Context: an optimization exercise on an open-source flow, tuned for small area and a short achievable clock period. The choices shown serve that exercise and are no tape-out recipe. Where RTL was checked, it was by simulation tests only, not by an equivalence proof against the original. Not every run is shown, and edits may drop behaviour that the tests do not exercise. Only the layout flow was run in runs 2 to 8; the RTL was not checked for function there.

==> flow/design.v <==
  parameter OR  = 2'b00;     
  parameter AND = 2'b01;     
  parameter XOR = 2'b10;     
  parameter ADC = 2'b11;     
  parameter SHR = 2'b00;     
  parameter SHL = 2'b01;     
  parameter INC = 2'b10;     
  parameter DEC = 2'b11;     
  parameter PCL_to_ADL    = 3'b000;
  parameter SP_to_ADL     = 3'b001;
  parameter DIR_to_ADL    = 3'b010;
  parameter ALUout_to_ADL = 3'b011;
  parameter DMABy_to_ADL  = 3'b100;
  parameter PPU04_to_ADL  = 3'b101;
  parameter PCH_to_ADH    = 3'b000;
  parameter SB_to_ADH     = 3'b001;
  parameter DIR_to_ADH    = 3'b010;
  parameter Pg0_to_ADH    = 3'b011;
  parameter Pg1_to_ADH    = 3'b100;
  parameter DMAPg_to_ADH  = 3'b101;
  parameter PPU20_to_ADH  = 3'b110;
  parameter PR_to_DB      = 3'b000;
  parameter DIR_to_DB     = 3'b001;
  parameter PCL_to_DB     = 3'b010;
  parameter PCH_to_DB     = 3'b011;
  parameter ACC_to_DB     = 3'b100;
  parameter SB_to_DB      = 3'b101;
  parameter ADL_to_SB      = 3'b000;
  parameter ADH_to_SB     = 3'b001;
  parameter XR_to_SB      = 3'b010;
  parameter YR_to_SB      = 3'b011;
  parameter ACC_to_SB     = 3'b100;
  parameter SP_to_SB      = 3'b101;
  parameter ALUout_to_SB  = 3'b110;
  parameter Zero_to_OpAB  = 1'b0;
  parameter SB_to_OpAB    = 1'b1;
  parameter ADH_to_OpBB   = 2'b00;
  parameter ADL_to_OpBB   = 2'b01;
  parameter DB_to_OpBB    = 2'b10;
  parameter bDB_to_OpBB   = 2'b11;
  parameter PCp1_to_PCB     = 3'b000;
  parameter ADDp1_to_PCB    = 3'b001;
  parameter VctIRQ_to_PCB   = 3'b010;
  parameter VctNMI_to_PCB   = 3'b011;
  parameter VctSTART_to_PCB = 3'b100;
  parameter ADD_to_PCB      = 3'b101;   
 parameter En    = 1'b1,
           Dis   = 1'b0,
           Read  = 1'b1,
           Write = 1'b0,
           On    = 1'b1,
           Off   = 1'b0,
           bOn   = 1'b0,
           bOff  = 1'b1;
 parameter [5:0] IS0 = 6'b000000,
                 IS1 = 6'b000001,
                 IS2 = 6'b000010,
                 IS3 = 6'b000011,
                 IS4 = 6'b000100,
                 IS5 = 6'b000101,
                 IS6 = 6'b000110,
                 ST0 = 6'b000111,
              ST1_01 = 6'b001000,
              ST1_02 = 6'b001001,
              ST1_03 = 6'b001010,
              ST1_04 = 6'b001011,
              ST1_05 = 6'b001100,
              ST1_06 = 6'b001101,
              ST1_07 = 6'b001110,
              ST2_01 = 6'b001111,
              ST2_02 = 6'b010000,
              ST2_03 = 6'b010001,
              ST2_04 = 6'b010010,
              ST2_05 = 6'b010011,
              ST2_06 = 6'b010100,
              ST2_07 = 6'b010101,
              ST2_08 = 6'b010110,
              ST2_09 = 6'b010111,
              ST2_10 = 6'b011000,
              ST3_01 = 6'b011001,
              ST3_02 = 6'b011010,
              ST3_03 = 6'b011011,
              ST3_04 = 6'b011100,
              ST3_05 = 6'b011101,
              ST3_06 = 6'b011110,
              ST3_07 = 6'b011111,
              ST3_08 = 6'b100000,
              ST3_09 = 6'b100001,
              ST4_01 = 6'b100010,
              ST4_02 = 6'b100011,
              ST4_03 = 6'b100100,
              ST4_04 = 6'b100101,
              ST5_01 = 6'b100110,
              ST5_02 = 6'b100111,
                DMA0 = 6'b101000,
                DMA1 = 6'b101001;
module NES_ALU #(parameter NumB=8)(
  input [1:0] ALU_Funct,                
  input [1:0] ALU_OpB_Funct,            
  input       ALU_OpB_FunctEn,          
  input       Cin,                      
  output reg [NumB-1:0] ALU_Rslt,       
  output      CFlg, NFlg, VFlg, ZFlg,   
	input [NumB-1:0] OpA,			            
	input [NumB-1:0] OpB			            
  );
  parameter OR  = 2'b00;     
  parameter AND = 2'b01;     
  parameter XOR = 2'b10;     
  parameter ADC = 2'b11;     
  parameter SHR = 2'b00;     
  parameter SHL = 2'b01;     
  parameter INC = 2'b10;     
  parameter DEC = 2'b11;     
  reg [NumB-1:0] OpB_reg;
  reg            CShFlg_reg;
  reg            CAdFlg_reg;
  always @*
  begin
    if(ALU_OpB_FunctEn)
      case (ALU_OpB_Funct)
        SHR:     {OpB_reg, CShFlg_reg} = {Cin, OpB[NumB-1:0]};
        SHL:     {CShFlg_reg, OpB_reg} = {OpB[NumB-1:0], Cin};
        INC:     {CShFlg_reg, OpB_reg} = OpB + 1'b1;
        DEC:     {CShFlg_reg, OpB_reg} = OpB - 1'b1;
        default: {CShFlg_reg, OpB_reg} = {1'b0, OpB};
      endcase
    else
      {CShFlg_reg, OpB_reg} = {1'b0, OpB};
  end
  always @*
  begin
    case (ALU_Funct)
      OR:       {CAdFlg_reg, ALU_Rslt} = {1'b0, OpA | OpB_reg};
      AND:      {CAdFlg_reg, ALU_Rslt} = {1'b0, OpA & OpB_reg};
      XOR:      {CAdFlg_reg, ALU_Rslt} = {1'b0, OpA ^ OpB_reg};
      ADC:      {CAdFlg_reg, ALU_Rslt} = OpA + OpB_reg + Cin;
      default:  {CAdFlg_reg, ALU_Rslt} = {1'b0, OpA | OpB_reg};
    endcase
  end
  assign NFlg = ALU_Rslt[NumB-1];
  assign ZFlg = (ALU_Rslt) ? 1'b0 : 1'b1;
  assign VFlg = (ALU_Funct == AND) ? ALU_Rslt[NumB-2] :
                (ALU_Funct == ADC) ? ( (OpA[NumB-1] ~^ OpB_reg[NumB-1]) & (OpA[NumB-1] ^ ALU_Rslt[NumB-1]) ) :
                1'b0;
  assign CFlg = (ALU_Funct == ADC) ? CAdFlg_reg : CShFlg_reg;
endmodule:NES_ALU
module CPU_DP #(parameter NumDb=8)(
  input clk, b_rst,
  input CU_R_bW,
  input CU_PCH_EN, CU_PCL_EN, CU_SP_EN, CU_ABL_EN, CU_ABH_EN, CU_DIR_EN, CU_DMA_By_EN, CU_InstrR_EN,
        CU_PstInstrR_EN, CU_PstInstrR_Clr,
        CU_XR_EN, CU_YR_EN, CU_ACC_EN, CU_OpA_EN, CU_OpB_EN,
  input [2:0] CU_PCB_Sel, CU_ADL_Sel, CU_ADH_Sel, CU_DB_Sel, CU_SB_Sel,
  input       CU_OpAB_Sel,
  input [1:0] CU_OpBB_Sel,
  input CU_NFlgB, CU_VFlgB, CU_BFlgB, CU_DFlgB, CU_IFlgB, CU_ZFlgB, CU_CFlgB,
  input CU_PR_EN, CU_NFlg_EN, CU_VFlg_EN, CU_BFlg_EN, CU_DFlg_EN, CU_IFlg_EN, CU_ZFlg_EN, CU_CFlg_EN,
  output reg [NumDb-1:0] o_DP_InstrR, o_DP_PstInstrR, o_DP_DMA_By,
  output reg o_DP_bDMA_Flg, o_DP_NFlg, o_DP_ZFlg, o_DP_CFlg, o_DP_VFlg, o_DP_IFlg,
  output o_DP_OpB_sign,
  input [NumDb-1:0] ALU_Rslt,
  output [NumDb-1:0] ALU_OpA, ALU_OpB,
  output reg r_bw,
  output [2*NumDb-1:0] addr,
  input  [NumDb-1:0] data_in,
  output [NumDb-1:0] data_out
  );
  parameter OR  = 2'b00;     
  parameter AND = 2'b01;     
  parameter XOR = 2'b10;     
  parameter ADC = 2'b11;     
  parameter SHR = 2'b00;     
  parameter SHL = 2'b01;     
  parameter INC = 2'b10;     
  parameter DEC = 2'b11;     
  parameter PCL_to_ADL    = 3'b000;
  parameter SP_to_ADL     = 3'b001;
  parameter DIR_to_ADL    = 3'b010;
  parameter ALUout_to_ADL = 3'b011;
  parameter DMABy_to_ADL  = 3'b100;
  parameter PPU04_to_ADL  = 3'b101;
  parameter PCH_to_ADH    = 3'b000;
  parameter SB_to_ADH     = 3'b001;
  parameter DIR_to_ADH    = 3'b010;
  parameter Pg0_to_ADH    = 3'b011;
  parameter Pg1_to_ADH    = 3'b100;
  parameter DMAPg_to_ADH  = 3'b101;
  parameter PPU20_to_ADH  = 3'b110;
  parameter PR_to_DB      = 3'b000;
  parameter DIR_to_DB     = 3'b001;
  parameter PCL_to_DB     = 3'b010;
  parameter PCH_to_DB     = 3'b011;
  parameter ACC_to_DB     = 3'b100;
  parameter SB_to_DB      = 3'b101;
  parameter ADL_to_SB      = 3'b000;
  parameter ADH_to_SB     = 3'b001;
  parameter XR_to_SB      = 3'b010;
  parameter YR_to_SB      = 3'b011;
  parameter ACC_to_SB     = 3'b100;
  parameter SP_to_SB      = 3'b101;
  parameter ALUout_to_SB  = 3'b110;
  parameter Zero_to_OpAB  = 1'b0;
  parameter SB_to_OpAB    = 1'b1;
  parameter ADH_to_OpBB   = 2'b00;
  parameter ADL_to_OpBB   = 2'b01;
  parameter DB_to_OpBB    = 2'b10;
  parameter bDB_to_OpBB   = 2'b11;
  parameter PCp1_to_PCB     = 3'b000;
  parameter ADDp1_to_PCB    = 3'b001;
  parameter VctIRQ_to_PCB   = 3'b010;
  parameter VctNMI_to_PCB   = 3'b011;
  parameter VctSTART_to_PCB = 3'b100;
  parameter ADD_to_PCB      = 3'b101;   
 parameter En    = 1'b1,
           Dis   = 1'b0,
           Read  = 1'b1,
           Write = 1'b0,
           On    = 1'b1,
           Off   = 1'b0,
           bOn   = 1'b0,
           bOff  = 1'b1;
 parameter [5:0] IS0 = 6'b000000,
                 IS1 = 6'b000001,
                 IS2 = 6'b000010,
                 IS3 = 6'b000011,
                 IS4 = 6'b000100,
                 IS5 = 6'b000101,
                 IS6 = 6'b000110,
                 ST0 = 6'b000111,
              ST1_01 = 6'b001000,
              ST1_02 = 6'b001001,
              ST1_03 = 6'b001010,
              ST1_04 = 6'b001011,
              ST1_05 = 6'b001100,
              ST1_06 = 6'b001101,
              ST1_07 = 6'b001110,
              ST2_01 = 6'b001111,
              ST2_02 = 6'b010000,
              ST2_03 = 6'b010001,
              ST2_04 = 6'b010010,
              ST2_05 = 6'b010011,
              ST2_06 = 6'b010100,
              ST2_07 = 6'b010101,
              ST2_08 = 6'b010110,
              ST2_09 = 6'b010111,
              ST2_10 = 6'b011000,
              ST3_01 = 6'b011001,
              ST3_02 = 6'b011010,
              ST3_03 = 6'b011011,
              ST3_04 = 6'b011100,
              ST3_05 = 6'b011101,
              ST3_06 = 6'b011110,
              ST3_07 = 6'b011111,
              ST3_08 = 6'b100000,
              ST3_09 = 6'b100001,
              ST4_01 = 6'b100010,
              ST4_02 = 6'b100011,
              ST4_03 = 6'b100100,
              ST4_04 = 6'b100101,
              ST5_01 = 6'b100110,
              ST5_02 = 6'b100111,
                DMA0 = 6'b101000,
                DMA1 = 6'b101001;
  wire [NumDb-1:0] DP_PCLB;    
  wire [NumDb-1:0] DP_PCHB;    
  reg [NumDb-1:0] DP_PCL;     
  reg [NumDb-1:0] DP_PCH;     
  reg [NumDb-1:0] DP_SP; 
  wire [NumDb-1:0] DP_ADL;     
  wire [NumDb-1:0] DP_ADH;     
  reg [NumDb-1:0] DP_ABL;     
  reg [NumDb-1:0] DP_ABH;     
  reg [NumDb-1:0] DP_DOR;         
  reg [NumDb-1:0] DP_DIR;         
  reg [NumDb-1:0] DP_InstrR;      
  reg [NumDb-1:0] DP_PstInstrR;   
  reg [NumDb-1:0] DP_XR;          
  reg [NumDb-1:0] DP_YR;          
  reg [NumDb-1:0] DP_ACC;         
  reg [NumDb-1:0] DP_OpA;         
  reg [NumDb-1:0] DP_OpB;         
  wire [NumDb-1:0] DP_DB;      
  wire [NumDb-1:0] DP_SB;      
  wire [NumDb-1:0] DP_OpAB;    
  wire [NumDb-1:0] DP_OpBB;    
  reg DP_NFlg;          
  reg DP_ZFlg;          
  reg DP_CFlg;          
  reg DP_VFlg;          
  reg DP_IFlg;          
  reg DP_BFlg;          
  reg DP_DFlg;          
  wire [NumDb-1:0] DP_PR;
  assign DP_PR = {DP_NFlg,DP_VFlg,1'b1,DP_BFlg,DP_DFlg,DP_IFlg,DP_ZFlg,DP_CFlg};
  wire [NumDb-1:0] DP_ALUout;
  reg   DP_bDMA_Flg;
  reg [NumDb-1:0] DP_DMA_Pg;
  reg [NumDb-1:0] DP_DMA_By;
  always_comb
    begin
      o_DP_InstrR = DP_InstrR;
      o_DP_PstInstrR = DP_PstInstrR;
      o_DP_bDMA_Flg = DP_bDMA_Flg;
      o_DP_DMA_By = DP_DMA_By;
      o_DP_NFlg = DP_NFlg;
      o_DP_ZFlg = DP_ZFlg;
      o_DP_CFlg = DP_CFlg;
      o_DP_VFlg = DP_VFlg;
      o_DP_IFlg = DP_IFlg;
    end
  always @ (posedge clk or negedge b_rst)    
  begin
    if (!b_rst)
    begin
      DP_bDMA_Flg <= bOff;
      DP_DMA_Pg <= {NumDb{1'b0}};
      DP_DMA_By <= {NumDb{1'b0}};
    end
    else if (!r_bw & addr==16'h4014)
    begin
      DP_bDMA_Flg <= bOn;
      DP_DMA_Pg <= ext_data;
      DP_DMA_By <= {NumDb{1'b0}};
    end
    else if (CU_DMA_By_EN)
      DP_DMA_By <= DP_DMA_By + 8'd1;
    else
      DP_bDMA_Flg <= bOff;
  end
  always @(negedge clk or negedge b_rst)
  begin
    if (!b_rst)
    begin
      DP_DOR <= {NumDb{1'b0}};
      DP_ABL <= {NumDb{1'b0}};
      DP_ABH <= {NumDb{1'b0}};
      r_bw <= 1'b1;
    end
    else
    begin
    DP_DOR <= DP_DB;
    if (CU_ABL_EN)
      DP_ABL <= DP_ADL;
    if (CU_ABH_EN)
      DP_ABH <= DP_ADH;
    r_bw <= CU_R_bW;
    end
  end
  wire [NumDb-1:0] ext_data;
  assign ext_data = r_bw ? data_in : DP_DOR;
  assign data_out = DP_DOR;
  assign addr = {DP_ABH,DP_ABL};
  always @(posedge clk or negedge b_rst)
  begin
    if (!b_rst)
    begin
      DP_InstrR <= 8'hEA;
      DP_PstInstrR <= {NumDb{1'b0}};
      DP_PCL <= {NumDb{1'b0}};
      DP_PCH <= {NumDb{1'b0}};
      DP_SP <= {NumDb{1'b0}};
      DP_DIR <= {NumDb{1'b0}};
      DP_XR <= {NumDb{1'b0}};
      DP_YR <= {NumDb{1'b0}};
      DP_ACC <= {NumDb{1'b0}};
      DP_OpA <= {NumDb{1'b0}};
      DP_OpB <= {NumDb{1'b0}};
      {DP_NFlg,DP_VFlg,DP_BFlg,DP_DFlg,DP_IFlg,DP_ZFlg,DP_CFlg} <= 7'b0;
    end
    else
    begin
    if (CU_InstrR_EN)
      DP_InstrR <= ext_data;
    if (CU_PstInstrR_Clr)
      DP_PstInstrR <= {NumDb{1'b0}};
    else if (CU_PstInstrR_EN)
      DP_PstInstrR <= DP_InstrR;
    if (CU_PCL_EN)
      DP_PCL <= DP_PCLB;
    if (CU_PCH_EN)
      DP_PCH <= DP_PCHB;
    if (CU_SP_EN)
      DP_SP <= DP_SB;
    if (CU_DIR_EN)
      DP_DIR <= ext_data;
    if (CU_XR_EN)
      DP_XR <= DP_SB;
    if (CU_YR_EN)
      DP_YR <= DP_SB;
    if (CU_ACC_EN)
      DP_ACC <= DP_SB;
    if (CU_OpA_EN)
      DP_OpA <= DP_OpAB;
    if (CU_OpB_EN)
      DP_OpB <= DP_OpBB;
    if (CU_PR_EN)
      {DP_NFlg,DP_VFlg,DP_BFlg,DP_DFlg,DP_IFlg,DP_ZFlg,DP_CFlg} <= {DP_DB[7:6],DP_DB[4:0]};
    else
    begin
      if (CU_NFlg_EN)
        DP_NFlg <= CU_NFlgB;
      if (CU_VFlg_EN)
        DP_VFlg <= CU_VFlgB;
      if (CU_BFlg_EN)
        DP_BFlg <= CU_BFlgB;
      if (CU_DFlg_EN)
        DP_DFlg <= CU_DFlgB;
      if (CU_IFlg_EN)
        DP_IFlg <= CU_IFlgB;
      if (CU_ZFlg_EN)
        DP_ZFlg <= CU_ZFlgB;
      if (CU_CFlg_EN)
        DP_CFlg <= CU_CFlgB;
    end  
    end
  end
  reg [NumDb-1:0] DP_ADL_m, DP_ADH_base, DP_SB_m, DP_ADH_m, DP_DB_m, DP_OpAB_m, DP_OpBB_m;
  reg [2*NumDb-1:0] DP_PCB_m;
  always @*
  begin
    case (CU_ADL_Sel)
      PCL_to_ADL:    DP_ADL_m = DP_PCL;
      SP_to_ADL:     DP_ADL_m = DP_SP;
      DIR_to_ADL:    DP_ADL_m = DP_DIR;
      ALUout_to_ADL: DP_ADL_m = DP_ALUout;
      DMABy_to_ADL:  DP_ADL_m = DP_DMA_By;
      PPU04_to_ADL:  DP_ADL_m = 8'h04;
      default:       DP_ADL_m = {NumDb{1'b0}};
    endcase
    case (CU_ADH_Sel)
      PCH_to_ADH:    DP_ADH_base = DP_PCH;
      DIR_to_ADH:    DP_ADH_base = DP_DIR;
      Pg0_to_ADH:    DP_ADH_base = {NumDb{1'b0}};
      Pg1_to_ADH:    DP_ADH_base = {{(NumDb-1){1'b0}},1'b1};
      DMAPg_to_ADH:  DP_ADH_base = DP_DMA_Pg;
      PPU20_to_ADH:  DP_ADH_base = 8'h20;
      default:       DP_ADH_base = {NumDb{1'b0}};
    endcase
    case (CU_SB_Sel)
      ADL_to_SB:     DP_SB_m = DP_ADL_m;
      ADH_to_SB:     DP_SB_m = DP_ADH_base;
      XR_to_SB:      DP_SB_m = DP_XR;
      YR_to_SB:      DP_SB_m = DP_YR;
      ACC_to_SB:     DP_SB_m = DP_ACC;
      SP_to_SB:      DP_SB_m = DP_SP;
      ALUout_to_SB:  DP_SB_m = DP_ALUout;
      default:       DP_SB_m = {NumDb{1'b0}};
    endcase
    DP_ADH_m = (CU_ADH_Sel==SB_to_ADH) ? DP_SB_m : DP_ADH_base;
    case (CU_DB_Sel)
      SB_to_DB:      DP_DB_m = DP_SB_m;
      PR_to_DB:      DP_DB_m = DP_PR;
      DIR_to_DB:     DP_DB_m = DP_DIR;
      PCL_to_DB:     DP_DB_m = DP_PCL;
      PCH_to_DB:     DP_DB_m = DP_PCH;
      ACC_to_DB:     DP_DB_m = DP_ACC;
      default:       DP_DB_m = {NumDb{1'b0}};
    endcase
    DP_OpAB_m = (CU_OpAB_Sel==SB_to_OpAB) ? DP_SB_m : {NumDb{1'b0}};
    case (CU_OpBB_Sel)
      ADH_to_OpBB:   DP_OpBB_m = DP_ADH_m;
      ADL_to_OpBB:   DP_OpBB_m = DP_ADL_m;
      DB_to_OpBB:    DP_OpBB_m = DP_DB_m;
      default:       DP_OpBB_m = ~DP_DB_m;
    endcase
    case (CU_PCB_Sel)
      PCp1_to_PCB:     DP_PCB_m = {DP_PCH,DP_PCL} + 1'b1;
      ADDp1_to_PCB:    DP_PCB_m = {DP_ADH_m,DP_ADL_m} + 1'b1;
      VctIRQ_to_PCB:   DP_PCB_m = {{2*NumDb-3{1'b1}},3'b110};
      VctNMI_to_PCB:   DP_PCB_m = {{2*NumDb-3{1'b1}},3'b010};
      VctSTART_to_PCB: DP_PCB_m = {{2*NumDb-3{1'b1}},3'b100};
      ADD_to_PCB:      DP_PCB_m = {DP_ADH_m,DP_ADL_m};
      default:         DP_PCB_m = {2*NumDb{1'b0}};
    endcase
  end
  assign DP_ADL = DP_ADL_m;
  assign DP_ADH = DP_ADH_m;
  assign DP_SB  = DP_SB_m;
  assign DP_DB  = DP_DB_m;
  assign DP_OpAB = DP_OpAB_m;
  assign DP_OpBB = DP_OpBB_m;
  assign {DP_PCHB,DP_PCLB} = DP_PCB_m;
 	assign o_DP_OpB_sign = DP_OpB[NumDb-1];
 	assign DP_ALUout = ALU_Rslt;
  assign ALU_OpA = DP_OpA;
  assign ALU_OpB = DP_OpB;
endmodule:CPU_DP
module CU_IntCpt(
  input  CU_clk, CU_bRST,    
  input  CU_bNMI, CU_bIRQ,   
  input  CU_bNMI_SD,         
  input  CU_bIRQ_SD,         
  output reg CU_bNMI_Flg,    
  output reg CU_bIRQ_Flg     
  );
  parameter OR  = 2'b00;     
  parameter AND = 2'b01;     
  parameter XOR = 2'b10;     
  parameter ADC = 2'b11;     
  parameter SHR = 2'b00;     
  parameter SHL = 2'b01;     
  parameter INC = 2'b10;     
  parameter DEC = 2'b11;     
  parameter PCL_to_ADL    = 3'b000;
  parameter SP_to_ADL     = 3'b001;
  parameter DIR_to_ADL    = 3'b010;
  parameter ALUout_to_ADL = 3'b011;
  parameter DMABy_to_ADL  = 3'b100;
  parameter PPU04_to_ADL  = 3'b101;
  parameter PCH_to_ADH    = 3'b000;
  parameter SB_to_ADH     = 3'b001;
  parameter DIR_to_ADH    = 3'b010;
  parameter Pg0_to_ADH    = 3'b011;
  parameter Pg1_to_ADH    = 3'b100;
  parameter DMAPg_to_ADH  = 3'b101;
  parameter PPU20_to_ADH  = 3'b110;
  parameter PR_to_DB      = 3'b000;
  parameter DIR_to_DB     = 3'b001;
  parameter PCL_to_DB     = 3'b010;
  parameter PCH_to_DB     = 3'b011;
  parameter ACC_to_DB     = 3'b100;
  parameter SB_to_DB      = 3'b101;
  parameter ADL_to_SB      = 3'b000;
  parameter ADH_to_SB     = 3'b001;
  parameter XR_to_SB      = 3'b010;
  parameter YR_to_SB      = 3'b011;
  parameter ACC_to_SB     = 3'b100;
  parameter SP_to_SB      = 3'b101;
  parameter ALUout_to_SB  = 3'b110;
  parameter Zero_to_OpAB  = 1'b0;
  parameter SB_to_OpAB    = 1'b1;
  parameter ADH_to_OpBB   = 2'b00;
  parameter ADL_to_OpBB   = 2'b01;
  parameter DB_to_OpBB    = 2'b10;
  parameter bDB_to_OpBB   = 2'b11;
  parameter PCp1_to_PCB     = 3'b000;
  parameter ADDp1_to_PCB    = 3'b001;
  parameter VctIRQ_to_PCB   = 3'b010;
  parameter VctNMI_to_PCB   = 3'b011;
  parameter VctSTART_to_PCB = 3'b100;
  parameter ADD_to_PCB      = 3'b101;   
 parameter En    = 1'b1,
           Dis   = 1'b0,
           Read  = 1'b1,
           Write = 1'b0,
           On    = 1'b1,
           Off   = 1'b0,
           bOn   = 1'b0,
           bOff  = 1'b1;
 parameter [5:0] IS0 = 6'b000000,
                 IS1 = 6'b000001,
                 IS2 = 6'b000010,
                 IS3 = 6'b000011,
                 IS4 = 6'b000100,
                 IS5 = 6'b000101,
                 IS6 = 6'b000110,
                 ST0 = 6'b000111,
              ST1_01 = 6'b001000,
              ST1_02 = 6'b001001,
              ST1_03 = 6'b001010,
              ST1_04 = 6'b001011,
              ST1_05 = 6'b001100,
              ST1_06 = 6'b001101,
              ST1_07 = 6'b001110,
              ST2_01 = 6'b001111,
              ST2_02 = 6'b010000,
              ST2_03 = 6'b010001,
              ST2_04 = 6'b010010,
              ST2_05 = 6'b010011,
              ST2_06 = 6'b010100,
              ST2_07 = 6'b010101,
              ST2_08 = 6'b010110,
              ST2_09 = 6'b010111,
              ST2_10 = 6'b011000,
              ST3_01 = 6'b011001,
              ST3_02 = 6'b011010,
              ST3_03 = 6'b011011,
              ST3_04 = 6'b011100,
              ST3_05 = 6'b011101,
              ST3_06 = 6'b011110,
              ST3_07 = 6'b011111,
              ST3_08 = 6'b100000,
              ST3_09 = 6'b100001,
              ST4_01 = 6'b100010,
              ST4_02 = 6'b100011,
              ST4_03 = 6'b100100,
              ST4_04 = 6'b100101,
              ST5_01 = 6'b100110,
              ST5_02 = 6'b100111,
                DMA0 = 6'b101000,
                DMA1 = 6'b101001;
  reg CU_bNMI_d, CU_bIRQ_d;
always @ (posedge CU_clk or negedge CU_bRST)
  begin
    if (!CU_bRST)
    begin
      CU_bNMI_d   <= 1'b1;
      CU_bIRQ_d   <= 1'b1;
      CU_bNMI_Flg <= bOff;
      CU_bIRQ_Flg <= bOff;
    end
    else
    begin
      CU_bNMI_d <= CU_bNMI;
      CU_bIRQ_d <= CU_bIRQ;
      if (~CU_bNMI_SD)
        CU_bNMI_Flg <= bOff;
      else if (CU_bNMI_d & ~CU_bNMI)
        CU_bNMI_Flg <= bOn;
      if (~CU_bIRQ_SD)
        CU_bIRQ_Flg <= bOff;
      else if (CU_bIRQ_d & ~CU_bIRQ)
        CU_bIRQ_Flg <= bOn;
    end
  end
endmodule:CU_IntCpt
module CU_FSM(
  input CU_phi2, CU_bRST,      
  input CU_bIRQ_Flg, CU_bNMI_Flg, CU_ALU_CFlg, CU_OpB_sign,
        CU_IFlg, CU_NFlg, CU_VFlg, CU_CFlg, CU_ZFlg,
        CU_bDMA_Flg,
  input [7:0] CU_DMA_By,
  input [2:0] CU_InstrX,
  input [2:0] CU_InstrY,
  input [1:0] CU_InstrZ,
  input [2:0] CU_PstInstrX,
  output reg [5:0] cur_state,
  output reg [5:0] next_state
  );
  parameter OR  = 2'b00;     
  parameter AND = 2'b01;     
  parameter XOR = 2'b10;     
  parameter ADC = 2'b11;     
  parameter SHR = 2'b00;     
  parameter SHL = 2'b01;     
  parameter INC = 2'b10;     
  parameter DEC = 2'b11;     
  parameter PCL_to_ADL    = 3'b000;
  parameter SP_to_ADL     = 3'b001;
  parameter DIR_to_ADL    = 3'b010;
  parameter ALUout_to_ADL = 3'b011;
  parameter DMABy_to_ADL  = 3'b100;
  parameter PPU04_to_ADL  = 3'b101;
  parameter PCH_to_ADH    = 3'b000;
  parameter SB_to_ADH     = 3'b001;
  parameter DIR_to_ADH    = 3'b010;
  parameter Pg0_to_ADH    = 3'b011;
  parameter Pg1_to_ADH    = 3'b100;
  parameter DMAPg_to_ADH  = 3'b101;
  parameter PPU20_to_ADH  = 3'b110;
  parameter PR_to_DB      = 3'b000;
  parameter DIR_to_DB     = 3'b001;
  parameter PCL_to_DB     = 3'b010;
  parameter PCH_to_DB     = 3'b011;
  parameter ACC_to_DB     = 3'b100;
  parameter SB_to_DB      = 3'b101;
  parameter ADL_to_SB      = 3'b000;
  parameter ADH_to_SB     = 3'b001;
  parameter XR_to_SB      = 3'b010;
  parameter YR_to_SB      = 3'b011;
  parameter ACC_to_SB     = 3'b100;
  parameter SP_to_SB      = 3'b101;
  parameter ALUout_to_SB  = 3'b110;
  parameter Zero_to_OpAB  = 1'b0;
  parameter SB_to_OpAB    = 1'b1;
  parameter ADH_to_OpBB   = 2'b00;
  parameter ADL_to_OpBB   = 2'b01;
  parameter DB_to_OpBB    = 2'b10;
  parameter bDB_to_OpBB   = 2'b11;
  parameter PCp1_to_PCB     = 3'b000;
  parameter ADDp1_to_PCB    = 3'b001;
  parameter VctIRQ_to_PCB   = 3'b010;
  parameter VctNMI_to_PCB   = 3'b011;
  parameter VctSTART_to_PCB = 3'b100;
  parameter ADD_to_PCB      = 3'b101;   
 parameter En    = 1'b1,
           Dis   = 1'b0,
           Read  = 1'b1,
           Write = 1'b0,
           On    = 1'b1,
           Off   = 1'b0,
           bOn   = 1'b0,
           bOff  = 1'b1;
 parameter [5:0] IS0 = 6'b000000,
                 IS1 = 6'b000001,
                 IS2 = 6'b000010,
                 IS3 = 6'b000011,
                 IS4 = 6'b000100,
                 IS5 = 6'b000101,
                 IS6 = 6'b000110,
                 ST0 = 6'b000111,
              ST1_01 = 6'b001000,
              ST1_02 = 6'b001001,
              ST1_03 = 6'b001010,
              ST1_04 = 6'b001011,
              ST1_05 = 6'b001100,
              ST1_06 = 6'b001101,
              ST1_07 = 6'b001110,
              ST2_01 = 6'b001111,
              ST2_02 = 6'b010000,
              ST2_03 = 6'b010001,
              ST2_04 = 6'b010010,
              ST2_05 = 6'b010011,
              ST2_06 = 6'b010100,
              ST2_07 = 6'b010101,
              ST2_08 = 6'b010110,
              ST2_09 = 6'b010111,
              ST2_10 = 6'b011000,
              ST3_01 = 6'b011001,
              ST3_02 = 6'b011010,
              ST3_03 = 6'b011011,
              ST3_04 = 6'b011100,
              ST3_05 = 6'b011101,
              ST3_06 = 6'b011110,
              ST3_07 = 6'b011111,
              ST3_08 = 6'b100000,
              ST3_09 = 6'b100001,
              ST4_01 = 6'b100010,
              ST4_02 = 6'b100011,
              ST4_03 = 6'b100100,
              ST4_04 = 6'b100101,
              ST5_01 = 6'b100110,
              ST5_02 = 6'b100111,
                DMA0 = 6'b101000,
                DMA1 = 6'b101001;
always @(posedge CU_phi2 or negedge CU_bRST)
  begin
    if (!CU_bRST)
      cur_state <= IS0;
    else
      cur_state <= next_state;  
  end
always @*
begin
  case (cur_state)
    IS0:
      next_state = IS1;
    IS1:
      next_state = IS2;
    IS2:
      next_state = IS3;
    IS3:
      next_state = IS4;
    IS4:
      next_state = IS5;
    IS5:
      next_state = IS6;
    IS6:
    begin
      if ((!CU_bIRQ_Flg & !CU_IFlg) | (!CU_bNMI_Flg))
        next_state = IS0;
      else
        next_state = ST0;
    end
    ST0:
      begin
        if ((((CU_InstrX[2:1]==2'b11)|(CU_InstrX[2]==1'b0))&(CU_InstrY==3'b101)&(CU_InstrZ==2'b10)) | ((CU_InstrY==3'b101)&(((CU_InstrX[2:1]==2'b10)&(CU_InstrZ[0]==1'b0))|(CU_InstrZ==2'b01))) | ((CU_InstrY==3'b100)&(CU_InstrZ==2'b01)))
          next_state = ST1_01;
        else if ((((CU_InstrY[2:1]==2'b11)&(CU_InstrZ==2'b01))|((CU_InstrX==3'b101)&(CU_InstrY==3'b111)&(CU_InstrZ[0]==1'b0))) |(((CU_InstrX[2]==1'b0)|(CU_InstrX[2:1]==2'b11))&(CU_InstrY==3'b111)&(CU_InstrZ==2'b10))|(((CU_InstrY==3'b010)&(CU_InstrZ==2'b01)&(CU_InstrX!=3'b100))|((CU_InstrY==3'b000)&(((CU_InstrX==3'b101)&(CU_InstrZ[0]==1'b0))|((CU_InstrX[2:1]==2'b11)&(CU_InstrZ==2'b00))))))
          next_state = ST1_02;
        else if (((((((CU_InstrX[2]==1'b0)|(CU_InstrX[2:1]==2'b11))&(CU_InstrY==3'b010))|((CU_InstrX[2:1]==2'b10)&(CU_InstrY[1:0]==2'b10)))&(CU_InstrZ==2'b10))|(((CU_InstrY==3'b110)|((CU_InstrX[2]==1'b1)&(CU_InstrY==3'b010)))&(CU_InstrZ==2'b00))))
          next_state = ST1_03;
        else if (((CU_InstrY==3'b011)&((CU_InstrZ==2'b01)|((CU_InstrX[2:1]==2'b10)&(CU_InstrZ[0]==1'b0))|((CU_InstrZ==2'b00)&((CU_InstrX[2:1]==2'b11)|(CU_InstrX==3'b001))))) | (((CU_InstrX[2]==1'b0)|(CU_InstrX[2:1]==2'b11))&(CU_InstrY==3'b011)&(CU_InstrZ==2'b10)) | ((CU_InstrX==3'b010)&(CU_InstrY==3'b011)&(CU_InstrZ==2'b00)) | ((CU_InstrX==3'b011)&(CU_InstrY==3'b011)&(CU_InstrZ==2'b00)) | ((CU_InstrY==3'b100)&(CU_InstrZ==2'b00)))
          next_state = ST1_04;
        else if (((CU_InstrY==3'b000)&(CU_InstrZ==2'b01)) | (((CU_InstrX[2]==1'b0)|(CU_InstrX[2:1]==2'b11))&(CU_InstrY==3'b001)&(CU_InstrZ==2'b10)) | ((CU_InstrY==3'b001)&((CU_InstrZ==2'b01)|((CU_InstrX[2:1]==2'b10)&(CU_InstrZ[0]==1'b0))|(((CU_InstrX[2:1]==2'b11)|(CU_InstrX==3'b001))&(CU_InstrZ==2'b00)))))
          next_state = ST1_05;
        else if (((CU_InstrX==3'b001)&(CU_InstrY==3'b000)&(CU_InstrZ==2'b00)))
          next_state = ST1_06;
        else if (((CU_InstrX[2]==1'b0)&(CU_InstrX[0]==1'b1)&(CU_InstrY==3'b010)&(CU_InstrZ==2'b00)) | ((CU_InstrX==3'b010)&(CU_InstrY==3'b000)&(CU_InstrZ==2'b00)) | ((CU_InstrX==3'b011)&(CU_InstrY==3'b000)&(CU_InstrZ==2'b00)) | ((CU_InstrX[2]==1'b0)&(CU_InstrX[0]==1'b0)&(CU_InstrY==3'b010)&(CU_InstrZ==2'b00)))
          next_state = ST1_07;
        else
          next_state = IS1;
      end
    ST1_01:
      begin
        if ((((CU_InstrX[2:1]==2'b11)|(CU_InstrX[2]==1'b0))&(CU_InstrY==3'b101)&(CU_InstrZ==2'b10)) | ((CU_InstrY==3'b101)&(((CU_InstrX[2:1]==2'b10)&(CU_InstrZ[0]==1'b0))|(CU_InstrZ==2'b01))))
          next_state = ST2_01;
        else if (((CU_InstrY==3'b100)&(CU_InstrZ==2'b01)))
          next_state = ST2_02;
        else
          next_state = IS1;
      end 
    ST1_02:
      begin
        if ((((CU_InstrY[2:1]==2'b11)&(CU_InstrZ==2'b01))|((CU_InstrX==3'b101)&(CU_InstrY==3'b111)&(CU_InstrZ[0]==1'b0)))|(((CU_InstrX[2]==1'b0)|(CU_InstrX[2:1]==2'b11))&(CU_InstrY==3'b111)&(CU_InstrZ==2'b10)))
          next_state = ST2_03;
        else if ((((CU_InstrY==3'b010)&(CU_InstrZ==2'b01)&(CU_InstrX!=3'b100))|((CU_InstrY==3'b000)&(((CU_InstrX==3'b101)&(CU_InstrZ[0]==1'b0))|((CU_InstrX[2:1]==2'b11)&(CU_InstrZ==2'b00))))))
        begin
          if ((!CU_bIRQ_Flg & !CU_IFlg) | (!CU_bNMI_Flg))
            next_state = IS0;
          else
            next_state = ST0;
        end
        else
          next_state = IS1;
      end
    ST1_03:
    begin
      if ((!CU_bIRQ_Flg & !CU_IFlg) | (!CU_bNMI_Flg))
        next_state = IS0;
      else
        next_state = ST0;
    end
    ST1_04:
      begin
        if (((CU_InstrY==3'b011)&((CU_InstrZ==2'b01)|((CU_InstrX[2:1]==2'b10)&(CU_InstrZ[0]==1'b0))|((CU_InstrZ==2'b00)&((CU_InstrX[2:1]==2'b11)|(CU_InstrX==3'b001))))) | (((CU_InstrX[2]==1'b0)|(CU_InstrX[2:1]==2'b11))&(CU_InstrY==3'b011)&(CU_InstrZ==2'b10)) | ((CU_InstrX==3'b010)&(CU_InstrY==3'b011)&(CU_InstrZ==2'b00)) | ((CU_InstrX==3'b011)&(CU_InstrY==3'b011)&(CU_InstrZ==2'b00)))
          next_state = ST2_04;
        else if (((CU_InstrY==3'b100)&(CU_InstrZ==2'b00)))
          next_state = ST2_05;
        else
          next_state = IS1;
      end
    ST1_05:
    begin
      if (((CU_InstrY==3'b000)&(CU_InstrZ==2'b01)))
        next_state = ST2_01;
      else if ((((CU_InstrX[2]==1'b0)|(CU_InstrX[2:1]==2'b11))&(CU_InstrY==3'b001)&(CU_InstrZ==2'b10)))
        next_state = ST2_06;
      else if (((CU_InstrY==3'b001)&((CU_InstrZ==2'b01)|((CU_InstrX[2:1]==2'b10)&(CU_InstrZ[0]==1'b0))|(((CU_InstrX[2:1]==2'b11)|(CU_InstrX==3'b001))&(CU_InstrZ==2'b00)))))
        next_state = ST2_07;
      else
        next_state = IS1;
    end
    ST1_06:
	  next_state = ST2_08;
    ST1_07:
    begin
      if (((CU_InstrX[2]==1'b0)&(CU_InstrX[0]==1'b1)&(CU_InstrY==3'b010)&(CU_InstrZ==2'b00)) | ((CU_InstrX==3'b010)&(CU_InstrY==3'b000)&(CU_InstrZ==2'b00)) | ((CU_InstrX==3'b011)&(CU_InstrY==3'b000)&(CU_InstrZ==2'b00)))
        next_state = ST2_09;
      else if (((CU_InstrX[2]==1'b0)&(CU_InstrX[0]==1'b0)&(CU_InstrY==3'b010)&(CU_InstrZ==2'b00)))
        next_state = ST2_10;
      else
          next_state = IS1;
    end
    ST2_01:
    begin
      if ((((CU_InstrX[2:1]==2'b11)|(CU_InstrX[2]==1'b0))&(CU_InstrY==3'b101)&(CU_InstrZ==2'b10)))
        next_state = ST2_06;
      else if (((CU_InstrY==3'b101)&(((CU_InstrX[2:1]==2'b10)&(CU_InstrZ[0]==1'b0))|(CU_InstrZ==2'b01))))
        next_state = ST2_07;
      else if (((CU_InstrY==3'b000)&(CU_InstrZ==2'b01)))
        next_state = ST3_05;
      else
        next_state = IS1;
    end
    ST2_02:
      next_state = ST2_03;
    ST2_03:
    begin
      if (((((CU_InstrY[2:1]==2'b11)&(CU_InstrZ==2'b01))|((CU_InstrX==3'b101)&(CU_InstrY==3'b111)&(CU_InstrZ[0]==1'b0))) | ((CU_InstrY==3'b100)&(CU_InstrZ==2'b01))) & (CU_ALU_CFlg))
        next_state = ST3_01;
      else if ((((CU_InstrX[2]==1'b0)|(CU_InstrX[2:1]==2'b11))&(CU_InstrY==3'b111)&(CU_InstrZ==2'b10)))
        next_state = ST3_02;
      else if (((((CU_InstrY[2:1]==2'b11)&(CU_InstrZ==2'b01))|((CU_InstrX==3'b101)&(CU_InstrY==3'b111)&(CU_InstrZ[0]==1'b0))) | ((CU_InstrY==3'b100)&(CU_InstrZ==2'b01))))
        next_state = ST2_07;      
      else 
        next_state = IS1;
    end
    ST2_04:
    begin
      if (((CU_InstrY==3'b011)&((CU_InstrZ==2'b01)|((CU_InstrX[2:1]==2'b10)&(CU_InstrZ[0]==1'b0))|((CU_InstrZ==2'b00)&((CU_InstrX[2:1]==2'b11)|(CU_InstrX==3'b001))))) |((CU_InstrY==3'b000)&(CU_InstrZ==2'b01)))
        next_state = ST2_07;
      else if ((((CU_InstrX[2]==1'b0)|(CU_InstrX[2:1]==2'b11))&(CU_InstrY==3'b011)&(CU_InstrZ==2'b10)))
        next_state = ST2_06;
      else if (((CU_InstrX==3'b011)&(CU_InstrY==3'b011)&(CU_InstrZ==2'b00)))
        next_state = ST3_03;
      else if (((CU_InstrX==3'b010)&(CU_InstrY==3'b011)&(CU_InstrZ==2'b00)) | ((CU_InstrX==3'b011)&(CU_InstrY==3'b011)&(CU_InstrZ==2'b00)))
      begin
        if ((!CU_bIRQ_Flg & !CU_IFlg) | (!CU_bNMI_Flg))
          next_state = IS0;
        else
          next_state = ST0;
      end
      else
        next_state = IS1;
    end
    ST2_05:     
    begin
      if (((CU_PstInstrX==3'b000) & ~CU_NFlg) | ((CU_PstInstrX==3'b001) & CU_NFlg) | ((CU_PstInstrX==3'b010) & ~CU_VFlg) | ((CU_PstInstrX==3'b011) & CU_VFlg) | ((CU_PstInstrX==3'b100) & ~CU_CFlg) | ((CU_PstInstrX==3'b101) & CU_CFlg) | ((CU_PstInstrX==3'b110) & ~CU_ZFlg) | ((CU_PstInstrX==3'b111) & CU_ZFlg))
      begin  
        if (((~CU_OpB_sign & CU_ALU_CFlg)|(CU_OpB_sign & ~CU_ALU_CFlg)))
          next_state = ST3_04;
        else 
        begin
          if ((!CU_bIRQ_Flg & !CU_IFlg) | (!CU_bNMI_Flg))
            next_state = IS0;
          else
            next_state = ST0;
        end
      end
      else
      begin
        if ((((CU_InstrX[2:1]==2'b11)|(CU_InstrX[2]==1'b0))&(CU_InstrY==3'b101)&(CU_InstrZ==2'b10)) | ((CU_InstrY==3'b101)&(((CU_InstrX[2:1]==2'b10)&(CU_InstrZ[0]==1'b0))|(CU_InstrZ==2'b01))) | ((CU_InstrY==3'b100)&(CU_InstrZ==2'b01)))
          next_state = ST1_01;
        else if ((((CU_InstrY[2:1]==2'b11)&(CU_InstrZ==2'b01))|((CU_InstrX==3'b101)&(CU_InstrY==3'b111)&(CU_InstrZ[0]==1'b0))) |(((CU_InstrX[2]==1'b0)|(CU_InstrX[2:1]==2'b11))&(CU_InstrY==3'b111)&(CU_InstrZ==2'b10))|(((CU_InstrY==3'b010)&(CU_InstrZ==2'b01)&(CU_InstrX!=3'b100))|((CU_InstrY==3'b000)&(((CU_InstrX==3'b101)&(CU_InstrZ[0]==1'b0))|((CU_InstrX[2:1]==2'b11)&(CU_InstrZ==2'b00))))))
          next_state = ST1_02;
        else if (((((((CU_InstrX[2]==1'b0)|(CU_InstrX[2:1]==2'b11))&(CU_InstrY==3'b010))|((CU_InstrX[2:1]==2'b10)&(CU_InstrY[1:0]==2'b10)))&(CU_InstrZ==2'b10))|(((CU_InstrY==3'b110)|((CU_InstrX[2]==1'b1)&(CU_InstrY==3'b010)))&(CU_InstrZ==2'b00))))
          next_state = ST1_03;
        else if (((CU_InstrY==3'b011)&((CU_InstrZ==2'b01)|((CU_InstrX[2:1]==2'b10)&(CU_InstrZ[0]==1'b0))|((CU_InstrZ==2'b00)&((CU_InstrX[2:1]==2'b11)|(CU_InstrX==3'b001))))) | (((CU_InstrX[2]==1'b0)|(CU_InstrX[2:1]==2'b11))&(CU_InstrY==3'b011)&(CU_InstrZ==2'b10)) | ((CU_InstrX==3'b010)&(CU_InstrY==3'b011)&(CU_InstrZ==2'b00)) | ((CU_InstrX==3'b011)&(CU_InstrY==3'b011)&(CU_InstrZ==2'b00)) | ((CU_InstrY==3'b100)&(CU_InstrZ==2'b00)))
          next_state = ST1_04;
        else if (((CU_InstrY==3'b000)&(CU_InstrZ==2'b01)) | (((CU_InstrX[2]==1'b0)|(CU_InstrX[2:1]==2'b11))&(CU_InstrY==3'b001)&(CU_InstrZ==2'b10)) | ((CU_InstrY==3'b001)&((CU_InstrZ==2'b01)|((CU_InstrX[2:1]==2'b10)&(CU_InstrZ[0]==1'b0))|(((CU_InstrX[2:1]==2'b11)|(CU_InstrX==3'b001))&(CU_InstrZ==2'b00)))))
          next_state = ST1_05;
        else if (((CU_InstrX==3'b001)&(CU_InstrY==3'b000)&(CU_InstrZ==2'b00)))
          next_state = ST1_06;
        else if (((CU_InstrX[2]==1'b0)&(CU_InstrX[0]==1'b1)&(CU_InstrY==3'b010)&(CU_InstrZ==2'b00)) | ((CU_InstrX==3'b010)&(CU_InstrY==3'b000)&(CU_InstrZ==2'b00)) | ((CU_InstrX==3'b011)&(CU_InstrY==3'b000)&(CU_InstrZ==2'b00)) | ((CU_InstrX[2]==1'b0)&(CU_InstrX[0]==1'b0)&(CU_InstrY==3'b010)&(CU_InstrZ==2'b00)))
          next_state = ST1_07;
        else
          next_state = IS1;
      end
    end
    ST2_06:
    begin
      if ((((CU_InstrX[2]==1'b0)|(CU_InstrX[2:1]==2'b11))&(CU_InstrY==3'b001)&(CU_InstrZ==2'b10))|(((CU_InstrX[2]==1'b0)|(CU_InstrX[2:1]==2'b11))&(CU_InstrY==3'b011)&(CU_InstrZ==2'b10))|(((CU_InstrX[2]==1'b0)|(CU_InstrX[2:1]==2'b11))&(CU_InstrY==3'b111)&(CU_InstrZ==2'b10))|(((CU_InstrX[2:1]==2'b11)|(CU_InstrX[2]==1'b0))&(CU_InstrY==3'b101)&(CU_InstrZ==2'b10)))
	    next_state = ST3_06;
	  else
        next_state = IS1;
    end
    ST2_07:
    begin
      if(((CU_InstrY==3'b001)&((CU_InstrZ==2'b01)|((CU_InstrX[2:1]==2'b10)&(CU_InstrZ[0]==1'b0))|(((CU_InstrX[2:1]==2'b11)|(CU_InstrX==3'b001))&(CU_InstrZ==2'b00))))|((CU_InstrY==3'b011)&((CU_InstrZ==2'b01)|((CU_InstrX[2:1]==2'b10)&(CU_InstrZ[0]==1'b0))|((CU_InstrZ==2'b00)&((CU_InstrX[2:1]==2'b11)|(CU_InstrX==3'b001)))))|((CU_InstrY==3'b101)&(((CU_InstrX[2:1]==2'b10)&(CU_InstrZ[0]==1'b0))|(CU_InstrZ==2'b01))) |(((CU_InstrY[2:1]==2'b11)&(CU_InstrZ==2'b01))|((CU_InstrX==3'b101)&(CU_InstrY==3'b111)&(CU_InstrZ[0]==1'b0))) |((CU_InstrY==3'b000)&(CU_InstrZ==2'b01)) | ((CU_InstrY==3'b100)&(CU_InstrZ==2'b01)))
      begin
        if (!CU_bDMA_Flg)
          next_state = DMA0;
        else if ((!CU_bIRQ_Flg & !CU_IFlg) | (!CU_bNMI_Flg))
          next_state = IS0;
        else
          next_state = ST0;
      end
      else
        next_state = IS1;
    end
    ST2_08:
      next_state = ST3_07;
    ST2_09:
    begin
      if (((CU_InstrX[2]==1'b0)&(CU_InstrX[0]==1'b1)&(CU_InstrY==3'b010)&(CU_InstrZ==2'b00)))
        next_state = ST3_08;
      else if (((CU_InstrX==3'b010)&(CU_InstrY==3'b000)&(CU_InstrZ==2'b00)) | ((CU_InstrX==3'b011)&(CU_InstrY==3'b000)&(CU_InstrZ==2'b00)))
        next_state = ST3_09;
      else
        next_state = IS1;
    end
    ST2_10:
    begin
      if (((CU_InstrX[2]==1'b0)&(CU_InstrX[0]==1'b0)&(CU_InstrY==3'b010)&(CU_InstrZ==2'b00)))
      begin
        if ((!CU_bIRQ_Flg & !CU_IFlg) | (!CU_bNMI_Flg))
          next_state = IS0;
        else
          next_state = ST0;
      end
      else if (((CU_InstrX==3'b001)&(CU_InstrY==3'b000)&(CU_InstrZ==2'b00)))
        next_state = ST5_01;
      else
        next_state = IS1;
    end
    ST3_01:
    begin
      if ((((CU_InstrY[2:1]==2'b11)&(CU_InstrZ==2'b01))|((CU_InstrX==3'b101)&(CU_InstrY==3'b111)&(CU_InstrZ[0]==1'b0))) | ((CU_InstrY==3'b100)&(CU_InstrZ==2'b01)))
        next_state = ST2_07;
      else
        next_state = IS1;
    end
    ST3_02:
      next_state = ST2_06;
    ST3_03:
      next_state = ST4_04;
    ST3_04:
    begin
      if ((!CU_bIRQ_Flg & !CU_IFlg) | (!CU_bNMI_Flg))
        next_state = IS0;
      else
        next_state = ST0;
    end
    ST3_05:
      next_state = ST2_04;
    ST3_06:
    begin
      if ((((CU_InstrX[2]==1'b0)|(CU_InstrX[2:1]==2'b11))&(CU_InstrY==3'b001)&(CU_InstrZ==2'b10))|(((CU_InstrX[2]==1'b0)|(CU_InstrX[2:1]==2'b11))&(CU_InstrY==3'b011)&(CU_InstrZ==2'b10))|(((CU_InstrX[2]==1'b0)|(CU_InstrX[2:1]==2'b11))&(CU_InstrY==3'b111)&(CU_InstrZ==2'b10))|(((CU_InstrX[2:1]==2'b11)|(CU_InstrX[2]==1'b0))&(CU_InstrY==3'b101)&(CU_InstrZ==2'b10)))
        next_state = ST4_01;
      else
        next_state = IS1;
    end
    ST3_07:
      next_state = ST2_10;
    ST3_08:
    begin
      if ((!CU_bIRQ_Flg & !CU_IFlg) | (!CU_bNMI_Flg))
        next_state = IS0;
      else
        next_state = ST0;
    end
    ST3_09:
    begin
      if (((CU_InstrX==3'b010)&(CU_InstrY==3'b000)&(CU_InstrZ==2'b00)))
        next_state = ST4_02;
      else if (((CU_InstrX==3'b011)&(CU_InstrY==3'b000)&(CU_InstrZ==2'b00)))
        next_state = ST4_03;
      else
        next_state = IS1;
    end
    ST4_01:
    begin
      if((((CU_InstrX[2]==1'b0)|(CU_InstrX[2:1]==2'b11))&(CU_InstrY==3'b001)&(CU_InstrZ==2'b10))|(((CU_InstrX[2]==1'b0)|(CU_InstrX[2:1]==2'b11))&(CU_InstrY==3'b011)&(CU_InstrZ==2'b10))|(((CU_InstrX[2]==1'b0)|(CU_InstrX[2:1]==2'b11))&(CU_InstrY==3'b111)&(CU_InstrZ==2'b10))|(((CU_InstrX[2:1]==2'b11)|(CU_InstrX[2]==1'b0))&(CU_InstrY==3'b101)&(CU_InstrZ==2'b10)))
      begin
        if ((!CU_bIRQ_Flg & !CU_IFlg) | (!CU_bNMI_Flg))
          next_state = IS0;
        else
          next_state = ST0;
      end
      else
        next_state = IS1;
    end
    ST4_02:
      next_state = ST5_01;
    ST4_03:
      next_state = ST5_02;
    ST4_04:
    begin
      if ((!CU_bIRQ_Flg & !CU_IFlg) | (!CU_bNMI_Flg))
        next_state = IS0;
      else
        next_state = ST0;
    end
    ST5_01:
    begin
      if (((CU_InstrX==3'b010)&(CU_InstrY==3'b000)&(CU_InstrZ==2'b00)) |((CU_InstrX==3'b001)&(CU_InstrY==3'b000)&(CU_InstrZ==2'b00)))
      begin
        if ((!CU_bIRQ_Flg & !CU_IFlg) | (!CU_bNMI_Flg))
          next_state = IS0;
        else
          next_state = ST0;
      end
      else
        next_state = IS1;
    end
    ST5_02:
    begin
      if ((!CU_bIRQ_Flg & !CU_IFlg) | (!CU_bNMI_Flg))
        next_state = IS0;
      else
        next_state = ST0;
    end
    DMA0:
      next_state = DMA1;
    DMA1:
    begin
      if (CU_DMA_By == 8'h00)
      begin
        if ((!CU_bIRQ_Flg & !CU_IFlg) | (!CU_bNMI_Flg))
          next_state = IS0;
        else
          next_state = ST0;
      end
      else
        next_state = DMA0;
    end
    default: 
		next_state = IS0;
  endcase
end
endmodule:CU_FSM
module CU_CtlGen (
  input CU_phi2, CU_bRST,       
  input [5:0] cur_state,
  input [5:0] next_state,
  input CU_bIRQ_Flg, CU_bNMI_Flg,
  input CU_bDMA_Flg,
  input [7:0] CU_DMA_By,
  input [7:0] CU_InstrR,
  input [7:0] CU_PstInstrR,
  input CU_OpB_sign,
  input CU_ZFlg, CU_NFlg, CU_CFlg, CU_VFlg, CU_IFlg,
  input CU_ALU_ZFlg, CU_ALU_VFlg, CU_ALU_CFlg, CU_ALU_NFlg,
  output reg CU_ALU_Cin,
  output reg [1:0] CU_ALU_Funct,
  output reg [1:0] CU_ALU_OpBFunct,
  output reg CU_ALU_OpBFunctEN,
  output reg CU_R_bW,
  output reg CU_DMA_By_EN, CU_PCH_EN, CU_PCL_EN, CU_SP_EN, CU_ABL_EN, CU_ABH_EN, CU_DIR_EN, CU_InstrR_EN, CU_PstInstrR_EN,
  output reg CU_PstInstrR_Clr,
  output reg CU_XR_EN, CU_YR_EN, CU_ACC_EN, CU_OpA_EN, CU_OpB_EN,
  output reg [2:0] CU_PC_Bus_Sel,
  output reg [2:0] CU_ADL_Sel,
  output reg [2:0] CU_ADH_Sel,
  output reg [2:0] CU_DB_Sel,
  output reg [2:0] CU_SB_Sel,
  output reg       CU_OpA_Bus_Sel,
  output reg [1:0] CU_OpB_Bus_Sel,
  output reg CU_BFlgB, CU_DFlgB, CU_IFlgB, CU_ZFlgB, CU_NFlgB, CU_CFlgB, CU_VFlgB,
  output reg CU_PR_EN, CU_NFlg_EN, CU_VFlg_EN, CU_BFlg_EN, CU_DFlg_EN, CU_IFlg_EN, CU_ZFlg_EN, CU_CFlg_EN,
  output reg CU_bNMI_SD, CU_bIRQ_SD,
  output [2:0] CU_InstrX,
  output [2:0] CU_InstrY,
  output [1:0] CU_InstrZ,
  output [2:0] CU_PstInstrX
  );
  parameter OR  = 2'b00;     
  parameter AND = 2'b01;     
  parameter XOR = 2'b10;     
  parameter ADC = 2'b11;     
  parameter SHR = 2'b00;     
  parameter SHL = 2'b01;     
  parameter INC = 2'b10;     
  parameter DEC = 2'b11;     
  parameter PCL_to_ADL    = 3'b000;
  parameter SP_to_ADL     = 3'b001;
  parameter DIR_to_ADL    = 3'b010;
  parameter ALUout_to_ADL = 3'b011;
  parameter DMABy_to_ADL  = 3'b100;
  parameter PPU04_to_ADL  = 3'b101;
  parameter PCH_to_ADH    = 3'b000;
  parameter SB_to_ADH     = 3'b001;
  parameter DIR_to_ADH    = 3'b010;
  parameter Pg0_to_ADH    = 3'b011;
  parameter Pg1_to_ADH    = 3'b100;
  parameter DMAPg_to_ADH  = 3'b101;
  parameter PPU20_to_ADH  = 3'b110;
  parameter PR_to_DB      = 3'b000;
  parameter DIR_to_DB     = 3'b001;
  parameter PCL_to_DB     = 3'b010;
  parameter PCH_to_DB     = 3'b011;
  parameter ACC_to_DB     = 3'b100;
  parameter SB_to_DB      = 3'b101;
  parameter ADL_to_SB      = 3'b000;
  parameter ADH_to_SB     = 3'b001;
  parameter XR_to_SB      = 3'b010;
  parameter YR_to_SB      = 3'b011;
  parameter ACC_to_SB     = 3'b100;
  parameter SP_to_SB      = 3'b101;
  parameter ALUout_to_SB  = 3'b110;
  parameter Zero_to_OpAB  = 1'b0;
  parameter SB_to_OpAB    = 1'b1;
  parameter ADH_to_OpBB   = 2'b00;
  parameter ADL_to_OpBB   = 2'b01;
  parameter DB_to_OpBB    = 2'b10;
  parameter bDB_to_OpBB   = 2'b11;
  parameter PCp1_to_PCB     = 3'b000;
  parameter ADDp1_to_PCB    = 3'b001;
  parameter VctIRQ_to_PCB   = 3'b010;
  parameter VctNMI_to_PCB   = 3'b011;
  parameter VctSTART_to_PCB = 3'b100;
  parameter ADD_to_PCB      = 3'b101;   
 parameter En    = 1'b1,
           Dis   = 1'b0,
           Read  = 1'b1,
           Write = 1'b0,
           On    = 1'b1,
           Off   = 1'b0,
           bOn   = 1'b0,
           bOff  = 1'b1;
 parameter [5:0] IS0 = 6'b000000,
                 IS1 = 6'b000001,
                 IS2 = 6'b000010,
                 IS3 = 6'b000011,
                 IS4 = 6'b000100,
                 IS5 = 6'b000101,
                 IS6 = 6'b000110,
                 ST0 = 6'b000111,
              ST1_01 = 6'b001000,
              ST1_02 = 6'b001001,
              ST1_03 = 6'b001010,
              ST1_04 = 6'b001011,
              ST1_05 = 6'b001100,
              ST1_06 = 6'b001101,
              ST1_07 = 6'b001110,
              ST2_01 = 6'b001111,
              ST2_02 = 6'b010000,
              ST2_03 = 6'b010001,
              ST2_04 = 6'b010010,
              ST2_05 = 6'b010011,
              ST2_06 = 6'b010100,
              ST2_07 = 6'b010101,
              ST2_08 = 6'b010110,
              ST2_09 = 6'b010111,
              ST2_10 = 6'b011000,
              ST3_01 = 6'b011001,
              ST3_02 = 6'b011010,
              ST3_03 = 6'b011011,
              ST3_04 = 6'b011100,
              ST3_05 = 6'b011101,
              ST3_06 = 6'b011110,
              ST3_07 = 6'b011111,
              ST3_08 = 6'b100000,
              ST3_09 = 6'b100001,
              ST4_01 = 6'b100010,
              ST4_02 = 6'b100011,
              ST4_03 = 6'b100100,
              ST4_04 = 6'b100101,
              ST5_01 = 6'b100110,
              ST5_02 = 6'b100111,
                DMA0 = 6'b101000,
                DMA1 = 6'b101001;
  reg Offset_sign;
  reg Offset_carry;
  wire [2:0] CU_PstInstrY;
  wire [1:0] CU_PstInstrZ;
  assign CU_InstrX = CU_InstrR[7:5];
  assign CU_InstrY = CU_InstrR[4:2];
  assign CU_InstrZ = CU_InstrR[1:0];
  assign CU_PstInstrX = CU_PstInstrR[7:5];
  assign CU_PstInstrY = CU_PstInstrR[4:2];
  assign CU_PstInstrZ = CU_PstInstrR[1:0];
always @(posedge CU_phi2 or negedge CU_bRST)
  begin      
    if (!CU_bRST)
    begin
      Offset_sign <= 1'b0;
      Offset_carry <= 1'b0;
    end
    else if (cur_state == ST2_05)
    begin
      Offset_sign <= CU_OpB_sign;
      Offset_carry <= CU_ALU_CFlg;
    end
  end
always @*
 begin
 CU_ALU_Cin = Off;
 CU_ALU_Funct = OR;
 CU_ALU_OpBFunct = INC;
 CU_ALU_OpBFunctEN = Dis;
 CU_R_bW = Read;
 CU_DMA_By_EN = Dis;
 CU_PCH_EN = Dis;
 CU_PCL_EN = Dis;
 CU_SP_EN = Dis;
 CU_ABL_EN = En;
 CU_ABH_EN = En;
 CU_DIR_EN = Dis;
 CU_InstrR_EN = Dis;
 CU_PstInstrR_EN = Dis;
 CU_PstInstrR_Clr = Off;
 CU_XR_EN = Dis;
 CU_YR_EN = Dis;
 CU_ACC_EN = Dis;
 CU_OpA_EN = Dis;
 CU_OpB_EN = Dis;
 CU_PC_Bus_Sel = PCp1_to_PCB;
 CU_ADL_Sel = PCL_to_ADL;
 CU_ADH_Sel = PCH_to_ADH;
 CU_DB_Sel = DIR_to_DB;
 CU_SB_Sel = ALUout_to_SB;
 CU_OpA_Bus_Sel = Zero_to_OpAB;
 CU_OpB_Bus_Sel = ADH_to_OpBB;
 CU_BFlgB = Off;
 CU_DFlgB = Off;
 CU_IFlgB = Off;
 CU_ZFlgB = Off;
 CU_NFlgB = Off;
 CU_CFlgB = Off;
 CU_VFlgB = Off;
 CU_PR_EN = Dis;
 CU_NFlg_EN = Dis;
 CU_VFlg_EN = Dis;
 CU_BFlg_EN = Dis;
 CU_DFlg_EN = Dis;
 CU_IFlg_EN = Dis;
 CU_ZFlg_EN = Dis;
 CU_CFlg_EN = Dis;
 CU_bNMI_SD = bOff;
 CU_bIRQ_SD = bOff;
   case (cur_state)
    IS0:                          
    begin
      CU_R_bW = Read;
      CU_ADL_Sel = PCL_to_ADL;
      CU_ADH_Sel = PCH_to_ADH;
    end
    IS1:
    begin
      if (!CU_bIRQ_Flg |((CU_InstrX==3'b000)&(CU_InstrY==3'b000)&(CU_InstrZ==2'b00)) |!CU_bNMI_Flg)
        CU_R_bW = Write;
      else 
        CU_R_bW = Read;
      CU_IFlgB = On;
      CU_ADL_Sel = SP_to_ADL;
      CU_ADH_Sel = Pg1_to_ADH;
      CU_DB_Sel = PCH_to_DB;
    end
    IS2:
    begin
      if (!CU_bIRQ_Flg |((CU_InstrX==3'b000)&(CU_InstrY==3'b000)&(CU_InstrZ==2'b00)) |!CU_bNMI_Flg)
        CU_R_bW = Write;
      else 
        CU_R_bW = Read;
      CU_ALU_Funct = OR;
      CU_ALU_OpBFunct = DEC;
      CU_ALU_OpBFunctEN = En;
      CU_ADL_Sel = ALUout_to_ADL;
      CU_ADH_Sel = Pg1_to_ADH;
      CU_DB_Sel = PCL_to_DB;
    end
    IS3:
    begin
      if (!CU_bIRQ_Flg |((CU_InstrX==3'b000)&(CU_InstrY==3'b000)&(CU_InstrZ==2'b00)) |!CU_bNMI_Flg)
        CU_R_bW = Write;
      else 
        CU_R_bW = Read;
      CU_ALU_Funct = OR;
      CU_ALU_OpBFunct = DEC;
      CU_ALU_OpBFunctEN = En;
      CU_ADL_Sel = ALUout_to_ADL;
      CU_ADH_Sel = Pg1_to_ADH;
      CU_DB_Sel = PR_to_DB;
    end
    IS4:
    begin
      CU_R_bW = Read;
      CU_ALU_Funct = OR;
      CU_ALU_OpBFunct = DEC;
      CU_ALU_OpBFunctEN = En;
      CU_SB_Sel = ALUout_to_SB;
      CU_ADL_Sel = PCL_to_ADL;
      CU_ADH_Sel = PCH_to_ADH;
    end
    IS5:
    begin
      CU_R_bW = Read;
      CU_ADL_Sel = PCL_to_ADL;
      CU_ADH_Sel = PCH_to_ADH;
      CU_DB_Sel = DIR_to_DB;
      CU_bNMI_SD = bOn;
      CU_bIRQ_SD = bOn;
    end
    IS6:
    begin
      CU_R_bW = Read;
      CU_ALU_Funct = OR;
      CU_ADH_Sel = DIR_to_ADH;
      CU_ADL_Sel = ALUout_to_ADL;
      CU_bNMI_SD = bOff;
      CU_bIRQ_SD = bOff;
    end
    ST0:
    begin
      CU_R_bW = Read;
      CU_ADH_Sel = PCH_to_ADH;
      CU_ADL_Sel = PCL_to_ADL;      
    end
    ST1_01:
    begin
      CU_R_bW = Read;
      CU_ADH_Sel = Pg0_to_ADH;
      CU_ADL_Sel = DIR_to_ADL;
      if (((CU_InstrX[2:1]==2'b10)&(CU_InstrZ==2'b10)))
        CU_SB_Sel = YR_to_SB;
      else
        CU_SB_Sel = XR_to_SB;
    end
    ST1_02:
    begin
      CU_R_bW = Read;
      CU_DB_Sel = DIR_to_DB;
      CU_ADH_Sel = PCH_to_ADH;
      CU_ADL_Sel = PCL_to_ADL;
      if ((((CU_InstrY==3'b010)&(CU_InstrZ==2'b01)&(CU_InstrX!=3'b100))|((CU_InstrY==3'b000)&(((CU_InstrX==3'b101)&(CU_InstrZ[0]==1'b0))|((CU_InstrX[2:1]==2'b11)&(CU_InstrZ==2'b00))))) & ((CU_InstrX==3'b111) & ((CU_InstrY==3'b011)|(CU_InstrY==3'b001)|(CU_InstrY==3'b000)) & (CU_InstrZ==2'b00)))
        CU_SB_Sel = XR_to_SB;
      else if ((((CU_InstrY==3'b010)&(CU_InstrZ==2'b01)&(CU_InstrX!=3'b100))|((CU_InstrY==3'b000)&(((CU_InstrX==3'b101)&(CU_InstrZ[0]==1'b0))|((CU_InstrX[2:1]==2'b11)&(CU_InstrZ==2'b00))))) & ((CU_InstrX==3'b110) & ((CU_InstrY==3'b011)|(CU_InstrY==3'b001)|(CU_InstrY==3'b000)) & (CU_InstrZ==2'b00)))
        CU_SB_Sel = YR_to_SB;
      else if ((((CU_InstrY==3'b010)&(CU_InstrZ==2'b01)&(CU_InstrX!=3'b100))|((CU_InstrY==3'b000)&(((CU_InstrX==3'b101)&(CU_InstrZ[0]==1'b0))|((CU_InstrX[2:1]==2'b11)&(CU_InstrZ==2'b00))))))
        CU_SB_Sel = ACC_to_SB;
      else if (((CU_InstrY[0]==1'b1) & (CU_InstrZ[1]==1'b0)) | (((CU_InstrX[2]==1'b0)|(CU_InstrX[2:1]==2'b11))&(CU_InstrY==3'b111)&(CU_InstrZ==2'b10)))
        CU_SB_Sel = XR_to_SB;
      else if (((CU_InstrY[0]==1'b0) | (CU_InstrZ[1]==1'b1)))
        CU_SB_Sel = YR_to_SB;      
    end
    ST1_03:
    begin
      CU_R_bW = Read;
      CU_DB_Sel = SB_to_DB;
      CU_ADH_Sel = PCH_to_ADH;
      CU_ADL_Sel = PCL_to_ADL;
      if ((((CU_InstrX==3'b101)&(CU_InstrY==3'b010))&(CU_InstrZ[0]==1'b0)) | ((CU_InstrX[2]==1'b0) & (CU_InstrY==3'b010) & (CU_InstrZ==2'b10)))
        CU_SB_Sel = ACC_to_SB;
      else if (((CU_InstrR==8'hE8)|(((((CU_InstrX==3'b100)|(CU_InstrX==3'b110))&(CU_InstrY==3'b010))|((CU_InstrX==3'b100)&(CU_InstrY==3'b110)))&(CU_InstrZ==2'b10))))
        CU_SB_Sel = XR_to_SB;
      else if (((CU_InstrZ==2'b00)&(((CU_InstrX==3'b100)&((CU_InstrY==3'b110)|(CU_InstrY==3'b010)))|((CU_InstrX==3'b110)&(CU_InstrY==3'b010)))))
        CU_SB_Sel = YR_to_SB;
      else if (((CU_InstrX==3'b101)&(CU_InstrY==3'b110)&(CU_InstrZ==2'b10)))
        CU_SB_Sel = SP_to_SB;
    end
    ST1_04:
    begin
      CU_R_bW = Read;
      CU_DB_Sel = DIR_to_DB;
      CU_SB_Sel = ADL_to_SB;
      CU_ADH_Sel = PCH_to_ADH;
      CU_ADL_Sel = PCL_to_ADL;
    end
    ST1_05:
    begin
      CU_ADH_Sel = Pg0_to_ADH;
      CU_ADL_Sel = DIR_to_ADL;
      if((CU_InstrX==3'b100) & ~((CU_InstrY==3'b000)&(CU_InstrZ==2'b01)))
        begin
        CU_R_bW = Write;
        CU_DB_Sel = SB_to_DB;
        end
      else
        CU_R_bW = Read;
      if ((CU_InstrX==3'b100) & (CU_InstrZ==2'b00))
        CU_SB_Sel = YR_to_SB;
      else if ((CU_InstrX==3'b100) & (CU_InstrZ==2'b01))
        CU_SB_Sel = ACC_to_SB;
      else
        CU_SB_Sel = XR_to_SB;
    end
    ST1_06:
    begin
      CU_R_bW = Read;
      CU_ADH_Sel = Pg1_to_ADH;
      CU_ADL_Sel = SP_to_ADL;
    end
    ST1_07:
    begin
      CU_ADH_Sel = Pg1_to_ADH;
      CU_ADL_Sel = SP_to_ADL;
      if(((CU_InstrX[2]==1'b0)&(CU_InstrX[0]==1'b0)&(CU_InstrY==3'b010)&(CU_InstrZ==2'b00)))
        CU_R_bW = Write;
      else
        CU_R_bW = Read;
      if ((CU_InstrX[1]==1'b0) & ((CU_InstrX[2]==1'b0)&(CU_InstrX[0]==1'b0)&(CU_InstrY==3'b010)&(CU_InstrZ==2'b00)))
        CU_DB_Sel = PR_to_DB;
      else if ((CU_InstrX[1]==1'b1) & ((CU_InstrX[2]==1'b0)&(CU_InstrX[0]==1'b0)&(CU_InstrY==3'b010)&(CU_InstrZ==2'b00)))
        CU_DB_Sel = ACC_to_DB;
      else
        CU_DB_Sel = PR_to_DB;   
    end
    ST2_01:
    begin
      CU_ALU_Funct = ADC;
      CU_ALU_Cin = Off;
      CU_ADH_Sel = Pg0_to_ADH;
      CU_ADL_Sel = ALUout_to_ADL;
      if((CU_InstrX==3'b100) & ~((CU_InstrY==3'b000)&(CU_InstrZ==2'b01)))
        begin
        CU_R_bW = Write;
        CU_DB_Sel = SB_to_DB;
        end
      else
        CU_R_bW = Read;
      if ((CU_InstrX==3'b100) & (CU_InstrZ==2'b00))
        CU_SB_Sel = YR_to_SB;
      else if ((CU_InstrX==3'b100) & (CU_InstrZ==2'b01))
        CU_SB_Sel = ACC_to_SB;
      else
        CU_SB_Sel = XR_to_SB;
    end
    ST2_02:
    begin
      CU_R_bW = Read;
      CU_SB_Sel = YR_to_SB;
      CU_DB_Sel = DIR_to_DB;
      CU_ALU_Funct = OR;
      CU_ALU_OpBFunct = INC;
      CU_ALU_OpBFunctEN = En;
      CU_ADH_Sel = Pg0_to_ADH;
      CU_ADL_Sel = ALUout_to_ADL;
    end
    ST2_03:
    begin 
      CU_DB_Sel = ACC_to_DB;
      CU_ALU_Funct = ADC;
      CU_ALU_Cin = Dis;
      CU_ADL_Sel = ALUout_to_ADL;
      CU_ADH_Sel = DIR_to_ADH;
      if ((CU_InstrX==3'b100) & !(CU_ALU_CFlg))
        CU_R_bW = Write;
      else 
        CU_R_bW = Read;
        CU_ABL_EN = En;
        CU_ABH_EN = En;
    end
    ST2_04:
    begin
      CU_R_bW = Read;
      CU_ALU_Funct = OR;
      CU_ADH_Sel = DIR_to_ADH;
      CU_ADL_Sel = ALUout_to_ADL;
      if((CU_InstrX==3'b100))
        begin
        CU_R_bW = Write;
        CU_DB_Sel = SB_to_DB;
        end
      else
        CU_R_bW = Read;
      if ((CU_InstrX==3'b100) & (CU_InstrZ==2'b00))
        CU_SB_Sel = YR_to_SB;
      else if ((CU_InstrX==3'b100) & (CU_InstrZ==2'b01))
        CU_SB_Sel = ACC_to_SB;
      else
        CU_SB_Sel = XR_to_SB;
    end
    ST2_05:
    begin
      if (((CU_PstInstrX==3'b000) & ~CU_NFlg) | ((CU_PstInstrX==3'b001) & CU_NFlg) | ((CU_PstInstrX==3'b010) & ~CU_VFlg) | ((CU_PstInstrX==3'b011) & CU_VFlg) | ((CU_PstInstrX==3'b100) & ~CU_CFlg) | ((CU_PstInstrX==3'b101) & CU_CFlg) | ((CU_PstInstrX==3'b110) & ~CU_ZFlg) | ((CU_PstInstrX==3'b111) & CU_ZFlg))
        begin
          CU_R_bW = Read;
          CU_ALU_Funct = ADC;
          CU_ALU_Cin = Off;
          CU_ADH_Sel = PCH_to_ADH;
          CU_ADL_Sel = ALUout_to_ADL;
        end
      else
      begin
        CU_R_bW = Read;
        CU_ADH_Sel = PCH_to_ADH;
        CU_ADL_Sel = PCL_to_ADL;
      end 
    end
    ST2_06:
    begin
      CU_ABL_EN = Dis;  
      CU_ABH_EN = Dis;
      CU_R_bW = Write;
      CU_DB_Sel = DIR_to_DB;
    end
    ST2_07:
    begin
      if (!CU_bDMA_Flg)
      begin
        CU_R_bW = Read;
        CU_ADL_Sel = DMABy_to_ADL;
        CU_ADH_Sel = DMAPg_to_ADH;
      end
      else
      begin
        CU_R_bW = Read;
        CU_DB_Sel = DIR_to_DB;
        CU_ADH_Sel = PCH_to_ADH;
        CU_ADL_Sel = PCL_to_ADL;
        if (((CU_InstrX==3'b111) & ((CU_InstrY==3'b011)|(CU_InstrY==3'b001)|(CU_InstrY==3'b000)) & (CU_InstrZ==2'b00)))
          CU_SB_Sel = XR_to_SB;
        else if (((CU_InstrX==3'b110) & ((CU_InstrY==3'b011)|(CU_InstrY==3'b001)|(CU_InstrY==3'b000)) & (CU_InstrZ==2'b00)))
          CU_SB_Sel = YR_to_SB;
        else 
          CU_SB_Sel = ACC_to_SB;
      end
    end
    ST2_08:
    begin
      CU_R_bW = Write;
      CU_DB_Sel = PCH_to_DB;
      CU_ADH_Sel = Pg1_to_ADH;
      CU_ADL_Sel = SP_to_ADL;  
    end
    ST2_09:
    begin
      CU_R_bW = Read;
      CU_ALU_Funct = OR;
      CU_ALU_OpBFunct = INC;
      CU_ALU_OpBFunctEN = En;
      CU_DB_Sel = DIR_to_DB;
      CU_SB_Sel = ALUout_to_SB;
      CU_ADL_Sel = ALUout_to_ADL;
      CU_ADH_Sel = Pg1_to_ADH;
   end
    ST2_10:
    begin
      CU_R_bW = Read;
      CU_ALU_Funct = OR;
      CU_ALU_OpBFunct = DEC;
      CU_ALU_OpBFunctEN = En;
      CU_DB_Sel = DIR_to_DB;
      CU_SB_Sel = ALUout_to_SB;
      CU_ADL_Sel = PCL_to_ADL;
      CU_ADH_Sel = PCH_to_ADH;
    end
    ST3_01:
    begin
      CU_ALU_Funct = OR;
      CU_ALU_OpBFunct = INC;
      CU_ALU_OpBFunctEN = En;
      CU_SB_Sel = ALUout_to_SB;
      CU_ADH_Sel = SB_to_ADH;
      if((CU_InstrX==3'b100))
        begin
          CU_R_bW = Write;
        end
      else
        CU_R_bW = Read; 
      CU_ABL_EN = Dis;
      CU_ABH_EN = En;
    end
    ST3_02:
    begin
      CU_ABH_EN = Dis;
      CU_ABL_EN = Dis;
      CU_R_bW = Read;  
    end
    ST3_03: 
    begin
      CU_R_bW = Read;
      CU_DB_Sel = DIR_to_DB;
      CU_ADL_Sel = PCL_to_ADL;
      CU_ADH_Sel = PCH_to_ADH;
    end
    ST3_04:
    begin
      if (~Offset_sign)
        begin
          CU_ALU_Funct = OR;
          CU_ALU_OpBFunct = INC;
          CU_ALU_OpBFunctEN = En;
        end
      else if (Offset_sign)
        begin
          CU_ALU_Funct = OR;
          CU_ALU_OpBFunct = DEC;
          CU_ALU_OpBFunctEN = En;
        end
      CU_SB_Sel = ALUout_to_SB;
      CU_ADH_Sel = SB_to_ADH;
    end
    ST3_05:
    begin
      CU_R_bW = Read;
      CU_DB_Sel = DIR_to_DB;
      CU_ALU_Funct = ADC;
      CU_ALU_Cin = On;
      CU_ADL_Sel = ALUout_to_ADL;
      CU_ADH_Sel = Pg0_to_ADH;
    end
    ST3_06:
    begin
      CU_ABH_EN = Dis;
      CU_ABL_EN = Dis;
      CU_R_bW = Write; 
      if ((CU_InstrX==3'b000))
        begin
        CU_ALU_Funct = OR;
        CU_ALU_OpBFunct = SHL;
        CU_ALU_OpBFunctEN = En;
        CU_ALU_Cin = Off; 
        end
      else if ((CU_InstrX==3'b010))
      begin
        CU_ALU_Funct = OR;
        CU_ALU_OpBFunct = SHR;
        CU_ALU_OpBFunctEN = En;
        CU_ALU_Cin = Off;
      end
      else if ((CU_InstrX==3'b001))
      begin
        CU_ALU_Funct = OR;
        CU_ALU_OpBFunct = SHL;
        CU_ALU_OpBFunctEN = En;
        CU_ALU_Cin = CU_CFlg;
      end
      else if ((CU_InstrX==3'b011))
      begin
        CU_ALU_Funct = OR;
        CU_ALU_OpBFunct = SHR;
        CU_ALU_OpBFunctEN = En;
        CU_ALU_Cin = CU_CFlg;
      end
      else if ((CU_InstrX==3'b110))
      begin
        CU_ALU_Funct = OR;
        CU_ALU_OpBFunct = DEC;
        CU_ALU_OpBFunctEN = En;
      end
      else if ((CU_InstrX==3'b111))
      begin
        CU_ALU_Funct = OR;
        CU_ALU_OpBFunct = INC;
        CU_ALU_OpBFunctEN = En;
      end
        CU_SB_Sel = ALUout_to_SB;
        CU_DB_Sel = SB_to_DB;
    end
    ST3_07:
    begin
      CU_R_bW = Write;
      CU_DB_Sel = PCL_to_DB;
      CU_ALU_Funct = OR;
      CU_ALU_OpBFunct = DEC;
      CU_ALU_OpBFunctEN = En;
      CU_ADL_Sel = ALUout_to_ADL;
      CU_ADH_Sel = Pg1_to_ADH;      
    end
    ST3_08:
    begin
      CU_R_bW = Read;
      CU_DB_Sel = DIR_to_DB;
      CU_ADL_Sel = PCL_to_ADL;
      CU_ADH_Sel = PCH_to_ADH;
    end
    ST3_09:
    begin
      CU_R_bW = Read;
      CU_ALU_Funct = OR;
      CU_ALU_OpBFunct = INC;
      CU_ALU_OpBFunctEN = En;
      CU_DB_Sel = DIR_to_DB;
      CU_SB_Sel = ALUout_to_SB;
      CU_ADL_Sel = ALUout_to_ADL;
      CU_ADH_Sel = Pg1_to_ADH;
    end
    ST4_01:
    begin
      CU_ABH_EN = En;
      CU_ABL_EN = En;
      CU_R_bW = Read;
      CU_ADL_Sel = PCL_to_ADL;
      CU_ADH_Sel = PCH_to_ADH;
    end
    ST4_02:
    begin
      CU_R_bW = Read;
      CU_ALU_Funct = OR;
      CU_ALU_OpBFunct = INC;
      CU_ALU_OpBFunctEN = En;
      CU_SB_Sel = ALUout_to_SB;
      CU_ADL_Sel = ALUout_to_ADL;
      CU_ADH_Sel = Pg1_to_ADH;
      CU_DB_Sel = DIR_to_DB;
    end
    ST4_03:
    begin
      CU_R_bW = Read;
      CU_ALU_Funct = OR;
      CU_ADL_Sel = ALUout_to_ADL;
      CU_ADH_Sel = DIR_to_ADH;
    end
    ST4_04:
    begin
      CU_R_bW = Read;
      CU_ALU_Funct = OR;
      CU_ADH_Sel = DIR_to_ADH;
      CU_ADL_Sel = ALUout_to_ADL;
      CU_R_bW = Read;
    end
    ST5_01:
    begin
      CU_R_bW = Read;
      CU_ALU_Funct = OR;
      CU_ADL_Sel = ALUout_to_ADL;
      CU_ADH_Sel = DIR_to_ADH;
    end
    ST5_02:
    begin
      CU_R_bW = Read;
      CU_ADL_Sel = PCL_to_ADL;
      CU_ADH_Sel = PCH_to_ADH;
    end
    DMA0:
    begin
      CU_R_bW = Write;
      CU_ADL_Sel = PPU04_to_ADL;
      CU_ADH_Sel = PPU20_to_ADH;
    end
    DMA1:
    begin
      if(CU_DMA_By == 8'h00)
      begin
        CU_R_bW = Read;
        CU_DB_Sel = DIR_to_DB;
        CU_ADH_Sel = PCH_to_ADH;
        CU_ADL_Sel = PCL_to_ADL;
        if (((CU_InstrX==3'b111) & ((CU_InstrY==3'b011)|(CU_InstrY==3'b001)|(CU_InstrY==3'b000)) & (CU_InstrZ==2'b00)))
          CU_SB_Sel = XR_to_SB;
        else if (((CU_InstrX==3'b110) & ((CU_InstrY==3'b011)|(CU_InstrY==3'b001)|(CU_InstrY==3'b000)) & (CU_InstrZ==2'b00)))
          CU_SB_Sel = YR_to_SB;
        else 
          CU_SB_Sel = ACC_to_SB;
      end
      else
      begin
        CU_R_bW = Read;
        CU_ADL_Sel = DMABy_to_ADL;
        CU_ADH_Sel = DMAPg_to_ADH;
      end
    end
  endcase
    case (next_state)
    IS0:
    begin
      CU_InstrR_EN =  En;
      CU_PCH_EN = En;
      CU_PCL_EN = En;
      CU_PC_Bus_Sel = ADD_to_PCB;
    end
    IS1:
    begin
     CU_DIR_EN = Dis; 
     CU_PstInstrR_Clr = On;
    end
    IS2:
    begin
      CU_IFlg_EN = En;
      CU_OpB_Bus_Sel = ADL_to_OpBB;
      CU_OpA_Bus_Sel = Zero_to_OpAB;
      CU_OpA_EN = En;
      CU_OpB_EN = En;
    end
    IS3:
    begin
      CU_OpB_Bus_Sel = ADL_to_OpBB;
      CU_OpA_Bus_Sel = Zero_to_OpAB;
      CU_OpA_EN = En;
      CU_OpB_EN = En;
    end
    IS4:
    begin
      CU_OpB_Bus_Sel = ADL_to_OpBB;
      CU_OpA_Bus_Sel = Zero_to_OpAB;
      CU_OpA_EN = En;
      CU_OpB_EN = En;
      if (!CU_bNMI_Flg)
        CU_PC_Bus_Sel = VctNMI_to_PCB;
      else if (!CU_bIRQ_Flg | ((CU_InstrX==3'b000)&(CU_InstrY==3'b000)&(CU_InstrZ==2'b00)))
        CU_PC_Bus_Sel = VctIRQ_to_PCB;
      else 
        CU_PC_Bus_Sel = VctSTART_to_PCB;
      CU_PCH_EN = En;
      CU_PCL_EN = En;
    end
    IS5:
    begin
      CU_DIR_EN = En;
      CU_PC_Bus_Sel = PCp1_to_PCB;
      CU_PCH_EN = En;
      CU_PCL_EN = En;
      CU_SP_EN = En;
    end
    IS6:
    begin
      CU_DIR_EN = En;
      CU_OpB_Bus_Sel = DB_to_OpBB;
      CU_OpA_Bus_Sel = Zero_to_OpAB;
      CU_OpA_EN = En;
      CU_OpB_EN = En;
    end
    ST0:
    begin
      CU_InstrR_EN =  En;
      CU_PCH_EN = En;
      CU_PCL_EN = En;
      if (((CU_PstInstrX==3'b001)&(CU_PstInstrY==3'b000)&(CU_PstInstrZ==2'b00)) | ((CU_PstInstrX==3'b010)&(CU_PstInstrY==3'b011)&(CU_PstInstrZ==2'b00)) | ((CU_PstInstrX==3'b011)&(CU_PstInstrY==3'b011)&(CU_PstInstrZ==2'b00)) | ((CU_PstInstrX[2]==1'b0)&(CU_PstInstrX[0]==1'b0)&(CU_PstInstrY==3'b010)&(CU_PstInstrZ==2'b00)) | ((CU_PstInstrX==3'b010)&(CU_PstInstrY==3'b000)&(CU_PstInstrZ==2'b00)))  
        CU_PC_Bus_Sel = ADDp1_to_PCB;
      else
        CU_PC_Bus_Sel = ADDp1_to_PCB;
    end
    ST1_01:
    begin
      CU_DIR_EN = En;
      CU_PC_Bus_Sel = PCp1_to_PCB;
      CU_PCH_EN = En;
      CU_PCL_EN = En;
      CU_PstInstrR_EN = En;
    end
    ST1_02:
    begin
      CU_DIR_EN = En;
      CU_PC_Bus_Sel = PCp1_to_PCB;
      CU_PCH_EN = En;
      CU_PCL_EN = En;
      CU_PstInstrR_EN = En;
    end
    ST1_03:
    begin
      CU_DIR_EN = Dis; 
      CU_PstInstrR_EN = En;
    end
    ST1_04:
    begin
      CU_DIR_EN = En;
      CU_PC_Bus_Sel = PCp1_to_PCB;
      CU_PCH_EN = En;
      CU_PCL_EN = En;
      CU_PstInstrR_EN = En;
    end
    ST1_05:
    begin
      CU_DIR_EN = En;
      CU_PC_Bus_Sel = PCp1_to_PCB;
      CU_PCH_EN = En;
      CU_PCL_EN = En;
      CU_PstInstrR_EN = En;
    end
    ST1_06:
    begin
      CU_DIR_EN = En;
      CU_PC_Bus_Sel = PCp1_to_PCB;
      CU_PCH_EN = En;
      CU_PCL_EN = En;
      CU_PstInstrR_EN = En;
    end
    ST1_07:
    begin
      CU_DIR_EN = Dis;
      CU_PstInstrR_EN = En;
    end
    ST2_01:
    begin
      CU_DIR_EN = Dis;
      CU_OpB_Bus_Sel = ADL_to_OpBB;
      CU_OpA_Bus_Sel = SB_to_OpAB;
      CU_OpA_EN = En;
      CU_OpB_EN = En;
    end
    ST2_02:
    begin
      CU_DIR_EN = En;
      CU_OpB_Bus_Sel = ADL_to_OpBB;
      CU_OpA_Bus_Sel = Zero_to_OpAB;
      CU_OpA_EN = En;
      CU_OpB_EN = En;
    end
    ST2_03:
    begin
      CU_DIR_EN = En;
      CU_OpB_Bus_Sel = DB_to_OpBB;
      CU_OpA_Bus_Sel = SB_to_OpAB;
      CU_OpA_EN = En;
      CU_OpB_EN = En;
      CU_PC_Bus_Sel = PCp1_to_PCB;
      if (((CU_InstrY==3'b100)&(CU_InstrZ==2'b01)))
      begin
        CU_PCH_EN = Dis;
        CU_PCL_EN = Dis;
      end
      else
      begin
        CU_PCH_EN = En;
        CU_PCL_EN = En;
      end
    end
    ST2_04:
    begin
      CU_DIR_EN = En;
      CU_OpB_Bus_Sel = DB_to_OpBB;
      CU_OpA_Bus_Sel = Zero_to_OpAB;
      CU_OpA_EN = En;
      CU_OpB_EN = En;
      CU_PC_Bus_Sel = PCp1_to_PCB;
      if (((CU_InstrY==3'b000)&(CU_InstrZ==2'b01)))
        begin
        CU_PCH_EN = Dis;
        CU_PCL_EN = Dis;
        end
      else
        begin
        CU_PCH_EN = En;
        CU_PCL_EN = En;
        end
    end
    ST2_05:
    begin
      CU_InstrR_EN = En;
      CU_OpB_Bus_Sel = DB_to_OpBB;
      CU_OpA_Bus_Sel = SB_to_OpAB;
      CU_OpA_EN = En;
      CU_OpB_EN = En;
      CU_ABH_EN = En;
      CU_ABL_EN = En;
      if (((CU_PstInstrX==3'b000) & ~CU_NFlg) | ((CU_PstInstrX==3'b001) & CU_NFlg) | ((CU_PstInstrX==3'b010) & ~CU_VFlg) | ((CU_PstInstrX==3'b011) & CU_VFlg) | ((CU_PstInstrX==3'b100) & ~CU_CFlg) | ((CU_PstInstrX==3'b101) & CU_CFlg) | ((CU_PstInstrX==3'b110) & ~CU_ZFlg) | ((CU_PstInstrX==3'b111) & CU_ZFlg) )
        CU_PC_Bus_Sel = ADD_to_PCB;
      else
        CU_PC_Bus_Sel = ADDp1_to_PCB;
      CU_PCH_EN = En;
      CU_PCL_EN = En;
    end
    ST2_06:
    begin
      CU_DIR_EN = En;
    end
    ST2_07:
    begin
      if ((CU_InstrX==3'b100))
        CU_DIR_EN = Dis;
      else
        CU_DIR_EN = En; 
    end
    ST2_08:
    begin
      CU_DIR_EN = Dis;
    end
    ST2_09:
    begin
      CU_DIR_EN = Dis;
      CU_OpB_Bus_Sel = ADL_to_OpBB;
      CU_OpA_Bus_Sel = Zero_to_OpAB;
      CU_OpA_EN = En;
      CU_OpB_EN = En;
    end
    ST2_10:
    begin
      CU_OpB_Bus_Sel = ADL_to_OpBB;
      CU_OpA_Bus_Sel = Zero_to_OpAB;
      CU_OpA_EN = En;
      CU_OpB_EN = En;
      CU_PCH_EN = Dis;
      CU_PCL_EN = Dis;
    end
    ST3_01:
    begin
      CU_DIR_EN = Dis;
      CU_OpB_Bus_Sel = ADH_to_OpBB;
      CU_OpA_Bus_Sel = Zero_to_OpAB;
      CU_OpA_EN = En;
      CU_OpB_EN = En;
    end
    ST3_02:
    begin
      CU_DIR_EN = Dis;
    end
    ST3_03:
    begin
      CU_DIR_EN = En;
      CU_PC_Bus_Sel = ADDp1_to_PCB;
      CU_PCH_EN = En;
      CU_PCL_EN = En;
    end
    ST3_04:
    begin
      CU_PC_Bus_Sel = ADD_to_PCB;
      CU_OpB_Bus_Sel = ADH_to_OpBB;
      CU_OpA_Bus_Sel = Zero_to_OpAB;
      CU_OpA_EN = En;
      CU_OpB_EN = En;
      CU_DIR_EN = Dis;
      CU_PCH_EN = Dis;
      CU_PCL_EN = En;
      CU_ABL_EN = Dis;
      CU_ABH_EN = En;
    end
    ST3_05:
    begin
      CU_DIR_EN = En;
      CU_ABL_EN = En;
      CU_ABH_EN = En;
    end
    ST3_06:
    begin
      CU_DIR_EN = Dis;
      CU_OpB_Bus_Sel = DB_to_OpBB;
      CU_OpA_Bus_Sel = Zero_to_OpAB;
      CU_OpA_EN = En;
      CU_OpB_EN = En;
    end
    ST3_07:
    begin
      CU_OpB_Bus_Sel = ADL_to_OpBB;
      CU_OpA_Bus_Sel = Zero_to_OpAB;
      CU_OpA_EN = En;
      CU_OpB_EN = En;
    end
    ST3_08:
    begin
      CU_DIR_EN = En;
      CU_SP_EN = En;
    end
    ST3_09:
    begin
      CU_DIR_EN = En;
      CU_OpB_Bus_Sel = ADL_to_OpBB;
      CU_OpA_Bus_Sel = Zero_to_OpAB;
      CU_OpA_EN = En;
      CU_OpB_EN = En;
    end
    ST4_01:
    begin
      CU_NFlgB = CU_ALU_NFlg;
      CU_ZFlgB = CU_ALU_ZFlg;
      CU_CFlgB = CU_ALU_CFlg;
      CU_NFlg_EN = En;
      CU_ZFlg_EN = En;
      if (((CU_InstrX[2]==1'b0)&(CU_InstrZ==2'b10)))
        CU_CFlg_EN = En; 
    end
    ST4_02:
    begin
      CU_DIR_EN = En;
      CU_OpB_Bus_Sel = ADL_to_OpBB;
      CU_OpA_Bus_Sel = Zero_to_OpAB;
      CU_OpA_EN = En;
      CU_OpB_EN = En;
      CU_PR_EN = En;
    end
    ST4_03:
    begin
      CU_DIR_EN = En;
      CU_SP_EN = En;
      CU_OpB_Bus_Sel = DB_to_OpBB;
      CU_OpA_Bus_Sel = Zero_to_OpAB;
      CU_OpA_EN = En;
      CU_OpB_EN = En;  
    end
    ST4_04:
    begin
      CU_DIR_EN = En;
      CU_OpB_Bus_Sel = DB_to_OpBB;
      CU_OpA_Bus_Sel = Zero_to_OpAB;
      CU_OpA_EN = En;
      CU_OpB_EN = En;
      CU_PC_Bus_Sel = PCp1_to_PCB;
      CU_PCH_EN = En;
      CU_PCL_EN = En;   
    end
    ST5_01:
    begin
      CU_DIR_EN = En;
      CU_SP_EN = En;
      CU_OpB_Bus_Sel = DB_to_OpBB;
      CU_OpA_Bus_Sel = Zero_to_OpAB;
      CU_OpA_EN = En;
      CU_OpB_EN = En;  
    end
    ST5_02:
    begin
      CU_DIR_EN = Dis;
      CU_PC_Bus_Sel = ADDp1_to_PCB;
      CU_PCH_EN = En;
      CU_PCL_EN = En;
    end
    DMA0:
    begin
      CU_DMA_By_EN = En;
      CU_DIR_EN = En;
    end
    DMA1:
    begin
      if(CU_DMA_By == 8'hFF)
      begin
        if ((CU_InstrX==3'b100))
          CU_DIR_EN = Dis;
        else
          CU_DIR_EN = En; 
      end
    end 
  endcase
    if (cur_state == ST0 | cur_state == IS0)
    if (((CU_PstInstrX==3'b000) & (CU_PstInstrZ==2'b01)))
    begin
      CU_ALU_Funct = OR;
      CU_SB_Sel = ALUout_to_SB;
    end
    else if (((CU_PstInstrX==3'b001) & (CU_PstInstrZ==2'b01)))
    begin
      CU_ALU_Funct = AND;
      CU_SB_Sel = ALUout_to_SB;
    end
    else if (((CU_PstInstrX==3'b010) & (CU_PstInstrZ==2'b01)))
    begin
      CU_ALU_Funct = XOR;
      CU_SB_Sel = ALUout_to_SB;
    end
    else if (((CU_PstInstrX==3'b011) & (CU_PstInstrZ==2'b01)))
    begin
      CU_ALU_Funct = ADC;
      CU_SB_Sel = ALUout_to_SB;
      CU_ALU_Cin = CU_CFlg;
    end
    else if (((CU_PstInstrX==3'b101) & (CU_PstInstrZ==2'b01)) | ((CU_PstInstrX==3'b101) & (CU_PstInstrZ==2'b10) & (CU_PstInstrY!=3'b010) & (CU_PstInstrY!=3'b100) & (CU_PstInstrY!=3'b110)) | ((CU_PstInstrX==3'b101) & (CU_PstInstrZ==2'b00) & (CU_PstInstrY!=3'b010) & (CU_PstInstrY!=3'b100) & (CU_PstInstrY!=3'b110)) |((CU_PstInstrX==3'b101)&(CU_PstInstrY==3'b110)&(CU_PstInstrZ==2'b10)) |((CU_PstInstrX==3'b100)&(CU_PstInstrY[1:0]==2'b10)&(CU_PstInstrZ==2'b10)) |((CU_PstInstrX==3'b100)&(CU_PstInstrY==3'b110)&(CU_PstInstrZ==2'b00)) |((CU_PstInstrX==3'b101)&(CU_PstInstrY==3'b010)&(CU_PstInstrZ[0]==1'b0)) | ((CU_PstInstrX[2]==1'b0)&(CU_PstInstrX[0]==1'b1)&(CU_PstInstrY==3'b010)&(CU_PstInstrZ==2'b00)))
    begin
      CU_ALU_Funct = OR;
      CU_DB_Sel = SB_to_DB;
      if (((CU_PstInstrX==3'b101)&(CU_PstInstrY==3'b010)&(CU_PstInstrZ[0]==1'b0)))
        CU_SB_Sel = ACC_to_SB;
      else if (((CU_PstInstrX==3'b100)&(CU_PstInstrY[1:0]==2'b10)&(CU_PstInstrZ==2'b10)))
        CU_SB_Sel = XR_to_SB;
      else if (((CU_PstInstrX==3'b100)&(CU_PstInstrY==3'b110)&(CU_PstInstrZ==2'b00)))
        CU_SB_Sel = YR_to_SB;
      else if (((CU_PstInstrX==3'b101)&(CU_PstInstrY==3'b110)&(CU_PstInstrZ==2'b10)))
        CU_SB_Sel = SP_to_SB;
      else
        CU_SB_Sel = ALUout_to_SB;
    end
    else if (((CU_PstInstrX==3'b110) & (CU_PstInstrZ==2'b01)))
    begin
      CU_ALU_Funct = ADC;
      CU_ALU_Cin = On;
      CU_SB_Sel = ALUout_to_SB;
    end
    else if (((CU_PstInstrX==3'b111) & (CU_PstInstrZ==2'b01)) )
    begin
      CU_ALU_Funct = ADC;
      CU_ALU_Cin = CU_CFlg;
      CU_SB_Sel = ALUout_to_SB;
    end
    else if (((CU_PstInstrZ==2'b00) & (CU_PstInstrX==3'b111) & ((CU_PstInstrY==3'b000) | (CU_PstInstrY==3'b001) | (CU_PstInstrY==3'b011))) |((CU_PstInstrZ==2'b00) & (CU_PstInstrX==3'b110) & ((CU_PstInstrY==3'b000) | (CU_PstInstrY==3'b001) | (CU_PstInstrY==3'b011))))
    begin
      CU_ALU_Funct = ADC;
      CU_ALU_Cin = On;
      CU_SB_Sel = ALUout_to_SB;
    end
    else if (((CU_PstInstrX==3'b001) & ((CU_PstInstrY==3'b001)|(CU_PstInstrY==3'b011))&(CU_PstInstrZ==2'b00)))
    begin
      CU_ALU_Funct = AND;
      CU_SB_Sel = ALUout_to_SB;
    end
    else if (((CU_PstInstrX==3'b000) & (CU_PstInstrY==3'b010) & (CU_PstInstrZ==2'b10)))
    begin
      CU_ALU_Funct = OR;
      CU_ALU_OpBFunct = SHL;
      CU_ALU_OpBFunctEN = En;
      CU_SB_Sel = ALUout_to_SB;
    end
    else if (((CU_PstInstrX==3'b010) & (CU_PstInstrY==3'b010) & (CU_PstInstrZ==2'b10)))
    begin
      CU_ALU_Funct = OR;
      CU_ALU_OpBFunct = SHR;
      CU_ALU_OpBFunctEN = En;
      CU_SB_Sel = ALUout_to_SB;
    end
    else if (((CU_PstInstrX==3'b001) & (CU_PstInstrY==3'b010) & (CU_PstInstrZ==2'b10)))
    begin
      CU_ALU_Funct = OR;
      CU_ALU_OpBFunct = SHL;
      CU_ALU_OpBFunctEN = En;
      CU_ALU_Cin = CU_CFlg;
      CU_SB_Sel = ALUout_to_SB;
    end
    else if (((CU_PstInstrX==3'b011) & (CU_PstInstrY==3'b010) & (CU_PstInstrZ==2'b10)))
    begin
      CU_ALU_Funct = OR;
      CU_ALU_OpBFunct = SHR;
      CU_ALU_OpBFunctEN = En;
      CU_ALU_Cin = CU_CFlg;
      CU_SB_Sel = ALUout_to_SB;
    end
    else if (((((CU_PstInstrX==3'b100) & (CU_PstInstrZ==2'b00)) | ((CU_PstInstrX==3'b110) & (CU_PstInstrZ==2'b10))) & (CU_PstInstrY==3'b010)))
    begin
      CU_ALU_Funct = OR;
      CU_ALU_OpBFunct = DEC;
      CU_ALU_OpBFunctEN = En;
      CU_SB_Sel = ALUout_to_SB;
    end
    else if (((CU_PstInstrX[2:1]==2'b11) & (CU_PstInstrY==3'b010) & (CU_PstInstrZ==2'b00)))
    begin
      CU_ALU_Funct = OR;
      CU_ALU_OpBFunct = INC;
      CU_ALU_OpBFunctEN = En;
      CU_SB_Sel = ALUout_to_SB;
    end    
  if (next_state == ST0 | next_state == IS0)
    if (((CU_PstInstrX==3'b000) & (CU_PstInstrZ==2'b01)) | ((CU_PstInstrX==3'b001) & (CU_PstInstrZ==2'b01)) | ((CU_PstInstrX==3'b010) & (CU_PstInstrZ==2'b01)) | ((CU_PstInstrX==3'b011) & (CU_PstInstrZ==2'b01)) | ((CU_PstInstrX==3'b001) & ((CU_PstInstrY==3'b001)|(CU_PstInstrY==3'b011))&(CU_PstInstrZ==2'b00)))
      begin
        CU_OpA_Bus_Sel = SB_to_OpAB;
        CU_OpB_Bus_Sel = DB_to_OpBB;
        CU_OpA_EN = En;
        CU_OpB_EN = En;
      end
    else if (((CU_PstInstrX==3'b101) & (CU_PstInstrZ==2'b01)) | ((CU_PstInstrX==3'b101) & (CU_PstInstrZ==2'b10) & (CU_PstInstrY!=3'b010) & (CU_PstInstrY!=3'b100) & (CU_PstInstrY!=3'b110)) | ((CU_PstInstrX==3'b101) & (CU_PstInstrZ==2'b00) & (CU_PstInstrY!=3'b010) & (CU_PstInstrY!=3'b100) & (CU_PstInstrY!=3'b110)) |((CU_PstInstrX==3'b101)&(CU_PstInstrY==3'b110)&(CU_PstInstrZ==2'b10)) |((CU_PstInstrX==3'b100)&(CU_PstInstrY[1:0]==2'b10)&(CU_PstInstrZ==2'b10)) |((CU_PstInstrX==3'b100)&(CU_PstInstrY==3'b110)&(CU_PstInstrZ==2'b00)) |((CU_PstInstrX==3'b101)&(CU_PstInstrY==3'b010)&(CU_PstInstrZ[0]==1'b0)) | ((CU_PstInstrX[2]==1'b0)&(CU_PstInstrX[0]==1'b1)&(CU_PstInstrY==3'b010)&(CU_PstInstrZ==2'b00)) |((CU_PstInstrX==3'b000) & (CU_PstInstrY==3'b010) & (CU_PstInstrZ==2'b10)) | ((CU_PstInstrX==3'b010) & (CU_PstInstrY==3'b010) & (CU_PstInstrZ==2'b10)) |((CU_PstInstrX==3'b001) & (CU_PstInstrY==3'b010) & (CU_PstInstrZ==2'b10)) |((CU_PstInstrX==3'b011) & (CU_PstInstrY==3'b010) & (CU_PstInstrZ==2'b10)) |((((CU_PstInstrX==3'b100) & (CU_PstInstrZ==2'b00)) | ((CU_PstInstrX==3'b110) & (CU_PstInstrZ==2'b10))) & (CU_PstInstrY==3'b010)) |((CU_PstInstrX[2:1]==2'b11) & (CU_PstInstrY==3'b010) & (CU_PstInstrZ==2'b00)))
      begin
        CU_OpA_Bus_Sel = Zero_to_OpAB;
        CU_OpB_Bus_Sel = DB_to_OpBB;
        CU_OpA_EN = En;
        CU_OpB_EN = En;
      end
    else if (((CU_PstInstrX==3'b110) & (CU_PstInstrZ==2'b01)) | ((CU_PstInstrX==3'b111) & (CU_PstInstrZ==2'b01)) |((CU_PstInstrZ==2'b00) & (CU_PstInstrX==3'b111) & ((CU_PstInstrY==3'b000) | (CU_PstInstrY==3'b001) | (CU_PstInstrY==3'b011))) |((CU_PstInstrZ==2'b00) & (CU_PstInstrX==3'b110) & ((CU_PstInstrY==3'b000) | (CU_PstInstrY==3'b001) | (CU_PstInstrY==3'b011))))
      begin
        CU_OpA_Bus_Sel = SB_to_OpAB;
        CU_OpB_Bus_Sel = bDB_to_OpBB;
        CU_OpA_EN = En;
        CU_OpB_EN = En;
      end
    else if (((CU_PstInstrX[2]==1'b0)&(CU_PstInstrX[0]==1'b0)&(CU_PstInstrY==3'b010)&(CU_PstInstrZ==2'b00))) 
      begin
          CU_SP_EN = En;
      end
    else if (((CU_PstInstrY==3'b110) & (CU_PstInstrZ==2'b00) &(CU_PstInstrX==3'b010)))
      begin
        CU_IFlgB = Off;
        CU_IFlg_EN = En;
      end
    else if (((CU_PstInstrY==3'b110) & (CU_PstInstrZ==2'b00) &(CU_PstInstrX==3'b011)))
      begin
        CU_IFlgB = On;
        CU_IFlg_EN = En;
      end
    else if (((CU_PstInstrY==3'b110) & (CU_PstInstrZ==2'b00) &(CU_PstInstrX==3'b000)))
      begin
        CU_CFlgB = Off;
        CU_CFlg_EN = En;
      end
    else if (((CU_PstInstrY==3'b110) & (CU_PstInstrZ==2'b00) &(CU_PstInstrX==3'b001)))
      begin
        CU_CFlgB = On;
        CU_CFlg_EN = En;
      end
    else if (((CU_PstInstrY==3'b110) & (CU_PstInstrZ==2'b00) &(CU_PstInstrX==3'b101)))
      begin
        CU_VFlgB = Off;
        CU_VFlg_EN = En;
      end
    else if (((CU_PstInstrY==3'b110) & (CU_PstInstrZ==2'b00) &(CU_PstInstrX==3'b111)))
      begin
        CU_DFlgB = On;
        CU_DFlg_EN = En;
      end
    else if (((CU_PstInstrY==3'b110) & (CU_PstInstrZ==2'b00) &(CU_PstInstrX==3'b110)))
      begin
        CU_DFlgB = Off;
        CU_DFlg_EN = En;
      end
    if ((next_state == ST1_01) | (next_state == ST1_02) | (next_state == ST1_03) | (next_state == ST1_04) | (next_state == ST1_05) | (next_state == ST1_06) | (next_state == ST1_07) | (next_state == IS1))
      begin
        CU_NFlgB = CU_ALU_NFlg;
        CU_ZFlgB = CU_ALU_ZFlg; 
        CU_CFlgB = CU_ALU_CFlg;
        CU_VFlgB = CU_ALU_VFlg;
        if (((CU_PstInstrZ==2'b01) & (CU_PstInstrX!=3'b100) & (CU_PstInstrX!=3'b110)) | (((CU_PstInstrX==3'b011) |(CU_PstInstrX==3'b000)|(CU_PstInstrX==3'b001)|(CU_PstInstrX==3'b010)) & (CU_PstInstrY==3'b010) & (CU_PstInstrZ==2'b10)) | ((CU_PstInstrX==3'b101) & (CU_PstInstrZ==2'b10) & (CU_PstInstrY!=3'b010) & (CU_PstInstrY!=3'b100) & (CU_PstInstrY!=3'b110)) |((CU_PstInstrX==3'b101) & (CU_PstInstrZ==2'b00) & (CU_PstInstrY!=3'b010) & (CU_PstInstrY!=3'b100) & (CU_PstInstrY!=3'b110)) | ((CU_PstInstrX==3'b110) & (CU_PstInstrZ==2'b01)) | ((CU_PstInstrZ==2'b00) & (CU_PstInstrX==3'b111) & ((CU_PstInstrY==3'b000) | (CU_PstInstrY==3'b001) | (CU_PstInstrY==3'b011))) | ((CU_PstInstrZ==2'b00) & (CU_PstInstrX==3'b110) & ((CU_PstInstrY==3'b000) | (CU_PstInstrY==3'b001) | (CU_PstInstrY==3'b011))) | ((CU_PstInstrX==3'b011)&(CU_PstInstrY==3'b010)&(CU_PstInstrZ==2'b00)) | ((CU_PstInstrX==3'b100)&(((CU_PstInstrY==3'b010)&(CU_PstInstrZ==2'b10))|((CU_PstInstrY==3'b110)&(CU_PstInstrZ==2'b00)))) |((((((CU_PstInstrX==3'b110)|(CU_PstInstrX==3'b101))&(CU_PstInstrY==3'b010))|((CU_PstInstrX==3'b101)&(CU_PstInstrY==3'b110)))&(CU_PstInstrZ==2'b10))|(CU_PstInstrR==8'hE8)) | (((CU_PstInstrX==3'b101)|(CU_PstInstrX==3'b100)|(CU_PstInstrX==3'b110))&(CU_PstInstrY==3'b010)&(CU_PstInstrZ==2'b00)) | ((CU_PstInstrX==3'b001) & ((CU_PstInstrY==3'b001)|(CU_PstInstrY==3'b011))&(CU_PstInstrZ==2'b00)))
        begin
          CU_NFlg_EN = En;
          CU_ZFlg_EN = En;
        end
        if (((CU_PstInstrX==3'b110) & (CU_PstInstrZ==2'b01)) | ((CU_PstInstrZ==2'b00) & (CU_PstInstrX==3'b111) & ((CU_PstInstrY==3'b000) | (CU_PstInstrY==3'b001) | (CU_PstInstrY==3'b011))) | ((CU_PstInstrZ==2'b00) & (CU_PstInstrX==3'b110) & ((CU_PstInstrY==3'b000) | (CU_PstInstrY==3'b001) | (CU_PstInstrY==3'b011))) | ((CU_PstInstrX==3'b011) & (CU_PstInstrZ==2'b01)) | ((CU_PstInstrX==3'b111) & (CU_PstInstrZ==2'b01)) | (((CU_PstInstrX==3'b011) |(CU_PstInstrX==3'b000)|(CU_PstInstrX==3'b001)|(CU_PstInstrX==3'b010)) & (CU_PstInstrY==3'b010) & (CU_PstInstrZ==2'b10)))
          CU_CFlg_EN = En;
        if (((CU_PstInstrX==3'b001) & ((CU_PstInstrY==3'b001)|(CU_PstInstrY==3'b011))&(CU_PstInstrZ==2'b00)) | ((CU_PstInstrX==3'b011) & (CU_PstInstrZ==2'b01)) | ((CU_PstInstrX==3'b111) & (CU_PstInstrZ==2'b01)))
          CU_VFlg_EN = En;
        if (((CU_PstInstrX==3'b100)&(CU_PstInstrY==3'b110)&(CU_PstInstrZ==2'b10)))
          CU_SP_EN = En;
        else if(((CU_PstInstrZ==2'b01) & (CU_PstInstrX!=3'b100) & (CU_PstInstrX!=3'b110)) | (((CU_PstInstrX==3'b011) |(CU_PstInstrX==3'b000)|(CU_PstInstrX==3'b001)|(CU_PstInstrX==3'b010)) & (CU_PstInstrY==3'b010) & (CU_PstInstrZ==2'b10)) | ((CU_PstInstrX==3'b011)&(CU_PstInstrY==3'b010)&(CU_PstInstrZ==2'b00)) | ((CU_PstInstrX==3'b100)&(((CU_PstInstrY==3'b010)&(CU_PstInstrZ==2'b10))|((CU_PstInstrY==3'b110)&(CU_PstInstrZ==2'b00)))))
          CU_ACC_EN = En;
        else if (((CU_PstInstrX==3'b101) & (CU_PstInstrZ==2'b10) & (CU_PstInstrY!=3'b010) & (CU_PstInstrY!=3'b100) & (CU_PstInstrY!=3'b110)) | ((((((CU_PstInstrX==3'b110)|(CU_PstInstrX==3'b101))&(CU_PstInstrY==3'b010))|((CU_PstInstrX==3'b101)&(CU_PstInstrY==3'b110)))&(CU_PstInstrZ==2'b10))|(CU_PstInstrR==8'hE8)))
          CU_XR_EN = En;
        else if (((CU_PstInstrX==3'b101) & (CU_PstInstrZ==2'b00) & (CU_PstInstrY!=3'b010) & (CU_PstInstrY!=3'b100) & (CU_PstInstrY!=3'b110)) | (((CU_PstInstrX==3'b101)|(CU_PstInstrX==3'b100)|(CU_PstInstrX==3'b110))&(CU_PstInstrY==3'b010)&(CU_PstInstrZ==2'b00)))
          CU_YR_EN = En;
        if (((CU_PstInstrX==3'b001)&(CU_PstInstrY==3'b010)&(CU_PstInstrZ==2'b00)))
          CU_PR_EN = En;
      end           
end
endmodule:CU_CtlGen
module nes_cpu (
  input         clk,        
  input         b_rst,      
  input         b_nmi,      
  input         b_irq,      
  input  [7:0]  data_in,    
  output [15:0] addr,       
  output        r_bw,       
  output [7:0]  data_out    
  );
  wire CU_R_bW;
  wire CU_DMA_By_EN, CU_PCH_EN, CU_PCL_EN, CU_SP_EN, CU_ABL_EN, CU_ABH_EN, CU_DIR_EN, CU_InstrR_EN, CU_PstInstrR_EN;
  wire CU_PstInstrR_Clr;
  wire CU_XR_EN, CU_YR_EN, CU_ACC_EN, CU_OpA_EN, CU_OpB_EN;
  wire [2:0] CU_PCB_Sel, CU_ADL_Sel, CU_ADH_Sel, CU_DB_Sel, CU_SB_Sel;
  wire       CU_OpAB_Sel;
  wire [1:0] CU_OpBB_Sel;
  wire CU_BFlgB, CU_DFlgB, CU_IFlgB, CU_ZFlgB, CU_NFlgB, CU_CFlgB, CU_VFlgB;
  wire CU_PR_EN, CU_NFlg_EN, CU_VFlg_EN, CU_BFlg_EN, CU_DFlg_EN, CU_IFlg_EN, CU_ZFlg_EN, CU_CFlg_EN;
  wire [7:0] DP_InstrR, DP_PstInstrR, DP_DMA_By;
  wire DP_bDMA_Flg, DP_NFlg, DP_ZFlg, DP_CFlg, DP_VFlg, DP_IFlg, DP_OpB_sign;
  wire [1:0] ALU_Funct, ALU_OpB_Funct;
  wire ALU_OpB_FunctEn, ALU_Cin;
  wire [7:0] ALU_Rslt, ALU_OpA, ALU_OpB;
  wire ALU_CFlg, ALU_NFlg, ALU_VFlg, ALU_ZFlg;
  wire [5:0] cur_state, nxt_state;
  wire bnmi_flg, birq_flg, bnmi_sd, birq_sd;
  wire [2:0] instrX, instrY, pst_instrX;
  wire [1:0] instrZ;
  CPU_DP CPU_DP_I0(
    .clk(clk), .b_rst(b_rst),
    .CU_R_bW(CU_R_bW),
    .CU_PCH_EN(CU_PCH_EN), .CU_PCL_EN(CU_PCL_EN), .CU_SP_EN(CU_SP_EN), .CU_ABL_EN(CU_ABL_EN),
    .CU_ABH_EN(CU_ABH_EN), .CU_DIR_EN(CU_DIR_EN), .CU_DMA_By_EN(CU_DMA_By_EN), .CU_InstrR_EN(CU_InstrR_EN),
    .CU_PstInstrR_EN(CU_PstInstrR_EN), .CU_PstInstrR_Clr(CU_PstInstrR_Clr),
    .CU_XR_EN(CU_XR_EN), .CU_YR_EN(CU_YR_EN), .CU_ACC_EN(CU_ACC_EN), .CU_OpA_EN(CU_OpA_EN), .CU_OpB_EN(CU_OpB_EN),
    .CU_PCB_Sel(CU_PCB_Sel), .CU_ADL_Sel(CU_ADL_Sel), .CU_ADH_Sel(CU_ADH_Sel), .CU_DB_Sel(CU_DB_Sel),
    .CU_SB_Sel(CU_SB_Sel), .CU_OpAB_Sel(CU_OpAB_Sel), .CU_OpBB_Sel(CU_OpBB_Sel),
    .CU_NFlgB(CU_NFlgB), .CU_VFlgB(CU_VFlgB), .CU_BFlgB(CU_BFlgB), .CU_DFlgB(CU_DFlgB),
    .CU_IFlgB(CU_IFlgB), .CU_ZFlgB(CU_ZFlgB), .CU_CFlgB(CU_CFlgB),
    .CU_PR_EN(CU_PR_EN), .CU_NFlg_EN(CU_NFlg_EN), .CU_VFlg_EN(CU_VFlg_EN), .CU_BFlg_EN(CU_BFlg_EN),
    .CU_DFlg_EN(CU_DFlg_EN), .CU_IFlg_EN(CU_IFlg_EN), .CU_ZFlg_EN(CU_ZFlg_EN), .CU_CFlg_EN(CU_CFlg_EN),
    .o_DP_InstrR(DP_InstrR), .o_DP_PstInstrR(DP_PstInstrR), .o_DP_DMA_By(DP_DMA_By),
    .o_DP_bDMA_Flg(DP_bDMA_Flg), .o_DP_NFlg(DP_NFlg), .o_DP_ZFlg(DP_ZFlg), .o_DP_CFlg(DP_CFlg), .o_DP_VFlg(DP_VFlg), .o_DP_IFlg(DP_IFlg),
    .o_DP_OpB_sign(DP_OpB_sign),
    .ALU_Rslt(ALU_Rslt), .ALU_OpA(ALU_OpA), .ALU_OpB(ALU_OpB),
    .r_bw(r_bw), .addr(addr), .data_in(data_in), .data_out(data_out)
  );
  NES_ALU NES_ALU_I0(
    .ALU_Funct(ALU_Funct), .ALU_OpB_Funct(ALU_OpB_Funct), .ALU_OpB_FunctEn(ALU_OpB_FunctEn), .Cin(ALU_Cin),
    .ALU_Rslt(ALU_Rslt), .CFlg(ALU_CFlg), .NFlg(ALU_NFlg), .VFlg(ALU_VFlg), .ZFlg(ALU_ZFlg),
    .OpA(ALU_OpA), .OpB(ALU_OpB)
  );
  CU_IntCpt CU_IntCpt_I0(
    .CU_clk(clk), .CU_bRST(b_rst),
    .CU_bNMI(b_nmi), .CU_bIRQ(b_irq),
    .CU_bNMI_SD(bnmi_sd), .CU_bIRQ_SD(birq_sd),
    .CU_bNMI_Flg(bnmi_flg), .CU_bIRQ_Flg(birq_flg)
  );
  CU_CtlGen CU_CtlGen_I0(
    .CU_phi2(clk), .CU_bRST(b_rst),
    .cur_state(cur_state), .next_state(nxt_state),
    .CU_bIRQ_Flg(birq_flg), .CU_bNMI_Flg(bnmi_flg),
    .CU_bDMA_Flg(DP_bDMA_Flg), .CU_DMA_By(DP_DMA_By), .CU_InstrR(DP_InstrR), .CU_PstInstrR(DP_PstInstrR),
    .CU_OpB_sign(DP_OpB_sign),
    .CU_ZFlg(DP_ZFlg), .CU_NFlg(DP_NFlg), .CU_CFlg(DP_CFlg), .CU_VFlg(DP_VFlg), .CU_IFlg(DP_IFlg),
    .CU_ALU_ZFlg(ALU_ZFlg), .CU_ALU_VFlg(ALU_VFlg), .CU_ALU_CFlg(ALU_CFlg), .CU_ALU_NFlg(ALU_NFlg),
    .CU_ALU_Cin(ALU_Cin), .CU_ALU_Funct(ALU_Funct), .CU_ALU_OpBFunct(ALU_OpB_Funct), .CU_ALU_OpBFunctEN(ALU_OpB_FunctEn),
    .CU_R_bW(CU_R_bW),
    .CU_DMA_By_EN(CU_DMA_By_EN), .CU_PCH_EN(CU_PCH_EN), .CU_PCL_EN(CU_PCL_EN), .CU_SP_EN(CU_SP_EN),
    .CU_ABL_EN(CU_ABL_EN), .CU_ABH_EN(CU_ABH_EN), .CU_DIR_EN(CU_DIR_EN), .CU_InstrR_EN(CU_InstrR_EN),
    .CU_PstInstrR_EN(CU_PstInstrR_EN), .CU_PstInstrR_Clr(CU_PstInstrR_Clr),
    .CU_XR_EN(CU_XR_EN), .CU_YR_EN(CU_YR_EN), .CU_ACC_EN(CU_ACC_EN), .CU_OpA_EN(CU_OpA_EN), .CU_OpB_EN(CU_OpB_EN),
    .CU_PC_Bus_Sel(CU_PCB_Sel), .CU_ADL_Sel(CU_ADL_Sel), .CU_ADH_Sel(CU_ADH_Sel), .CU_DB_Sel(CU_DB_Sel),
    .CU_SB_Sel(CU_SB_Sel), .CU_OpA_Bus_Sel(CU_OpAB_Sel), .CU_OpB_Bus_Sel(CU_OpBB_Sel),
    .CU_BFlgB(CU_BFlgB), .CU_DFlgB(CU_DFlgB), .CU_IFlgB(CU_IFlgB), .CU_ZFlgB(CU_ZFlgB),
    .CU_NFlgB(CU_NFlgB), .CU_CFlgB(CU_CFlgB), .CU_VFlgB(CU_VFlgB),
    .CU_PR_EN(CU_PR_EN), .CU_NFlg_EN(CU_NFlg_EN), .CU_VFlg_EN(CU_VFlg_EN), .CU_BFlg_EN(CU_BFlg_EN),
    .CU_DFlg_EN(CU_DFlg_EN), .CU_IFlg_EN(CU_IFlg_EN), .CU_ZFlg_EN(CU_ZFlg_EN), .CU_CFlg_EN(CU_CFlg_EN),
    .CU_bNMI_SD(bnmi_sd), .CU_bIRQ_SD(birq_sd),
    .CU_InstrX(instrX), .CU_InstrY(instrY), .CU_InstrZ(instrZ), .CU_PstInstrX(pst_instrX)
  );
  CU_FSM CU_FSM_I0(
    .CU_phi2(clk), .CU_bRST(b_rst),
    .CU_bIRQ_Flg(birq_flg), .CU_bNMI_Flg(bnmi_flg), .CU_ALU_CFlg(ALU_CFlg), .CU_OpB_sign(DP_OpB_sign),
    .CU_IFlg(DP_IFlg), .CU_NFlg(DP_NFlg), .CU_VFlg(DP_VFlg), .CU_CFlg(DP_CFlg), .CU_ZFlg(DP_ZFlg),
    .CU_bDMA_Flg(DP_bDMA_Flg), .CU_DMA_By(DP_DMA_By),
    .CU_InstrX(instrX), .CU_InstrY(instrY), .CU_InstrZ(instrZ), .CU_PstInstrX(pst_instrX),
    .cur_state(cur_state), .next_state(nxt_state)
  );
endmodule
==> flow/run.sh <==
#!/bin/bash
# synth_recipe.tcl (not shown) runs the flow's synth.tcl, then flattens the netlist and writes it again
# the make line also repeats each setting of config.mk as NAME=value (left out here)
make -C /OpenROAD-flow-scripts/flow DESIGN_CONFIG=/design/flow/config.mk WORK_HOME=/design/flow/orfs CLKGATE_MAP_FILE= SYNTH_SCRIPT=/design/flow/synth_recipe.tcl finish
==> flow/config.mk <==
export PLATFORM = sky130hd
export DESIGN_NAME = nes_cpu
export DESIGN_NICKNAME = nes_cpu
export VERILOG_FILES = /design/flow/design.v
export SDC_FILE = /design/flow/constraint.sdc
export NUM_CORES = 4
export LEC_CHECK = 0
export CAP_MARGIN = 20
export CORE_MARGIN = 2
export CORE_UTILIZATION = 40
export SLEW_MARGIN = 20
==> flow/constraint.sdc <==
create_clock -name core_clock -period 12.0 [get_ports {clk}]
set_input_delay 2.4000 -clock core_clock [delete_from_list [all_inputs] [get_ports {clk}]]
set_output_delay 2.4000 -clock core_clock [all_outputs]
set_load 0.01 [all_outputs]
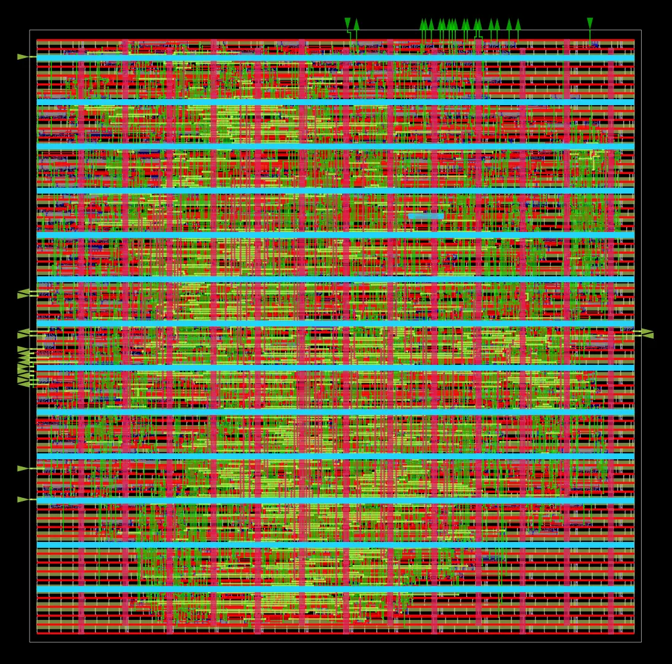
Figure 1: run 1, top view of the die.
WL final: 61400 µm
die height: 188 µm
die area: 35400 µm²
Ports: 37

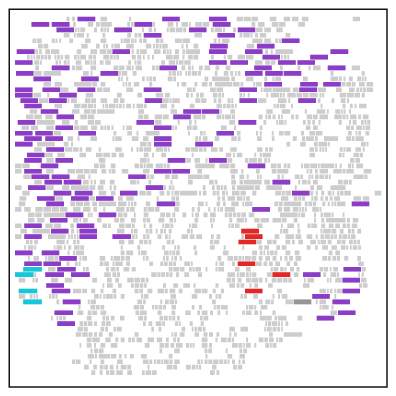
Figure 2: run 1, flops by top-level scope.
(2 px per µm)
[purple] CPU_DP_I0 | placed flops: 137 | where: spread over the die
[red] CU_FSM_I0 | placed flops: 6
[cyan] CU_IntCpt_I0 | placed flops: 4 | where: south-west
not coloured: 1

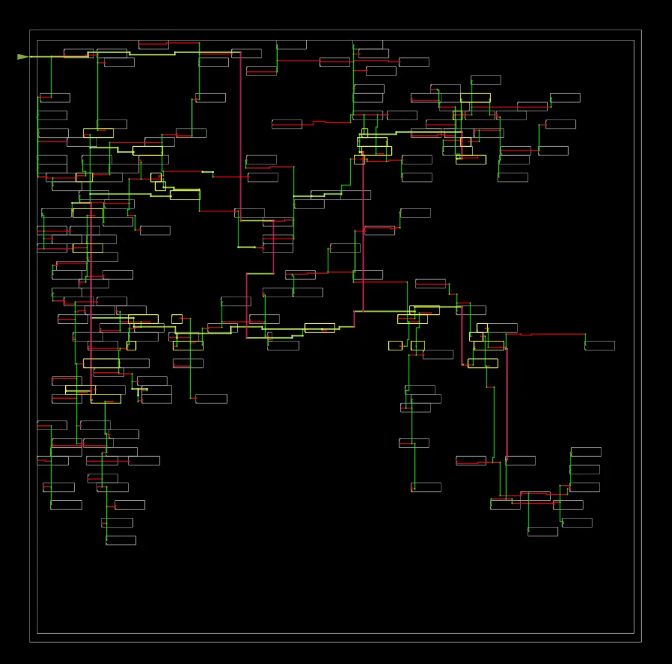
Figure 3: run 1, the clock network.
clk sinks: 148
clock buf count: 19

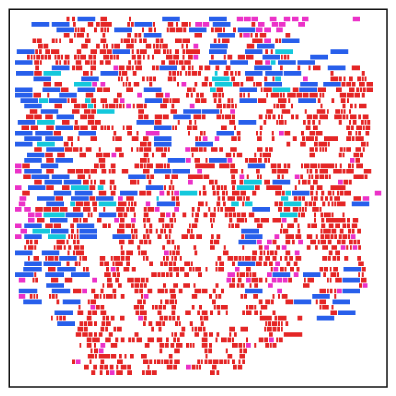
Figure 4: run 1, cell classes on the final placement.
(2 px per µm)
[cyan] clock drivers and dummy loads | cells: 33
[blue] flops | cells: 148
[magenta] other buffers and delay cells | cells: 113
[red] all other logic | cells: 1433

## run 1: worst register-to-register path, delay by kind of cell (launching register included)
| family | cells | cell delay (ns) |
|---|---|---|
| DFF | 1 | 0.49 |
| muxes | 1 | 0.29 |
| and+or+nand+nor | 5 | 1.58 |
| adders and majority gates | 1 | 0.25 |
| AOI/OAI and AO/OA | 13 | 2.38 |
| buffers and inverters | 3 | 0.48 |
## run 1: layout make-up
| class | count | area [µm²] |
|---|---|---|
| Inverter | 62 | 233 |
| Clock buffer | 19 | 464 |
| Tap cell | 448 | 561 |
| Sequential cell | 148 | 3720 |
| Timing Repair Buffer | 113 | 956 |
| Clock inverter | 14 | 140 |
| Multi-Input combinational cell | 1371 | 9160 |
| Fill cell | 3266 | 18200 |
## run 1: synth_stat cells (all sizes together), types with 24 or more instances
cell	instances	area, µm²
nand3	68	340
mux2i	35	350
a211oi	24	198
inv	63	236
o21ai	87	435
clkbuf	77	289
dfrtn	24	601
a31oi	27	169
a21oi	123	616
buf	39	199
nor2b	35	219
nor3	69	350
mux2	76	860
nand2	130	488
nand2b	29	181
nor2	167	629
dfrtp	113	2830
==> impl_results.md, run 1 <==
- Vias in the first global route: 13700
- WP data required: 6.24 ns
- Total CTS buffers: 17
- Worst setup path endpoint: CPU_DP_I0.DP_ABH[5]
- Wire length per cell: 28.2 µm
- Clock Skew: 0.0389 ns
- Top Layer Used: met5
- Setup crit start: CU_FSM_I0.cur_state[1]
- Mapped cell area: 13600 µm²
- First-pass GRT wire length: 91100 µm
- Setup TNS: 0 ns
- Hpwl dp: 47100 µm
- Mux cell area share after synthesis: 9.09%
- Met3 wire length: 7460 µm
- Largest family of logic cells by synthesized area: compound AO/OA/AOI/OAI gates
- DR iter-0 viols: 2359
- Dpl cell area: 14600 µm²
- CP bufs+invs: 3
- Synth Area in Adders: 2.31%
- Total grt overflow: 0
- Post-Syn Nets: 1733
- Total setup buffers inserted after CTS: 0
- Yosys reg bits: 148
- Synth Instances: 1698
- Place WS: 0.435 ns
- Synth unique cells: 103
- Via count: 14900
- Nets: 1749
- Reg2Reg Depth: 23
- Post-synth EDFFs: 0
- Most Frequent Cell on Critical Path: a21oi_1
- Reg clk slew, reported paths: 0.06 ns
- Status: complete, no violations
- DRT antenna net count: 0
- Initial core utilization: 40.5%
- Actual slew at the worst max-slew pin: 1.17 ns
- DRC errors left: 0
- Antenna Cells: 0
- Routed met2 length: 25000 µm
- Seq/Total Area, Yosys: 27.4%
- Synth Flop Type: dfrtp_1
- Slowest-stage cell, CP: or4_1
- Worst skew pair latency: 0.45 ns
- Hold_sp: CPU_DP_I0.DP_ABL[2]
- Slew headroom: 21.7%
- CTS max path bufs: 2
- Worst hold path type: reg -> reg
- Final Util: 45.5%
- Crit-path cells: or3_1 -> a21o_1 -> or4_1 -> and3_4 -> a21oi_1 -> o22ai_1 -> a22oi_1 -> nand2_1 -> a21oi_1 -> a31oi_1 -> mux2_2 -> inv_1 -> ha_1 -> a21boi_0 -> o21ai_0 -> a21oi_1 -> nor3_1 -> o31ai_1 -> buf_4 -> a221o_1 -> a221oi_1 -> buf_4 -> a21oi_1
- Antenna violations before repair: 2
- Synth warn: 5
- Hold path depth: 1
- FF-to-FF setup slack: 0.32 ns
- Final hold slack: 0.478 ns
Figure 5. Clock network drawn from the DEF (run 1).
(2 px per µm)
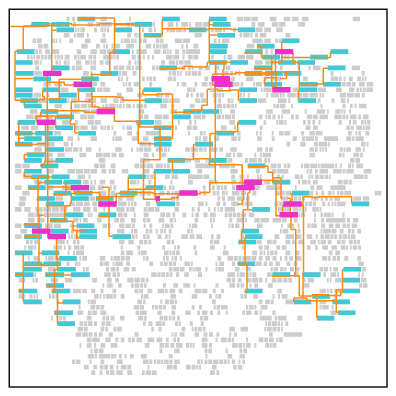

==> run 2, diff against run 1 <==
--- a/flow/design.v
+++ b/flow/design.v
@@ -329,23 +329,25 @@
       DP_bDMA_Flg <= bOff;
   end
-  always @(negedge clk or negedge b_rst)
+  reg [NumDb-1:0] DP_ABL_q, DP_ABH_q;
+  always @(posedge clk or negedge b_rst)
   begin
     if (!b_rst)
     begin
-      DP_DOR <= {NumDb{1'b0}};
-      DP_ABL <= {NumDb{1'b0}};
-      DP_ABH <= {NumDb{1'b0}};
-      r_bw <= 1'b1;
+      DP_ABL_q <= {NumDb{1'b0}};
+      DP_ABH_q <= {NumDb{1'b0}};
     end
     else
     begin
-    DP_DOR <= DP_DB;
-    if (CU_ABL_EN)
-      DP_ABL <= DP_ADL;
-    if (CU_ABH_EN)
-      DP_ABH <= DP_ADH;
-    r_bw <= CU_R_bW;
+      DP_ABL_q <= DP_ABL;
+      DP_ABH_q <= DP_ABH;
     end
   end
+  always @*
+  begin
+    DP_DOR = DP_DB;
+    DP_ABL = CU_ABL_EN ? DP_ADL : DP_ABL_q;
+    DP_ABH = CU_ABH_EN ? DP_ADH : DP_ABH_q;
+    r_bw = CU_R_bW;
+  end
   wire [NumDb-1:0] ext_data;
   assign ext_data = r_bw ? data_in : DP_DOR;
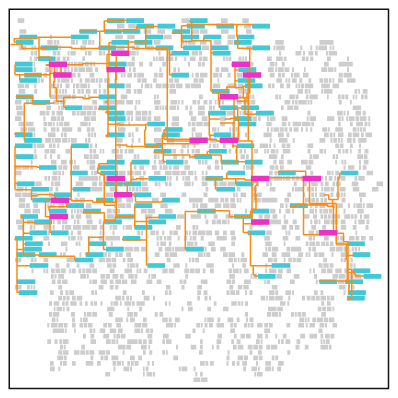
Figure 6: run 2, clock network drawn from the DEF.
(2 px per µm)
[orange] clock wires | length: 2350 µm
[cyan] flip-flops | count: 139
[magenta] cells driving clock nets | count: 17
routed clock nets: 18

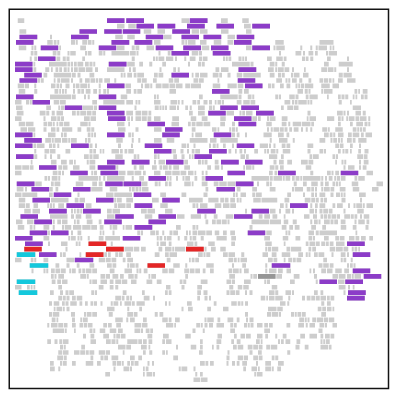
Figure 7: run 2, flops by top-level scope.
(2 px per µm)
[purple] CPU_DP_I0 | placed flops: 128
[red] CU_FSM_I0 | placed flops: 6
[cyan] CU_IntCpt_I0 | placed flops: 4

==> run 2 against run 1 <==
- utilization down 0.90 points
- register-to-register slack better by 1.9 ns
- global-route usage up 1.1 points
- sequential cell count down 9
- design area down 1.5%
- clock-buffer cell count up 2
- worst hold slack better by 0.0024 ns
- synthesized cell count up 4.1%
- critical path depth up 3
==> impl_results.md, run 2 <==
- Multi-input gates: 1431 (+4.4%)
- Fmax: 90.6 MHz
- Bufs w/o clock: 90 (-20%)
- Worst Slack Setup Final: 0.957 ns
- Total grt overflow: 0 (unchanged)
- Slowest-stage cell, CP: nor4bb_1
- Initial core utilization: 40.7% (+0.17 points)
- Pins Over Slew Limit: 0
- Seq/Total Area, Yosys: 25.5% (-1.9 points)
- Compound-cell area share of the yosys netlist: 29.9%
- Met1 Use GR: 51.2%
- Largest family of logic cells by synthesized area: compound AO/OA/AOI/OAI gates
- Antenna Cells: 0 (unchanged)
- DRT antenna net count: 0 (unchanged)
- Largest class: multi-input gates
- Clock Skew: 0.0143 ns (-0.0246 ns)
- Layout cells sized above 1: 11.2%
- Synth unique cells: 116 (+13%)
- CTS max path bufs: 2 (unchanged)
- Sequential cell area share: 23.3% (-1.1 points)
- Met3 wire length: 7250 µm (-2.9%)
- Top-count cell post-synth: nand2_1
- Die area: 35700 µm² (+0.90%)
- Well Taps: 448 (unchanged)
- Worst setup path endpoint: data_out[7]
- Hpwl dp: 48000 µm (+1.8%)
- Synth Instances: 1767 (+4.1%)
- Metal-1 WL: 27200 µm
- Reg clk slew, reported paths: 0.07 ns (about the same)
- Logic inverters: 64 (+3.2%)
- Rows: 67
- Layout non-clock buf frac: 5.11% (-1.2 points)
- Clock buf count: 21 (+2)
- Area Overhead vs Synth: 9.71%
- Nets: 1778 (+1.7%)
- Vias in the first global route: 14400 (+5.1%)
- Largest cells by area after synthesis: dfrtp_1 (24%), nand2_1 (5.1%), nor2_1 (4.6%), a21oi_1 (4.0%), mux2_2 (3.9%)
- GR Layer Usage met3: 7.49%
- CTS tree: yes
- Setup crit start: CU_FSM_I0.cur_state[1]
- Layout fillers: 3372 (+3.2%)
- FFs w/ async S/R, synth: 100%
- Hold buffers post-CTS: 0
- DR iter-0 viols: 2244 (-4.9%)
- RSZ-0062 raised after global routing: no
- DRC errors left: 0 (unchanged)
- XOR/XNOR Fraction of Synth Area: 2.54%
- GR Util met2: 52.0%
- ClkCell Share: 3.90% (-0.065 points)
- WP data required: 9.60 ns (+3.36 ns)
- Synth Flop Type: dfrtp_1
- Ports: 37 (unchanged)
- Clk sinks: 139 (-6.1%)
- Total CTS buffers: 17 (unchanged)
- Mux cell area share after synthesis: 6.33% (-2.8 points)
- Register area: 3490 µm² (-6.1%)
- GRT Util Overall: 35.4%
- Root Driver: clkbuf_16
- Setup TNS: 0 ns (unchanged)
- Commonest non-fill, non-tap cell in the layout: nand2_1
- Wire length per cell: 28.9 µm (+2.2%)
- CP Max Fanout: 16
- Antenna violations before repair: 0 (-2)
- Worst hold path type: reg -> reg
- Largest net degree at the start of global routing: 93
- Drt first pass iters: 9
- Reg2Reg Depth: 32 (+39%)
- Final Setup Violations: 0
- Hold path depth: 2 (+1)
- Synth Area in Adders: 2.29% (-0.021 points)
- Place WS: 1.88 ns (+1.45 ns)
- First-pass GRT wire length: 95400 µm (+4.8%)
- CP bufs+invs: 4 (+1)
- Post-synth EDFFs: 0 (unchanged)
- Post-synth top area cell: dfrtp_1
- Die height: 189 µm (+0.45%)
- Busiest grt layer: met2
- Most frequent cells in the layout: nand2_1 (186), nor2_1 (167), dfrtp_1 (129)
- H-tree depth: 4
- Commonest cells in the synthesized netlist: nand2_1 (186), nor2_1 (167), dfrtp_1 (129)
- FF-to-FF setup slack: 2.18 ns (+1.86 ns)
- Layout Cells excl Fill: 2204
- Synth Area in Simple Gates: 27.3%
- Yosys reg bits: 139 (-6.1%)
- Multi-input combinational area share: 62.4% (+2.2 points)
- Area occupied by multi-input gates: 9360 µm² (+2.2%)
- Post-Syn Nets: 1802 (+4.0%)
- RR Startpoint: CU_FSM_I0.cur_state[1]
- Startpoint types: register
- Crit Path Class: reg -> out
- Worst skew pair latency: 0.45 ns (about the same)
- Routed met2 length: 26700 µm (+6.9%)
- Most Frequent Cell on Critical Path: a21oi_1
- Sequential cells: 139 (-6.1%)
- Total setup buffers inserted after CTS: 0 (unchanged)
- CP Capture Type: output port
- Area of the core: 33600 µm²
- Cells after DPL: 2172
- Yosys top cell area share: 23.6% (+2.7 points)
- Hold Vio Cnt, Final: 0
- WL final: 63600 µm (+3.6%)
- Slew headroom: 21.4% (-0.29 points)
- Actual slew at the worst max-slew pin: 1.16 ns (-0.00251 ns)
- Status: complete, no violations
- Synth warn: 5 (unchanged)
- Via count: 15500 (+4.1%)
- Mapped cell area: 13700 µm² (+0.91%)
- Top Layer Used: met4
==> run 2: changes by cell type in the layout (fill, tap and decap cells not counted), sizes merged, moves of 12 or more <==
cell,before,now
dfrtp,113,129
nand2,130,187
mux2,76,50
xor2,10,22
o21ai,87,99
a21oi,123,109
buf,78,55
dfrtn,24,0
==> run 2: metrics by stage <==
stage,utilization (%),area (µm²),hold slack [ns]
floorplan,-,13700,0.445
global placement,42.9,14400,0.457
detailed placement,42.9,14400,0.466
CTS,44.6,15000,0.480
global route,44.6,15000,0.501
finish,44.6,15000,0.481
==> run 2: worst min-delay path by stage <==
stage	to	startpoint
final	CPU_DP_I0.DP_YR[6]	CPU_DP_I0.DP_YR[6]
after global placement	CPU_DP_I0.DP_YR[6]	CPU_DP_I0.DP_YR[6]
after detailed placement	CPU_DP_I0.DP_YR[6]	CPU_DP_I0.DP_YR[6]
after CTS	CPU_DP_I0.DP_YR[6]	CPU_DP_I0.DP_YR[6]
after floorplan	CPU_DP_I0.DP_YR[6]	CPU_DP_I0.DP_YR[6]
after global routing	CPU_DP_I0.DP_YR[7]	CPU_DP_I0.DP_YR[7]
==> run 3, diff against run 2 <==
--- a/flow/config.mk
+++ b/flow/config.mk
@@ -6,4 +6,5 @@
 export NUM_CORES = 4
 export LEC_CHECK = 0
+export ABC_CLOCK_PERIOD_IN_PS = 7000
 export CAP_MARGIN = 20
 export CORE_MARGIN = 2
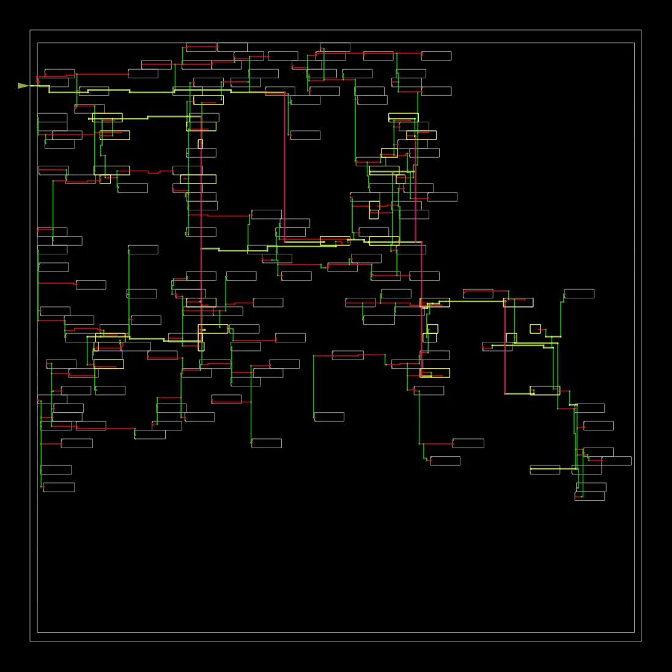
Figure 8: run 3, the clock network.
sequential cells: 139
Clock Skew: 0.0143 ns
clk sinks: 139

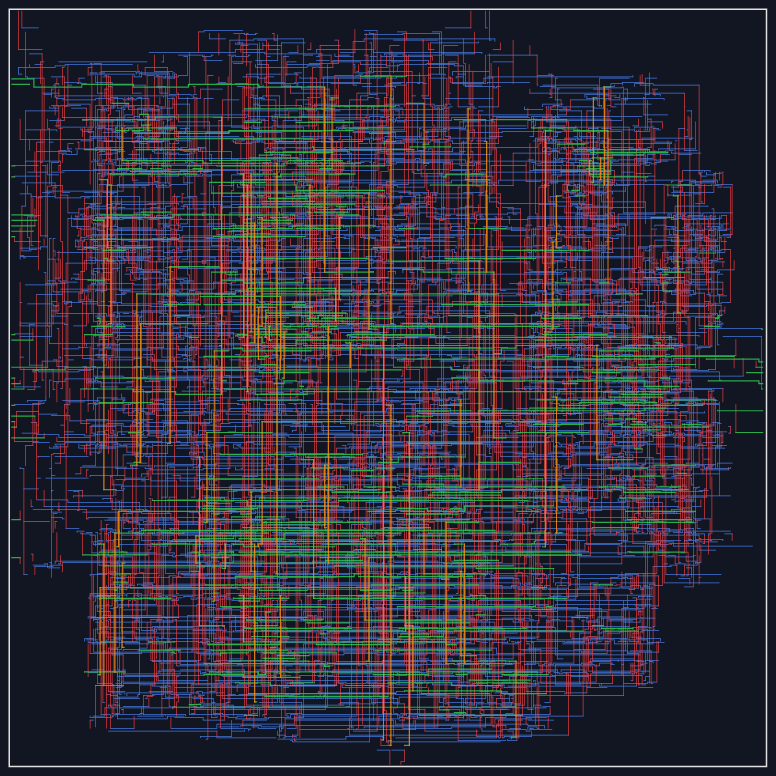
Figure 9: run 3, signal wires by layer.
(4 px per µm)
[orange] met4 | wire length: 2410 µm
[blue] met1 | wire length: 27.2 mm
[green] met3 | wire length: 7250 µm
[red] met2 | wire length: 26.7 mm

==> run 3 against run 2 <==
- die area stayed put
- critical path depth stayed put
- wire length stayed put
- final cell count stayed put
- sequential cell count stayed put
- via count stayed put
- utilization stayed put
==> impl_results.md, run 3 <==
- Status: complete, no violations
- Rows: 67 (unchanged)
- Setup crit start: CU_FSM_I0.cur_state[1]
- Synth unique cells: 116 (unchanged)
- Startpoint types: register
- Total setup buffers inserted after CTS: 0 (unchanged)
- Largest cells by area after synthesis: dfrtp_1 (24%), nand2_1 (5.1%), nor2_1 (4.6%), a21oi_1 (4.0%), mux2_2 (3.9%)
- GR Util met2: 52.0% (unchanged)
- CTS max path bufs: 2 (unchanged)
- Reg clk slew, reported paths: 0.07 ns (about the same)
- Dpl cell area: 14400 µm² (unchanged)
- Wire length per cell: 28.9 µm (unchanged)
- Busiest grt layer: met2
- Hold_sp: CPU_DP_I0.DP_YR[6]
- Reg2Reg Depth: 32 (unchanged)
- Actual slew at the worst max-slew pin: 1.16 ns (unchanged)
- Final Util: 44.6% (unchanged)
- Area Overhead vs Synth: 9.71% (unchanged)
- Final hold slack: 0.481 ns (unchanged)
- Area of the core: 33600 µm² (unchanged)
- Fmax: 90.6 MHz (unchanged)
- Post-synth EDFFs: 0 (unchanged)
- Drt first pass iters: 9 (unchanged)
- Metal-1 WL: 27200 µm (unchanged)
- Place WS: 1.88 ns (unchanged)
- Ports: 37 (unchanged)
- Synth Instances: 1767 (unchanged)
- Antenna violations before repair: 0 (unchanged)
- Mapped cell area: 13700 µm² (unchanged)
- Layout Cell Area excl Fill: 15000 µm² (unchanged)
- DR iter-0 viols: 2244 (unchanged)
- H-tree depth: 4 (unchanged)
- Slowest-stage cell, CP: nor4bb_1
- Cells after DPL: 2172 (unchanged)
- CP Max Fanout: 16 (unchanged)
- Yosys reg bits: 139 (unchanged)
- Post-synth top area cell: dfrtp_1
- Die height: 189 µm (unchanged)
- Nets: 1778 (unchanged)
- Hold path depth: 2 (unchanged)
- Worst setup path endpoint: data_out[7]
- DRC errors left: 0 (unchanged)
- Post-Syn Nets: 1802 (unchanged)
- FF-to-FF setup slack: 2.18 ns (about the same)
- Seq/Total Area, Yosys: 25.5% (unchanged)
- Total grt overflow: 0 (unchanged)
- Die area: 35700 µm² (unchanged)
- Worst Slack Setup Final: 0.957 ns (unchanged)
- Hold buffers post-CTS: 0 (unchanged)
- Commonest cells in the synthesized netlist: nand2_1 (186), nor2_1 (167), dfrtp_1 (129)
- Final Setup Violations: 0 (unchanged)
- Root Driver: clkbuf_16
- Worst Hold End: CPU_DP_I0.DP_YR[6]
- Top Layer Used: met4
- RR Startpoint: CU_FSM_I0.cur_state[1]
- GRT Util Overall: 35.4% (unchanged)
- Met3 wire length: 7250 µm (unchanged)
- Hpwl dp: 48000 µm (unchanged)
- Largest net degree at the start of global routing: 93 (unchanged)
- Yosys top cell area share: 23.6% (unchanged)
- Via count: 15500 (unchanged)
- Top-count cell post-synth: nand2_1
- Commonest non-fill, non-tap cell in the layout: nand2_1
## run 3: logic make-up (layout without fill, tap and decap cells)
family                   Yosys count  in the layout  share of synthesized area [%]
XOR/XNOR                          38             38                           2.54
buffers and inverters            197            186                           6.06
multiplexers                      79             79                           6.33
adder cells (fa/ha/maj)           24             24                           2.29
flip-flops                       139            139                           25.5
AO/OA/AOI/OAI                    568            568                           29.9
AND/OR/NAND/NOR                  722            722                           27.3
## run 3: final cells by class
class / count / area, µm² / area share, %
clock buffers: 21 / 450 / 3.00
well taps: 448 / 561 / 3.73
flip-flops and latches: 139 / 3490 / 23.3
multi-input cells: 1431 / 9360 / 62.4
inverters: 64 / 240 / 1.60
repair buffers: 90 / 767 / 5.11
clock inverters: 11 / 135 / 0.900
## run 3: worst max-delay path, delay by kind of cell (launching register included)
kind	cells	cell delay, ns
DFF	1	0.53
buffers and inverters	4	1.15
xor gates and xnor gates	1	0.15
AOI/OAI and AO/OA	16	4.22
adders and majority gates	1	0.33
muxes	1	0.18
and+or+nand+nor	3	1.62
Figure 10. Cell classes on the final placement (run 3).
(2 px per µm)
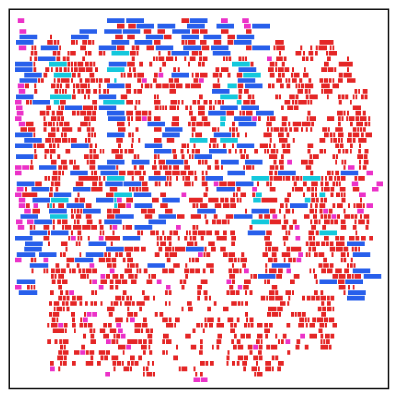

==> run 4, diff against run 3 <==
--- a/flow/config.mk
+++ b/flow/config.mk
@@ -6,7 +6,7 @@
 export NUM_CORES = 4
 export LEC_CHECK = 0
-export ABC_CLOCK_PERIOD_IN_PS = 7000
 export CAP_MARGIN = 20
 export CORE_MARGIN = 2
 export CORE_UTILIZATION = 40
+export SETUP_SLACK_MARGIN = 3.5
 export SLEW_MARGIN = 20
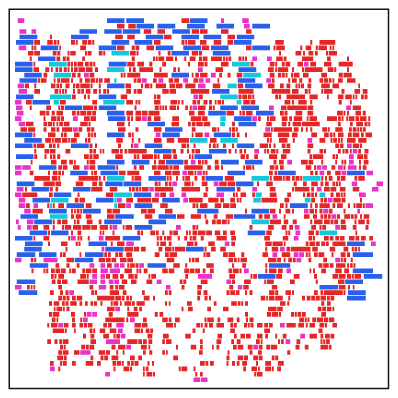
Figure 11: run 4, cell classes on the final placement.
(2 px per µm)
[cyan] clock drivers and dummy loads | cells: 32
[blue] flops | cells: 139
[magenta] other buffers and delay cells | cells: 156
[red] all other logic | cells: 1496

==> run 4 against run 3 <==
- first-iteration DRC count is 16% higher
- final cell count is 3.0% higher
- critical path depth is 13 lower
- die area stayed put
- largest cell class unchanged
==> impl_results.md, run 4 <==
- CP Capture Type: output port
- Hold buffers post-CTS: 0 (unchanged)
- Metal-1 WL: 27600 µm (+1.4%)
- Top Layer Used: met4
- Synth warn: 5
- Final Setup Violations: 0 (unchanged)
- Slowest-stage cell, CP: o31ai_2
- Antenna violations before repair: 0 (unchanged)
- Synth Area in Adders: 2.29% (unchanged)
- Drt first pass iters: 8 (-1)
- Total grt overflow: 0 (unchanged)
- Nets: 1845 (+3.8%)
- Top delay family on crit path: compound AO/OA/AOI/OAI gates
- GRT Util Overall: 36.4% (+1.0 points)
- Commonest cells in the synthesized netlist: nand2_1 (186), nor2_1 (167), dfrtp_1 (129)
- CTS tree: yes
- First-pass GRT wire length: 98000 µm
- Hold Vio Cnt, Final: 0
- Rows: 67 (unchanged)
- Max_cap viols: 0
- Register area: 3520 µm² (+0.79%)
- Synth Instances: 1767 (unchanged)
- Setup crit start: CU_FSM_I0.cur_state[4]
- Top-count cell post-synth: nand2_1
- Post-synth EDFFs: 0 (unchanged)
- Reg clk slew, reported paths: 0.07 ns (about the same)
- Critical path depth: 13 (-50%)
- RR Startpoint: CU_FSM_I0.cur_state[5]
- Largest net degree at the start of global routing: 93 (unchanged)
- Final clock period utilization by the worst path: 70.4%
- Met3 wire length: 7510 µm (+3.6%)
- Reg-to-reg endpoint: CPU_DP_I0.DP_PCH[4]
- Reg2Reg Depth: 33 (+3.1%)
- Die height: 189 µm (unchanged)
- Tmin final: 8.45 ns
- Mux cell area share after synthesis: 6.33% (unchanged)
- Synth unique cells: 116 (unchanged)
- Largest cells by area after synthesis: dfrtp_1 (24%), nand2_1 (5.1%), nor2_1 (4.6%), a21oi_1 (4.0%), mux2_2 (3.9%)
- DRT antenna net count: 0
- Synth Area in Simple Gates: 27.3% (unchanged)
- Worst Hold End: CPU_DP_I0.DP_XR[6]
- FFs w/ async S/R, synth: 100%
- Synth Flop Type: dfrtp_1
- Place WS: 1.88 ns (unchanged)
- Setup TNS: 0 ns
- Crit-path cells: buf_12 -> nor2b_1 -> buf_4 -> nand3_1 -> o21ai_2 -> a31o_1 -> a22oi_1 -> a21o_1 -> o31ai_2 -> o21ai_0 -> a311o_1 -> a221o_1 -> clkdlybuf4s50_1
- Port bufs: 36
- Layout cells sized above 1: 20.6%
- Worst Slack Setup Final: 3.55 ns (+2.59 ns)
- CP bufs+invs: 3 (-1)
- Yosys top cell area share: 23.6% (unchanged)
- GR Layer Usage met3: 8.08%
- Yosys reg bits: 139 (unchanged)
- Most frequent cells in the layout: nand2_1 (185), nor2_1 (164), dfrtp_1 (120)
- WL final: 65700 µm
- Clk sinks: 139 (unchanged)
- Area occupied by multi-input gates: 10100 µm² (+7.9%)
- CP Max Fanout: 34 (+18)
- CTS max path bufs: 2 (unchanged)
- Largest family of logic cells by synthesized area: compound AO/OA/AOI/OAI gates
- Pins Over Slew Limit: 0
- Worst hold path type: reg -> reg
- Routed met2 length: 27900 µm
- Die area: 35700 µm² (unchanged)
- Compound-cell area share of the yosys netlist: 29.9% (unchanged)
- Ports: 37 (unchanged)
- Fmax: 118 MHz (+31%)
- Post-Syn Nets: 1802 (unchanged)
- Root Driver: clkbuf_16
- Wire length per cell: 28.9 µm (+0.23%)
- Vias in the first global route: 14800
- FF-to-FF setup slack: 3.96 ns (+1.78 ns)
- Slew headroom: 19.7%
- DR iter-0 viols: 2608 (+16%)
- Met1 Use GR: 51.9%
- Area Overhead vs Synth: 19.4%
- Actual slew at the worst max-slew pin: 1.19 ns (+0.0259 ns)
- XOR/XNOR Fraction of Synth Area: 2.54% (unchanged)
- Antenna Cells: 0
- Initial core utilization: 40.7%
- GR Util met2: 54.0% (+2.1 points)
- Placer Congestion: 1.05
- Horiz. Die Dim: 189 µm
- Syn_area_per_cell: 7.74 µm²
- Seq/Total Area, Yosys: 25.5% (unchanged)
- RSZ-0062 raised after global routing: yes
- Mapped cell area: 13700 µm² (unchanged)
- Status: complete, no violations
- DRC errors left: 0 (unchanged)
- Post-synth top area cell: dfrtp_1
- Commonest non-fill, non-tap cell in the layout: nand2_1
- Startpoint types: register
- Hold_sp: CPU_DP_I0.DP_XR[6]
- Layout fillers: 3285
- Slowest stage delay, CP: 0.58 ns
- Area of the core: 33600 µm² (unchanged)
- Hold path depth: 2 (unchanged)
- DR vias/cell: 6.95
- Via count: 15800 (+2.0%)
- Worst setup path endpoint: data_out[0]
- H-tree depth: 4 (unchanged)
- Hpwl dp: 48000 µm (unchanged)
- Worst Path Arrival: 6.05 ns
- Busiest grt layer: met2
- WP data required: 9.60 ns
- Final Util: 48.6% (+4.0 points)
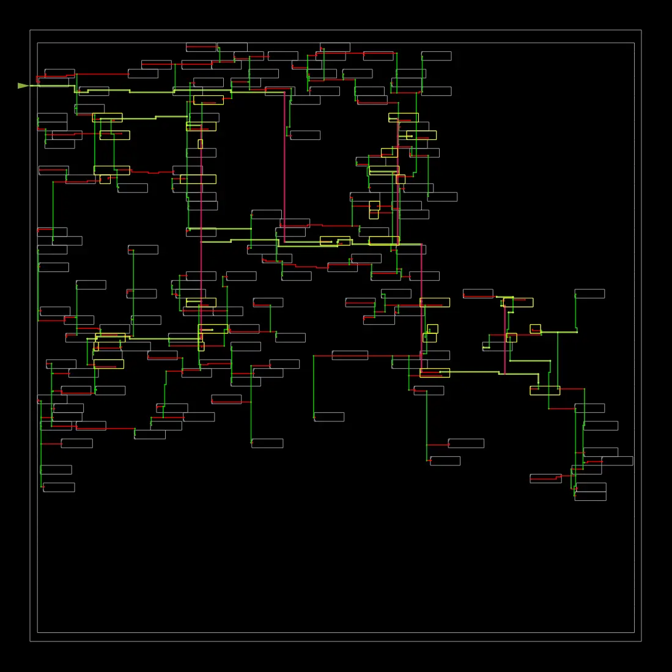
Figure 12: run 4, the clock network.
Clock Skew: 0.0133 ns
worst skew pair latency: 0.45 ns
clock buf count: 21
total CTS buffers: 17

-- run 4: layout make-up --
class / count / share of cell area (%)
Multi-Input combinational cell: 1432 / 61.8
Clock inverter: 11 / 0.827
Tap cell: 448 / 3.43
Clock buffer: 21 / 2.76
Inverter: 64 / 1.49
Sequential cell: 139 / 21.5
Timing Repair Buffer: 156 / 8.11
-- run 4: per-stage QoR --
| stage | hold WS, ns | area, µm² | instances |
|---|---|---|---|
| 3_5_place_dp | 0.466 | 14400 | 2172 |
| 6_report | 0.485 | 16300 | 2271 |
| 4_1_cts | 0.486 | 15800 | 2239 |
| 2_1_floorplan | 0.445 | 13700 | 1767 |
| 5_1_grt | 0.501 | 16300 | 2271 |
| 3_3_place_gp | 0.457 | 14400 | 2172 |
-- run 4: repair_timing --
| item | in CTS | in global routing |
|---|---|---|
| buffers inserted | 34 | 32 |
| pin swaps | 30 | 48 |
| setup endpoints to repair | 33 | 28 |
| resized for setup | 117 | 88 |
| cloned | 1 | 0 |
-- run 4: tightest hold or removal path, stage by stage (launching register included) --
cell and delay [ns]:
dfrtp_1 0.35, nand2_1 0.05, o21ai_0 0.06
Figure 13. Signal wires by layer (run 4).
(4 px per µm)
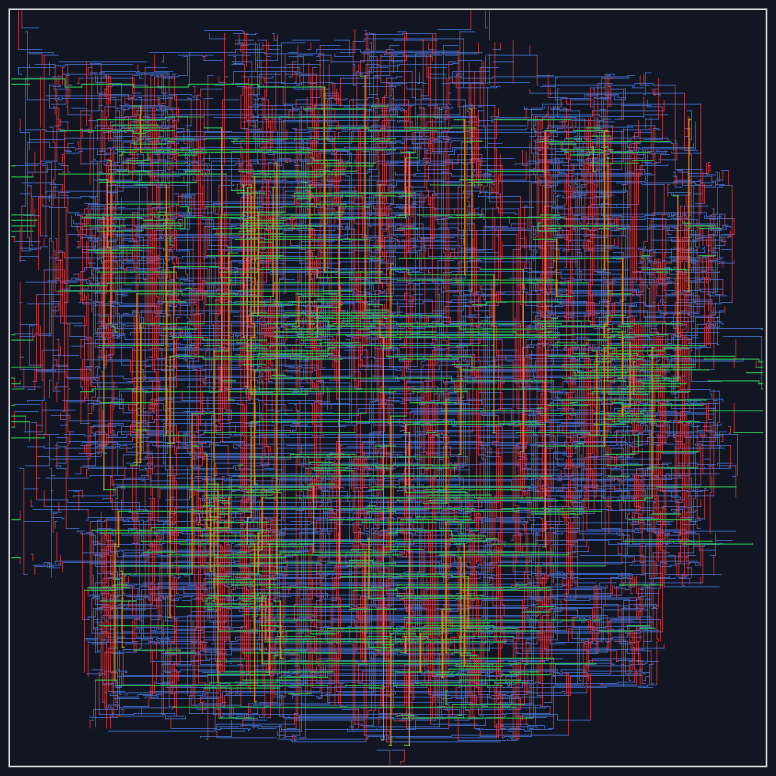

==> run 5, diff against run 4 <==
--- a/flow/config.mk
+++ b/flow/config.mk
@@ -9,4 +9,4 @@
 export CORE_MARGIN = 2
 export CORE_UTILIZATION = 40
-export SETUP_SLACK_MARGIN = 3.5
+export SETUP_SLACK_MARGIN = 5
 export SLEW_MARGIN = 20
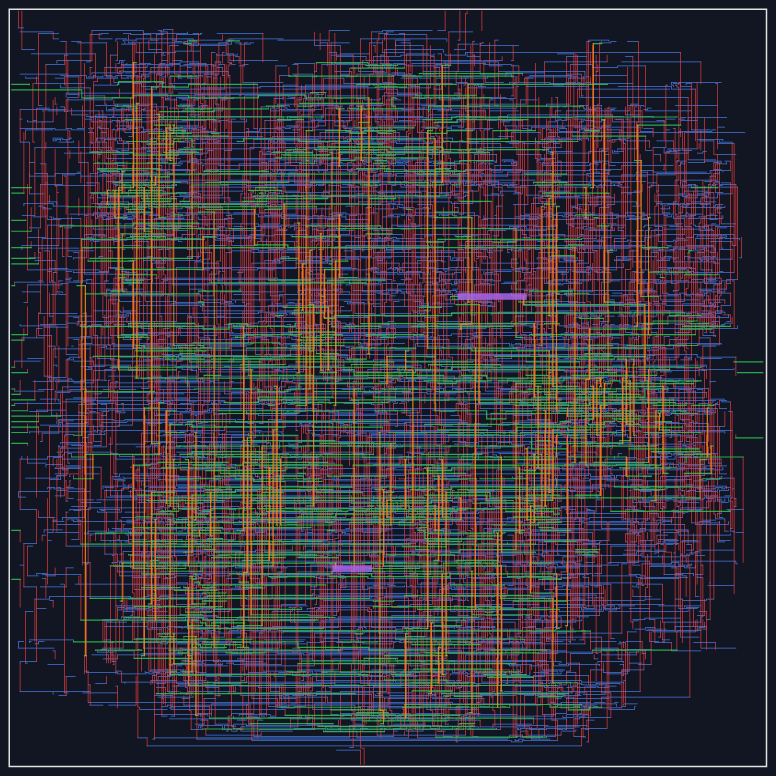
Figure 14: run 5, signal wires by layer.
(4 px per µm)
[purple] met5 | wire length: 23.9 µm
[red] met2 | wire length: 30.4 mm
[green] met3 | wire length: 10100 µm
[blue] met1 | wire length: 29.0 mm
[orange] met4 | wire length: 3870 µm

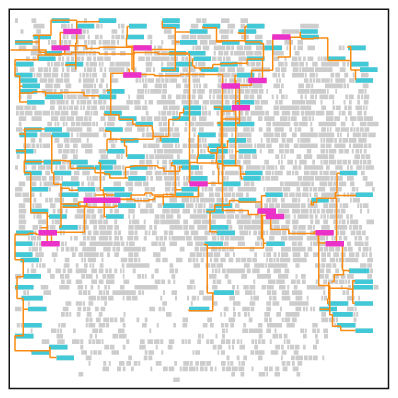
Figure 15: run 5, clock network drawn from the DEF.
(2 px per µm)
[orange] clock wires | length: 2420 µm
[magenta] cells driving clock nets | count: 17
[cyan] flip-flops | count: 139
flops lie: spread over the die

==> run 5 against run 4 <==
- die area stayed put
- setup slack better by 0.24 ns
- maximum frequency grew 2.9%
- first-iteration DRC count rose by 14%
- largest cell class unchanged
- clock skew increased by 0.0066 ns
- utilization increased by 7.8 points
- register-to-register slack better by 0.45 ns
==> impl_results.md, run 5 <==
- Status: complete, no violations
- Post-Syn Nets: 1802 (unchanged)
- Busiest grt layer: met2
- Top delay family on crit path: compound AO/OA/AOI/OAI gates
- GR Util met2: 56.7% (+2.7 points)
- Layout Cells excl Fill: 2431 (+7.0%)
- FF-to-FF setup slack: 4.41 ns (+0.45 ns)
- Final Util: 56.4% (+7.8 points)
- Fmax: 122 MHz (+2.9%)
- Reg clk slew, reported paths: 0.07 ns (about the same)
- Clock Skew: 0.0199 ns (+0.00661 ns)
- WP data required: 9.60 ns (about the same)
- Seq/Total Area, Yosys: 25.5% (unchanged)
- Pins Over Slew Limit: 0 (unchanged)
- Worst Hold End: CPU_DP_I0.DP_XR[5]
- Hold path depth: 2 (unchanged)
- Synth warn: 5 (unchanged)
- Worst hold path type: reg -> reg
- Max_cap viols: 0 (unchanged)
- Reg2Reg Depth: 38 (+15%)
- Die area: 35700 µm² (unchanged)
- Syn_area_per_cell: 7.74 µm² (unchanged)
- Top Layer Used: met5
- Via count: 17200 (+9.0%)
- Synth unique cells: 116 (unchanged)
- Yosys top cell area share: 23.6% (unchanged)
- Worst setup path endpoint: data_out[6]
- RSZ-0062 raised after global routing: yes
- Synth Area in Adders: 2.29% (unchanged)
- CP Capture Type: output port
- CP Max Fanout: 9 (-74%)
- Nets: 2003 (+8.6%)
- Reg-to-reg endpoint: CPU_DP_I0.DP_PCH[0]
- DRT antenna net count: 0 (unchanged)
- Area of the core: 33600 µm² (unchanged)
- Routed met2 length: 30400 µm (+9.1%)
- DRC errors left: 0 (unchanged)
- Layout fillers: 2970 (-9.6%)
- First-pass GRT wire length: 104000 µm (+6.1%)
- Wire length per cell: 30.2 µm (+4.4%)
- Compound-cell area share of the yosys netlist: 29.9% (unchanged)
- WL final: 73400 µm (+12%)
- Rows: 67 (unchanged)
- Drt first pass iters: 7 (-1)
- Final clock period utilization by the worst path: 68.4% (-2.0 points)
- Clk sinks: 139 (unchanged)
- Largest family of logic cells by synthesized area: compound AO/OA/AOI/OAI gates
- Total grt overflow: 0 (unchanged)
- Area Overhead vs Synth: 38.6%
- Met1 Use GR: 53.3% (+1.4 points)
- Placer Congestion: 1.03 (-1.4%)
- CTS max path bufs: 2 (unchanged)
- CTS tree: yes
- Synth Area in Simple Gates: 27.3% (unchanged)
- Slowest stage delay, CP: 0.71 ns (+0.13 ns)
- Cells after DPL: 2171 (-0.046%)
- Place WS: 2.65 ns (+0.768 ns)
- DR iter-0 viols: 2984 (+14%)
- Worst skew pair latency: 0.46 ns (about the same)
- Vias in the first global route: 15400 (+4.4%)
- XOR/XNOR Fraction of Synth Area: 2.54% (unchanged)
- Worst Path Arrival: 5.81 ns (-0.24 ns)
- Critical path depth: 26 (+13)
- Slew headroom: 25.2% (+5.5 points)
- Met3 wire length: 10100 µm (+34%)
- Post-synth EDFFs: 0 (unchanged)
- Largest cells by area after synthesis: dfrtp_1 (24%), nand2_1 (5.1%), nor2_1 (4.6%), a21oi_1 (4.0%), mux2_2 (3.9%)
- H-tree depth: 4 (unchanged)
- Mux cell area share after synthesis: 6.33% (unchanged)
- Hold Vio Cnt, Final: 0 (unchanged)
- Mapped cell area: 13700 µm² (unchanged)
- Dpl cell area: 14600 µm² (+1.3%)
- Top-count cell post-synth: nand2_1
- Metal-1 WL: 29000 µm (+5.2%)
- Tmin final: 8.21 ns (-0.242 ns)
- Total CTS buffers: 17 (unchanged)
- CP bufs+invs: 7 (+4)
- DR vias/cell: 7.08 (+1.9%)
- Antenna violations before repair: 3 (+3)
- Layout cells sized above 1: 34.3% (+14 points)
- Initial core utilization: 40.7% (unchanged)
- Horiz. Die Dim: 189 µm (unchanged)
- Ports: 37 (unchanged)
- GR Layer Usage met3: 12.6% (+4.5 points)
- FFs w/ async S/R, synth: 100% (unchanged)
- Commonest non-fill, non-tap cell in the layout: buf_4
- Startpoint types: register
- Root Driver: clkbuf_16
- Commonest cells in the synthesized netlist: nand2_1 (186), nor2_1 (167), dfrtp_1 (129)
- Slowest-stage cell, CP: dfstp_4
- Setup crit start: CPU_DP_I0.DP_InstrR[7]
- Actual slew at the worst max-slew pin: 1.12 ns (-0.0729 ns)
- Synth Flop Type: dfrtp_1
- Layout Cell Area excl Fill: 19000 µm² (+16%)
- Post-synth top area cell: dfrtp_1
- Synth Instances: 1767 (unchanged)
- RR Startpoint: CPU_DP_I0.DP_InstrR[7]
- Final hold slack: 0.486 ns (+0.000793 ns)
- Final Setup Violations: 0 (unchanged)
- Setup TNS: 0 ns (unchanged)
- Die height: 189 µm (unchanged)
- Yosys reg bits: 139 (unchanged)
- Largest net degree at the start of global routing: 82 (-12%)
- Worst Slack Setup Final: 3.79 ns (+0.242 ns)
- Hold_sp: CPU_DP_I0.DP_XR[5]
- Port bufs: 36 (unchanged)
-- run 5: repair_timing --
item / in CTS / in global routing
hold buffers: 0 / 0
setup buffers: 126 / 86
gates cloned: 7 / 7
endpoints found under the setup margin: 131 / 111
pin swaps: 91 / 101
resized for setup: 311 / 197
-- run 5: kinds of logic after synthesis --
group / after synthesis
xor gates and xnor gates: 38
and+or+nand+nor: 722
buffers and inverters: 197
adders and majority gates: 24
DFF: 139
muxes: 79
AOI/OAI and AO/OA: 568
-- run 5: final cells by class --
class,count,area (µm²),area share (%)
diodes,2,5.00,0.0264
inverters,64,250,1.32
clock inverters,13,144,0.759
repair buffers,313,2920,15.4
well taps,448,561,2.96
flip-flops and latches,139,3530,18.6
clock buffers,19,433,2.28
multi-input cells,1433,11100,58.6
Figure 16. Cell classes on the final placement (run 5).
(2 px per µm)
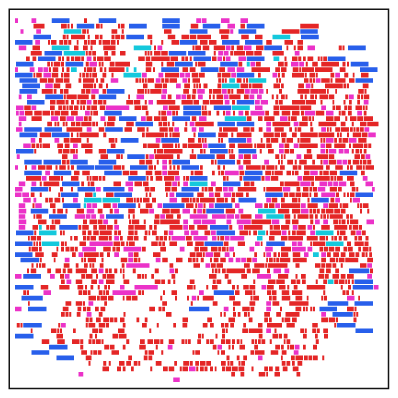

==> run 6: too many edits to list; what changed since run 5 <==
flow/design.v: 2421 -> 2565 lines; modules unchanged: 2
  CPU_DP: edited, 343 -> 346 lines
  CU_IntCpt: edited, 129 -> 133 lines
  CU_CurDec: new, 728 lines
  CU_CtlGen: edited, 1265 -> 671 lines
  nes_cpu: edited, 91 -> 94 lines
==> module CPU_DP as of run 6 <==
module CPU_DP #(parameter NumDb=8)(
  input clk, b_rst,
  input CU_R_bW,
  input CU_PCH_EN, CU_PCL_EN, CU_SP_EN, CU_ABL_EN, CU_ABH_EN, CU_DIR_EN, CU_DMA_By_EN, CU_InstrR_EN,
        CU_PstInstrR_EN, CU_PstInstrR_Clr,
        CU_XR_EN, CU_YR_EN, CU_ACC_EN, CU_OpA_EN, CU_OpB_EN,
  input [2:0] CU_PCB_Sel, CU_ADL_Sel, CU_ADH_Sel, CU_DB_Sel, CU_SB_Sel,
  input       CU_OpAB_Sel,
  input [1:0] CU_OpBB_Sel,
  input CU_NFlgB, CU_VFlgB, CU_BFlgB, CU_DFlgB, CU_IFlgB, CU_ZFlgB, CU_CFlgB,
  input CU_PR_EN, CU_NFlg_EN, CU_VFlg_EN, CU_BFlg_EN, CU_DFlg_EN, CU_IFlg_EN, CU_ZFlg_EN, CU_CFlg_EN,
  output reg [NumDb-1:0] o_DP_InstrR, o_DP_PstInstrR, o_DP_DMA_By,
  output reg o_DP_bDMA_Flg, o_DP_NFlg, o_DP_ZFlg, o_DP_CFlg, o_DP_VFlg, o_DP_IFlg,
  output o_DP_OpB_sign,
  output [NumDb-1:0] o_DP_InstrR_D, o_DP_PstInstrR_D,    
  input [NumDb-1:0] ALU_Rslt,
  output [NumDb-1:0] ALU_OpA, ALU_OpB,
  output reg r_bw,
  output [2*NumDb-1:0] addr,
  input  [NumDb-1:0] data_in,
  output [NumDb-1:0] data_out
  );
  parameter OR  = 2'b00;     
  parameter AND = 2'b01;     
  parameter XOR = 2'b10;     
  parameter ADC = 2'b11;     
  parameter SHR = 2'b00;     
  parameter SHL = 2'b01;     
  parameter INC = 2'b10;     
  parameter DEC = 2'b11;     
  parameter PCL_to_ADL    = 3'b000;
  parameter SP_to_ADL     = 3'b001;
  parameter DIR_to_ADL    = 3'b010;
  parameter ALUout_to_ADL = 3'b011;
  parameter DMABy_to_ADL  = 3'b100;
  parameter PPU04_to_ADL  = 3'b101;
  parameter PCH_to_ADH    = 3'b000;
  parameter SB_to_ADH     = 3'b001;
  parameter DIR_to_ADH    = 3'b010;
  parameter Pg0_to_ADH    = 3'b011;
  parameter Pg1_to_ADH    = 3'b100;
  parameter DMAPg_to_ADH  = 3'b101;
  parameter PPU20_to_ADH  = 3'b110;
  parameter PR_to_DB      = 3'b000;
  parameter DIR_to_DB     = 3'b001;
  parameter PCL_to_DB     = 3'b010;
  parameter PCH_to_DB     = 3'b011;
  parameter ACC_to_DB     = 3'b100;
  parameter SB_to_DB      = 3'b101;
  parameter ADL_to_SB      = 3'b000;
  parameter ADH_to_SB     = 3'b001;
  parameter XR_to_SB      = 3'b010;
  parameter YR_to_SB      = 3'b011;
  parameter ACC_to_SB     = 3'b100;
  parameter SP_to_SB      = 3'b101;
  parameter ALUout_to_SB  = 3'b110;
  parameter Zero_to_OpAB  = 1'b0;
  parameter SB_to_OpAB    = 1'b1;
  parameter ADH_to_OpBB   = 2'b00;
  parameter ADL_to_OpBB   = 2'b01;
  parameter DB_to_OpBB    = 2'b10;
  parameter bDB_to_OpBB   = 2'b11;
  parameter PCp1_to_PCB     = 3'b000;
  parameter ADDp1_to_PCB    = 3'b001;
  parameter VctIRQ_to_PCB   = 3'b010;
  parameter VctNMI_to_PCB   = 3'b011;
  parameter VctSTART_to_PCB = 3'b100;
  parameter ADD_to_PCB      = 3'b101;   
 parameter En    = 1'b1,
           Dis   = 1'b0,
           Read  = 1'b1,
           Write = 1'b0,
           On    = 1'b1,
           Off   = 1'b0,
           bOn   = 1'b0,
           bOff  = 1'b1;
 parameter [5:0] IS0 = 6'b000000,
                 IS1 = 6'b000001,
                 IS2 = 6'b000010,
                 IS3 = 6'b000011,
                 IS4 = 6'b000100,
                 IS5 = 6'b000101,
                 IS6 = 6'b000110,
                 ST0 = 6'b000111,
              ST1_01 = 6'b001000,
              ST1_02 = 6'b001001,
              ST1_03 = 6'b001010,
              ST1_04 = 6'b001011,
              ST1_05 = 6'b001100,
              ST1_06 = 6'b001101,
              ST1_07 = 6'b001110,
              ST2_01 = 6'b001111,
              ST2_02 = 6'b010000,
              ST2_03 = 6'b010001,
              ST2_04 = 6'b010010,
              ST2_05 = 6'b010011,
              ST2_06 = 6'b010100,
              ST2_07 = 6'b010101,
              ST2_08 = 6'b010110,
              ST2_09 = 6'b010111,
              ST2_10 = 6'b011000,
              ST3_01 = 6'b011001,
              ST3_02 = 6'b011010,
              ST3_03 = 6'b011011,
              ST3_04 = 6'b011100,
              ST3_05 = 6'b011101,
              ST3_06 = 6'b011110,
              ST3_07 = 6'b011111,
              ST3_08 = 6'b100000,
              ST3_09 = 6'b100001,
              ST4_01 = 6'b100010,
              ST4_02 = 6'b100011,
              ST4_03 = 6'b100100,
              ST4_04 = 6'b100101,
              ST5_01 = 6'b100110,
              ST5_02 = 6'b100111,
                DMA0 = 6'b101000,
                DMA1 = 6'b101001;
  wire [NumDb-1:0] DP_PCLB;    
  wire [NumDb-1:0] DP_PCHB;    
  reg [NumDb-1:0] DP_PCL;     
  reg [NumDb-1:0] DP_PCH;     
  reg [NumDb-1:0] DP_SP; 
  wire [NumDb-1:0] DP_ADL;     
  wire [NumDb-1:0] DP_ADH;     
  reg [NumDb-1:0] DP_ABL;     
  reg [NumDb-1:0] DP_ABH;     
  reg [NumDb-1:0] DP_DOR;         
  reg [NumDb-1:0] DP_DIR;         
  reg [NumDb-1:0] DP_InstrR;      
  reg [NumDb-1:0] DP_PstInstrR;   
  reg [NumDb-1:0] DP_XR;          
  reg [NumDb-1:0] DP_YR;          
  reg [NumDb-1:0] DP_ACC;         
  reg [NumDb-1:0] DP_OpA;         
  reg [NumDb-1:0] DP_OpB;         
  wire [NumDb-1:0] DP_DB;      
  wire [NumDb-1:0] DP_SB;      
  wire [NumDb-1:0] DP_OpAB;    
  wire [NumDb-1:0] DP_OpBB;    
  reg DP_NFlg;          
  reg DP_ZFlg;          
  reg DP_CFlg;          
  reg DP_VFlg;          
  reg DP_IFlg;          
  reg DP_BFlg;          
  reg DP_DFlg;          
  wire [NumDb-1:0] DP_PR;
  assign DP_PR = {DP_NFlg,DP_VFlg,1'b1,DP_BFlg,DP_DFlg,DP_IFlg,DP_ZFlg,DP_CFlg};
  wire [NumDb-1:0] DP_ALUout;
  reg   DP_bDMA_Flg;
  reg [NumDb-1:0] DP_DMA_Pg;
  reg [NumDb-1:0] DP_DMA_By;
  always_comb
    begin
      o_DP_InstrR = DP_InstrR;
      o_DP_PstInstrR = DP_PstInstrR;
      o_DP_bDMA_Flg = DP_bDMA_Flg;
      o_DP_DMA_By = DP_DMA_By;
      o_DP_NFlg = DP_NFlg;
      o_DP_ZFlg = DP_ZFlg;
      o_DP_CFlg = DP_CFlg;
      o_DP_VFlg = DP_VFlg;
      o_DP_IFlg = DP_IFlg;
    end
  always @ (posedge clk or negedge b_rst)    
  begin
    if (!b_rst)
    begin
      DP_bDMA_Flg <= bOff;
      DP_DMA_Pg <= {NumDb{1'b0}};
      DP_DMA_By <= {NumDb{1'b0}};
    end
    else if (!r_bw & addr==16'h4014)
    begin
      DP_bDMA_Flg <= bOn;
      DP_DMA_Pg <= ext_data;
      DP_DMA_By <= {NumDb{1'b0}};
    end
    else if (CU_DMA_By_EN)
      DP_DMA_By <= DP_DMA_By + 8'd1;
    else
      DP_bDMA_Flg <= bOff;
  end
  reg [NumDb-1:0] DP_ABL_q, DP_ABH_q;
  always @(posedge clk or negedge b_rst)
  begin
    if (!b_rst)
    begin
      DP_ABL_q <= {NumDb{1'b0}};
      DP_ABH_q <= {NumDb{1'b0}};
    end
    else
    begin
      DP_ABL_q <= DP_ABL;
      DP_ABH_q <= DP_ABH;
    end
  end
  always @*
  begin
    DP_DOR = DP_DB;
    DP_ABL = CU_ABL_EN ? DP_ADL : DP_ABL_q;
    DP_ABH = CU_ABH_EN ? DP_ADH : DP_ABH_q;
    r_bw = CU_R_bW;
  end
  wire [NumDb-1:0] ext_data;
  assign ext_data = r_bw ? data_in : DP_DOR;
  assign data_out = DP_DOR;
  assign addr = {DP_ABH,DP_ABL};
  assign o_DP_InstrR_D = CU_InstrR_EN ? ext_data : DP_InstrR;
  assign o_DP_PstInstrR_D = CU_PstInstrR_Clr ? {NumDb{1'b0}} : CU_PstInstrR_EN ? DP_InstrR : DP_PstInstrR;
  always @(posedge clk or negedge b_rst)
  begin
    if (!b_rst)
    begin
      DP_InstrR <= 8'hEA;
      DP_PstInstrR <= {NumDb{1'b0}};
      DP_PCL <= {NumDb{1'b0}};
      DP_PCH <= {NumDb{1'b0}};
      DP_SP <= {NumDb{1'b0}};
      DP_DIR <= {NumDb{1'b0}};
      DP_XR <= {NumDb{1'b0}};
      DP_YR <= {NumDb{1'b0}};
      DP_ACC <= {NumDb{1'b0}};
      DP_OpA <= {NumDb{1'b0}};
      DP_OpB <= {NumDb{1'b0}};
      {DP_NFlg,DP_VFlg,DP_BFlg,DP_DFlg,DP_IFlg,DP_ZFlg,DP_CFlg} <= 7'b0;
    end
    else
    begin
    if (CU_InstrR_EN)
      DP_InstrR <= ext_data;
    if (CU_PstInstrR_Clr)
      DP_PstInstrR <= {NumDb{1'b0}};
    else if (CU_PstInstrR_EN)
      DP_PstInstrR <= DP_InstrR;
    if (CU_PCL_EN)
      DP_PCL <= DP_PCLB;
    if (CU_PCH_EN)
      DP_PCH <= DP_PCHB;
    if (CU_SP_EN)
      DP_SP <= DP_SB;
    if (CU_DIR_EN)
      DP_DIR <= ext_data;
    if (CU_XR_EN)
      DP_XR <= DP_SB;
    if (CU_YR_EN)
      DP_YR <= DP_SB;
    if (CU_ACC_EN)
      DP_ACC <= DP_SB;
    if (CU_OpA_EN)
      DP_OpA <= DP_OpAB;
    if (CU_OpB_EN)
      DP_OpB <= DP_OpBB;
    if (CU_PR_EN)
      {DP_NFlg,DP_VFlg,DP_BFlg,DP_DFlg,DP_IFlg,DP_ZFlg,DP_CFlg} <= {DP_DB[7:6],DP_DB[4:0]};
    else
    begin
      if (CU_NFlg_EN)
        DP_NFlg <= CU_NFlgB;
      if (CU_VFlg_EN)
        DP_VFlg <= CU_VFlgB;
      if (CU_BFlg_EN)
        DP_BFlg <= CU_BFlgB;
      if (CU_DFlg_EN)
        DP_DFlg <= CU_DFlgB;
      if (CU_IFlg_EN)
        DP_IFlg <= CU_IFlgB;
      if (CU_ZFlg_EN)
        DP_ZFlg <= CU_ZFlgB;
      if (CU_CFlg_EN)
        DP_CFlg <= CU_CFlgB;
    end  
    end
  end
  reg [NumDb-1:0] DP_ADL_m, DP_ADH_base, DP_SB_m, DP_ADH_m, DP_DB_m, DP_OpAB_m, DP_OpBB_m;
  reg [2*NumDb-1:0] DP_PCB_m;
  always @*
  begin
    case (CU_ADL_Sel)
      PCL_to_ADL:    DP_ADL_m = DP_PCL;
      SP_to_ADL:     DP_ADL_m = DP_SP;
      DIR_to_ADL:    DP_ADL_m = DP_DIR;
      ALUout_to_ADL: DP_ADL_m = DP_ALUout;
      DMABy_to_ADL:  DP_ADL_m = DP_DMA_By;
      PPU04_to_ADL:  DP_ADL_m = 8'h04;
      default:       DP_ADL_m = {NumDb{1'b0}};
    endcase
    case (CU_ADH_Sel)
      PCH_to_ADH:    DP_ADH_base = DP_PCH;
      DIR_to_ADH:    DP_ADH_base = DP_DIR;
      Pg0_to_ADH:    DP_ADH_base = {NumDb{1'b0}};
      Pg1_to_ADH:    DP_ADH_base = {{(NumDb-1){1'b0}},1'b1};
      DMAPg_to_ADH:  DP_ADH_base = DP_DMA_Pg;
      PPU20_to_ADH:  DP_ADH_base = 8'h20;
      default:       DP_ADH_base = {NumDb{1'b0}};
    endcase
    case (CU_SB_Sel)
      ADL_to_SB:     DP_SB_m = DP_ADL_m;
      ADH_to_SB:     DP_SB_m = DP_ADH_base;
      XR_to_SB:      DP_SB_m = DP_XR;
      YR_to_SB:      DP_SB_m = DP_YR;
      ACC_to_SB:     DP_SB_m = DP_ACC;
      SP_to_SB:      DP_SB_m = DP_SP;
      ALUout_to_SB:  DP_SB_m = DP_ALUout;
      default:       DP_SB_m = {NumDb{1'b0}};
    endcase
    DP_ADH_m = (CU_ADH_Sel==SB_to_ADH) ? DP_SB_m : DP_ADH_base;
    case (CU_DB_Sel)
      SB_to_DB:      DP_DB_m = DP_SB_m;
      PR_to_DB:      DP_DB_m = DP_PR;
      DIR_to_DB:     DP_DB_m = DP_DIR;
      PCL_to_DB:     DP_DB_m = DP_PCL;
      PCH_to_DB:     DP_DB_m = DP_PCH;
      ACC_to_DB:     DP_DB_m = DP_ACC;
      default:       DP_DB_m = {NumDb{1'b0}};
    endcase
    DP_OpAB_m = (CU_OpAB_Sel==SB_to_OpAB) ? DP_SB_m : {NumDb{1'b0}};
    case (CU_OpBB_Sel)
      ADH_to_OpBB:   DP_OpBB_m = DP_ADH_m;
      ADL_to_OpBB:   DP_OpBB_m = DP_ADL_m;
      DB_to_OpBB:    DP_OpBB_m = DP_DB_m;
      default:       DP_OpBB_m = ~DP_DB_m;
    endcase
    case (CU_PCB_Sel)
      PCp1_to_PCB:     DP_PCB_m = {DP_PCH,DP_PCL} + 1'b1;
      ADDp1_to_PCB:    DP_PCB_m = {DP_ADH_m,DP_ADL_m} + 1'b1;
      VctIRQ_to_PCB:   DP_PCB_m = {{2*NumDb-3{1'b1}},3'b110};
      VctNMI_to_PCB:   DP_PCB_m = {{2*NumDb-3{1'b1}},3'b010};
      VctSTART_to_PCB: DP_PCB_m = {{2*NumDb-3{1'b1}},3'b100};
      ADD_to_PCB:      DP_PCB_m = {DP_ADH_m,DP_ADL_m};
      default:         DP_PCB_m = {2*NumDb{1'b0}};
    endcase
  end
  assign DP_ADL = DP_ADL_m;
  assign DP_ADH = DP_ADH_m;
  assign DP_SB  = DP_SB_m;
  assign DP_DB  = DP_DB_m;
  assign DP_OpAB = DP_OpAB_m;
  assign DP_OpBB = DP_OpBB_m;
  assign {DP_PCHB,DP_PCLB} = DP_PCB_m;
 	assign o_DP_OpB_sign = DP_OpB[NumDb-1];
 	assign DP_ALUout = ALU_Rslt;
  assign ALU_OpA = DP_OpA;
  assign ALU_OpB = DP_OpB;
endmodule:CPU_DP
--- a/flow/config.mk
+++ b/flow/config.mk
@@ -9,4 +9,4 @@
 export CORE_MARGIN = 2
 export CORE_UTILIZATION = 40
-export SETUP_SLACK_MARGIN = 5
+export SETUP_SLACK_MARGIN = 3.5
 export SLEW_MARGIN = 20
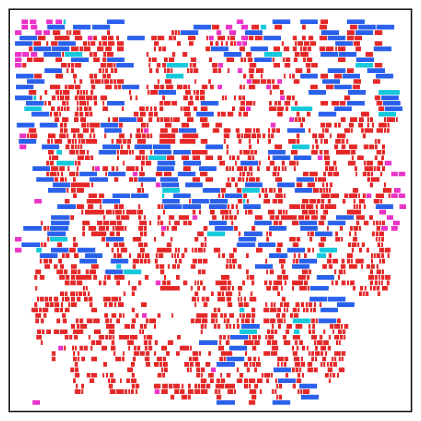
Figure 17: run 6, cell classes on the final placement.
(2 px per µm)
[blue] flops | cells: 168
[red] all other logic | cells: 1594
[cyan] clock drivers and dummy loads | cells: 31
[magenta] other buffers and delay cells | cells: 65

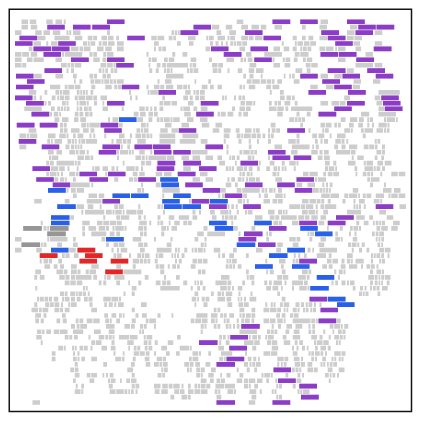
Figure 18: run 6, flops by top-level scope.
(2 px per µm)
[blue] CU_CtlGen_I0 | placed flops: 30 | where: a horizontal strip, middle
[purple] CPU_DP_I0 | placed flops: 128 | where: spread over the die
[red] CU_FSM_I0 | placed flops: 6

==> run 6 against run 5 <==
- register-to-register slack lost 0.06 ns
- first-iteration DRC count decreased by 24%
- maximum frequency down 1.1%
- setup slack worse by 0.090 ns
- critical path depth decreased by 10
- global-route usage fell by 6.0 points
- synthesized cell count is 7.2% higher
- area after synthesis is 13% higher
==> impl_results.md, run 6 <==
- Pins Over Slew Limit: 0 (unchanged)
- Status: complete, no violations
- Worst hold path type: reg -> reg
- Final Util: 43.9% (-13 points)
- Total CTS buffers: 17 (unchanged)
- RSZ-0062 raised after global routing: no
- Port bufs: 36 (unchanged)
- Bufs w/o clock: 65 (-79%)
- Area of the core: 37800 µm² (+13%)
- Total grt overflow: 0 (unchanged)
- Layout non-clock buf frac: 3.51% (-12 points)
- Die height: 200 µm (+6.0%)
- CP Max Fanout: 15 (+6)
- Mapped cell area: 15400 µm² (+13%)
- Total setup buffers inserted after CTS: 0 (-100%)
- Routed met2 length: 29400 µm (-3.4%)
- Fmax: 120 MHz (-1.1%)
- Via count: 16100 (-6.6%)
- Commonest cells in the synthesized netlist: nor2_1 (185), nand2_1 (156), dfrtp_1 (150)
- Hold_sp: CU_CtlGen_I0.ctl_q[4]
- Metal-1 WL: 29200 µm (+0.63%)
- Wire length per cell: 28.3 µm (-6.4%)
- Final hold slack: 0.481 ns (-0.00509 ns)
- ClkCell Share: 3.59% (+0.55 points)
- Initial core utilization: 40.7% (+0.050 points)
- Largest net degree at the start of global routing: 78 (-4.9%)
- Synth warn: 6 (+1)
- Drt first pass iters: 6 (-1)
- H-tree depth: 4 (unchanged)
- Dpl cell area: 16000 µm² (+9.4%)
- Final clock period utilization by the worst path: 69.2% (+0.75 points)
- Largest cells by area after synthesis: dfrtp_1 (24%), mux2_2 (5.0%), nor2_1 (4.5%), mux2i_1 (3.9%), nand2_1 (3.8%)
- Vias in the first global route: 14800 (-3.7%)
- Post-Syn Nets: 1929 (+7.0%)
- Worst skew pair latency: 0.50 ns (+0.04 ns)
- Post-synth top area cell: dfrtp_1
- Reg clk slew, reported paths: 0.07 ns (about the same)
- Synth Instances: 1894 (+7.2%)
- DRC errors left: 0 (unchanged)
- Reg-to-reg endpoint: CPU_DP_I0.DP_PCH[6]
- Setup crit start: CU_CtlGen_I0.ctl_q[18]
- Yosys top cell area share: 24.3% (+0.75 points)
- Sequential cells: 168 (+21%)
- Layout cells sized above 1: 12.5% (-22 points)
- Layout fillers: 3878 (+31%)
- DR vias/cell: 6.78 (-4.1%)
- Yosys reg bits: 168 (+21%)
- Synth Flop Type: dfrtp_1
- Antenna violations before repair: 0 (-3)
- Worst Path Arrival: 5.90 ns (+0.09 ns)
- Actual slew at the worst max-slew pin: 1.09 ns (-0.0224 ns)
- Top delay family on crit path: compound AO/OA/AOI/OAI gates
- Register area: 4230 µm² (+20%)
[run 6: cell count changes after synthesis, sizes merged, moves of 11 or more]
cell and change:
nand3 +13, nand3b +11, nor4 +16, nand2 -29, inv +20, a222oi -14
and3 +12, dfrtp +21, nor2 +21, mux2i +32, mux2 +22
[run 6: cells by family after synthesis]
| group | after synthesis | synth area share [%] |
|---|---|---|
| and+or+nand+nor | 780 | 27.6 |
| AOI/OAI and AO/OA | 539 | 24.8 |
| buffers and inverters | 216 | 6.42 |
| adders and majority gates | 23 | 1.96 |
| DFF | 168 | 27.4 |
| xor gates and xnor gates | 30 | 1.75 |
| muxes | 138 | 10.1 |
[run 6: what timing repair did]
| item | 4_1_cts | 5_1_grt |
|---|---|---|
| hold buffers | 0 | 0 |
| endpoints found under the setup margin | 0 | 9 |
| gates resized for setup | 0 | 3 |
[run 6: stage by stage]
step / worst slack [ns] / std cells
after floorplan: 5.50 / 1894
after global placement: 4.21 / 2338
after detailed placement: 4.18 / 2338
after CTS: 3.63 / 2369
after global routing: 3.55 / 2369
final: 3.70 / 2369
[run 6: per-layer routing]
metal	vias to the layer above	GRT usage [%]
li1	7045	-
met1	7932	46.9
met2	943	50.1
met3	151	5.45
met4	0	12.1
met5	-	0
Figure 19. Signal wires by layer (run 6).
(3 px per µm)
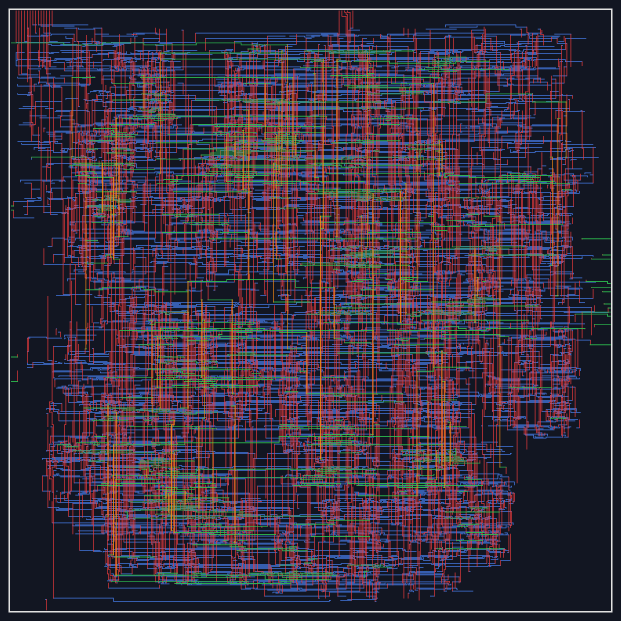

==> run 7, diff against run 6 <==
--- a/flow/config.mk
+++ b/flow/config.mk
@@ -9,4 +9,4 @@
 export CORE_MARGIN = 2
 export CORE_UTILIZATION = 40
-export SETUP_SLACK_MARGIN = 3.5
+export SETUP_SLACK_MARGIN = 5
 export SLEW_MARGIN = 20
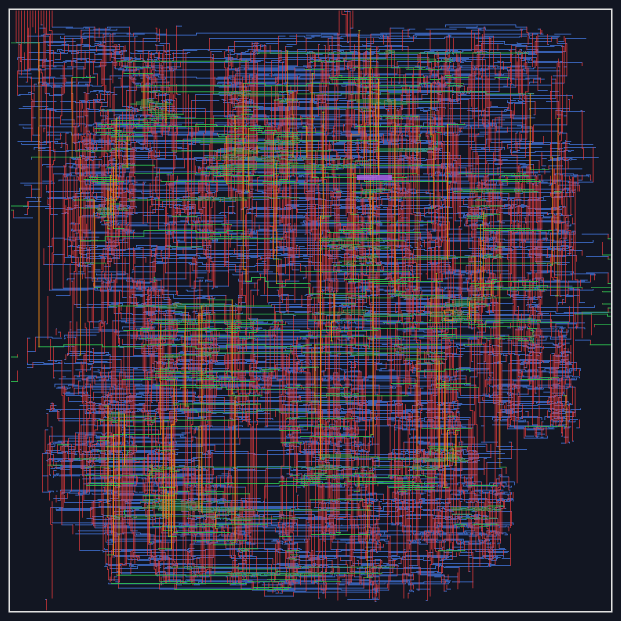
Figure 20: run 7, signal wires by layer.
(3 px per µm)
[purple] met5 | wire length: 10.1 µm
[red] met2 | wire length: 30.2 mm
[orange] met4 | wire length: 2410 µm
[blue] met1 | wire length: 29.6 mm
[green] met3 | wire length: 6490 µm

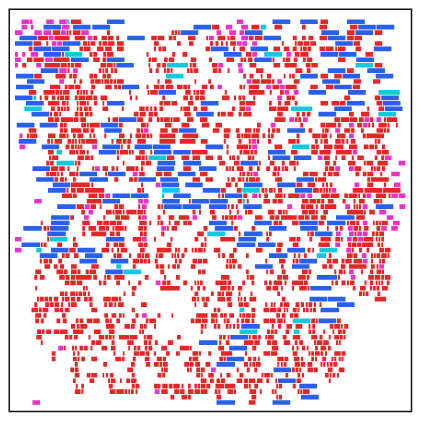
Figure 21: run 7, cell classes on the final placement.
(2 px per µm)
[magenta] other buffers and delay cells | cells: 131
[cyan] clock drivers and dummy loads | cells: 31
[red] all other logic | cells: 1595
[blue] flops | cells: 168

==> run 7 against run 6 <==
- highest routed layer is now met5
- setup slack gained 1.1 ns
- area after synthesis is the same
- sequential cell count stayed put
- clock skew is 0.0011 ns higher
- register-to-register slack improved by 0.83 ns
- final cell count up 2.8%
- still clean
- critical endpoint is now addr[15]
- via count up 2.3%
- maximum frequency rose by 15%
==> impl_results.md, run 7 <==
- Worst Slack Setup Final: 4.80 ns (+1.10 ns)
- Area of the core: 37800 µm² (unchanged)
- Worst Path Arrival: 4.80 ns (-1.10 ns)
- Commonest cells in the synthesized netlist: nor2_1 (185), nand2_1 (156), dfrtp_1 (150)
- Total CTS buffers: 17 (unchanged)
- Met1 Use GR: 47.3% (+0.40 points)
- WP data required: 9.60 ns
- H-tree depth: 4 (unchanged)
- Metal-1 WL: 29600 µm (+1.3%)
- Status: complete, no violations
- Largest cells by area after synthesis: dfrtp_1 (24%), mux2_2 (5.0%), nor2_1 (4.5%), mux2i_1 (3.9%), nand2_1 (3.8%)
- GR Layer Usage met3: 6.05% (+0.60 points)
- RSZ-0062 raised after global routing: yes
- Reg clk slew, reported paths: 0.07 ns (about the same)
- Reg-to-reg endpoint: CPU_DP_I0.DP_PCH[6]
- Fmax: 139 MHz (+15%)
- Max_cap viols: 0
- Dpl cell area: 16000 µm² (unchanged)
- Worst hold path type: reg -> reg
- Drt first pass iters: 7 (+1)
- Initial core utilization: 40.7% (unchanged)
- Via count: 16400 (+2.3%)
- Rows: 71
- Final hold slack: 0.482 ns (+0.000939 ns)
- Post-synth top area cell: dfrtp_1
- Total grt overflow: 0 (unchanged)
- Tmin final: 7.20 ns
- Synth warn: 6 (unchanged)
- Synth Flop Type: dfrtp_1
- Layout cells sized above 1: 20.3% (+7.7 points)
- Final Util: 46.4% (+2.5 points)
- Actual slew at the worst max-slew pin: 1.09 ns (-0.00387 ns)
- Die height: 200 µm (unchanged)
- Final clock period utilization by the worst path: 60.0% (-9.2 points)
- Worst skew pair latency: 0.51 ns (about the same)
- DR vias/cell: 6.75 (-0.49%)
- DRC errors left: 0 (unchanged)
- Hold Vio Cnt, Final: 0
- Worst setup path endpoint: addr[15]
- Vias in the first global route: 15100 (+1.7%)
- Crit-path cells: a21o_4 -> a21oi_2 -> o211ai_1 -> o21ai_1 -> inv_1 -> fa_2 -> fa_2 -> nor2b_4 -> o2111a_1 -> o211ai_1 -> buf_4 -> a21oi_4 -> or4_4 -> and2_4 -> inv_4 -> or3_4 -> buf_4 -> mux2_2 -> buf_2
- Synth Instances: 1894 (unchanged)
- Cells after DPL: 2338 (unchanged)
- Yosys reg bits: 168 (unchanged)
- Yosys top cell area share: 24.3% (unchanged)
- Antenna violations before repair: 1 (+1)
- Post-Syn Nets: 1929 (unchanged)
- Hold_sp: CU_CtlGen_I0.ctl_q[4]
- Wire length per cell: 28.2 µm (-0.29%)
- Layout fillers: 3811 (-1.7%)
- Synth unique cells: 125
- Port bufs: 36 (unchanged)
- Setup crit start: CU_CtlGen_I0.ctl_q[18]
- CP Max Fanout: 6 (-9)
- Ports: 37
- Place WS: 4.18 ns (unchanged)
- GR Util met2: 51.0% (+0.88 points)
- Pins Over Slew Limit: 0 (unchanged)
- Layout Cells excl Fill: 2436 (+2.8%)
- Largest net degree at the start of global routing: 78 (unchanged)
run 7: area by class of cell:
type	count	area (µm²)	area share, %
Clock buffer	21	450	2.57
Clock inverter	10	145	0.827
Sequential cell	168	4240	24.2
Inverter	84	328	1.87
Tap cell	511	639	3.64
Timing Repair Buffer	131	1070	6.09
Multi-Input combinational cell	1511	10700	60.8
run 7: repair_timing:
item	CTS	global route
resized for setup	113	72
pin swaps	16	18
buffers inserted	37	29
cloned	0	1
setup endpoints to repair	29	29
hold buffers	0	0
run 7: kinds of logic after synthesis:
kind of cell / Yosys count / synth area share [%]
and+or+nand+nor: 780 / 27.6
DFF: 168 / 27.4
muxes: 138 / 10.1
xor gates and xnor gates: 30 / 1.75
AOI/OAI and AO/OA: 539 / 24.8
adders and majority gates: 23 / 1.96
buffers and inverters: 216 / 6.42
run 7: critical path, delay by kind of cell (launching register included):
family | cells | cell delay [ns]
AND/OR/NAND/NOR | 4 | 0.96
buffers and inverters | 5 | 0.61
multiplexers | 1 | 0.29
AO/OA/AOI/OAI | 7 | 1.19
flip-flops | 1 | 0.48
adder cells (fa/ha/maj) | 2 | 0.75
Figure 22. Clock network drawn from the DEF (run 7).
(2 px per µm)
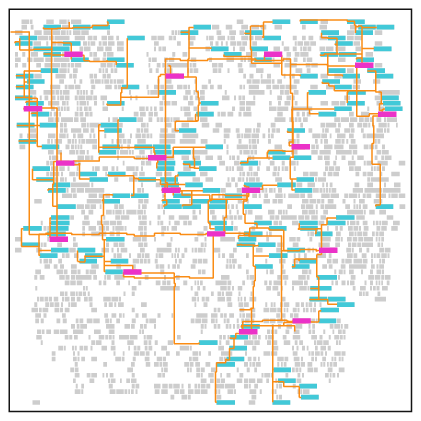

==> run 8, diff against run 7 <==
--- a/flow/config.mk
+++ b/flow/config.mk
@@ -6,7 +6,8 @@
 export NUM_CORES = 4
 export LEC_CHECK = 0
+export ABC_AREA = 1
 export CAP_MARGIN = 20
 export CORE_MARGIN = 2
 export CORE_UTILIZATION = 40
-export SETUP_SLACK_MARGIN = 5
+export SETUP_SLACK_MARGIN = 4
 export SLEW_MARGIN = 20
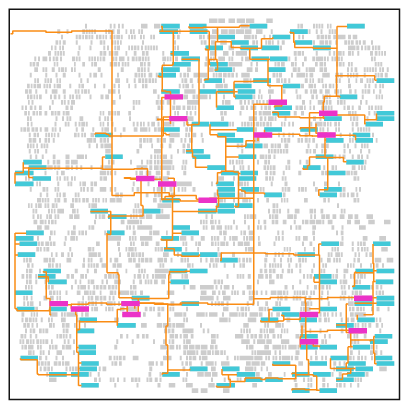
Figure 23: run 8, clock network drawn from the DEF.
(2 px per µm)
[magenta] cells driving clock nets | count: 17
[orange] clock wires | length: 2770 µm
[cyan] flip-flops | count: 168
routed clock nets: 18

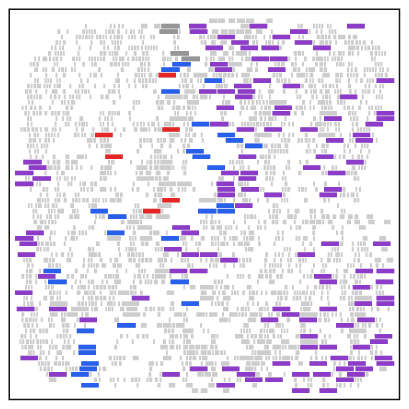
Figure 24: run 8, flops by top-level scope.
(2 px per µm)
[blue] CU_CtlGen_I0 | placed flops: 30
[purple] CPU_DP_I0 | placed flops: 128 | where: spread over the die
[red] CU_FSM_I0 | placed flops: 6

==> run 8 against run 7 <==
- global-route usage about the same
- clock skew is 0.0039 ns lower
- area after synthesis decreased by 5.9%
- non-clock buffer count is 73 lower
- wire length is 7.9% lower
- worst hold slack lost 0.0043 ns
- critical path type unchanged
- largest cell class unchanged
==> impl_results.md, run 8 <==
- Clock buf count: 17 (-19%)
- Post-synth top area cell: dfrtp_1
- Setup crit start: CU_CtlGen_I0.ctl_q[25]
- DRT antenna net count: 0
- Synth warn: 6 (unchanged)
- Largest cells by area after synthesis: dfrtp_1 (26%), nand2_1 (18%), inv_1 (8.1%), nand3_1 (7.6%), nor2_1 (7.5%)
- Multi-input gates: 1785 (+18%)
- WL final: 63300 µm
- Synth Area in Simple Gates: 43.1% (+15 points)
- Layout Cells excl Fill: 2847 (+17%)
- Reg-to-reg endpoint: CPU_DP_I0.DP_OpB[7]
- Actual slew at the worst max-slew pin: 1.03 ns (-0.0582 ns)
- Largest net degree at the start of global routing: 101 (+29%)
- Area of the core: 35700 µm² (-5.8%)
- Setup TNS: 0 ns
- Layout Cell Area excl Fill: 16200 µm²
- Worst Hold End: CU_IntCpt_I0.CU_bIRQ_Flg
- Placer Congestion: 1.02
- Total grt overflow: 0 (unchanged)
- Antenna Cells: 1
- Worst Slack Setup Final: 4.22 ns (-0.583 ns)
- Ports: 37 (unchanged)
- Synth Instances: 2332 (+23%)
- Worst Path Arrival: 5.38 ns (+0.58 ns)
- Biggest register: CU_CtlGen_I0.ctl_q
- RSZ-0062 raised after global routing: yes
- XOR/XNOR Fraction of Synth Area: 0.604% (-1.1 points)
- Root Driver: clkbuf_16
- Largest class: multi-input gates
- Via count: 16400 (-0.16%)
- Area Overhead vs Synth: 11.6%
- CP Max Fanout: 9 (+3)
- Synth Area in Adders: 2.09% (+0.12 points)
- Status: complete, no violations
- Mux cell area share after synthesis: 0.0690% (-10 points)
- Layout fillers: 3857 (+1.2%)
- CP Capture Type: output port
- Final Util: 45.4% (-1.0 points)
- Die area: 37800 µm²
- Hold buffers post-CTS: 0 (unchanged)
- DRC errors left: 0 (unchanged)
- Dpl cell area: 15300 µm² (-4.4%)
- Horiz. Die Dim: 194 µm
- Tmin final: 7.78 ns (+0.583 ns)
- Compound-cell area share of the yosys netlist: 14.6% (-10 points)
- Slowest-stage cell, CP: dfstp_2
- FF-to-FF setup slack: 5.81 ns
- ClkCell Share: 3.80% (+0.40 points)
- Rows: 69 (-2.8%)
- Startpoint types: register
- WP data required: 9.60 ns (about the same)
- Critical path depth: 25 (+6)
- Vias in the first global route: 15200 (+0.57%)
- DR vias/cell: 5.77 (-15%)
- Yosys top cell area share: 25.9% (+1.5 points)
- Sequential cell area share: 26.1% (+2.0 points)
- Most frequent cells in the layout: nand2_1 (677), inv_1 (309), nor2_1 (283)
- Largest family of logic cells by synthesized area: simple AND/OR/NAND/NOR gates
- Die height: 194 µm (-3.0%)
- FFs w/ async S/R, synth: 100%
- CP bufs+invs: 7 (+2)
- Commonest cells in the synthesized netlist: nand2_1 (679), inv_1 (312), nor2_1 (288)
- Multi-input combinational area share: 55.1% (-5.7 points)
- Post-synth EDFFs: 0
- Layout non-clock buf frac: 3.43% (-2.7 points)
- Top delay family on crit path: simple AND/OR/NAND/NOR gates
- Port bufs: 36 (unchanged)
- Bufs w/o clock: 58 (-56%)
- Fmax: 129 MHz (-7.5%)
- Reg clk slew, reported paths: 0.08 ns (about the same)
- GRT Util Overall: 33.4%
- Initial core utilization: 40.7% (-0.072 points)
- Top-count cell post-synth: nand2_1
- Synth Flop Type: dfrtp_1
- Antenna violations before repair: 0 (-1)
- Layout cells sized above 1: 9.90% (-10 points)
- Syn_area_per_cell: 6.22 µm²
- Worst hold path type: reg -> reg
- Crit Path Class: reg -> out
- Yosys reg bits: 168 (unchanged)
- Wire length per cell: 22.2 µm (-21%)
- Final clock period utilization by the worst path: 64.8% (+4.9 points)
- Hold_sp: CU_CtlGen_I0.ctl_q[4]
- Drt first pass iters: 19 (+12)
- Final hold slack: 0.478 ns (-0.00432 ns)
- Area occupied by multi-input gates: 8910 µm² (-16%)
- Worst skew pair latency: 0.48 ns (-0.03 ns)
- Logic inverters: 342 (+310%)
- Hold Vio Cnt, Final: 0 (unchanged)
- Final Setup Violations: 0
- First-pass GRT wire length: 95500 µm
- Hpwl dp: 50600 µm
- Commonest non-fill, non-tap cell in the layout: nand2_1
- Cells after DPL: 2798 (+20%)
- RR Startpoint: CU_CtlGen_I0.ctl_q[25]
- Clock Skew: 0.0151 ns
- Max reg flops: 29
- Worst setup path endpoint: addr[10]
- Max_cap viols: 0 (unchanged)
- Hold path depth: 1
- Total CTS buffers: 17 (unchanged)
- H-tree depth: 4 (unchanged)
- Sequential cells: 168 (unchanged)
- Post-Syn Nets: 2367 (+23%)
- Well Taps: 461 (-9.8%)
- Place WS: 4.23 ns (+0.0488 ns)
- Pins Over Slew Limit: 0 (unchanged)
- CTS max path bufs: 2
- Synth unique cells: 66 (-47%)
- Register area: 4230 µm² (-0.35%)
run 8: cell count changes after synthesis, moves of 28 or more:
| cell | change |
|---|---|
| mux2i_1 | -59 |
| a21oi_1 | -28 |
| o21ai_0 | +37 |
| inv_1 | +233 |
| nor2_1 | +103 |
| clkbuf_1 | -58 |
| nand3_1 | +147 |
| mux2_2 | -68 |
| nand2_1 | +523 |
run 8: what timing repair did:
action	in CTS	in global routing
setup endpoints to repair	16	16
cloned	0	2
buffers inserted	0	14
gates resized for setup	12	29
pin swaps	0	4
run 8: layer usage:
layer	track usage [%]	wire, µm	part of all wire [%]
met2	53.4	28700	45
met1	45.5	27100	43
met4	14.2	2920	4.6
met3	4.51	4530	7.2
met5	0	0	0
Figure 25. The clock network (run 8).
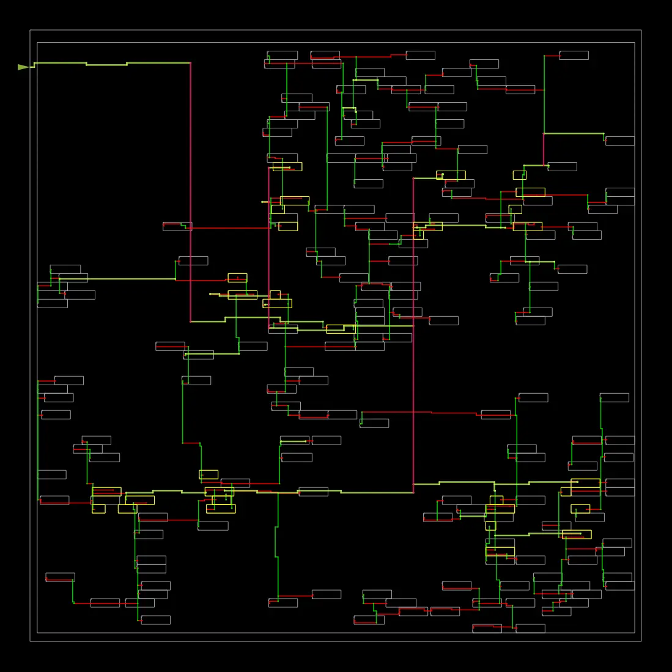

==> run 9, diff against run 8 <==
--- a/flow/design.v
+++ b/flow/design.v
@@ -116,4 +116,7 @@
   reg            CShFlg_reg;
   reg            CAdFlg_reg;
+  wire           dec = ALU_OpB_Funct[0];
+  wire [NumB-1:0] OpB_x = OpB ^ {NumB{dec}};
+  wire [NumB:0]   OpB_inc = {1'b0, OpB_x} + 1'b1;
   always @*
   begin
@@ -122,11 +125,10 @@
         SHR:     {OpB_reg, CShFlg_reg} = {Cin, OpB[NumB-1:0]};
         SHL:     {CShFlg_reg, OpB_reg} = {OpB[NumB-1:0], Cin};
-        INC:     {CShFlg_reg, OpB_reg} = OpB + 1'b1;
-        DEC:     {CShFlg_reg, OpB_reg} = OpB - 1'b1;
-        default: {CShFlg_reg, OpB_reg} = {1'b0, OpB};
+        default: {CShFlg_reg, OpB_reg} = {OpB_inc[NumB], OpB_inc[NumB-1:0] ^ {NumB{dec}}};
       endcase
     else
       {CShFlg_reg, OpB_reg} = {1'b0, OpB};
   end
+  wire [NumB:0] Sum = OpA + OpB + Cin;
   always @*
   begin
@@ -135,6 +137,5 @@
       AND:      {CAdFlg_reg, ALU_Rslt} = {1'b0, OpA & OpB_reg};
       XOR:      {CAdFlg_reg, ALU_Rslt} = {1'b0, OpA ^ OpB_reg};
-      ADC:      {CAdFlg_reg, ALU_Rslt} = OpA + OpB_reg + Cin;
-      default:  {CAdFlg_reg, ALU_Rslt} = {1'b0, OpA | OpB_reg};
+      default:  {CAdFlg_reg, ALU_Rslt} = Sum;
     endcase
   end
@@ -142,5 +143,5 @@
   assign ZFlg = (ALU_Rslt) ? 1'b0 : 1'b1;
   assign VFlg = (ALU_Funct == AND) ? ALU_Rslt[NumB-2] :
-                (ALU_Funct == ADC) ? ( (OpA[NumB-1] ~^ OpB_reg[NumB-1]) & (OpA[NumB-1] ^ ALU_Rslt[NumB-1]) ) :
+                (ALU_Funct == ADC) ? ( (OpA[NumB-1] ~^ OpB[NumB-1]) & (OpA[NumB-1] ^ ALU_Rslt[NumB-1]) ) :
                 1'b0;
   assign CFlg = (ALU_Funct == ADC) ? CAdFlg_reg : CShFlg_reg;
@@ -422,5 +423,5 @@
   end
   reg [NumDb-1:0] DP_ADL_m, DP_ADH_base, DP_SB_m, DP_ADH_m, DP_DB_m, DP_OpAB_m, DP_OpBB_m;
-  reg [2*NumDb-1:0] DP_PCB_m;
+  reg [2*NumDb-1:0] DP_PCB_m, DP_PCB_inc;
   always @*
   begin
@@ -470,11 +471,13 @@
       default:       DP_OpBB_m = ~DP_DB_m;
     endcase
+    DP_PCB_inc = ((CU_PCB_Sel==PCp1_to_PCB) ? {DP_PCH,DP_PCL} : {DP_ADH_m,DP_ADL_m})
+                 + (CU_PCB_Sel==PCp1_to_PCB || CU_PCB_Sel==ADDp1_to_PCB);
     case (CU_PCB_Sel)
-      PCp1_to_PCB:     DP_PCB_m = {DP_PCH,DP_PCL} + 1'b1;
-      ADDp1_to_PCB:    DP_PCB_m = {DP_ADH_m,DP_ADL_m} + 1'b1;
+      PCp1_to_PCB,
+      ADDp1_to_PCB,
+      ADD_to_PCB:      DP_PCB_m = DP_PCB_inc;
       VctIRQ_to_PCB:   DP_PCB_m = {{2*NumDb-3{1'b1}},3'b110};
       VctNMI_to_PCB:   DP_PCB_m = {{2*NumDb-3{1'b1}},3'b010};
       VctSTART_to_PCB: DP_PCB_m = {{2*NumDb-3{1'b1}},3'b100};
-      ADD_to_PCB:      DP_PCB_m = {DP_ADH_m,DP_ADL_m};
       default:         DP_PCB_m = {2*NumDb{1'b0}};
     endcase
--- a/flow/config.mk
+++ b/flow/config.mk
@@ -6,8 +6,7 @@
 export NUM_CORES = 4
 export LEC_CHECK = 0
-export ABC_AREA = 1
 export CAP_MARGIN = 20
 export CORE_MARGIN = 2
 export CORE_UTILIZATION = 40
-export SETUP_SLACK_MARGIN = 4
+export SETUP_SLACK_MARGIN = 5
 export SLEW_MARGIN = 20
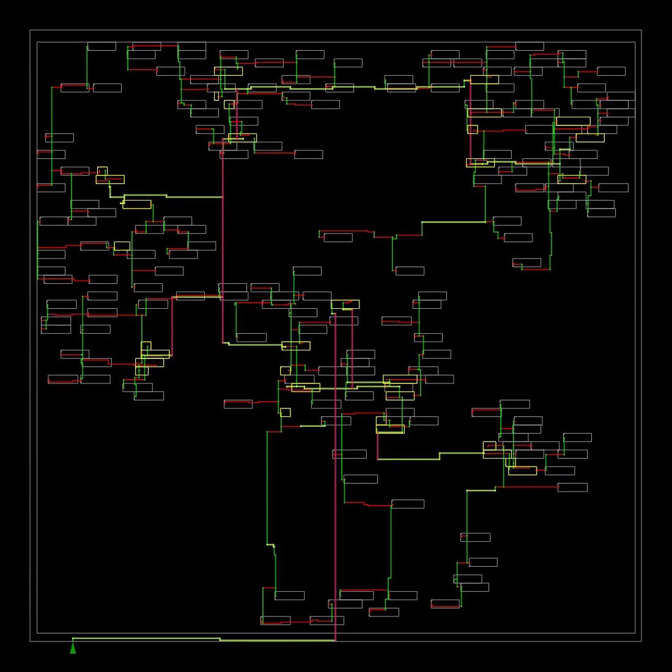
Figure 26: run 9, the clock network.
sequential cells: 168
worst skew pair latency: 0.48 ns

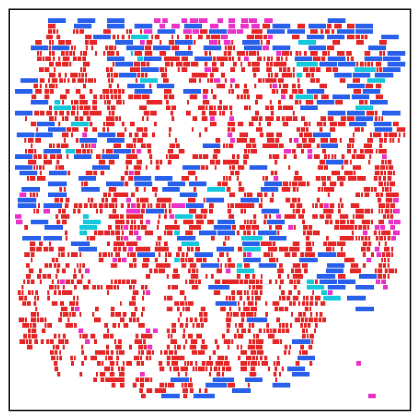
Figure 27: run 9, cell classes on the final placement.
(2 px per µm)
[cyan] clock drivers and dummy loads | cells: 32
[blue] flops | cells: 168
[red] all other logic | cells: 1660
[magenta] other buffers and delay cells | cells: 100

==> run 9 against run 8 <==
- wire length up 8.5%
- worst hold slack better by 0.0072 ns
- utilization up 0.89 points
- non-clock buffer count up 42
- first-iteration DRC count up 10%
- clock skew up 0.0081 ns
==> impl_results.md, run 9 <==
- Status: complete, no violations
- Commonest cells in the synthesized netlist: nor2_1 (204), nand2_1 (176), dfrtp_1 (150)
- Met1 Use GR: 48.1% (+2.7 points)
- First-pass GRT wire length: 102000 µm (+6.8%)
- GR Layer Usage met3: 7.36% (+2.8 points)
- Largest cells by area after synthesis: dfrtp_1 (24%), nor2_1 (5.0%), mux2_2 (4.3%), nand2_1 (4.3%), o21ai_0 (3.8%)
- Clock Skew: 0.0232 ns (+0.00811 ns)
- XOR/XNOR Fraction of Synth Area: 1.03% (+0.42 points)
- Crit Path Class: reg -> out
- Post-synth top area cell: dfrtp_1
- Setup TNS: 0 ns (unchanged)
- Placer Congestion: 1.02 (-0.44%)
- Actual slew at the worst max-slew pin: 1.10 ns (+0.0690 ns)
- Worst Slack Setup Final: 4.88 ns (+0.662 ns)
- Pins Over Slew Limit: 0 (unchanged)
- GR Util met2: 52.6% (-0.85 points)
- Final Setup Violations: 0 (unchanged)
- Total grt overflow: 0 (unchanged)
- DR vias/cell: 6.75 (+17%)
- RR Startpoint: CU_FSM_I0.cur_state[4]
- Top delay family on crit path: compound AO/OA/AOI/OAI gates
- Layout cells sized above 1: 16.6% (+6.7 points)
- Met3 wire length: 6640 µm (+46%)
- Horiz. Die Dim: 200 µm (+2.8%)
- Synth unique cells: 114 (+73%)
- Worst Path Arrival: 4.72 ns (-0.66 ns)
- Total CTS buffers: 17 (unchanged)
- Max reg flops: 29 (unchanged)
- DRT antenna net count: 0 (unchanged)
- Die area: 39900 µm² (+5.6%)
- FFs w/ async S/R, synth: 100% (unchanged)
- Initial core utilization: 40.6% (-0.048 points)
- Synth warn: 6 (unchanged)
- Routed met2 length: 29900 µm (+4.3%)
- DRC errors left: 0 (unchanged)
- Hpwl dp: 51700 µm (+2.0%)
- Area Overhead vs Synth: 13.9%
- Worst hold path type: reg -> reg
- Layout fillers: 3758 (-2.6%)
- Syn_area_per_cell: 7.89 µm² (+27%)
- FF-to-FF setup slack: 5.31 ns (-0.50 ns)
- Ports: 37 (unchanged)
- Tmin final: 7.12 ns (-0.662 ns)
- Worst setup path endpoint: addr[10]
- Commonest non-fill, non-tap cell in the layout: nor2_1
- Most frequent cells in the layout: nor2_1 (202), nand2_1 (172), dfrtp_1 (132)
- Mux cell area share after synthesis: 9.69% (+9.6 points)
- Metal-1 WL: 29600 µm (+9.0%)
- CP Capture Type: output port
- Top-count cell post-synth: nor2_1
- Yosys reg bits: 168 (unchanged)
- Port bufs: 36 (unchanged)
- Final hold slack: 0.485 ns (+0.00720 ns)
- Die height: 200 µm (+2.8%)
- H-tree depth: 4 (unchanged)
- Place WS: 4.12 ns (-0.114 ns)
- Hold_sp: CPU_DP_I0.DP_ABH_q[7]
- Reg-to-reg endpoint: CPU_DP_I0.DP_OpB[2]
- Layout Cells excl Fill: 2471 (-13%)
- Area of the core: 37800 µm² (+5.9%)
- Rows: 71 (+2.9%)
- Yosys top cell area share: 24.5% (-1.4 points)
- Vias in the first global route: 15700 (+3.2%)
- Setup crit start: CPU_DP_I0.DP_DMA_By[0]
- Layout Cell Area excl Fill: 17500 µm² (+8.0%)
- Dpl cell area: 16000 µm² (+4.8%)
- Largest net degree at the start of global routing: 99 (-2.0%)
- Antenna violations before repair: 0 (unchanged)
- Final Util: 46.3% (+0.89 points)
- Busiest grt layer: met2
- Drt first pass iters: 6 (-13)
- Cells after DPL: 2395 (-14%)
- Slowest-stage cell, CP: a221oi_1
- Fmax: 140 MHz (+9.3%)
- CP bufs+invs: 2 (-5)
- Reg clk slew, reported paths: 0.08 ns (about the same)
- Critical path depth: 11 (-56%)
-- run 9: cell count changes after synthesis, moves of 31 or more --
cell	before	now
nand2_1	679	176
clkbuf_1	12	63
nand2b_1	0	41
inv_1	312	69
nor2_1	288	204
mux2_2	0	59
a21oi_1	76	107
nand3_1	220	87
mux2i_1	1	55
nor2b_1	0	45
-- run 9: repair_timing --
| action | 4_1_cts | 5_1_grt |
|---|---|---|
| gates cloned | 0 | 1 |
| resized for setup | 93 | 51 |
| pin swaps | 18 | 12 |
| endpoints found under the setup margin | 45 | 29 |
| buffers inserted | 31 | 12 |
-- run 9: layout make-up --
| class | count | area, µm² | share of cell area (%) |
|---|---|---|---|
| flip-flops and latches | 168 | 4270 | 24.4 |
| well taps | 511 | 639 | 3.66 |
| clock buffers | 19 | 443 | 2.54 |
| repair buffers | 100 | 895 | 5.12 |
| clock inverters | 13 | 183 | 1.05 |
| inverters | 75 | 287 | 1.64 |
| multi-input cells | 1585 | 10800 | 61.5 |
Figure 28. Top view of the die (run 9).
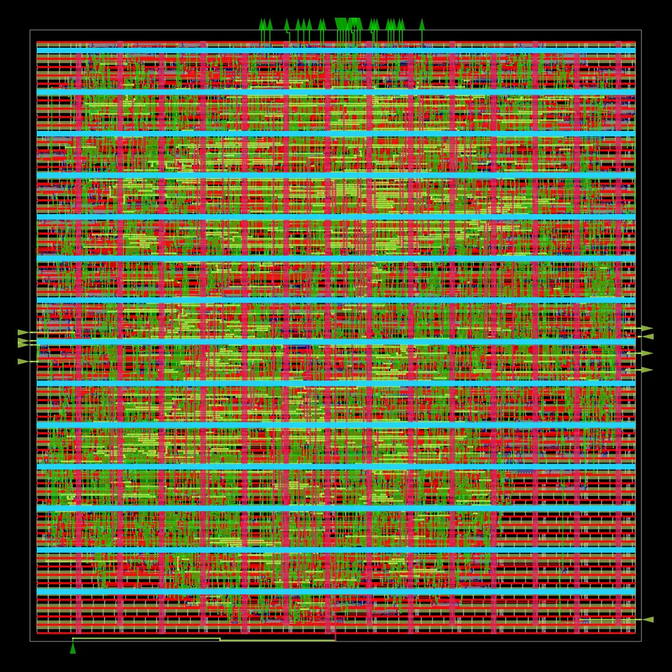

==> run 10, diff against run 9 <==
--- a/flow/config.mk
+++ b/flow/config.mk
@@ -6,7 +6,8 @@
 export NUM_CORES = 4
 export LEC_CHECK = 0
+export ABC_AREA = 1
 export CAP_MARGIN = 20
 export CORE_MARGIN = 2
-export CORE_UTILIZATION = 40
+export CORE_UTILIZATION = 60
 export SETUP_SLACK_MARGIN = 5
 export SLEW_MARGIN = 20
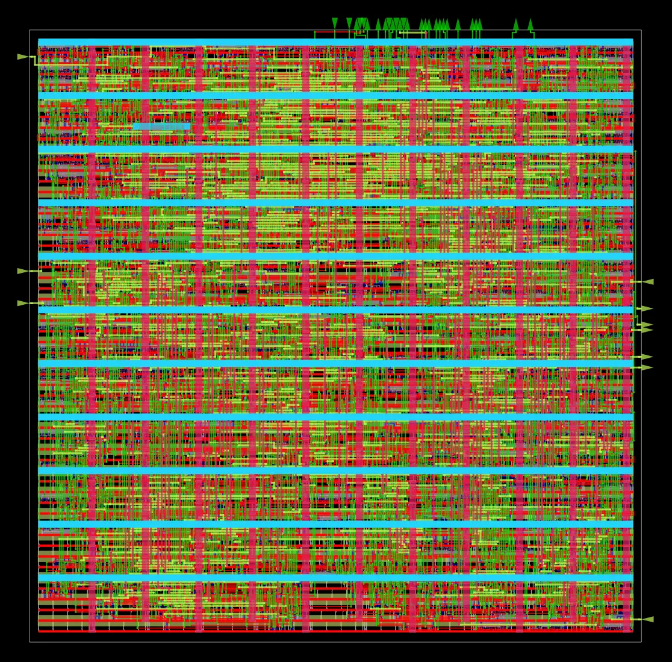
Figure 29: run 10, top view of the die.
WL final: 56400 µm
Rows: 55
Horiz. Die Dim: 155 µm
Layout Cells excl Fill: 2532

==> run 10 against run 9 <==
- die area shrank 40%
- area after synthesis shrank 10%
- synthesized cell count grew 13%
- design area shrank 13%
- worst hold slack gained 0.0046 ns
- global-route usage grew 12 points
- first-iteration DRC count grew 34%
- utilization grew 21 points
- maximum frequency grew 2.8%
- critical endpoint is now addr[12]
- largest cell class unchanged
==> impl_results.md, run 10 <==
- Drt first pass iters: 10 (+4)
- Top-count cell post-synth: nand2_1
- Total setup buffers inserted after CTS: 1 (-97%)
- Layout cells sized above 1: 8.33% (-8.3 points)
- FFs w/ async S/R, synth: 100% (unchanged)
- Slew headroom: 21.7%
- Clock Skew: 0.0175 ns (-0.00569 ns)
- Worst Path Arrival: 4.52 ns (-0.20 ns)
- Worst Hold End: CPU_DP_I0.DP_DMA_Pg[0]
- Placer Congestion: 1.16 (+14%)
- Final hold slack: 0.490 ns (+0.00462 ns)
- Mapped cell area: 13700 µm²
- Hold buffers post-CTS: 0
- DR vias/cell: 6.41 (-5.1%)
- Hpwl dp: 44500 µm (-14%)
- GRT Util Overall: 46.0%
- Hold Vio Cnt, Final: 0
- Nets: 2274
- Commonest cells in the synthesized netlist: nand2_1 (640), inv_1 (314), nor2_1 (267)
- Final Util: 67.1% (+21 points)
- Synth Area in Adders: 2.75%
- Final Setup Violations: 0 (unchanged)
- Synth unique cells: 64 (-44%)
- DR iter-0 viols: 2648
- Place WS: 5.03 ns (+0.917 ns)
- Pins Over Slew Limit: 0 (unchanged)
- Slowest stage delay, CP: 0.55 ns
- Routed met2 length: 23700 µm (-21%)
- Actual slew at the worst max-slew pin: 1.17 ns (+0.0653 ns)
- Status: complete, no violations
- RSZ-0062 raised after global routing: yes
- Top Layer Used: met5
- Synth Flop Type: dfrtp_1
- Via count: 16200
- Max_cap viols: 0
- Total grt overflow: 0 (unchanged)
- Most frequent cells in the layout: nand2_1 (634), inv_1 (314), nor2_1 (260)
- Yosys reg bits: 168 (unchanged)
- XOR/XNOR Fraction of Synth Area: 0.701% (-0.33 points)
- Setup TNS: 0 ns (unchanged)
- Initial core utilization: 60.9% (+20 points)
- Crit-path cells: inv_1 -> ha_1 -> and3_1 -> nand2_1 -> nand2_1 -> nand2_2 -> inv_1 -> a21oi_1 -> inv_1 -> nor2_1 -> o2bb2ai_1 -> nor2_1 -> nand2_1 -> nand2_1 -> nand4_1 -> inv_1 -> nor2_1 -> nor2_1 -> a21oi_2 -> clkdlybuf4s50_1
- Max reg flops: 29 (unchanged)
- Tmin final: 6.92 ns (-0.196 ns)
- Die area: 24100 µm² (-40%)
- RR Startpoint: CPU_DP_I0.DP_PstInstrR[5]
- Area of the core: 22600 µm² (-40%)
- Worst skew pair latency: 0.46 ns (-0.02 ns)
- WP data required: 9.60 ns
- H-tree depth: 4 (unchanged)
- Post-Syn Nets: 2235
- Yosys top cell area share: 27.3% (+2.8 points)
- Largest net degree at the start of global routing: 110 (+11%)
- GR Layer Usage met3: 14.5% (+7.2 points)
- Port bufs: 36 (unchanged)
- Hold path depth: 2
- Post-synth EDFFs: 0
- Critical path depth: 20 (+9)
- CTS tree: yes
- Antenna violations before repair: 2 (+2)
- Met1 Use GR: 59.8% (+12 points)
- Root Driver: clkbuf_16
- Cells after DPL: 2491 (+4.0%)
- Fmax: 144 MHz (+2.8%)
- CP bufs+invs: 5 (+3)
- Vias in the first global route: 14700 (-6.4%)
- Largest family of logic cells by synthesized area: simple AND/OR/NAND/NOR gates
- Reg2Reg Depth: 33
- Synth warn: 6 (unchanged)
- Busiest grt layer: met2
- Hold_sp: CPU_DP_I0.DP_DMA_Pg[0]
- Clk sinks: 168
- Cts repair resizes: 8 (-91%)
- CP Capture Type: output port
- First-pass GRT wire length: 84000 µm (-18%)
- Met3 wire length: 8000 µm (+21%)
- Post-synth top area cell: dfrtp_1
- Mux cell area share after synthesis: 0% (-9.7 points)
- Crit Path Class: reg -> out
- Wire length per cell: 22.3 µm
- Top delay family on crit path: simple AND/OR/NAND/NOR gates
- GR Util met2: 69.3% (+17 points)
- Worst hold path type: reg -> reg
- Reg-to-reg endpoint: CPU_DP_I0.DP_PCH[6]
- Area Overhead vs Synth: 10.2%
- Worst Slack Setup Final: 5.08 ns (+0.196 ns)
- Metal-1 WL: 21100 µm (-29%)
- DRC errors left: 0 (unchanged)
- DRT antenna net count: 0 (unchanged)
- Reg clk slew, reported paths: 0.07 ns (about the same)
- Synth Area in Simple Gates: 39.8%
- Compound-cell area share of the yosys netlist: 15.4%
- Largest cells by area after synthesis: dfrtp_1 (27%), nand2_1 (17%), inv_1 (8.6%), nor2_1 (7.3%), nand3_1 (6.1%)
- Slowest-stage cell, CP: clkdlybuf4s50_1
- Ports: 37 (unchanged)
- Syn_area_per_cell: 6.27 µm² (-21%)
- Dpl cell area: 14300 µm² (-10%)
- Layout Cell Area excl Fill: 15200 µm² (-13%)
- Startpoint types: register
- FF-to-FF setup slack: 6.77 ns (+1.46 ns)
- Commonest non-fill, non-tap cell in the layout: nand2_1
- Total CTS buffers: 17 (unchanged)
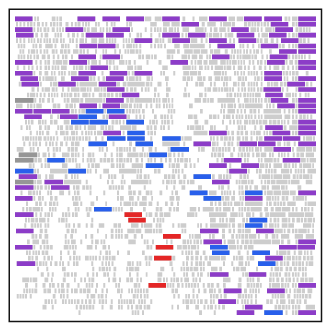
Figure 30: run 10, flops by top-level scope.
(2 px per µm)
[purple] CPU_DP_I0 | placed flops: 128 | where: spread over the die
[red] CU_FSM_I0 | placed flops: 6 | where: south
[blue] CU_CtlGen_I0 | placed flops: 30
not coloured: 4

==> run 10: cell count changes in the layout (fill, tap and decap cells not counted), moves of 40 or more <==
cell / before / now
nand3_1: 85 / 167
mux2i_1: 52 / 0
nor2b_1: 43 / 1
nor2_1: 202 / 260
buf_4: 61 / 15
nand2_1: 172 / 634
nand2b_1: 41 / 1
mux2_2: 59 / 0
inv_1: 68 / 314
==> run 10: area by class of cell <==
type	count	area [µm²]
multi-input combinational	1655	8180
tap	285	357
fill	2031	7420
sequential	168	4230
clock inverter	14	150
antenna	1	2.50
inverter	338	1270
timing repair buffer	53	532
clock buffer	18	429
==> run 10: worst max path at each step <==
stage | slack [ns] | from | to
floorplan | 6.23 | CPU_DP_I0.DP_OpB[0] | addr[15]
global placement | 5.19 | CPU_DP_I0.DP_CFlg | addr[11]
detailed placement | 5.03 | CPU_DP_I0.DP_CFlg | addr[15]
CTS | 4.98 | CU_CtlGen_I0.Offset_sign | addr[15]
global route | 4.81 | CU_CtlGen_I0.Offset_sign | addr[12]
finish | 5.08 | CPU_DP_I0.DP_DMA_By[0] | addr[12]
Figure 31. Clock network drawn from the DEF (run 10).
(3 px per µm)
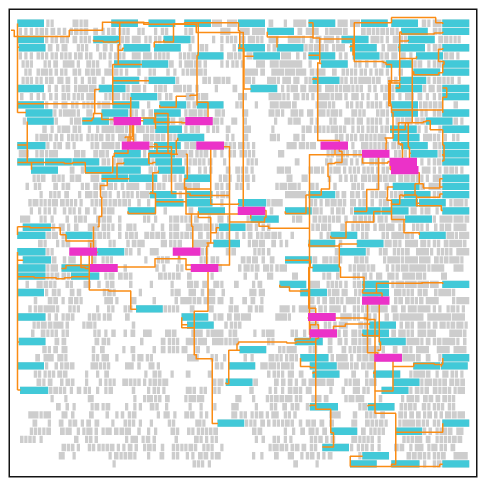

==> run 11, diff against run 10 <==
--- a/flow/config.mk
+++ b/flow/config.mk
@@ -9,5 +9,5 @@
 export CAP_MARGIN = 20
 export CORE_MARGIN = 2
-export CORE_UTILIZATION = 60
+export CORE_UTILIZATION = 40
 export SETUP_SLACK_MARGIN = 5
 export SLEW_MARGIN = 20
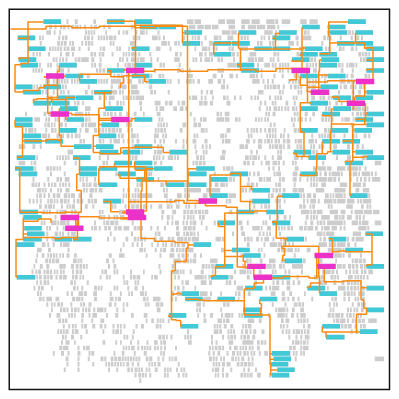
Figure 32: run 11, clock network drawn from the DEF.
(2 px per µm)
[cyan] flip-flops | count: 168
[magenta] cells driving clock nets | count: 17
[orange] clock wires | length: 2670 µm
flops lie: spread over the die
routed clock nets: 18

==> run 11 against run 10 <==
- critical path depth grew 4
- clock-buffer cell count grew 1
- die area grew 49%
- non-clock buffer count shrank 3
- via count shrank 4.0%
- setup slack gained 0.082 ns
- first-iteration DRC count shrank 25%
==> impl_results.md, run 11 <==
- Synth Area in Adders: 2.75% (unchanged)
- ClkCell Share: 3.53% (-0.30 points)
- Final Util: 45.4% (-22 points)
- Met1 Use GR: 49.0% (-11 points)
- Synth warn: 6 (unchanged)
- Drt first pass iters: 7 (-3)
- Cts repair resizes: 6 (-2)
- Slowest-stage cell, CP: clkdlybuf4s50_1
- FFs w/ async S/R, synth: 100% (unchanged)
- FF-to-FF setup slack: 6.51 ns (-0.26 ns)
- DR iter-0 viols: 1991 (-25%)
- Post-synth top area cell: dfrtp_1
- Largest class: multi-input gates
- Fmax: 146 MHz (+1.2%)
- Hpwl dp: 48700 µm (+9.4%)
- Via count: 15600 (-4.0%)
- Total CTS buffers: 17 (unchanged)
- WP data required: 9.60 ns (about the same)
- Layout non-clock buf frac: 3.35% (-0.16 points)
- Top Layer Used: met4
- Critical path depth: 24 (+20%)
- Setup crit start: CU_CtlGen_I0.Offset_sign
- Top-count cell post-synth: nand2_1
- Register area: 4230 µm² (unchanged)
- Total setup buffers inserted after CTS: 1 (unchanged)
- Nets: 2271 (-0.13%)
- Rows: 67 (+22%)
- Routed met2 length: 25600 µm (+7.7%)
- Largest family of logic cells by synthesized area: simple AND/OR/NAND/NOR gates
- Reg clk slew, reported paths: 0.07 ns (about the same)
- Max reg flops: 29 (unchanged)
- RR Startpoint: CPU_DP_I0.DP_InstrR[6]
- GR Layer Usage met3: 6.47% (-8.0 points)
- Yosys reg bits: 168 (unchanged)
- CP bufs+invs: 3 (-2)
- Pins Over Slew Limit: 0 (unchanged)
- Max_cap viols: 0 (unchanged)
- Commonest non-fill, non-tap cell in the layout: nand2_1
- WL final: 60100 µm (+6.6%)
- Tmin final: 6.84 ns (-0.0820 ns)
- Synth unique cells: 64 (unchanged)
- Reg-to-reg endpoint: CU_CtlGen_I0.ctl_q[6]
- Metal-1 WL: 27000 µm (+28%)
- Slowest stage delay, CP: 0.55 ns (about the same)
- Slew headroom: 24.5% (+2.8 points)
- H-tree depth: 4 (unchanged)
- Well Taps: 448 (+57%)
- Post-Syn Nets: 2235 (unchanged)
- Sequential cells: 168 (unchanged)
- Compound-cell area share of the yosys netlist: 15.4% (unchanged)
- Hold Vio Cnt, Final: 0 (unchanged)
- Actual slew at the worst max-slew pin: 1.12 ns (-0.0411 ns)
- Final hold slack: 0.481 ns (-0.00859 ns)
- XOR/XNOR Fraction of Synth Area: 0.701% (unchanged)
- Setup TNS: 0 ns (unchanged)
- Clk sinks: 168 (unchanged)
- Reg2Reg Depth: 25 (-24%)
- RSZ-0062 raised after global routing: yes
- Horiz. Die Dim: 189 µm (+22%)
- Area of the core: 33700 µm² (+49%)
- Vias in the first global route: 14200 (-3.3%)
- Wire length per cell: 22.3 µm (+0.27%)
- Worst setup path endpoint: data_out[7]
- DR vias/cell: 5.79 (-9.6%)
- Layout fillers: 3593 (+77%)
- Multi-input combinational area share: 53.5% (-0.51 points)
- Mux cell area share after synthesis: 0% (unchanged)
- DRT antenna net count: 0 (unchanged)
- Multi-input gates: 1655 (unchanged)
- Status: complete, no violations
- Startpoint types: register
- GRT Util Overall: 33.6% (-12 points)
- CTS tree: yes
- Bufs w/o clock: 50 (-5.7%)
- Sequential cell area share: 27.7% (-0.26 points)
- Largest cells by area after synthesis: dfrtp_1 (27%), nand2_1 (17%), inv_1 (8.6%), nor2_1 (7.3%), nand3_1 (6.1%)
- First-pass GRT wire length: 90300 µm (+7.4%)
- Placer Congestion: 1.01 (-13%)
- Total grt overflow: 0 (unchanged)
- Area occupied by multi-input gates: 8180 µm² (about the same)
- Port bufs: 36 (unchanged)
- Antenna violations before repair: 0 (-2)
- Final Setup Violations: 0 (unchanged)
- GR Util met2: 50.2% (-19 points)
- Mapped cell area: 13700 µm² (unchanged)
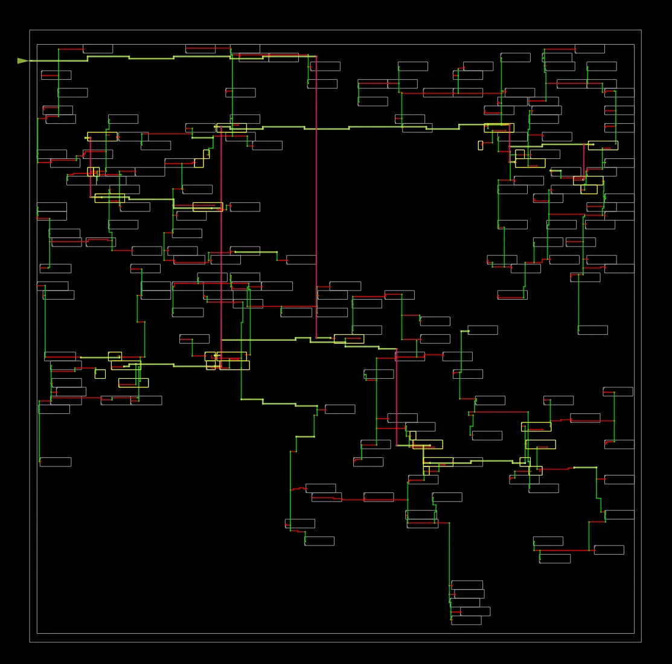
Figure 33: run 11, the clock network.
clock buf count: 19
Clock Skew: 0.0121 ns
worst skew pair latency: 0.47 ns

-- run 11: cell counts after synthesis --
No cell type changed its count.
-- run 11: worst min-delay path by stage --
stage / startpoint / end / slack, ns / cells past startpoint
finish: CPU_DP_I0.DP_PCH[7] / CPU_DP_I0.DP_PCH[7] / 0.48 / 2
global route: CPU_DP_I0.DP_ACC[1] / CPU_DP_I0.DP_ACC[1] / 0.52 / 2
CTS: CPU_DP_I0.DP_PCH[7] / CPU_DP_I0.DP_PCH[7] / 0.48 / 2
detailed placement: CPU_DP_I0.DP_PCH[7] / CPU_DP_I0.DP_PCH[7] / 0.47 / 2
global placement: CPU_DP_I0.DP_PCH[7] / CPU_DP_I0.DP_PCH[7] / 0.47 / 2
floorplan: CU_CtlGen_I0.ctl_q[4] / CU_IntCpt_I0.CU_bIRQ_Flg / 0.45 / 1
-- run 11: stage by stage --
stage / setup WS, ns / cells / cell area (µm²)
finish: 5.16 / 2691 / 15300
global route: 4.98 / 2691 / 15300
CTS: 4.91 / 2686 / 15100
detailed placement: 5.04 / 2653 / 14500
global placement: 5.15 / 2653 / 14500
floorplan: 6.23 / 2194 / 13700
Figure 34. Flops by top-level scope (run 11).
(2 px per µm)
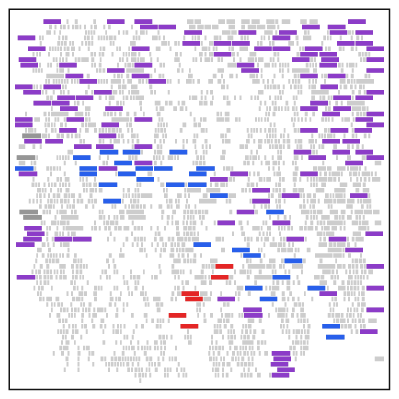

==> run 12, diff against run 11 <==
--- a/flow/config.mk
+++ b/flow/config.mk
@@ -10,4 +10,5 @@
 export CORE_MARGIN = 2
 export CORE_UTILIZATION = 40
+export CTS_BUF_LIST = sky130_fd_sc_hd__clkbuf_4 sky130_fd_sc_hd__clkbuf_8
 export SETUP_SLACK_MARGIN = 5
 export SLEW_MARGIN = 20
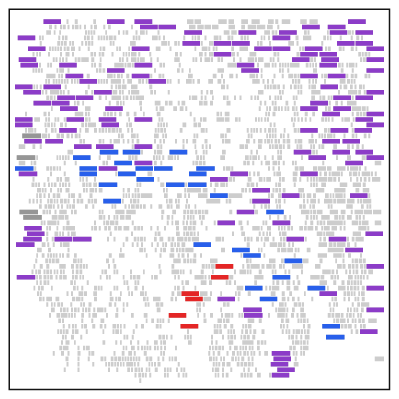
Figure 35: run 12, flops by top-level scope.
(2 px per µm)
[blue] CU_CtlGen_I0 | placed flops: 30
[purple] CPU_DP_I0 | placed flops: 128 | where: spread over the die
[red] CU_FSM_I0 | placed flops: 6 | where: south

==> run 12 against run 11 <==
- die area did not move
- setup slack lost 0.071 ns
- maximum frequency down 1.0%
- wire length barely moved
- design area shrank 0.90%
- final cell count rose by 0.15%
- sequential cell count unchanged
- worst hold slack better by 0.0058 ns
- area after synthesis did not move
- largest cell class unchanged
- highest routed layer unchanged
==> impl_results.md, run 12 <==
- Top-count cell post-synth: nand2_1
- CTS max path bufs: 2
- Total grt overflow: 0 (unchanged)
- Register area: 4230 µm² (unchanged)
- Placer Congestion: 1.01 (unchanged)
- Port bufs: 36 (unchanged)
- ClkCell Share: 2.32% (-1.2 points)
- FFs w/ async S/R, synth: 100% (unchanged)
- Biggest register: CU_CtlGen_I0.ctl_q
- Vias in the first global route: 14100 (-0.28%)
- Seq/Total Area, Yosys: 30.7%
- Post-synth EDFFs: 0
- Pins Over Slew Limit: 0 (unchanged)
- Drt first pass iters: 6 (-1)
- Setup crit start: CPU_DP_I0.DP_InstrR[0]
- Yosys top cell area share: 27.3%
- Startpoint types: register
- Hold_sp: CPU_DP_I0.DP_PCH[7]
- WL final: 60100 µm (about the same)
- Horiz. Die Dim: 189 µm (unchanged)
- Ports: 37
- Worst Path Arrival: 4.51 ns
- CP Capture Type: output port
- H-tree depth: 4 (unchanged)
- Slowest stage delay, CP: 0.59 ns (+0.04 ns)
- Sequential cell area share: 27.9% (+0.25 points)
- Bufs w/o clock: 54 (+8.0%)
- Hold path depth: 2 (unchanged)
- Syn_area_per_cell: 6.27 µm²
- CP Max Fanout: 16
- DRC errors left: 0
- Tmin final: 6.91 ns (+0.0714 ns)
- Rows: 67 (unchanged)
- Reg-to-reg endpoint: CPU_DP_I0.DP_PCH[6]
- CTS tree: yes
- Reg2Reg Depth: 33 (+32%)
- Place WS: 5.04 ns (unchanged)
- Actual slew at the worst max-slew pin: 1.19 ns (+0.0655 ns)
- Commonest non-fill, non-tap cell in the layout: nand2_1
- Yosys reg bits: 168 (unchanged)
- Multi-input combinational area share: 54.2% (+0.74 points)
- Final hold slack: 0.487 ns (+0.00578 ns)
- Antenna Cells: 0
- Final Setup Violations: 0 (unchanged)
- Layout Cells excl Fill: 2695 (+0.15%)
- DRT antenna net count: 0 (unchanged)
- Post-Syn Nets: 2235 (unchanged)
- Largest net degree at the start of global routing: 102
- Status: complete, no violations
- Clock buf count: 19 (unchanged)
- Setup TNS: 0 ns (unchanged)
- GRT Util Overall: 33.6% (-0.091 points)
- Area of the core: 33700 µm² (unchanged)
- Logic inverters: 338
- Crit Path Class: reg -> out
- Clock Skew: 0.0220 ns (+0.00985 ns)
- Hold buffers post-CTS: 0
- Synth Instances: 2194
- Worst Slack Setup Final: 5.09 ns (-0.0714 ns)
- Die height: 189 µm
- DR iter-0 viols: 1877 (-5.7%)
- Reg clk slew, reported paths: 0.09 ns (+0.02 ns)
- Layout fillers: 3618 (+0.70%)
- Nets: 2275 (+0.18%)
- Layout cells sized above 1: 8.72%
- DR vias/cell: 5.79 (about the same)
- Synth Flop Type: dfrtp_1
- Wire length per cell: 22.3 µm (-0.13%)
- Antenna violations before repair: 0 (unchanged)
- Die area: 35900 µm²
- Largest cells by area after synthesis: dfrtp_1 (27%), nand2_1 (17%), inv_1 (8.6%), nor2_1 (7.3%), nand3_1 (6.1%)
- Worst Hold End: CPU_DP_I0.DP_PCH[7]
- Via count: 15600 (+0.19%)
- Multi-input gates: 1655 (unchanged)
- First-pass GRT wire length: 90200 µm (about the same)
- Commonest cells in the synthesized netlist: nand2_1 (640), inv_1 (314), nor2_1 (267)
- CP bufs+invs: 6 (+3)
- Worst hold path type: reg -> reg
- Worst skew pair latency: 0.52 ns (+0.05 ns)
- Critical path depth: 21 (-13%)
- Dpl cell area: 14500 µm² (unchanged)
- Slowest-stage cell, CP: clkdlybuf4s50_1
- Initial core utilization: 40.8%
- Max reg flops: 29 (unchanged)
- Final clock period utilization by the worst path: 57.6%
- RR Startpoint: CPU_DP_I0.DP_PstInstrR[7]
- RSZ-0062 raised after global routing: yes
- Layout Cell Area excl Fill: 15200 µm² (-0.90%)
- Most frequent cells in the layout: nand2_1 (634), inv_1 (314), nor2_1 (260)
- Well Taps: 448 (unchanged)
- Worst setup path endpoint: addr[14]
- Synth unique cells: 64 (unchanged)
- Sequential cells: 168 (unchanged)
- Mapped cell area: 13700 µm² (unchanged)
- Area occupied by multi-input gates: 8220 µm² (+0.47%)
- Cells after DPL: 2653 (unchanged)
- Hpwl dp: 48700 µm (unchanged)
- Most Frequent Cell on Critical Path: nor2_1
- Fmax: 145 MHz (-1.0%)
- WP data required: 9.60 ns (about the same)
- Area Overhead vs Synth: 10.2%
- Total CTS buffers: 17 (unchanged)
- Slew headroom: 20.1% (-4.4 points)
- Final Util: 45.0% (-0.41 points)
- Layout non-clock buf frac: 3.46% (+0.10 points)
- Clk sinks: 168 (unchanged)
- Max_cap viols: 0 (unchanged)
- FF-to-FF setup slack: 6.63 ns (+0.12 ns)
- Post-synth top area cell: dfrtp_1
- Root Driver: clkbuf_8
- Hold Vio Cnt, Final: 0 (unchanged)
- Top delay family on crit path: simple AND/OR/NAND/NOR gates
- Largest class: multi-input gates
- Synth warn: 6 (unchanged)
- Crit-path cells: inv_2 -> nor2_1 -> inv_1 -> nor2_2 -> inv_1 -> nor2_1 -> nor2_1 -> and2_0 -> nand3_1 -> nor2_1 -> nand2_1 -> a21oi_1 -> nand2_2 -> nor2_4 -> nand3_2 -> nand2_1 -> inv_2 -> nand3b_1 -> buf_12 -> o21ai_0 -> clkdlybuf4s50_1
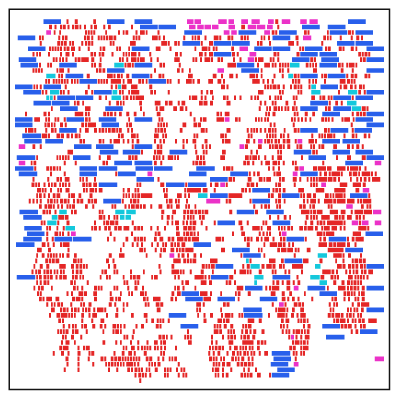
Figure 36: run 12, cell classes on the final placement.
(2 px per µm)
[red] all other logic | cells: 1993
[blue] flops | cells: 168
[magenta] other buffers and delay cells | cells: 54
[cyan] clock drivers and dummy loads | cells: 32

-- run 12: changes by cell type in the layout (fill, tap and decap cells not counted), sizes merged --
cell	previous run	this run
dlygate4sd2	1	6
buf	14	18
clkdlybuf4s50	21	20
dlymetal6s2s	13	9
-- run 12: layer usage --
metal | vias to the layer above | routed length, µm | global-route usage [%]
li1 | 7231 | - | -
met1 | 7367 | 26700 | 49.0
met2 | 890 | 25700 | 50.0
met3 | 121 | 5770 | 5.80
met4 | 0 | 1990 | 11.1
met5 | - | 0 | 0
-- run 12: cell families after synthesis --
kind of cell               count (synthesis)  share of synthesized area (%)
AOI/OAI and AO/OA                        356                           15.4
xor gates and xnor gates                  11                          0.701
adders and majority gates                 29                           2.75
buffers and inverters                    371                           10.6
DFF                                      168                           30.7
and+or+nand+nor                         1259                           39.8
-- run 12: what timing repair did --
item / in CTS / in global routing
pin swaps: 1 / 5
cloned: 0 / 0
endpoints found under the setup margin: 17 / 23
buffers inserted: 2 / 8
resized for setup: 18 / 42
Figure 37. Top view of the die (run 12).
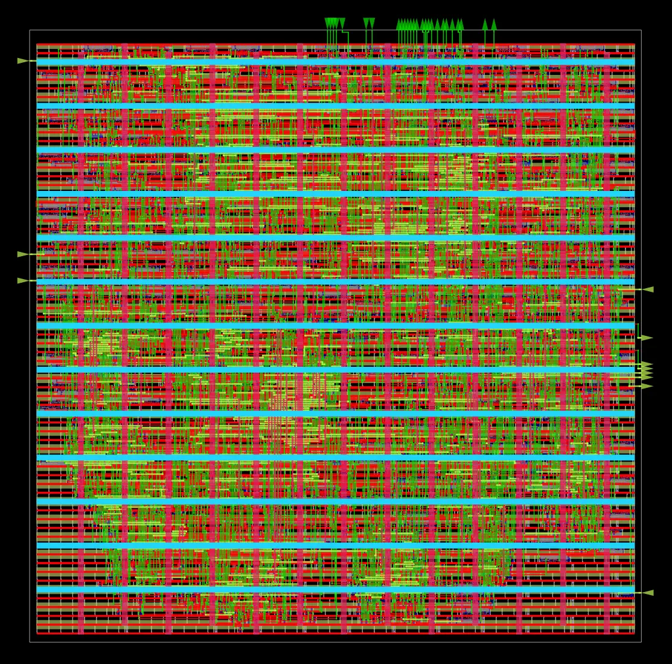

==> run 13, diff against run 12 <==
==> flow/flow/run.sh (new file) <==
#!/bin/bash
set -euo pipefail
export SETUP_SLACK_MARGIN=6.5
bash standard.sh finish > standard_flow.log 2>&1
==> flow/standard.sh (new file) <==
#!/bin/bash
# synth_recipe.tcl (not shown) runs the flow's synth.tcl, then flattens the netlist and writes it again
# the make line also repeats each setting of config.mk as NAME=value (left out here)
make -C /OpenROAD-flow-scripts/flow DESIGN_CONFIG=/design/flow/config.mk WORK_HOME=/design/flow/orfs CLKGATE_MAP_FILE= SYNTH_SCRIPT=/design/flow/synth_recipe.tcl "${@:-finish}"
--- a/flow/config.mk
+++ b/flow/config.mk
@@ -10,5 +10,3 @@
 export CORE_MARGIN = 2
 export CORE_UTILIZATION = 40
-export CTS_BUF_LIST = sky130_fd_sc_hd__clkbuf_4 sky130_fd_sc_hd__clkbuf_8
-export SETUP_SLACK_MARGIN = 5
 export SLEW_MARGIN = 20
removed: flow/run.sh
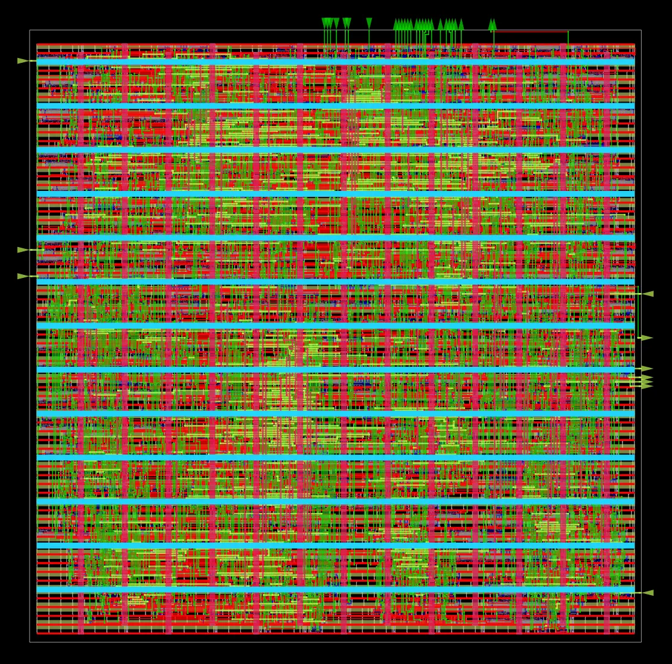
Figure 38: run 13, top view of the die.
WL final: 65600 µm
Layout Cell Area excl Fill: 18600 µm²
die height: 189 µm
die area: 35900 µm²
Layout Cells excl Fill: 2877

==> run 13 against run 12 <==
- non-clock buffer count grew 182
- via count grew 6.5%
- sequential cell count is the same
- critical path type unchanged
==> impl_results.md, run 13 <==
- Worst hold path type: reg -> reg
- DR iter-0 viols: 1873 (-0.21%)
- Commonest cells in the synthesized netlist: nand2_1 (640), inv_1 (314), nor2_1 (267)
- Area of the core: 33700 µm² (unchanged)
- CTS max path bufs: 2 (unchanged)
- XOR/XNOR Fraction of Synth Area: 0.701% (unchanged)
- Status: complete, no violations
- Total CTS buffers: 17 (unchanged)
- RSZ-0062 raised after global routing: yes
- H-tree depth: 4 (unchanged)
- Reg clk slew, reported paths: 0.07 ns (-0.02 ns)
- Ports: 37 (unchanged)
- Horiz. Die Dim: 189 µm (unchanged)
- Root Driver: clkbuf_16
- DRT antenna net count: 0 (unchanged)
- Register area: 4240 µm² (+0.12%)
- Multi-input gates: 1655 (unchanged)
- Multi-input combinational area share: 52.9% (-1.4 points)
- Most frequent cells in the layout: nand2_1 (533), inv_1 (268), nor2_1 (200)
- Fmax: 161 MHz (+11%)
- Antenna violations before repair: 0 (unchanged)
- Sequential cell area share: 22.8% (-5.1 points)
- Synth unique cells: 64 (unchanged)
- Startpoint types: register
- Hold Vio Cnt, Final: 0 (unchanged)
- Synth Instances: 2194 (unchanged)
- Final clock period utilization by the worst path: 51.7% (-5.9 points)
- Placer Congestion: 1.04 (+2.3%)
- Worst Path Arrival: 3.81 ns (-0.70 ns)
- Crit Path Class: reg -> out
- Synth warn: 6 (unchanged)
- CP Max Fanout: 4 (-12)
- Nets: 2457 (+8.0%)
- Layout fillers: 3353 (-7.3%)
- Largest net degree at the start of global routing: 68 (-33%)
- Hold buffers post-CTS: 0 (unchanged)
- Well Taps: 448 (unchanged)
- Clock buf count: 22 (+3)
- Syn_area_per_cell: 6.27 µm² (unchanged)
- Initial core utilization: 40.8% (unchanged)
- Hold_sp: CU_CtlGen_I0.ctl_q[4]
- CP bufs+invs: 4 (-2)
- Largest cells by area after synthesis: dfrtp_1 (27%), nand2_1 (17%), inv_1 (8.6%), nor2_1 (7.3%), nand3_1 (6.1%)
- Worst skew pair latency: 0.46 ns (-0.06 ns)
- Total grt overflow: 0 (unchanged)
- Post-synth EDFFs: 0 (unchanged)
- Place WS: 4.88 ns (-0.155 ns)
- Bufs w/o clock: 236 (+340%)
- Sequential cells: 168 (unchanged)
- Cts repair resizes: 350 (+332)
- Post-Syn Nets: 2235 (unchanged)
- Pins Over Slew Limit: 0 (unchanged)
- Biggest register: CU_CtlGen_I0.ctl_q
- Seq/Total Area, Yosys: 30.7% (unchanged)
- CTS tree: yes
- DRC errors left: 0 (unchanged)
- FF-to-FF setup slack: 6.15 ns (-0.48 ns)
- Layout cells sized above 1: 29.3% (+21 points)
- Mux cell area share after synthesis: 0% (unchanged)
- FFs w/ async S/R, synth: 100% (unchanged)
- Setup crit start: CU_CtlGen_I0.Offset_sign
- Vias in the first global route: 15200 (+7.4%)
- WP data required: 9.60 ns (about the same)
- Compound-cell area share of the yosys netlist: 15.4% (unchanged)
- Slowest-stage cell, CP: dfrtp_1
- Slew headroom: 11.0% (-9.1 points)
- Commonest non-fill, non-tap cell in the layout: nand2_1
- First-pass GRT wire length: 95100 µm (+5.5%)
- Synth Flop Type: dfrtp_1
- Worst Slack Setup Final: 5.79 ns (+0.706 ns)
- Synth Area in Adders: 2.75% (unchanged)
- Total setup buffers inserted after CTS: 102 (+100)
- Final Setup Violations: 0 (unchanged)
- Layout non-clock buf frac: 11.2% (+7.7 points)
- Port bufs: 36 (unchanged)
- Top-count cell post-synth: nand2_1
- Via count: 16600 (+6.5%)
- Actual slew at the worst max-slew pin: 1.33 ns (+0.138 ns)
- Yosys reg bits: 168 (unchanged)
- DR vias/cell: 5.78 (-0.20%)
- Max_cap viols: 0 (unchanged)
- Largest class: multi-input gates
- Area Overhead vs Synth: 35.0%
- Clock Skew: 0.0163 ns (-0.00565 ns)
- Clk sinks: 168 (unchanged)
- RR Startpoint: CPU_DP_I0.DP_CFlg
- Tmin final: 6.21 ns (-0.706 ns)
- Mapped cell area: 13700 µm² (unchanged)
- Post-synth top area cell: dfrtp_1
- Yosys top cell area share: 27.3% (unchanged)
- Max reg flops: 29 (unchanged)
- Drt first pass iters: 6 (unchanged)
- GRT Util Overall: 35.6% (+2.0 points)
- Rows: 67 (unchanged)
- Antenna Cells: 0 (unchanged)
- Setup TNS: 0 ns (unchanged)
- Slowest stage delay, CP: 0.39 ns (-0.20 ns)
- Synth Area in Simple Gates: 39.8% (unchanged)
- ClkCell Share: 2.96% (+0.64 points)
- Top delay family on crit path: simple AND/OR/NAND/NOR gates
- Largest family of logic cells by synthesized area: simple AND/OR/NAND/NOR gates
- Wire length per cell: 22.8 µm (+2.4%)
- Crit-path cells: nand2_4 -> buf_6 -> nand3_2 -> nand2_2 -> inv_2 -> nand2_2 -> nor2_4 -> nand2_4 -> nor2_4 -> nand3_2 -> a21oi_2 -> o21ai_1 -> a22oi_2 -> inv_2 -> ha_4 -> a21oi_2 -> o211ai_1 -> nand3_1 -> nand2_1 -> nand2_1 -> nand2_2 -> nand2_4 -> a31oi_4 -> buf_6
- CP Capture Type: output port
- Logic inverters: 338 (unchanged)
- Area occupied by multi-input gates: 9810 µm² (+19%)
- Hpwl dp: 49700 µm (+2.0%)
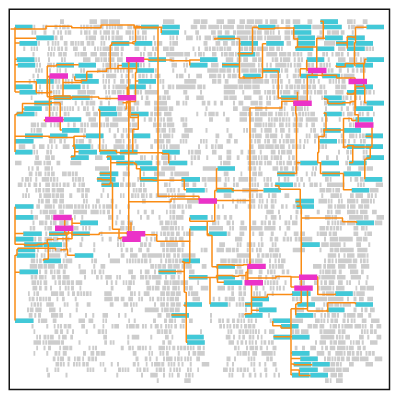
Figure 39: run 13, clock network drawn from the DEF.
(2 px per µm)
[cyan] flip-flops | count: 168
[magenta] cells driving clock nets | count: 17
[orange] clock wires | length: 2700 µm
flops lie: spread over the die
routed clock nets: 18

-- run 13: cell counts after synthesis --
No cell type changed its count.
-- run 13: metrics by stage --
stage	area (µm²)	instances	hold slack [ns]	utilization (%)
3_5_place_dp	14600	2653	0.467	43.3
3_3_place_gp	14600	2653	0.464	43.3
4_1_cts	16800	2788	0.483	49.9
2_1_floorplan	13800	2194	0.447	-
5_1_grt	18600	2877	0.492	55.1
6_report	18600	2877	0.480	55.1
-- run 13: routing by layer --
metal	vias to the layer above	part of all wire (%)	global-route usage [%]
met4	0	3.9	12.0
li1	7604	-	-
met2	908	44	54.6
met3	155	9.4	6.73
met5	-	0	0
met1	7963	43	50.2
-- run 13: path summary, 6_finish.rpt --
kind | endpoint | depth (start not counted)
hold / removal | CU_IntCpt_I0.CU_bIRQ_Flg | 1
setup reg to reg | CPU_DP_I0.DP_PCL[6] | 40
min in group asynchronous | CU_CtlGen_I0.ctl_q[23] | 1
hold reg to reg | CU_IntCpt_I0.CU_bIRQ_Flg | 1
max in group asynchronous | CPU_DP_I0.DP_OpB[2] | 2
setup / recovery | addr[15] | 24

## Gallery

Signal wires by layer.
image #1
(3 px per µm)
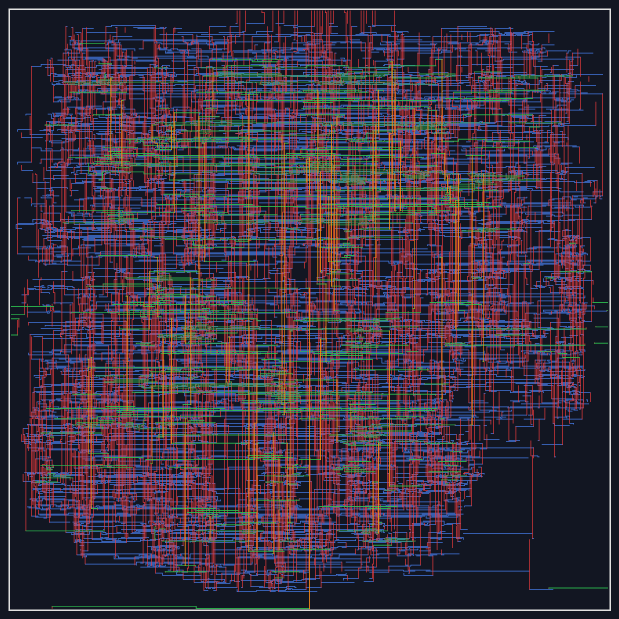
image #2
(3 px per µm)
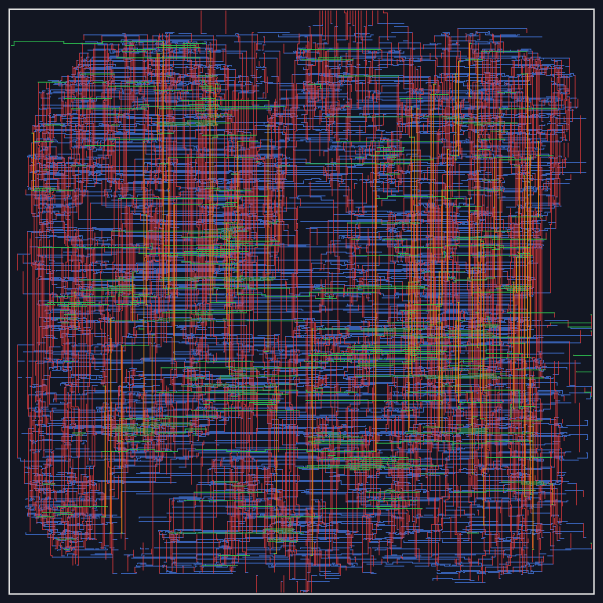
image #3
(4 px per µm)
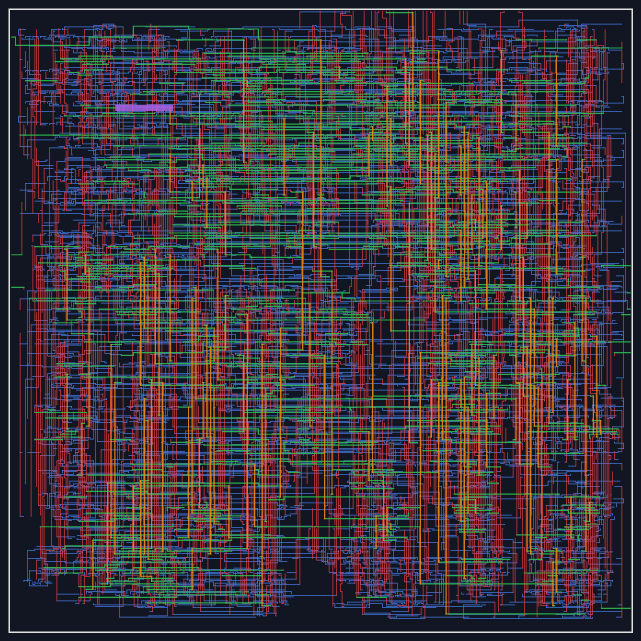
image #4
(4 px per µm)
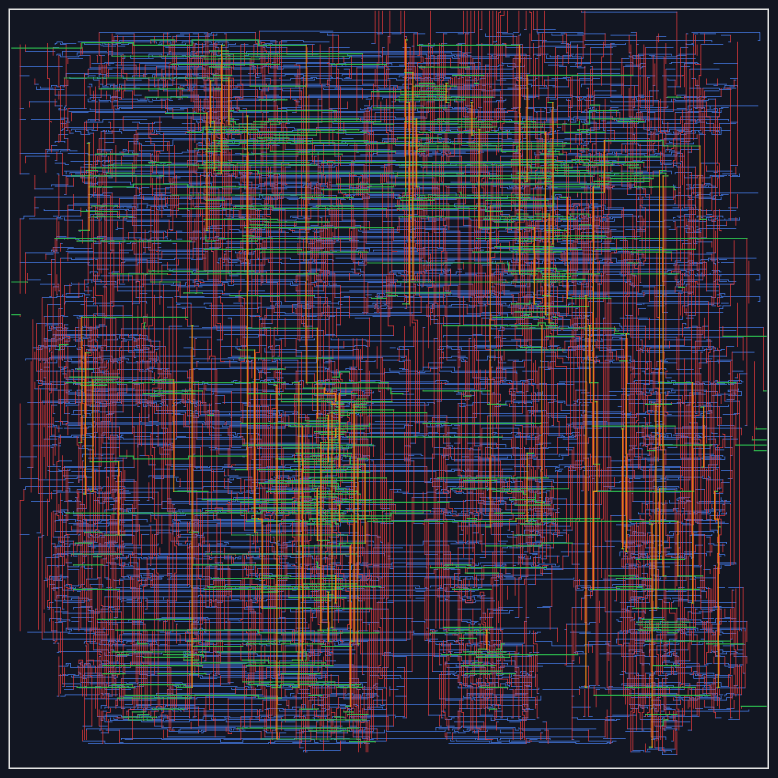
image #5
(4 px per µm)
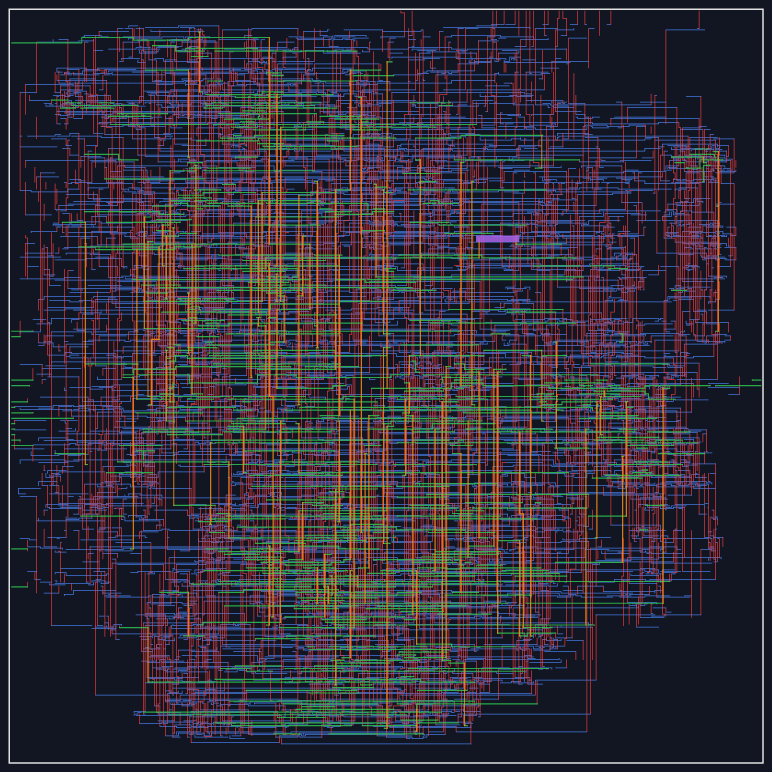
- smallest die: image #3
Run 13 is image #4.
Run 8 is image #2.
Run 10 is image #3.
Run 9 is image #1.
Run 1 is image #5.

Key to image #2:
[orange] met4 | wire length: 2920 µm
[green] met3 | wire length: 4530 µm
[red] met2 | wire length: 28.7 mm
[blue] met1 | wire length: 27.1 mm


==> gallery <==
Cell classes on the final placement.
(2 px per µm)
Plate I
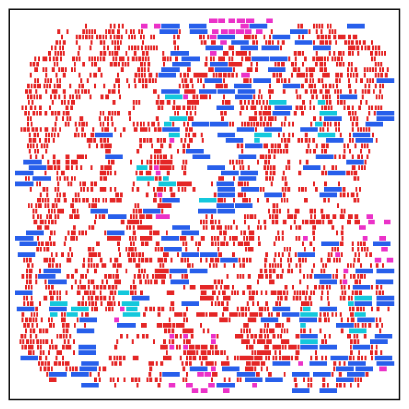
Plate II
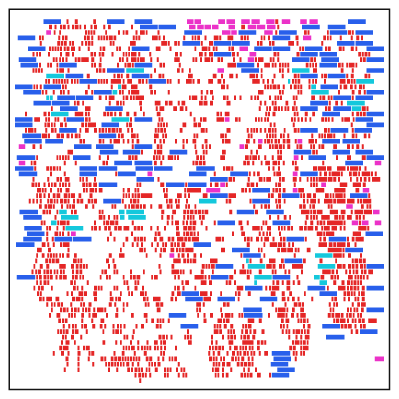
Plate III
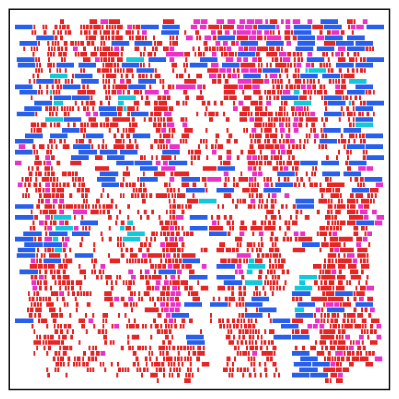
The one with the highest utilization is Plate III.
| from | picture |
|---|---|
| run 13 | Plate III |
| run 11 | Plate II |
| run 8 | Plate I |

==> afterwards: timing with drivers on the ports <==
How much do the figures lean on ideal ports? The routed layouts below were timed once more, with nothing changed but the port constraints.
Step 1 sets driving cells, clkbuf_16 on the clock port and buf_2 on the other inputs (assumed; they add their load-dependent delay and slew).
Step 2 moves the port delays by t, midway between the first and last clock arrival at a register: inputs arrive t later, outputs are due t later. That takes back most of the time a late clock gives input paths.
Three values: ideal, step 1, step 2; two values: the first two.
| run | shift t [ns] | setup WS [ns] | worst setup path after step 2 | clock arrival spread, ns | worst register clock-pin slew, ns |
|---|---|---|---|---|---|
| run 2 | 0.488 | 0.957 / 0.908 / 1.396 | register to output | 0.015 / 0.014 | 0.07 / 0.07 |
| run 3 | 0.488 | 0.957 / 0.908 / 1.396 | register to output | 0.015 / 0.014 | 0.07 / 0.07 |
| run 4 | 0.490 | 3.549 / 3.499 / 3.962 | register to register | 0.013 / 0.013 | 0.07 / 0.07 |
| run 5 | 0.504 | 3.791 / 3.736 / 4.240 | register to output | 0.020 / 0.020 | 0.08 / 0.08 |
| run 6 | 0.545 | 3.701 / 3.643 / 4.188 | register to output | 0.017 / 0.018 | 0.08 / 0.08 |
| run 7 | 0.552 | 4.801 / 4.744 / 5.177 | register to register | 0.019 / 0.019 | 0.08 / 0.08 |
| run 8 | 0.528 | 4.218 / 4.161 / 4.690 | register to output | 0.015 / 0.015 | 0.09 / 0.09 |
| run 9 | 0.522 | 4.880 / 4.828 / 5.310 | register to register | 0.023 / 0.023 | 0.08 / 0.08 |
| run 10 | 0.497 | 5.077 / 5.027 / 5.524 | register to output | 0.017 / 0.017 | 0.08 / 0.08 |
| run 11 | 0.516 | 5.159 / 5.103 / 5.619 | register to output | 0.012 / 0.013 | 0.08 / 0.08 |
| run 12 | 0.560 | 5.087 / 5.036 / 5.596 | register to output | 0.022 / 0.022 | 0.11 / 0.11 |
| run 13 | 0.512 | 5.793 / 5.736 / 6.150 | register to register | 0.017 / 0.017 | 0.08 / 0.08 |
After both steps every run listed still meets setup and hold.
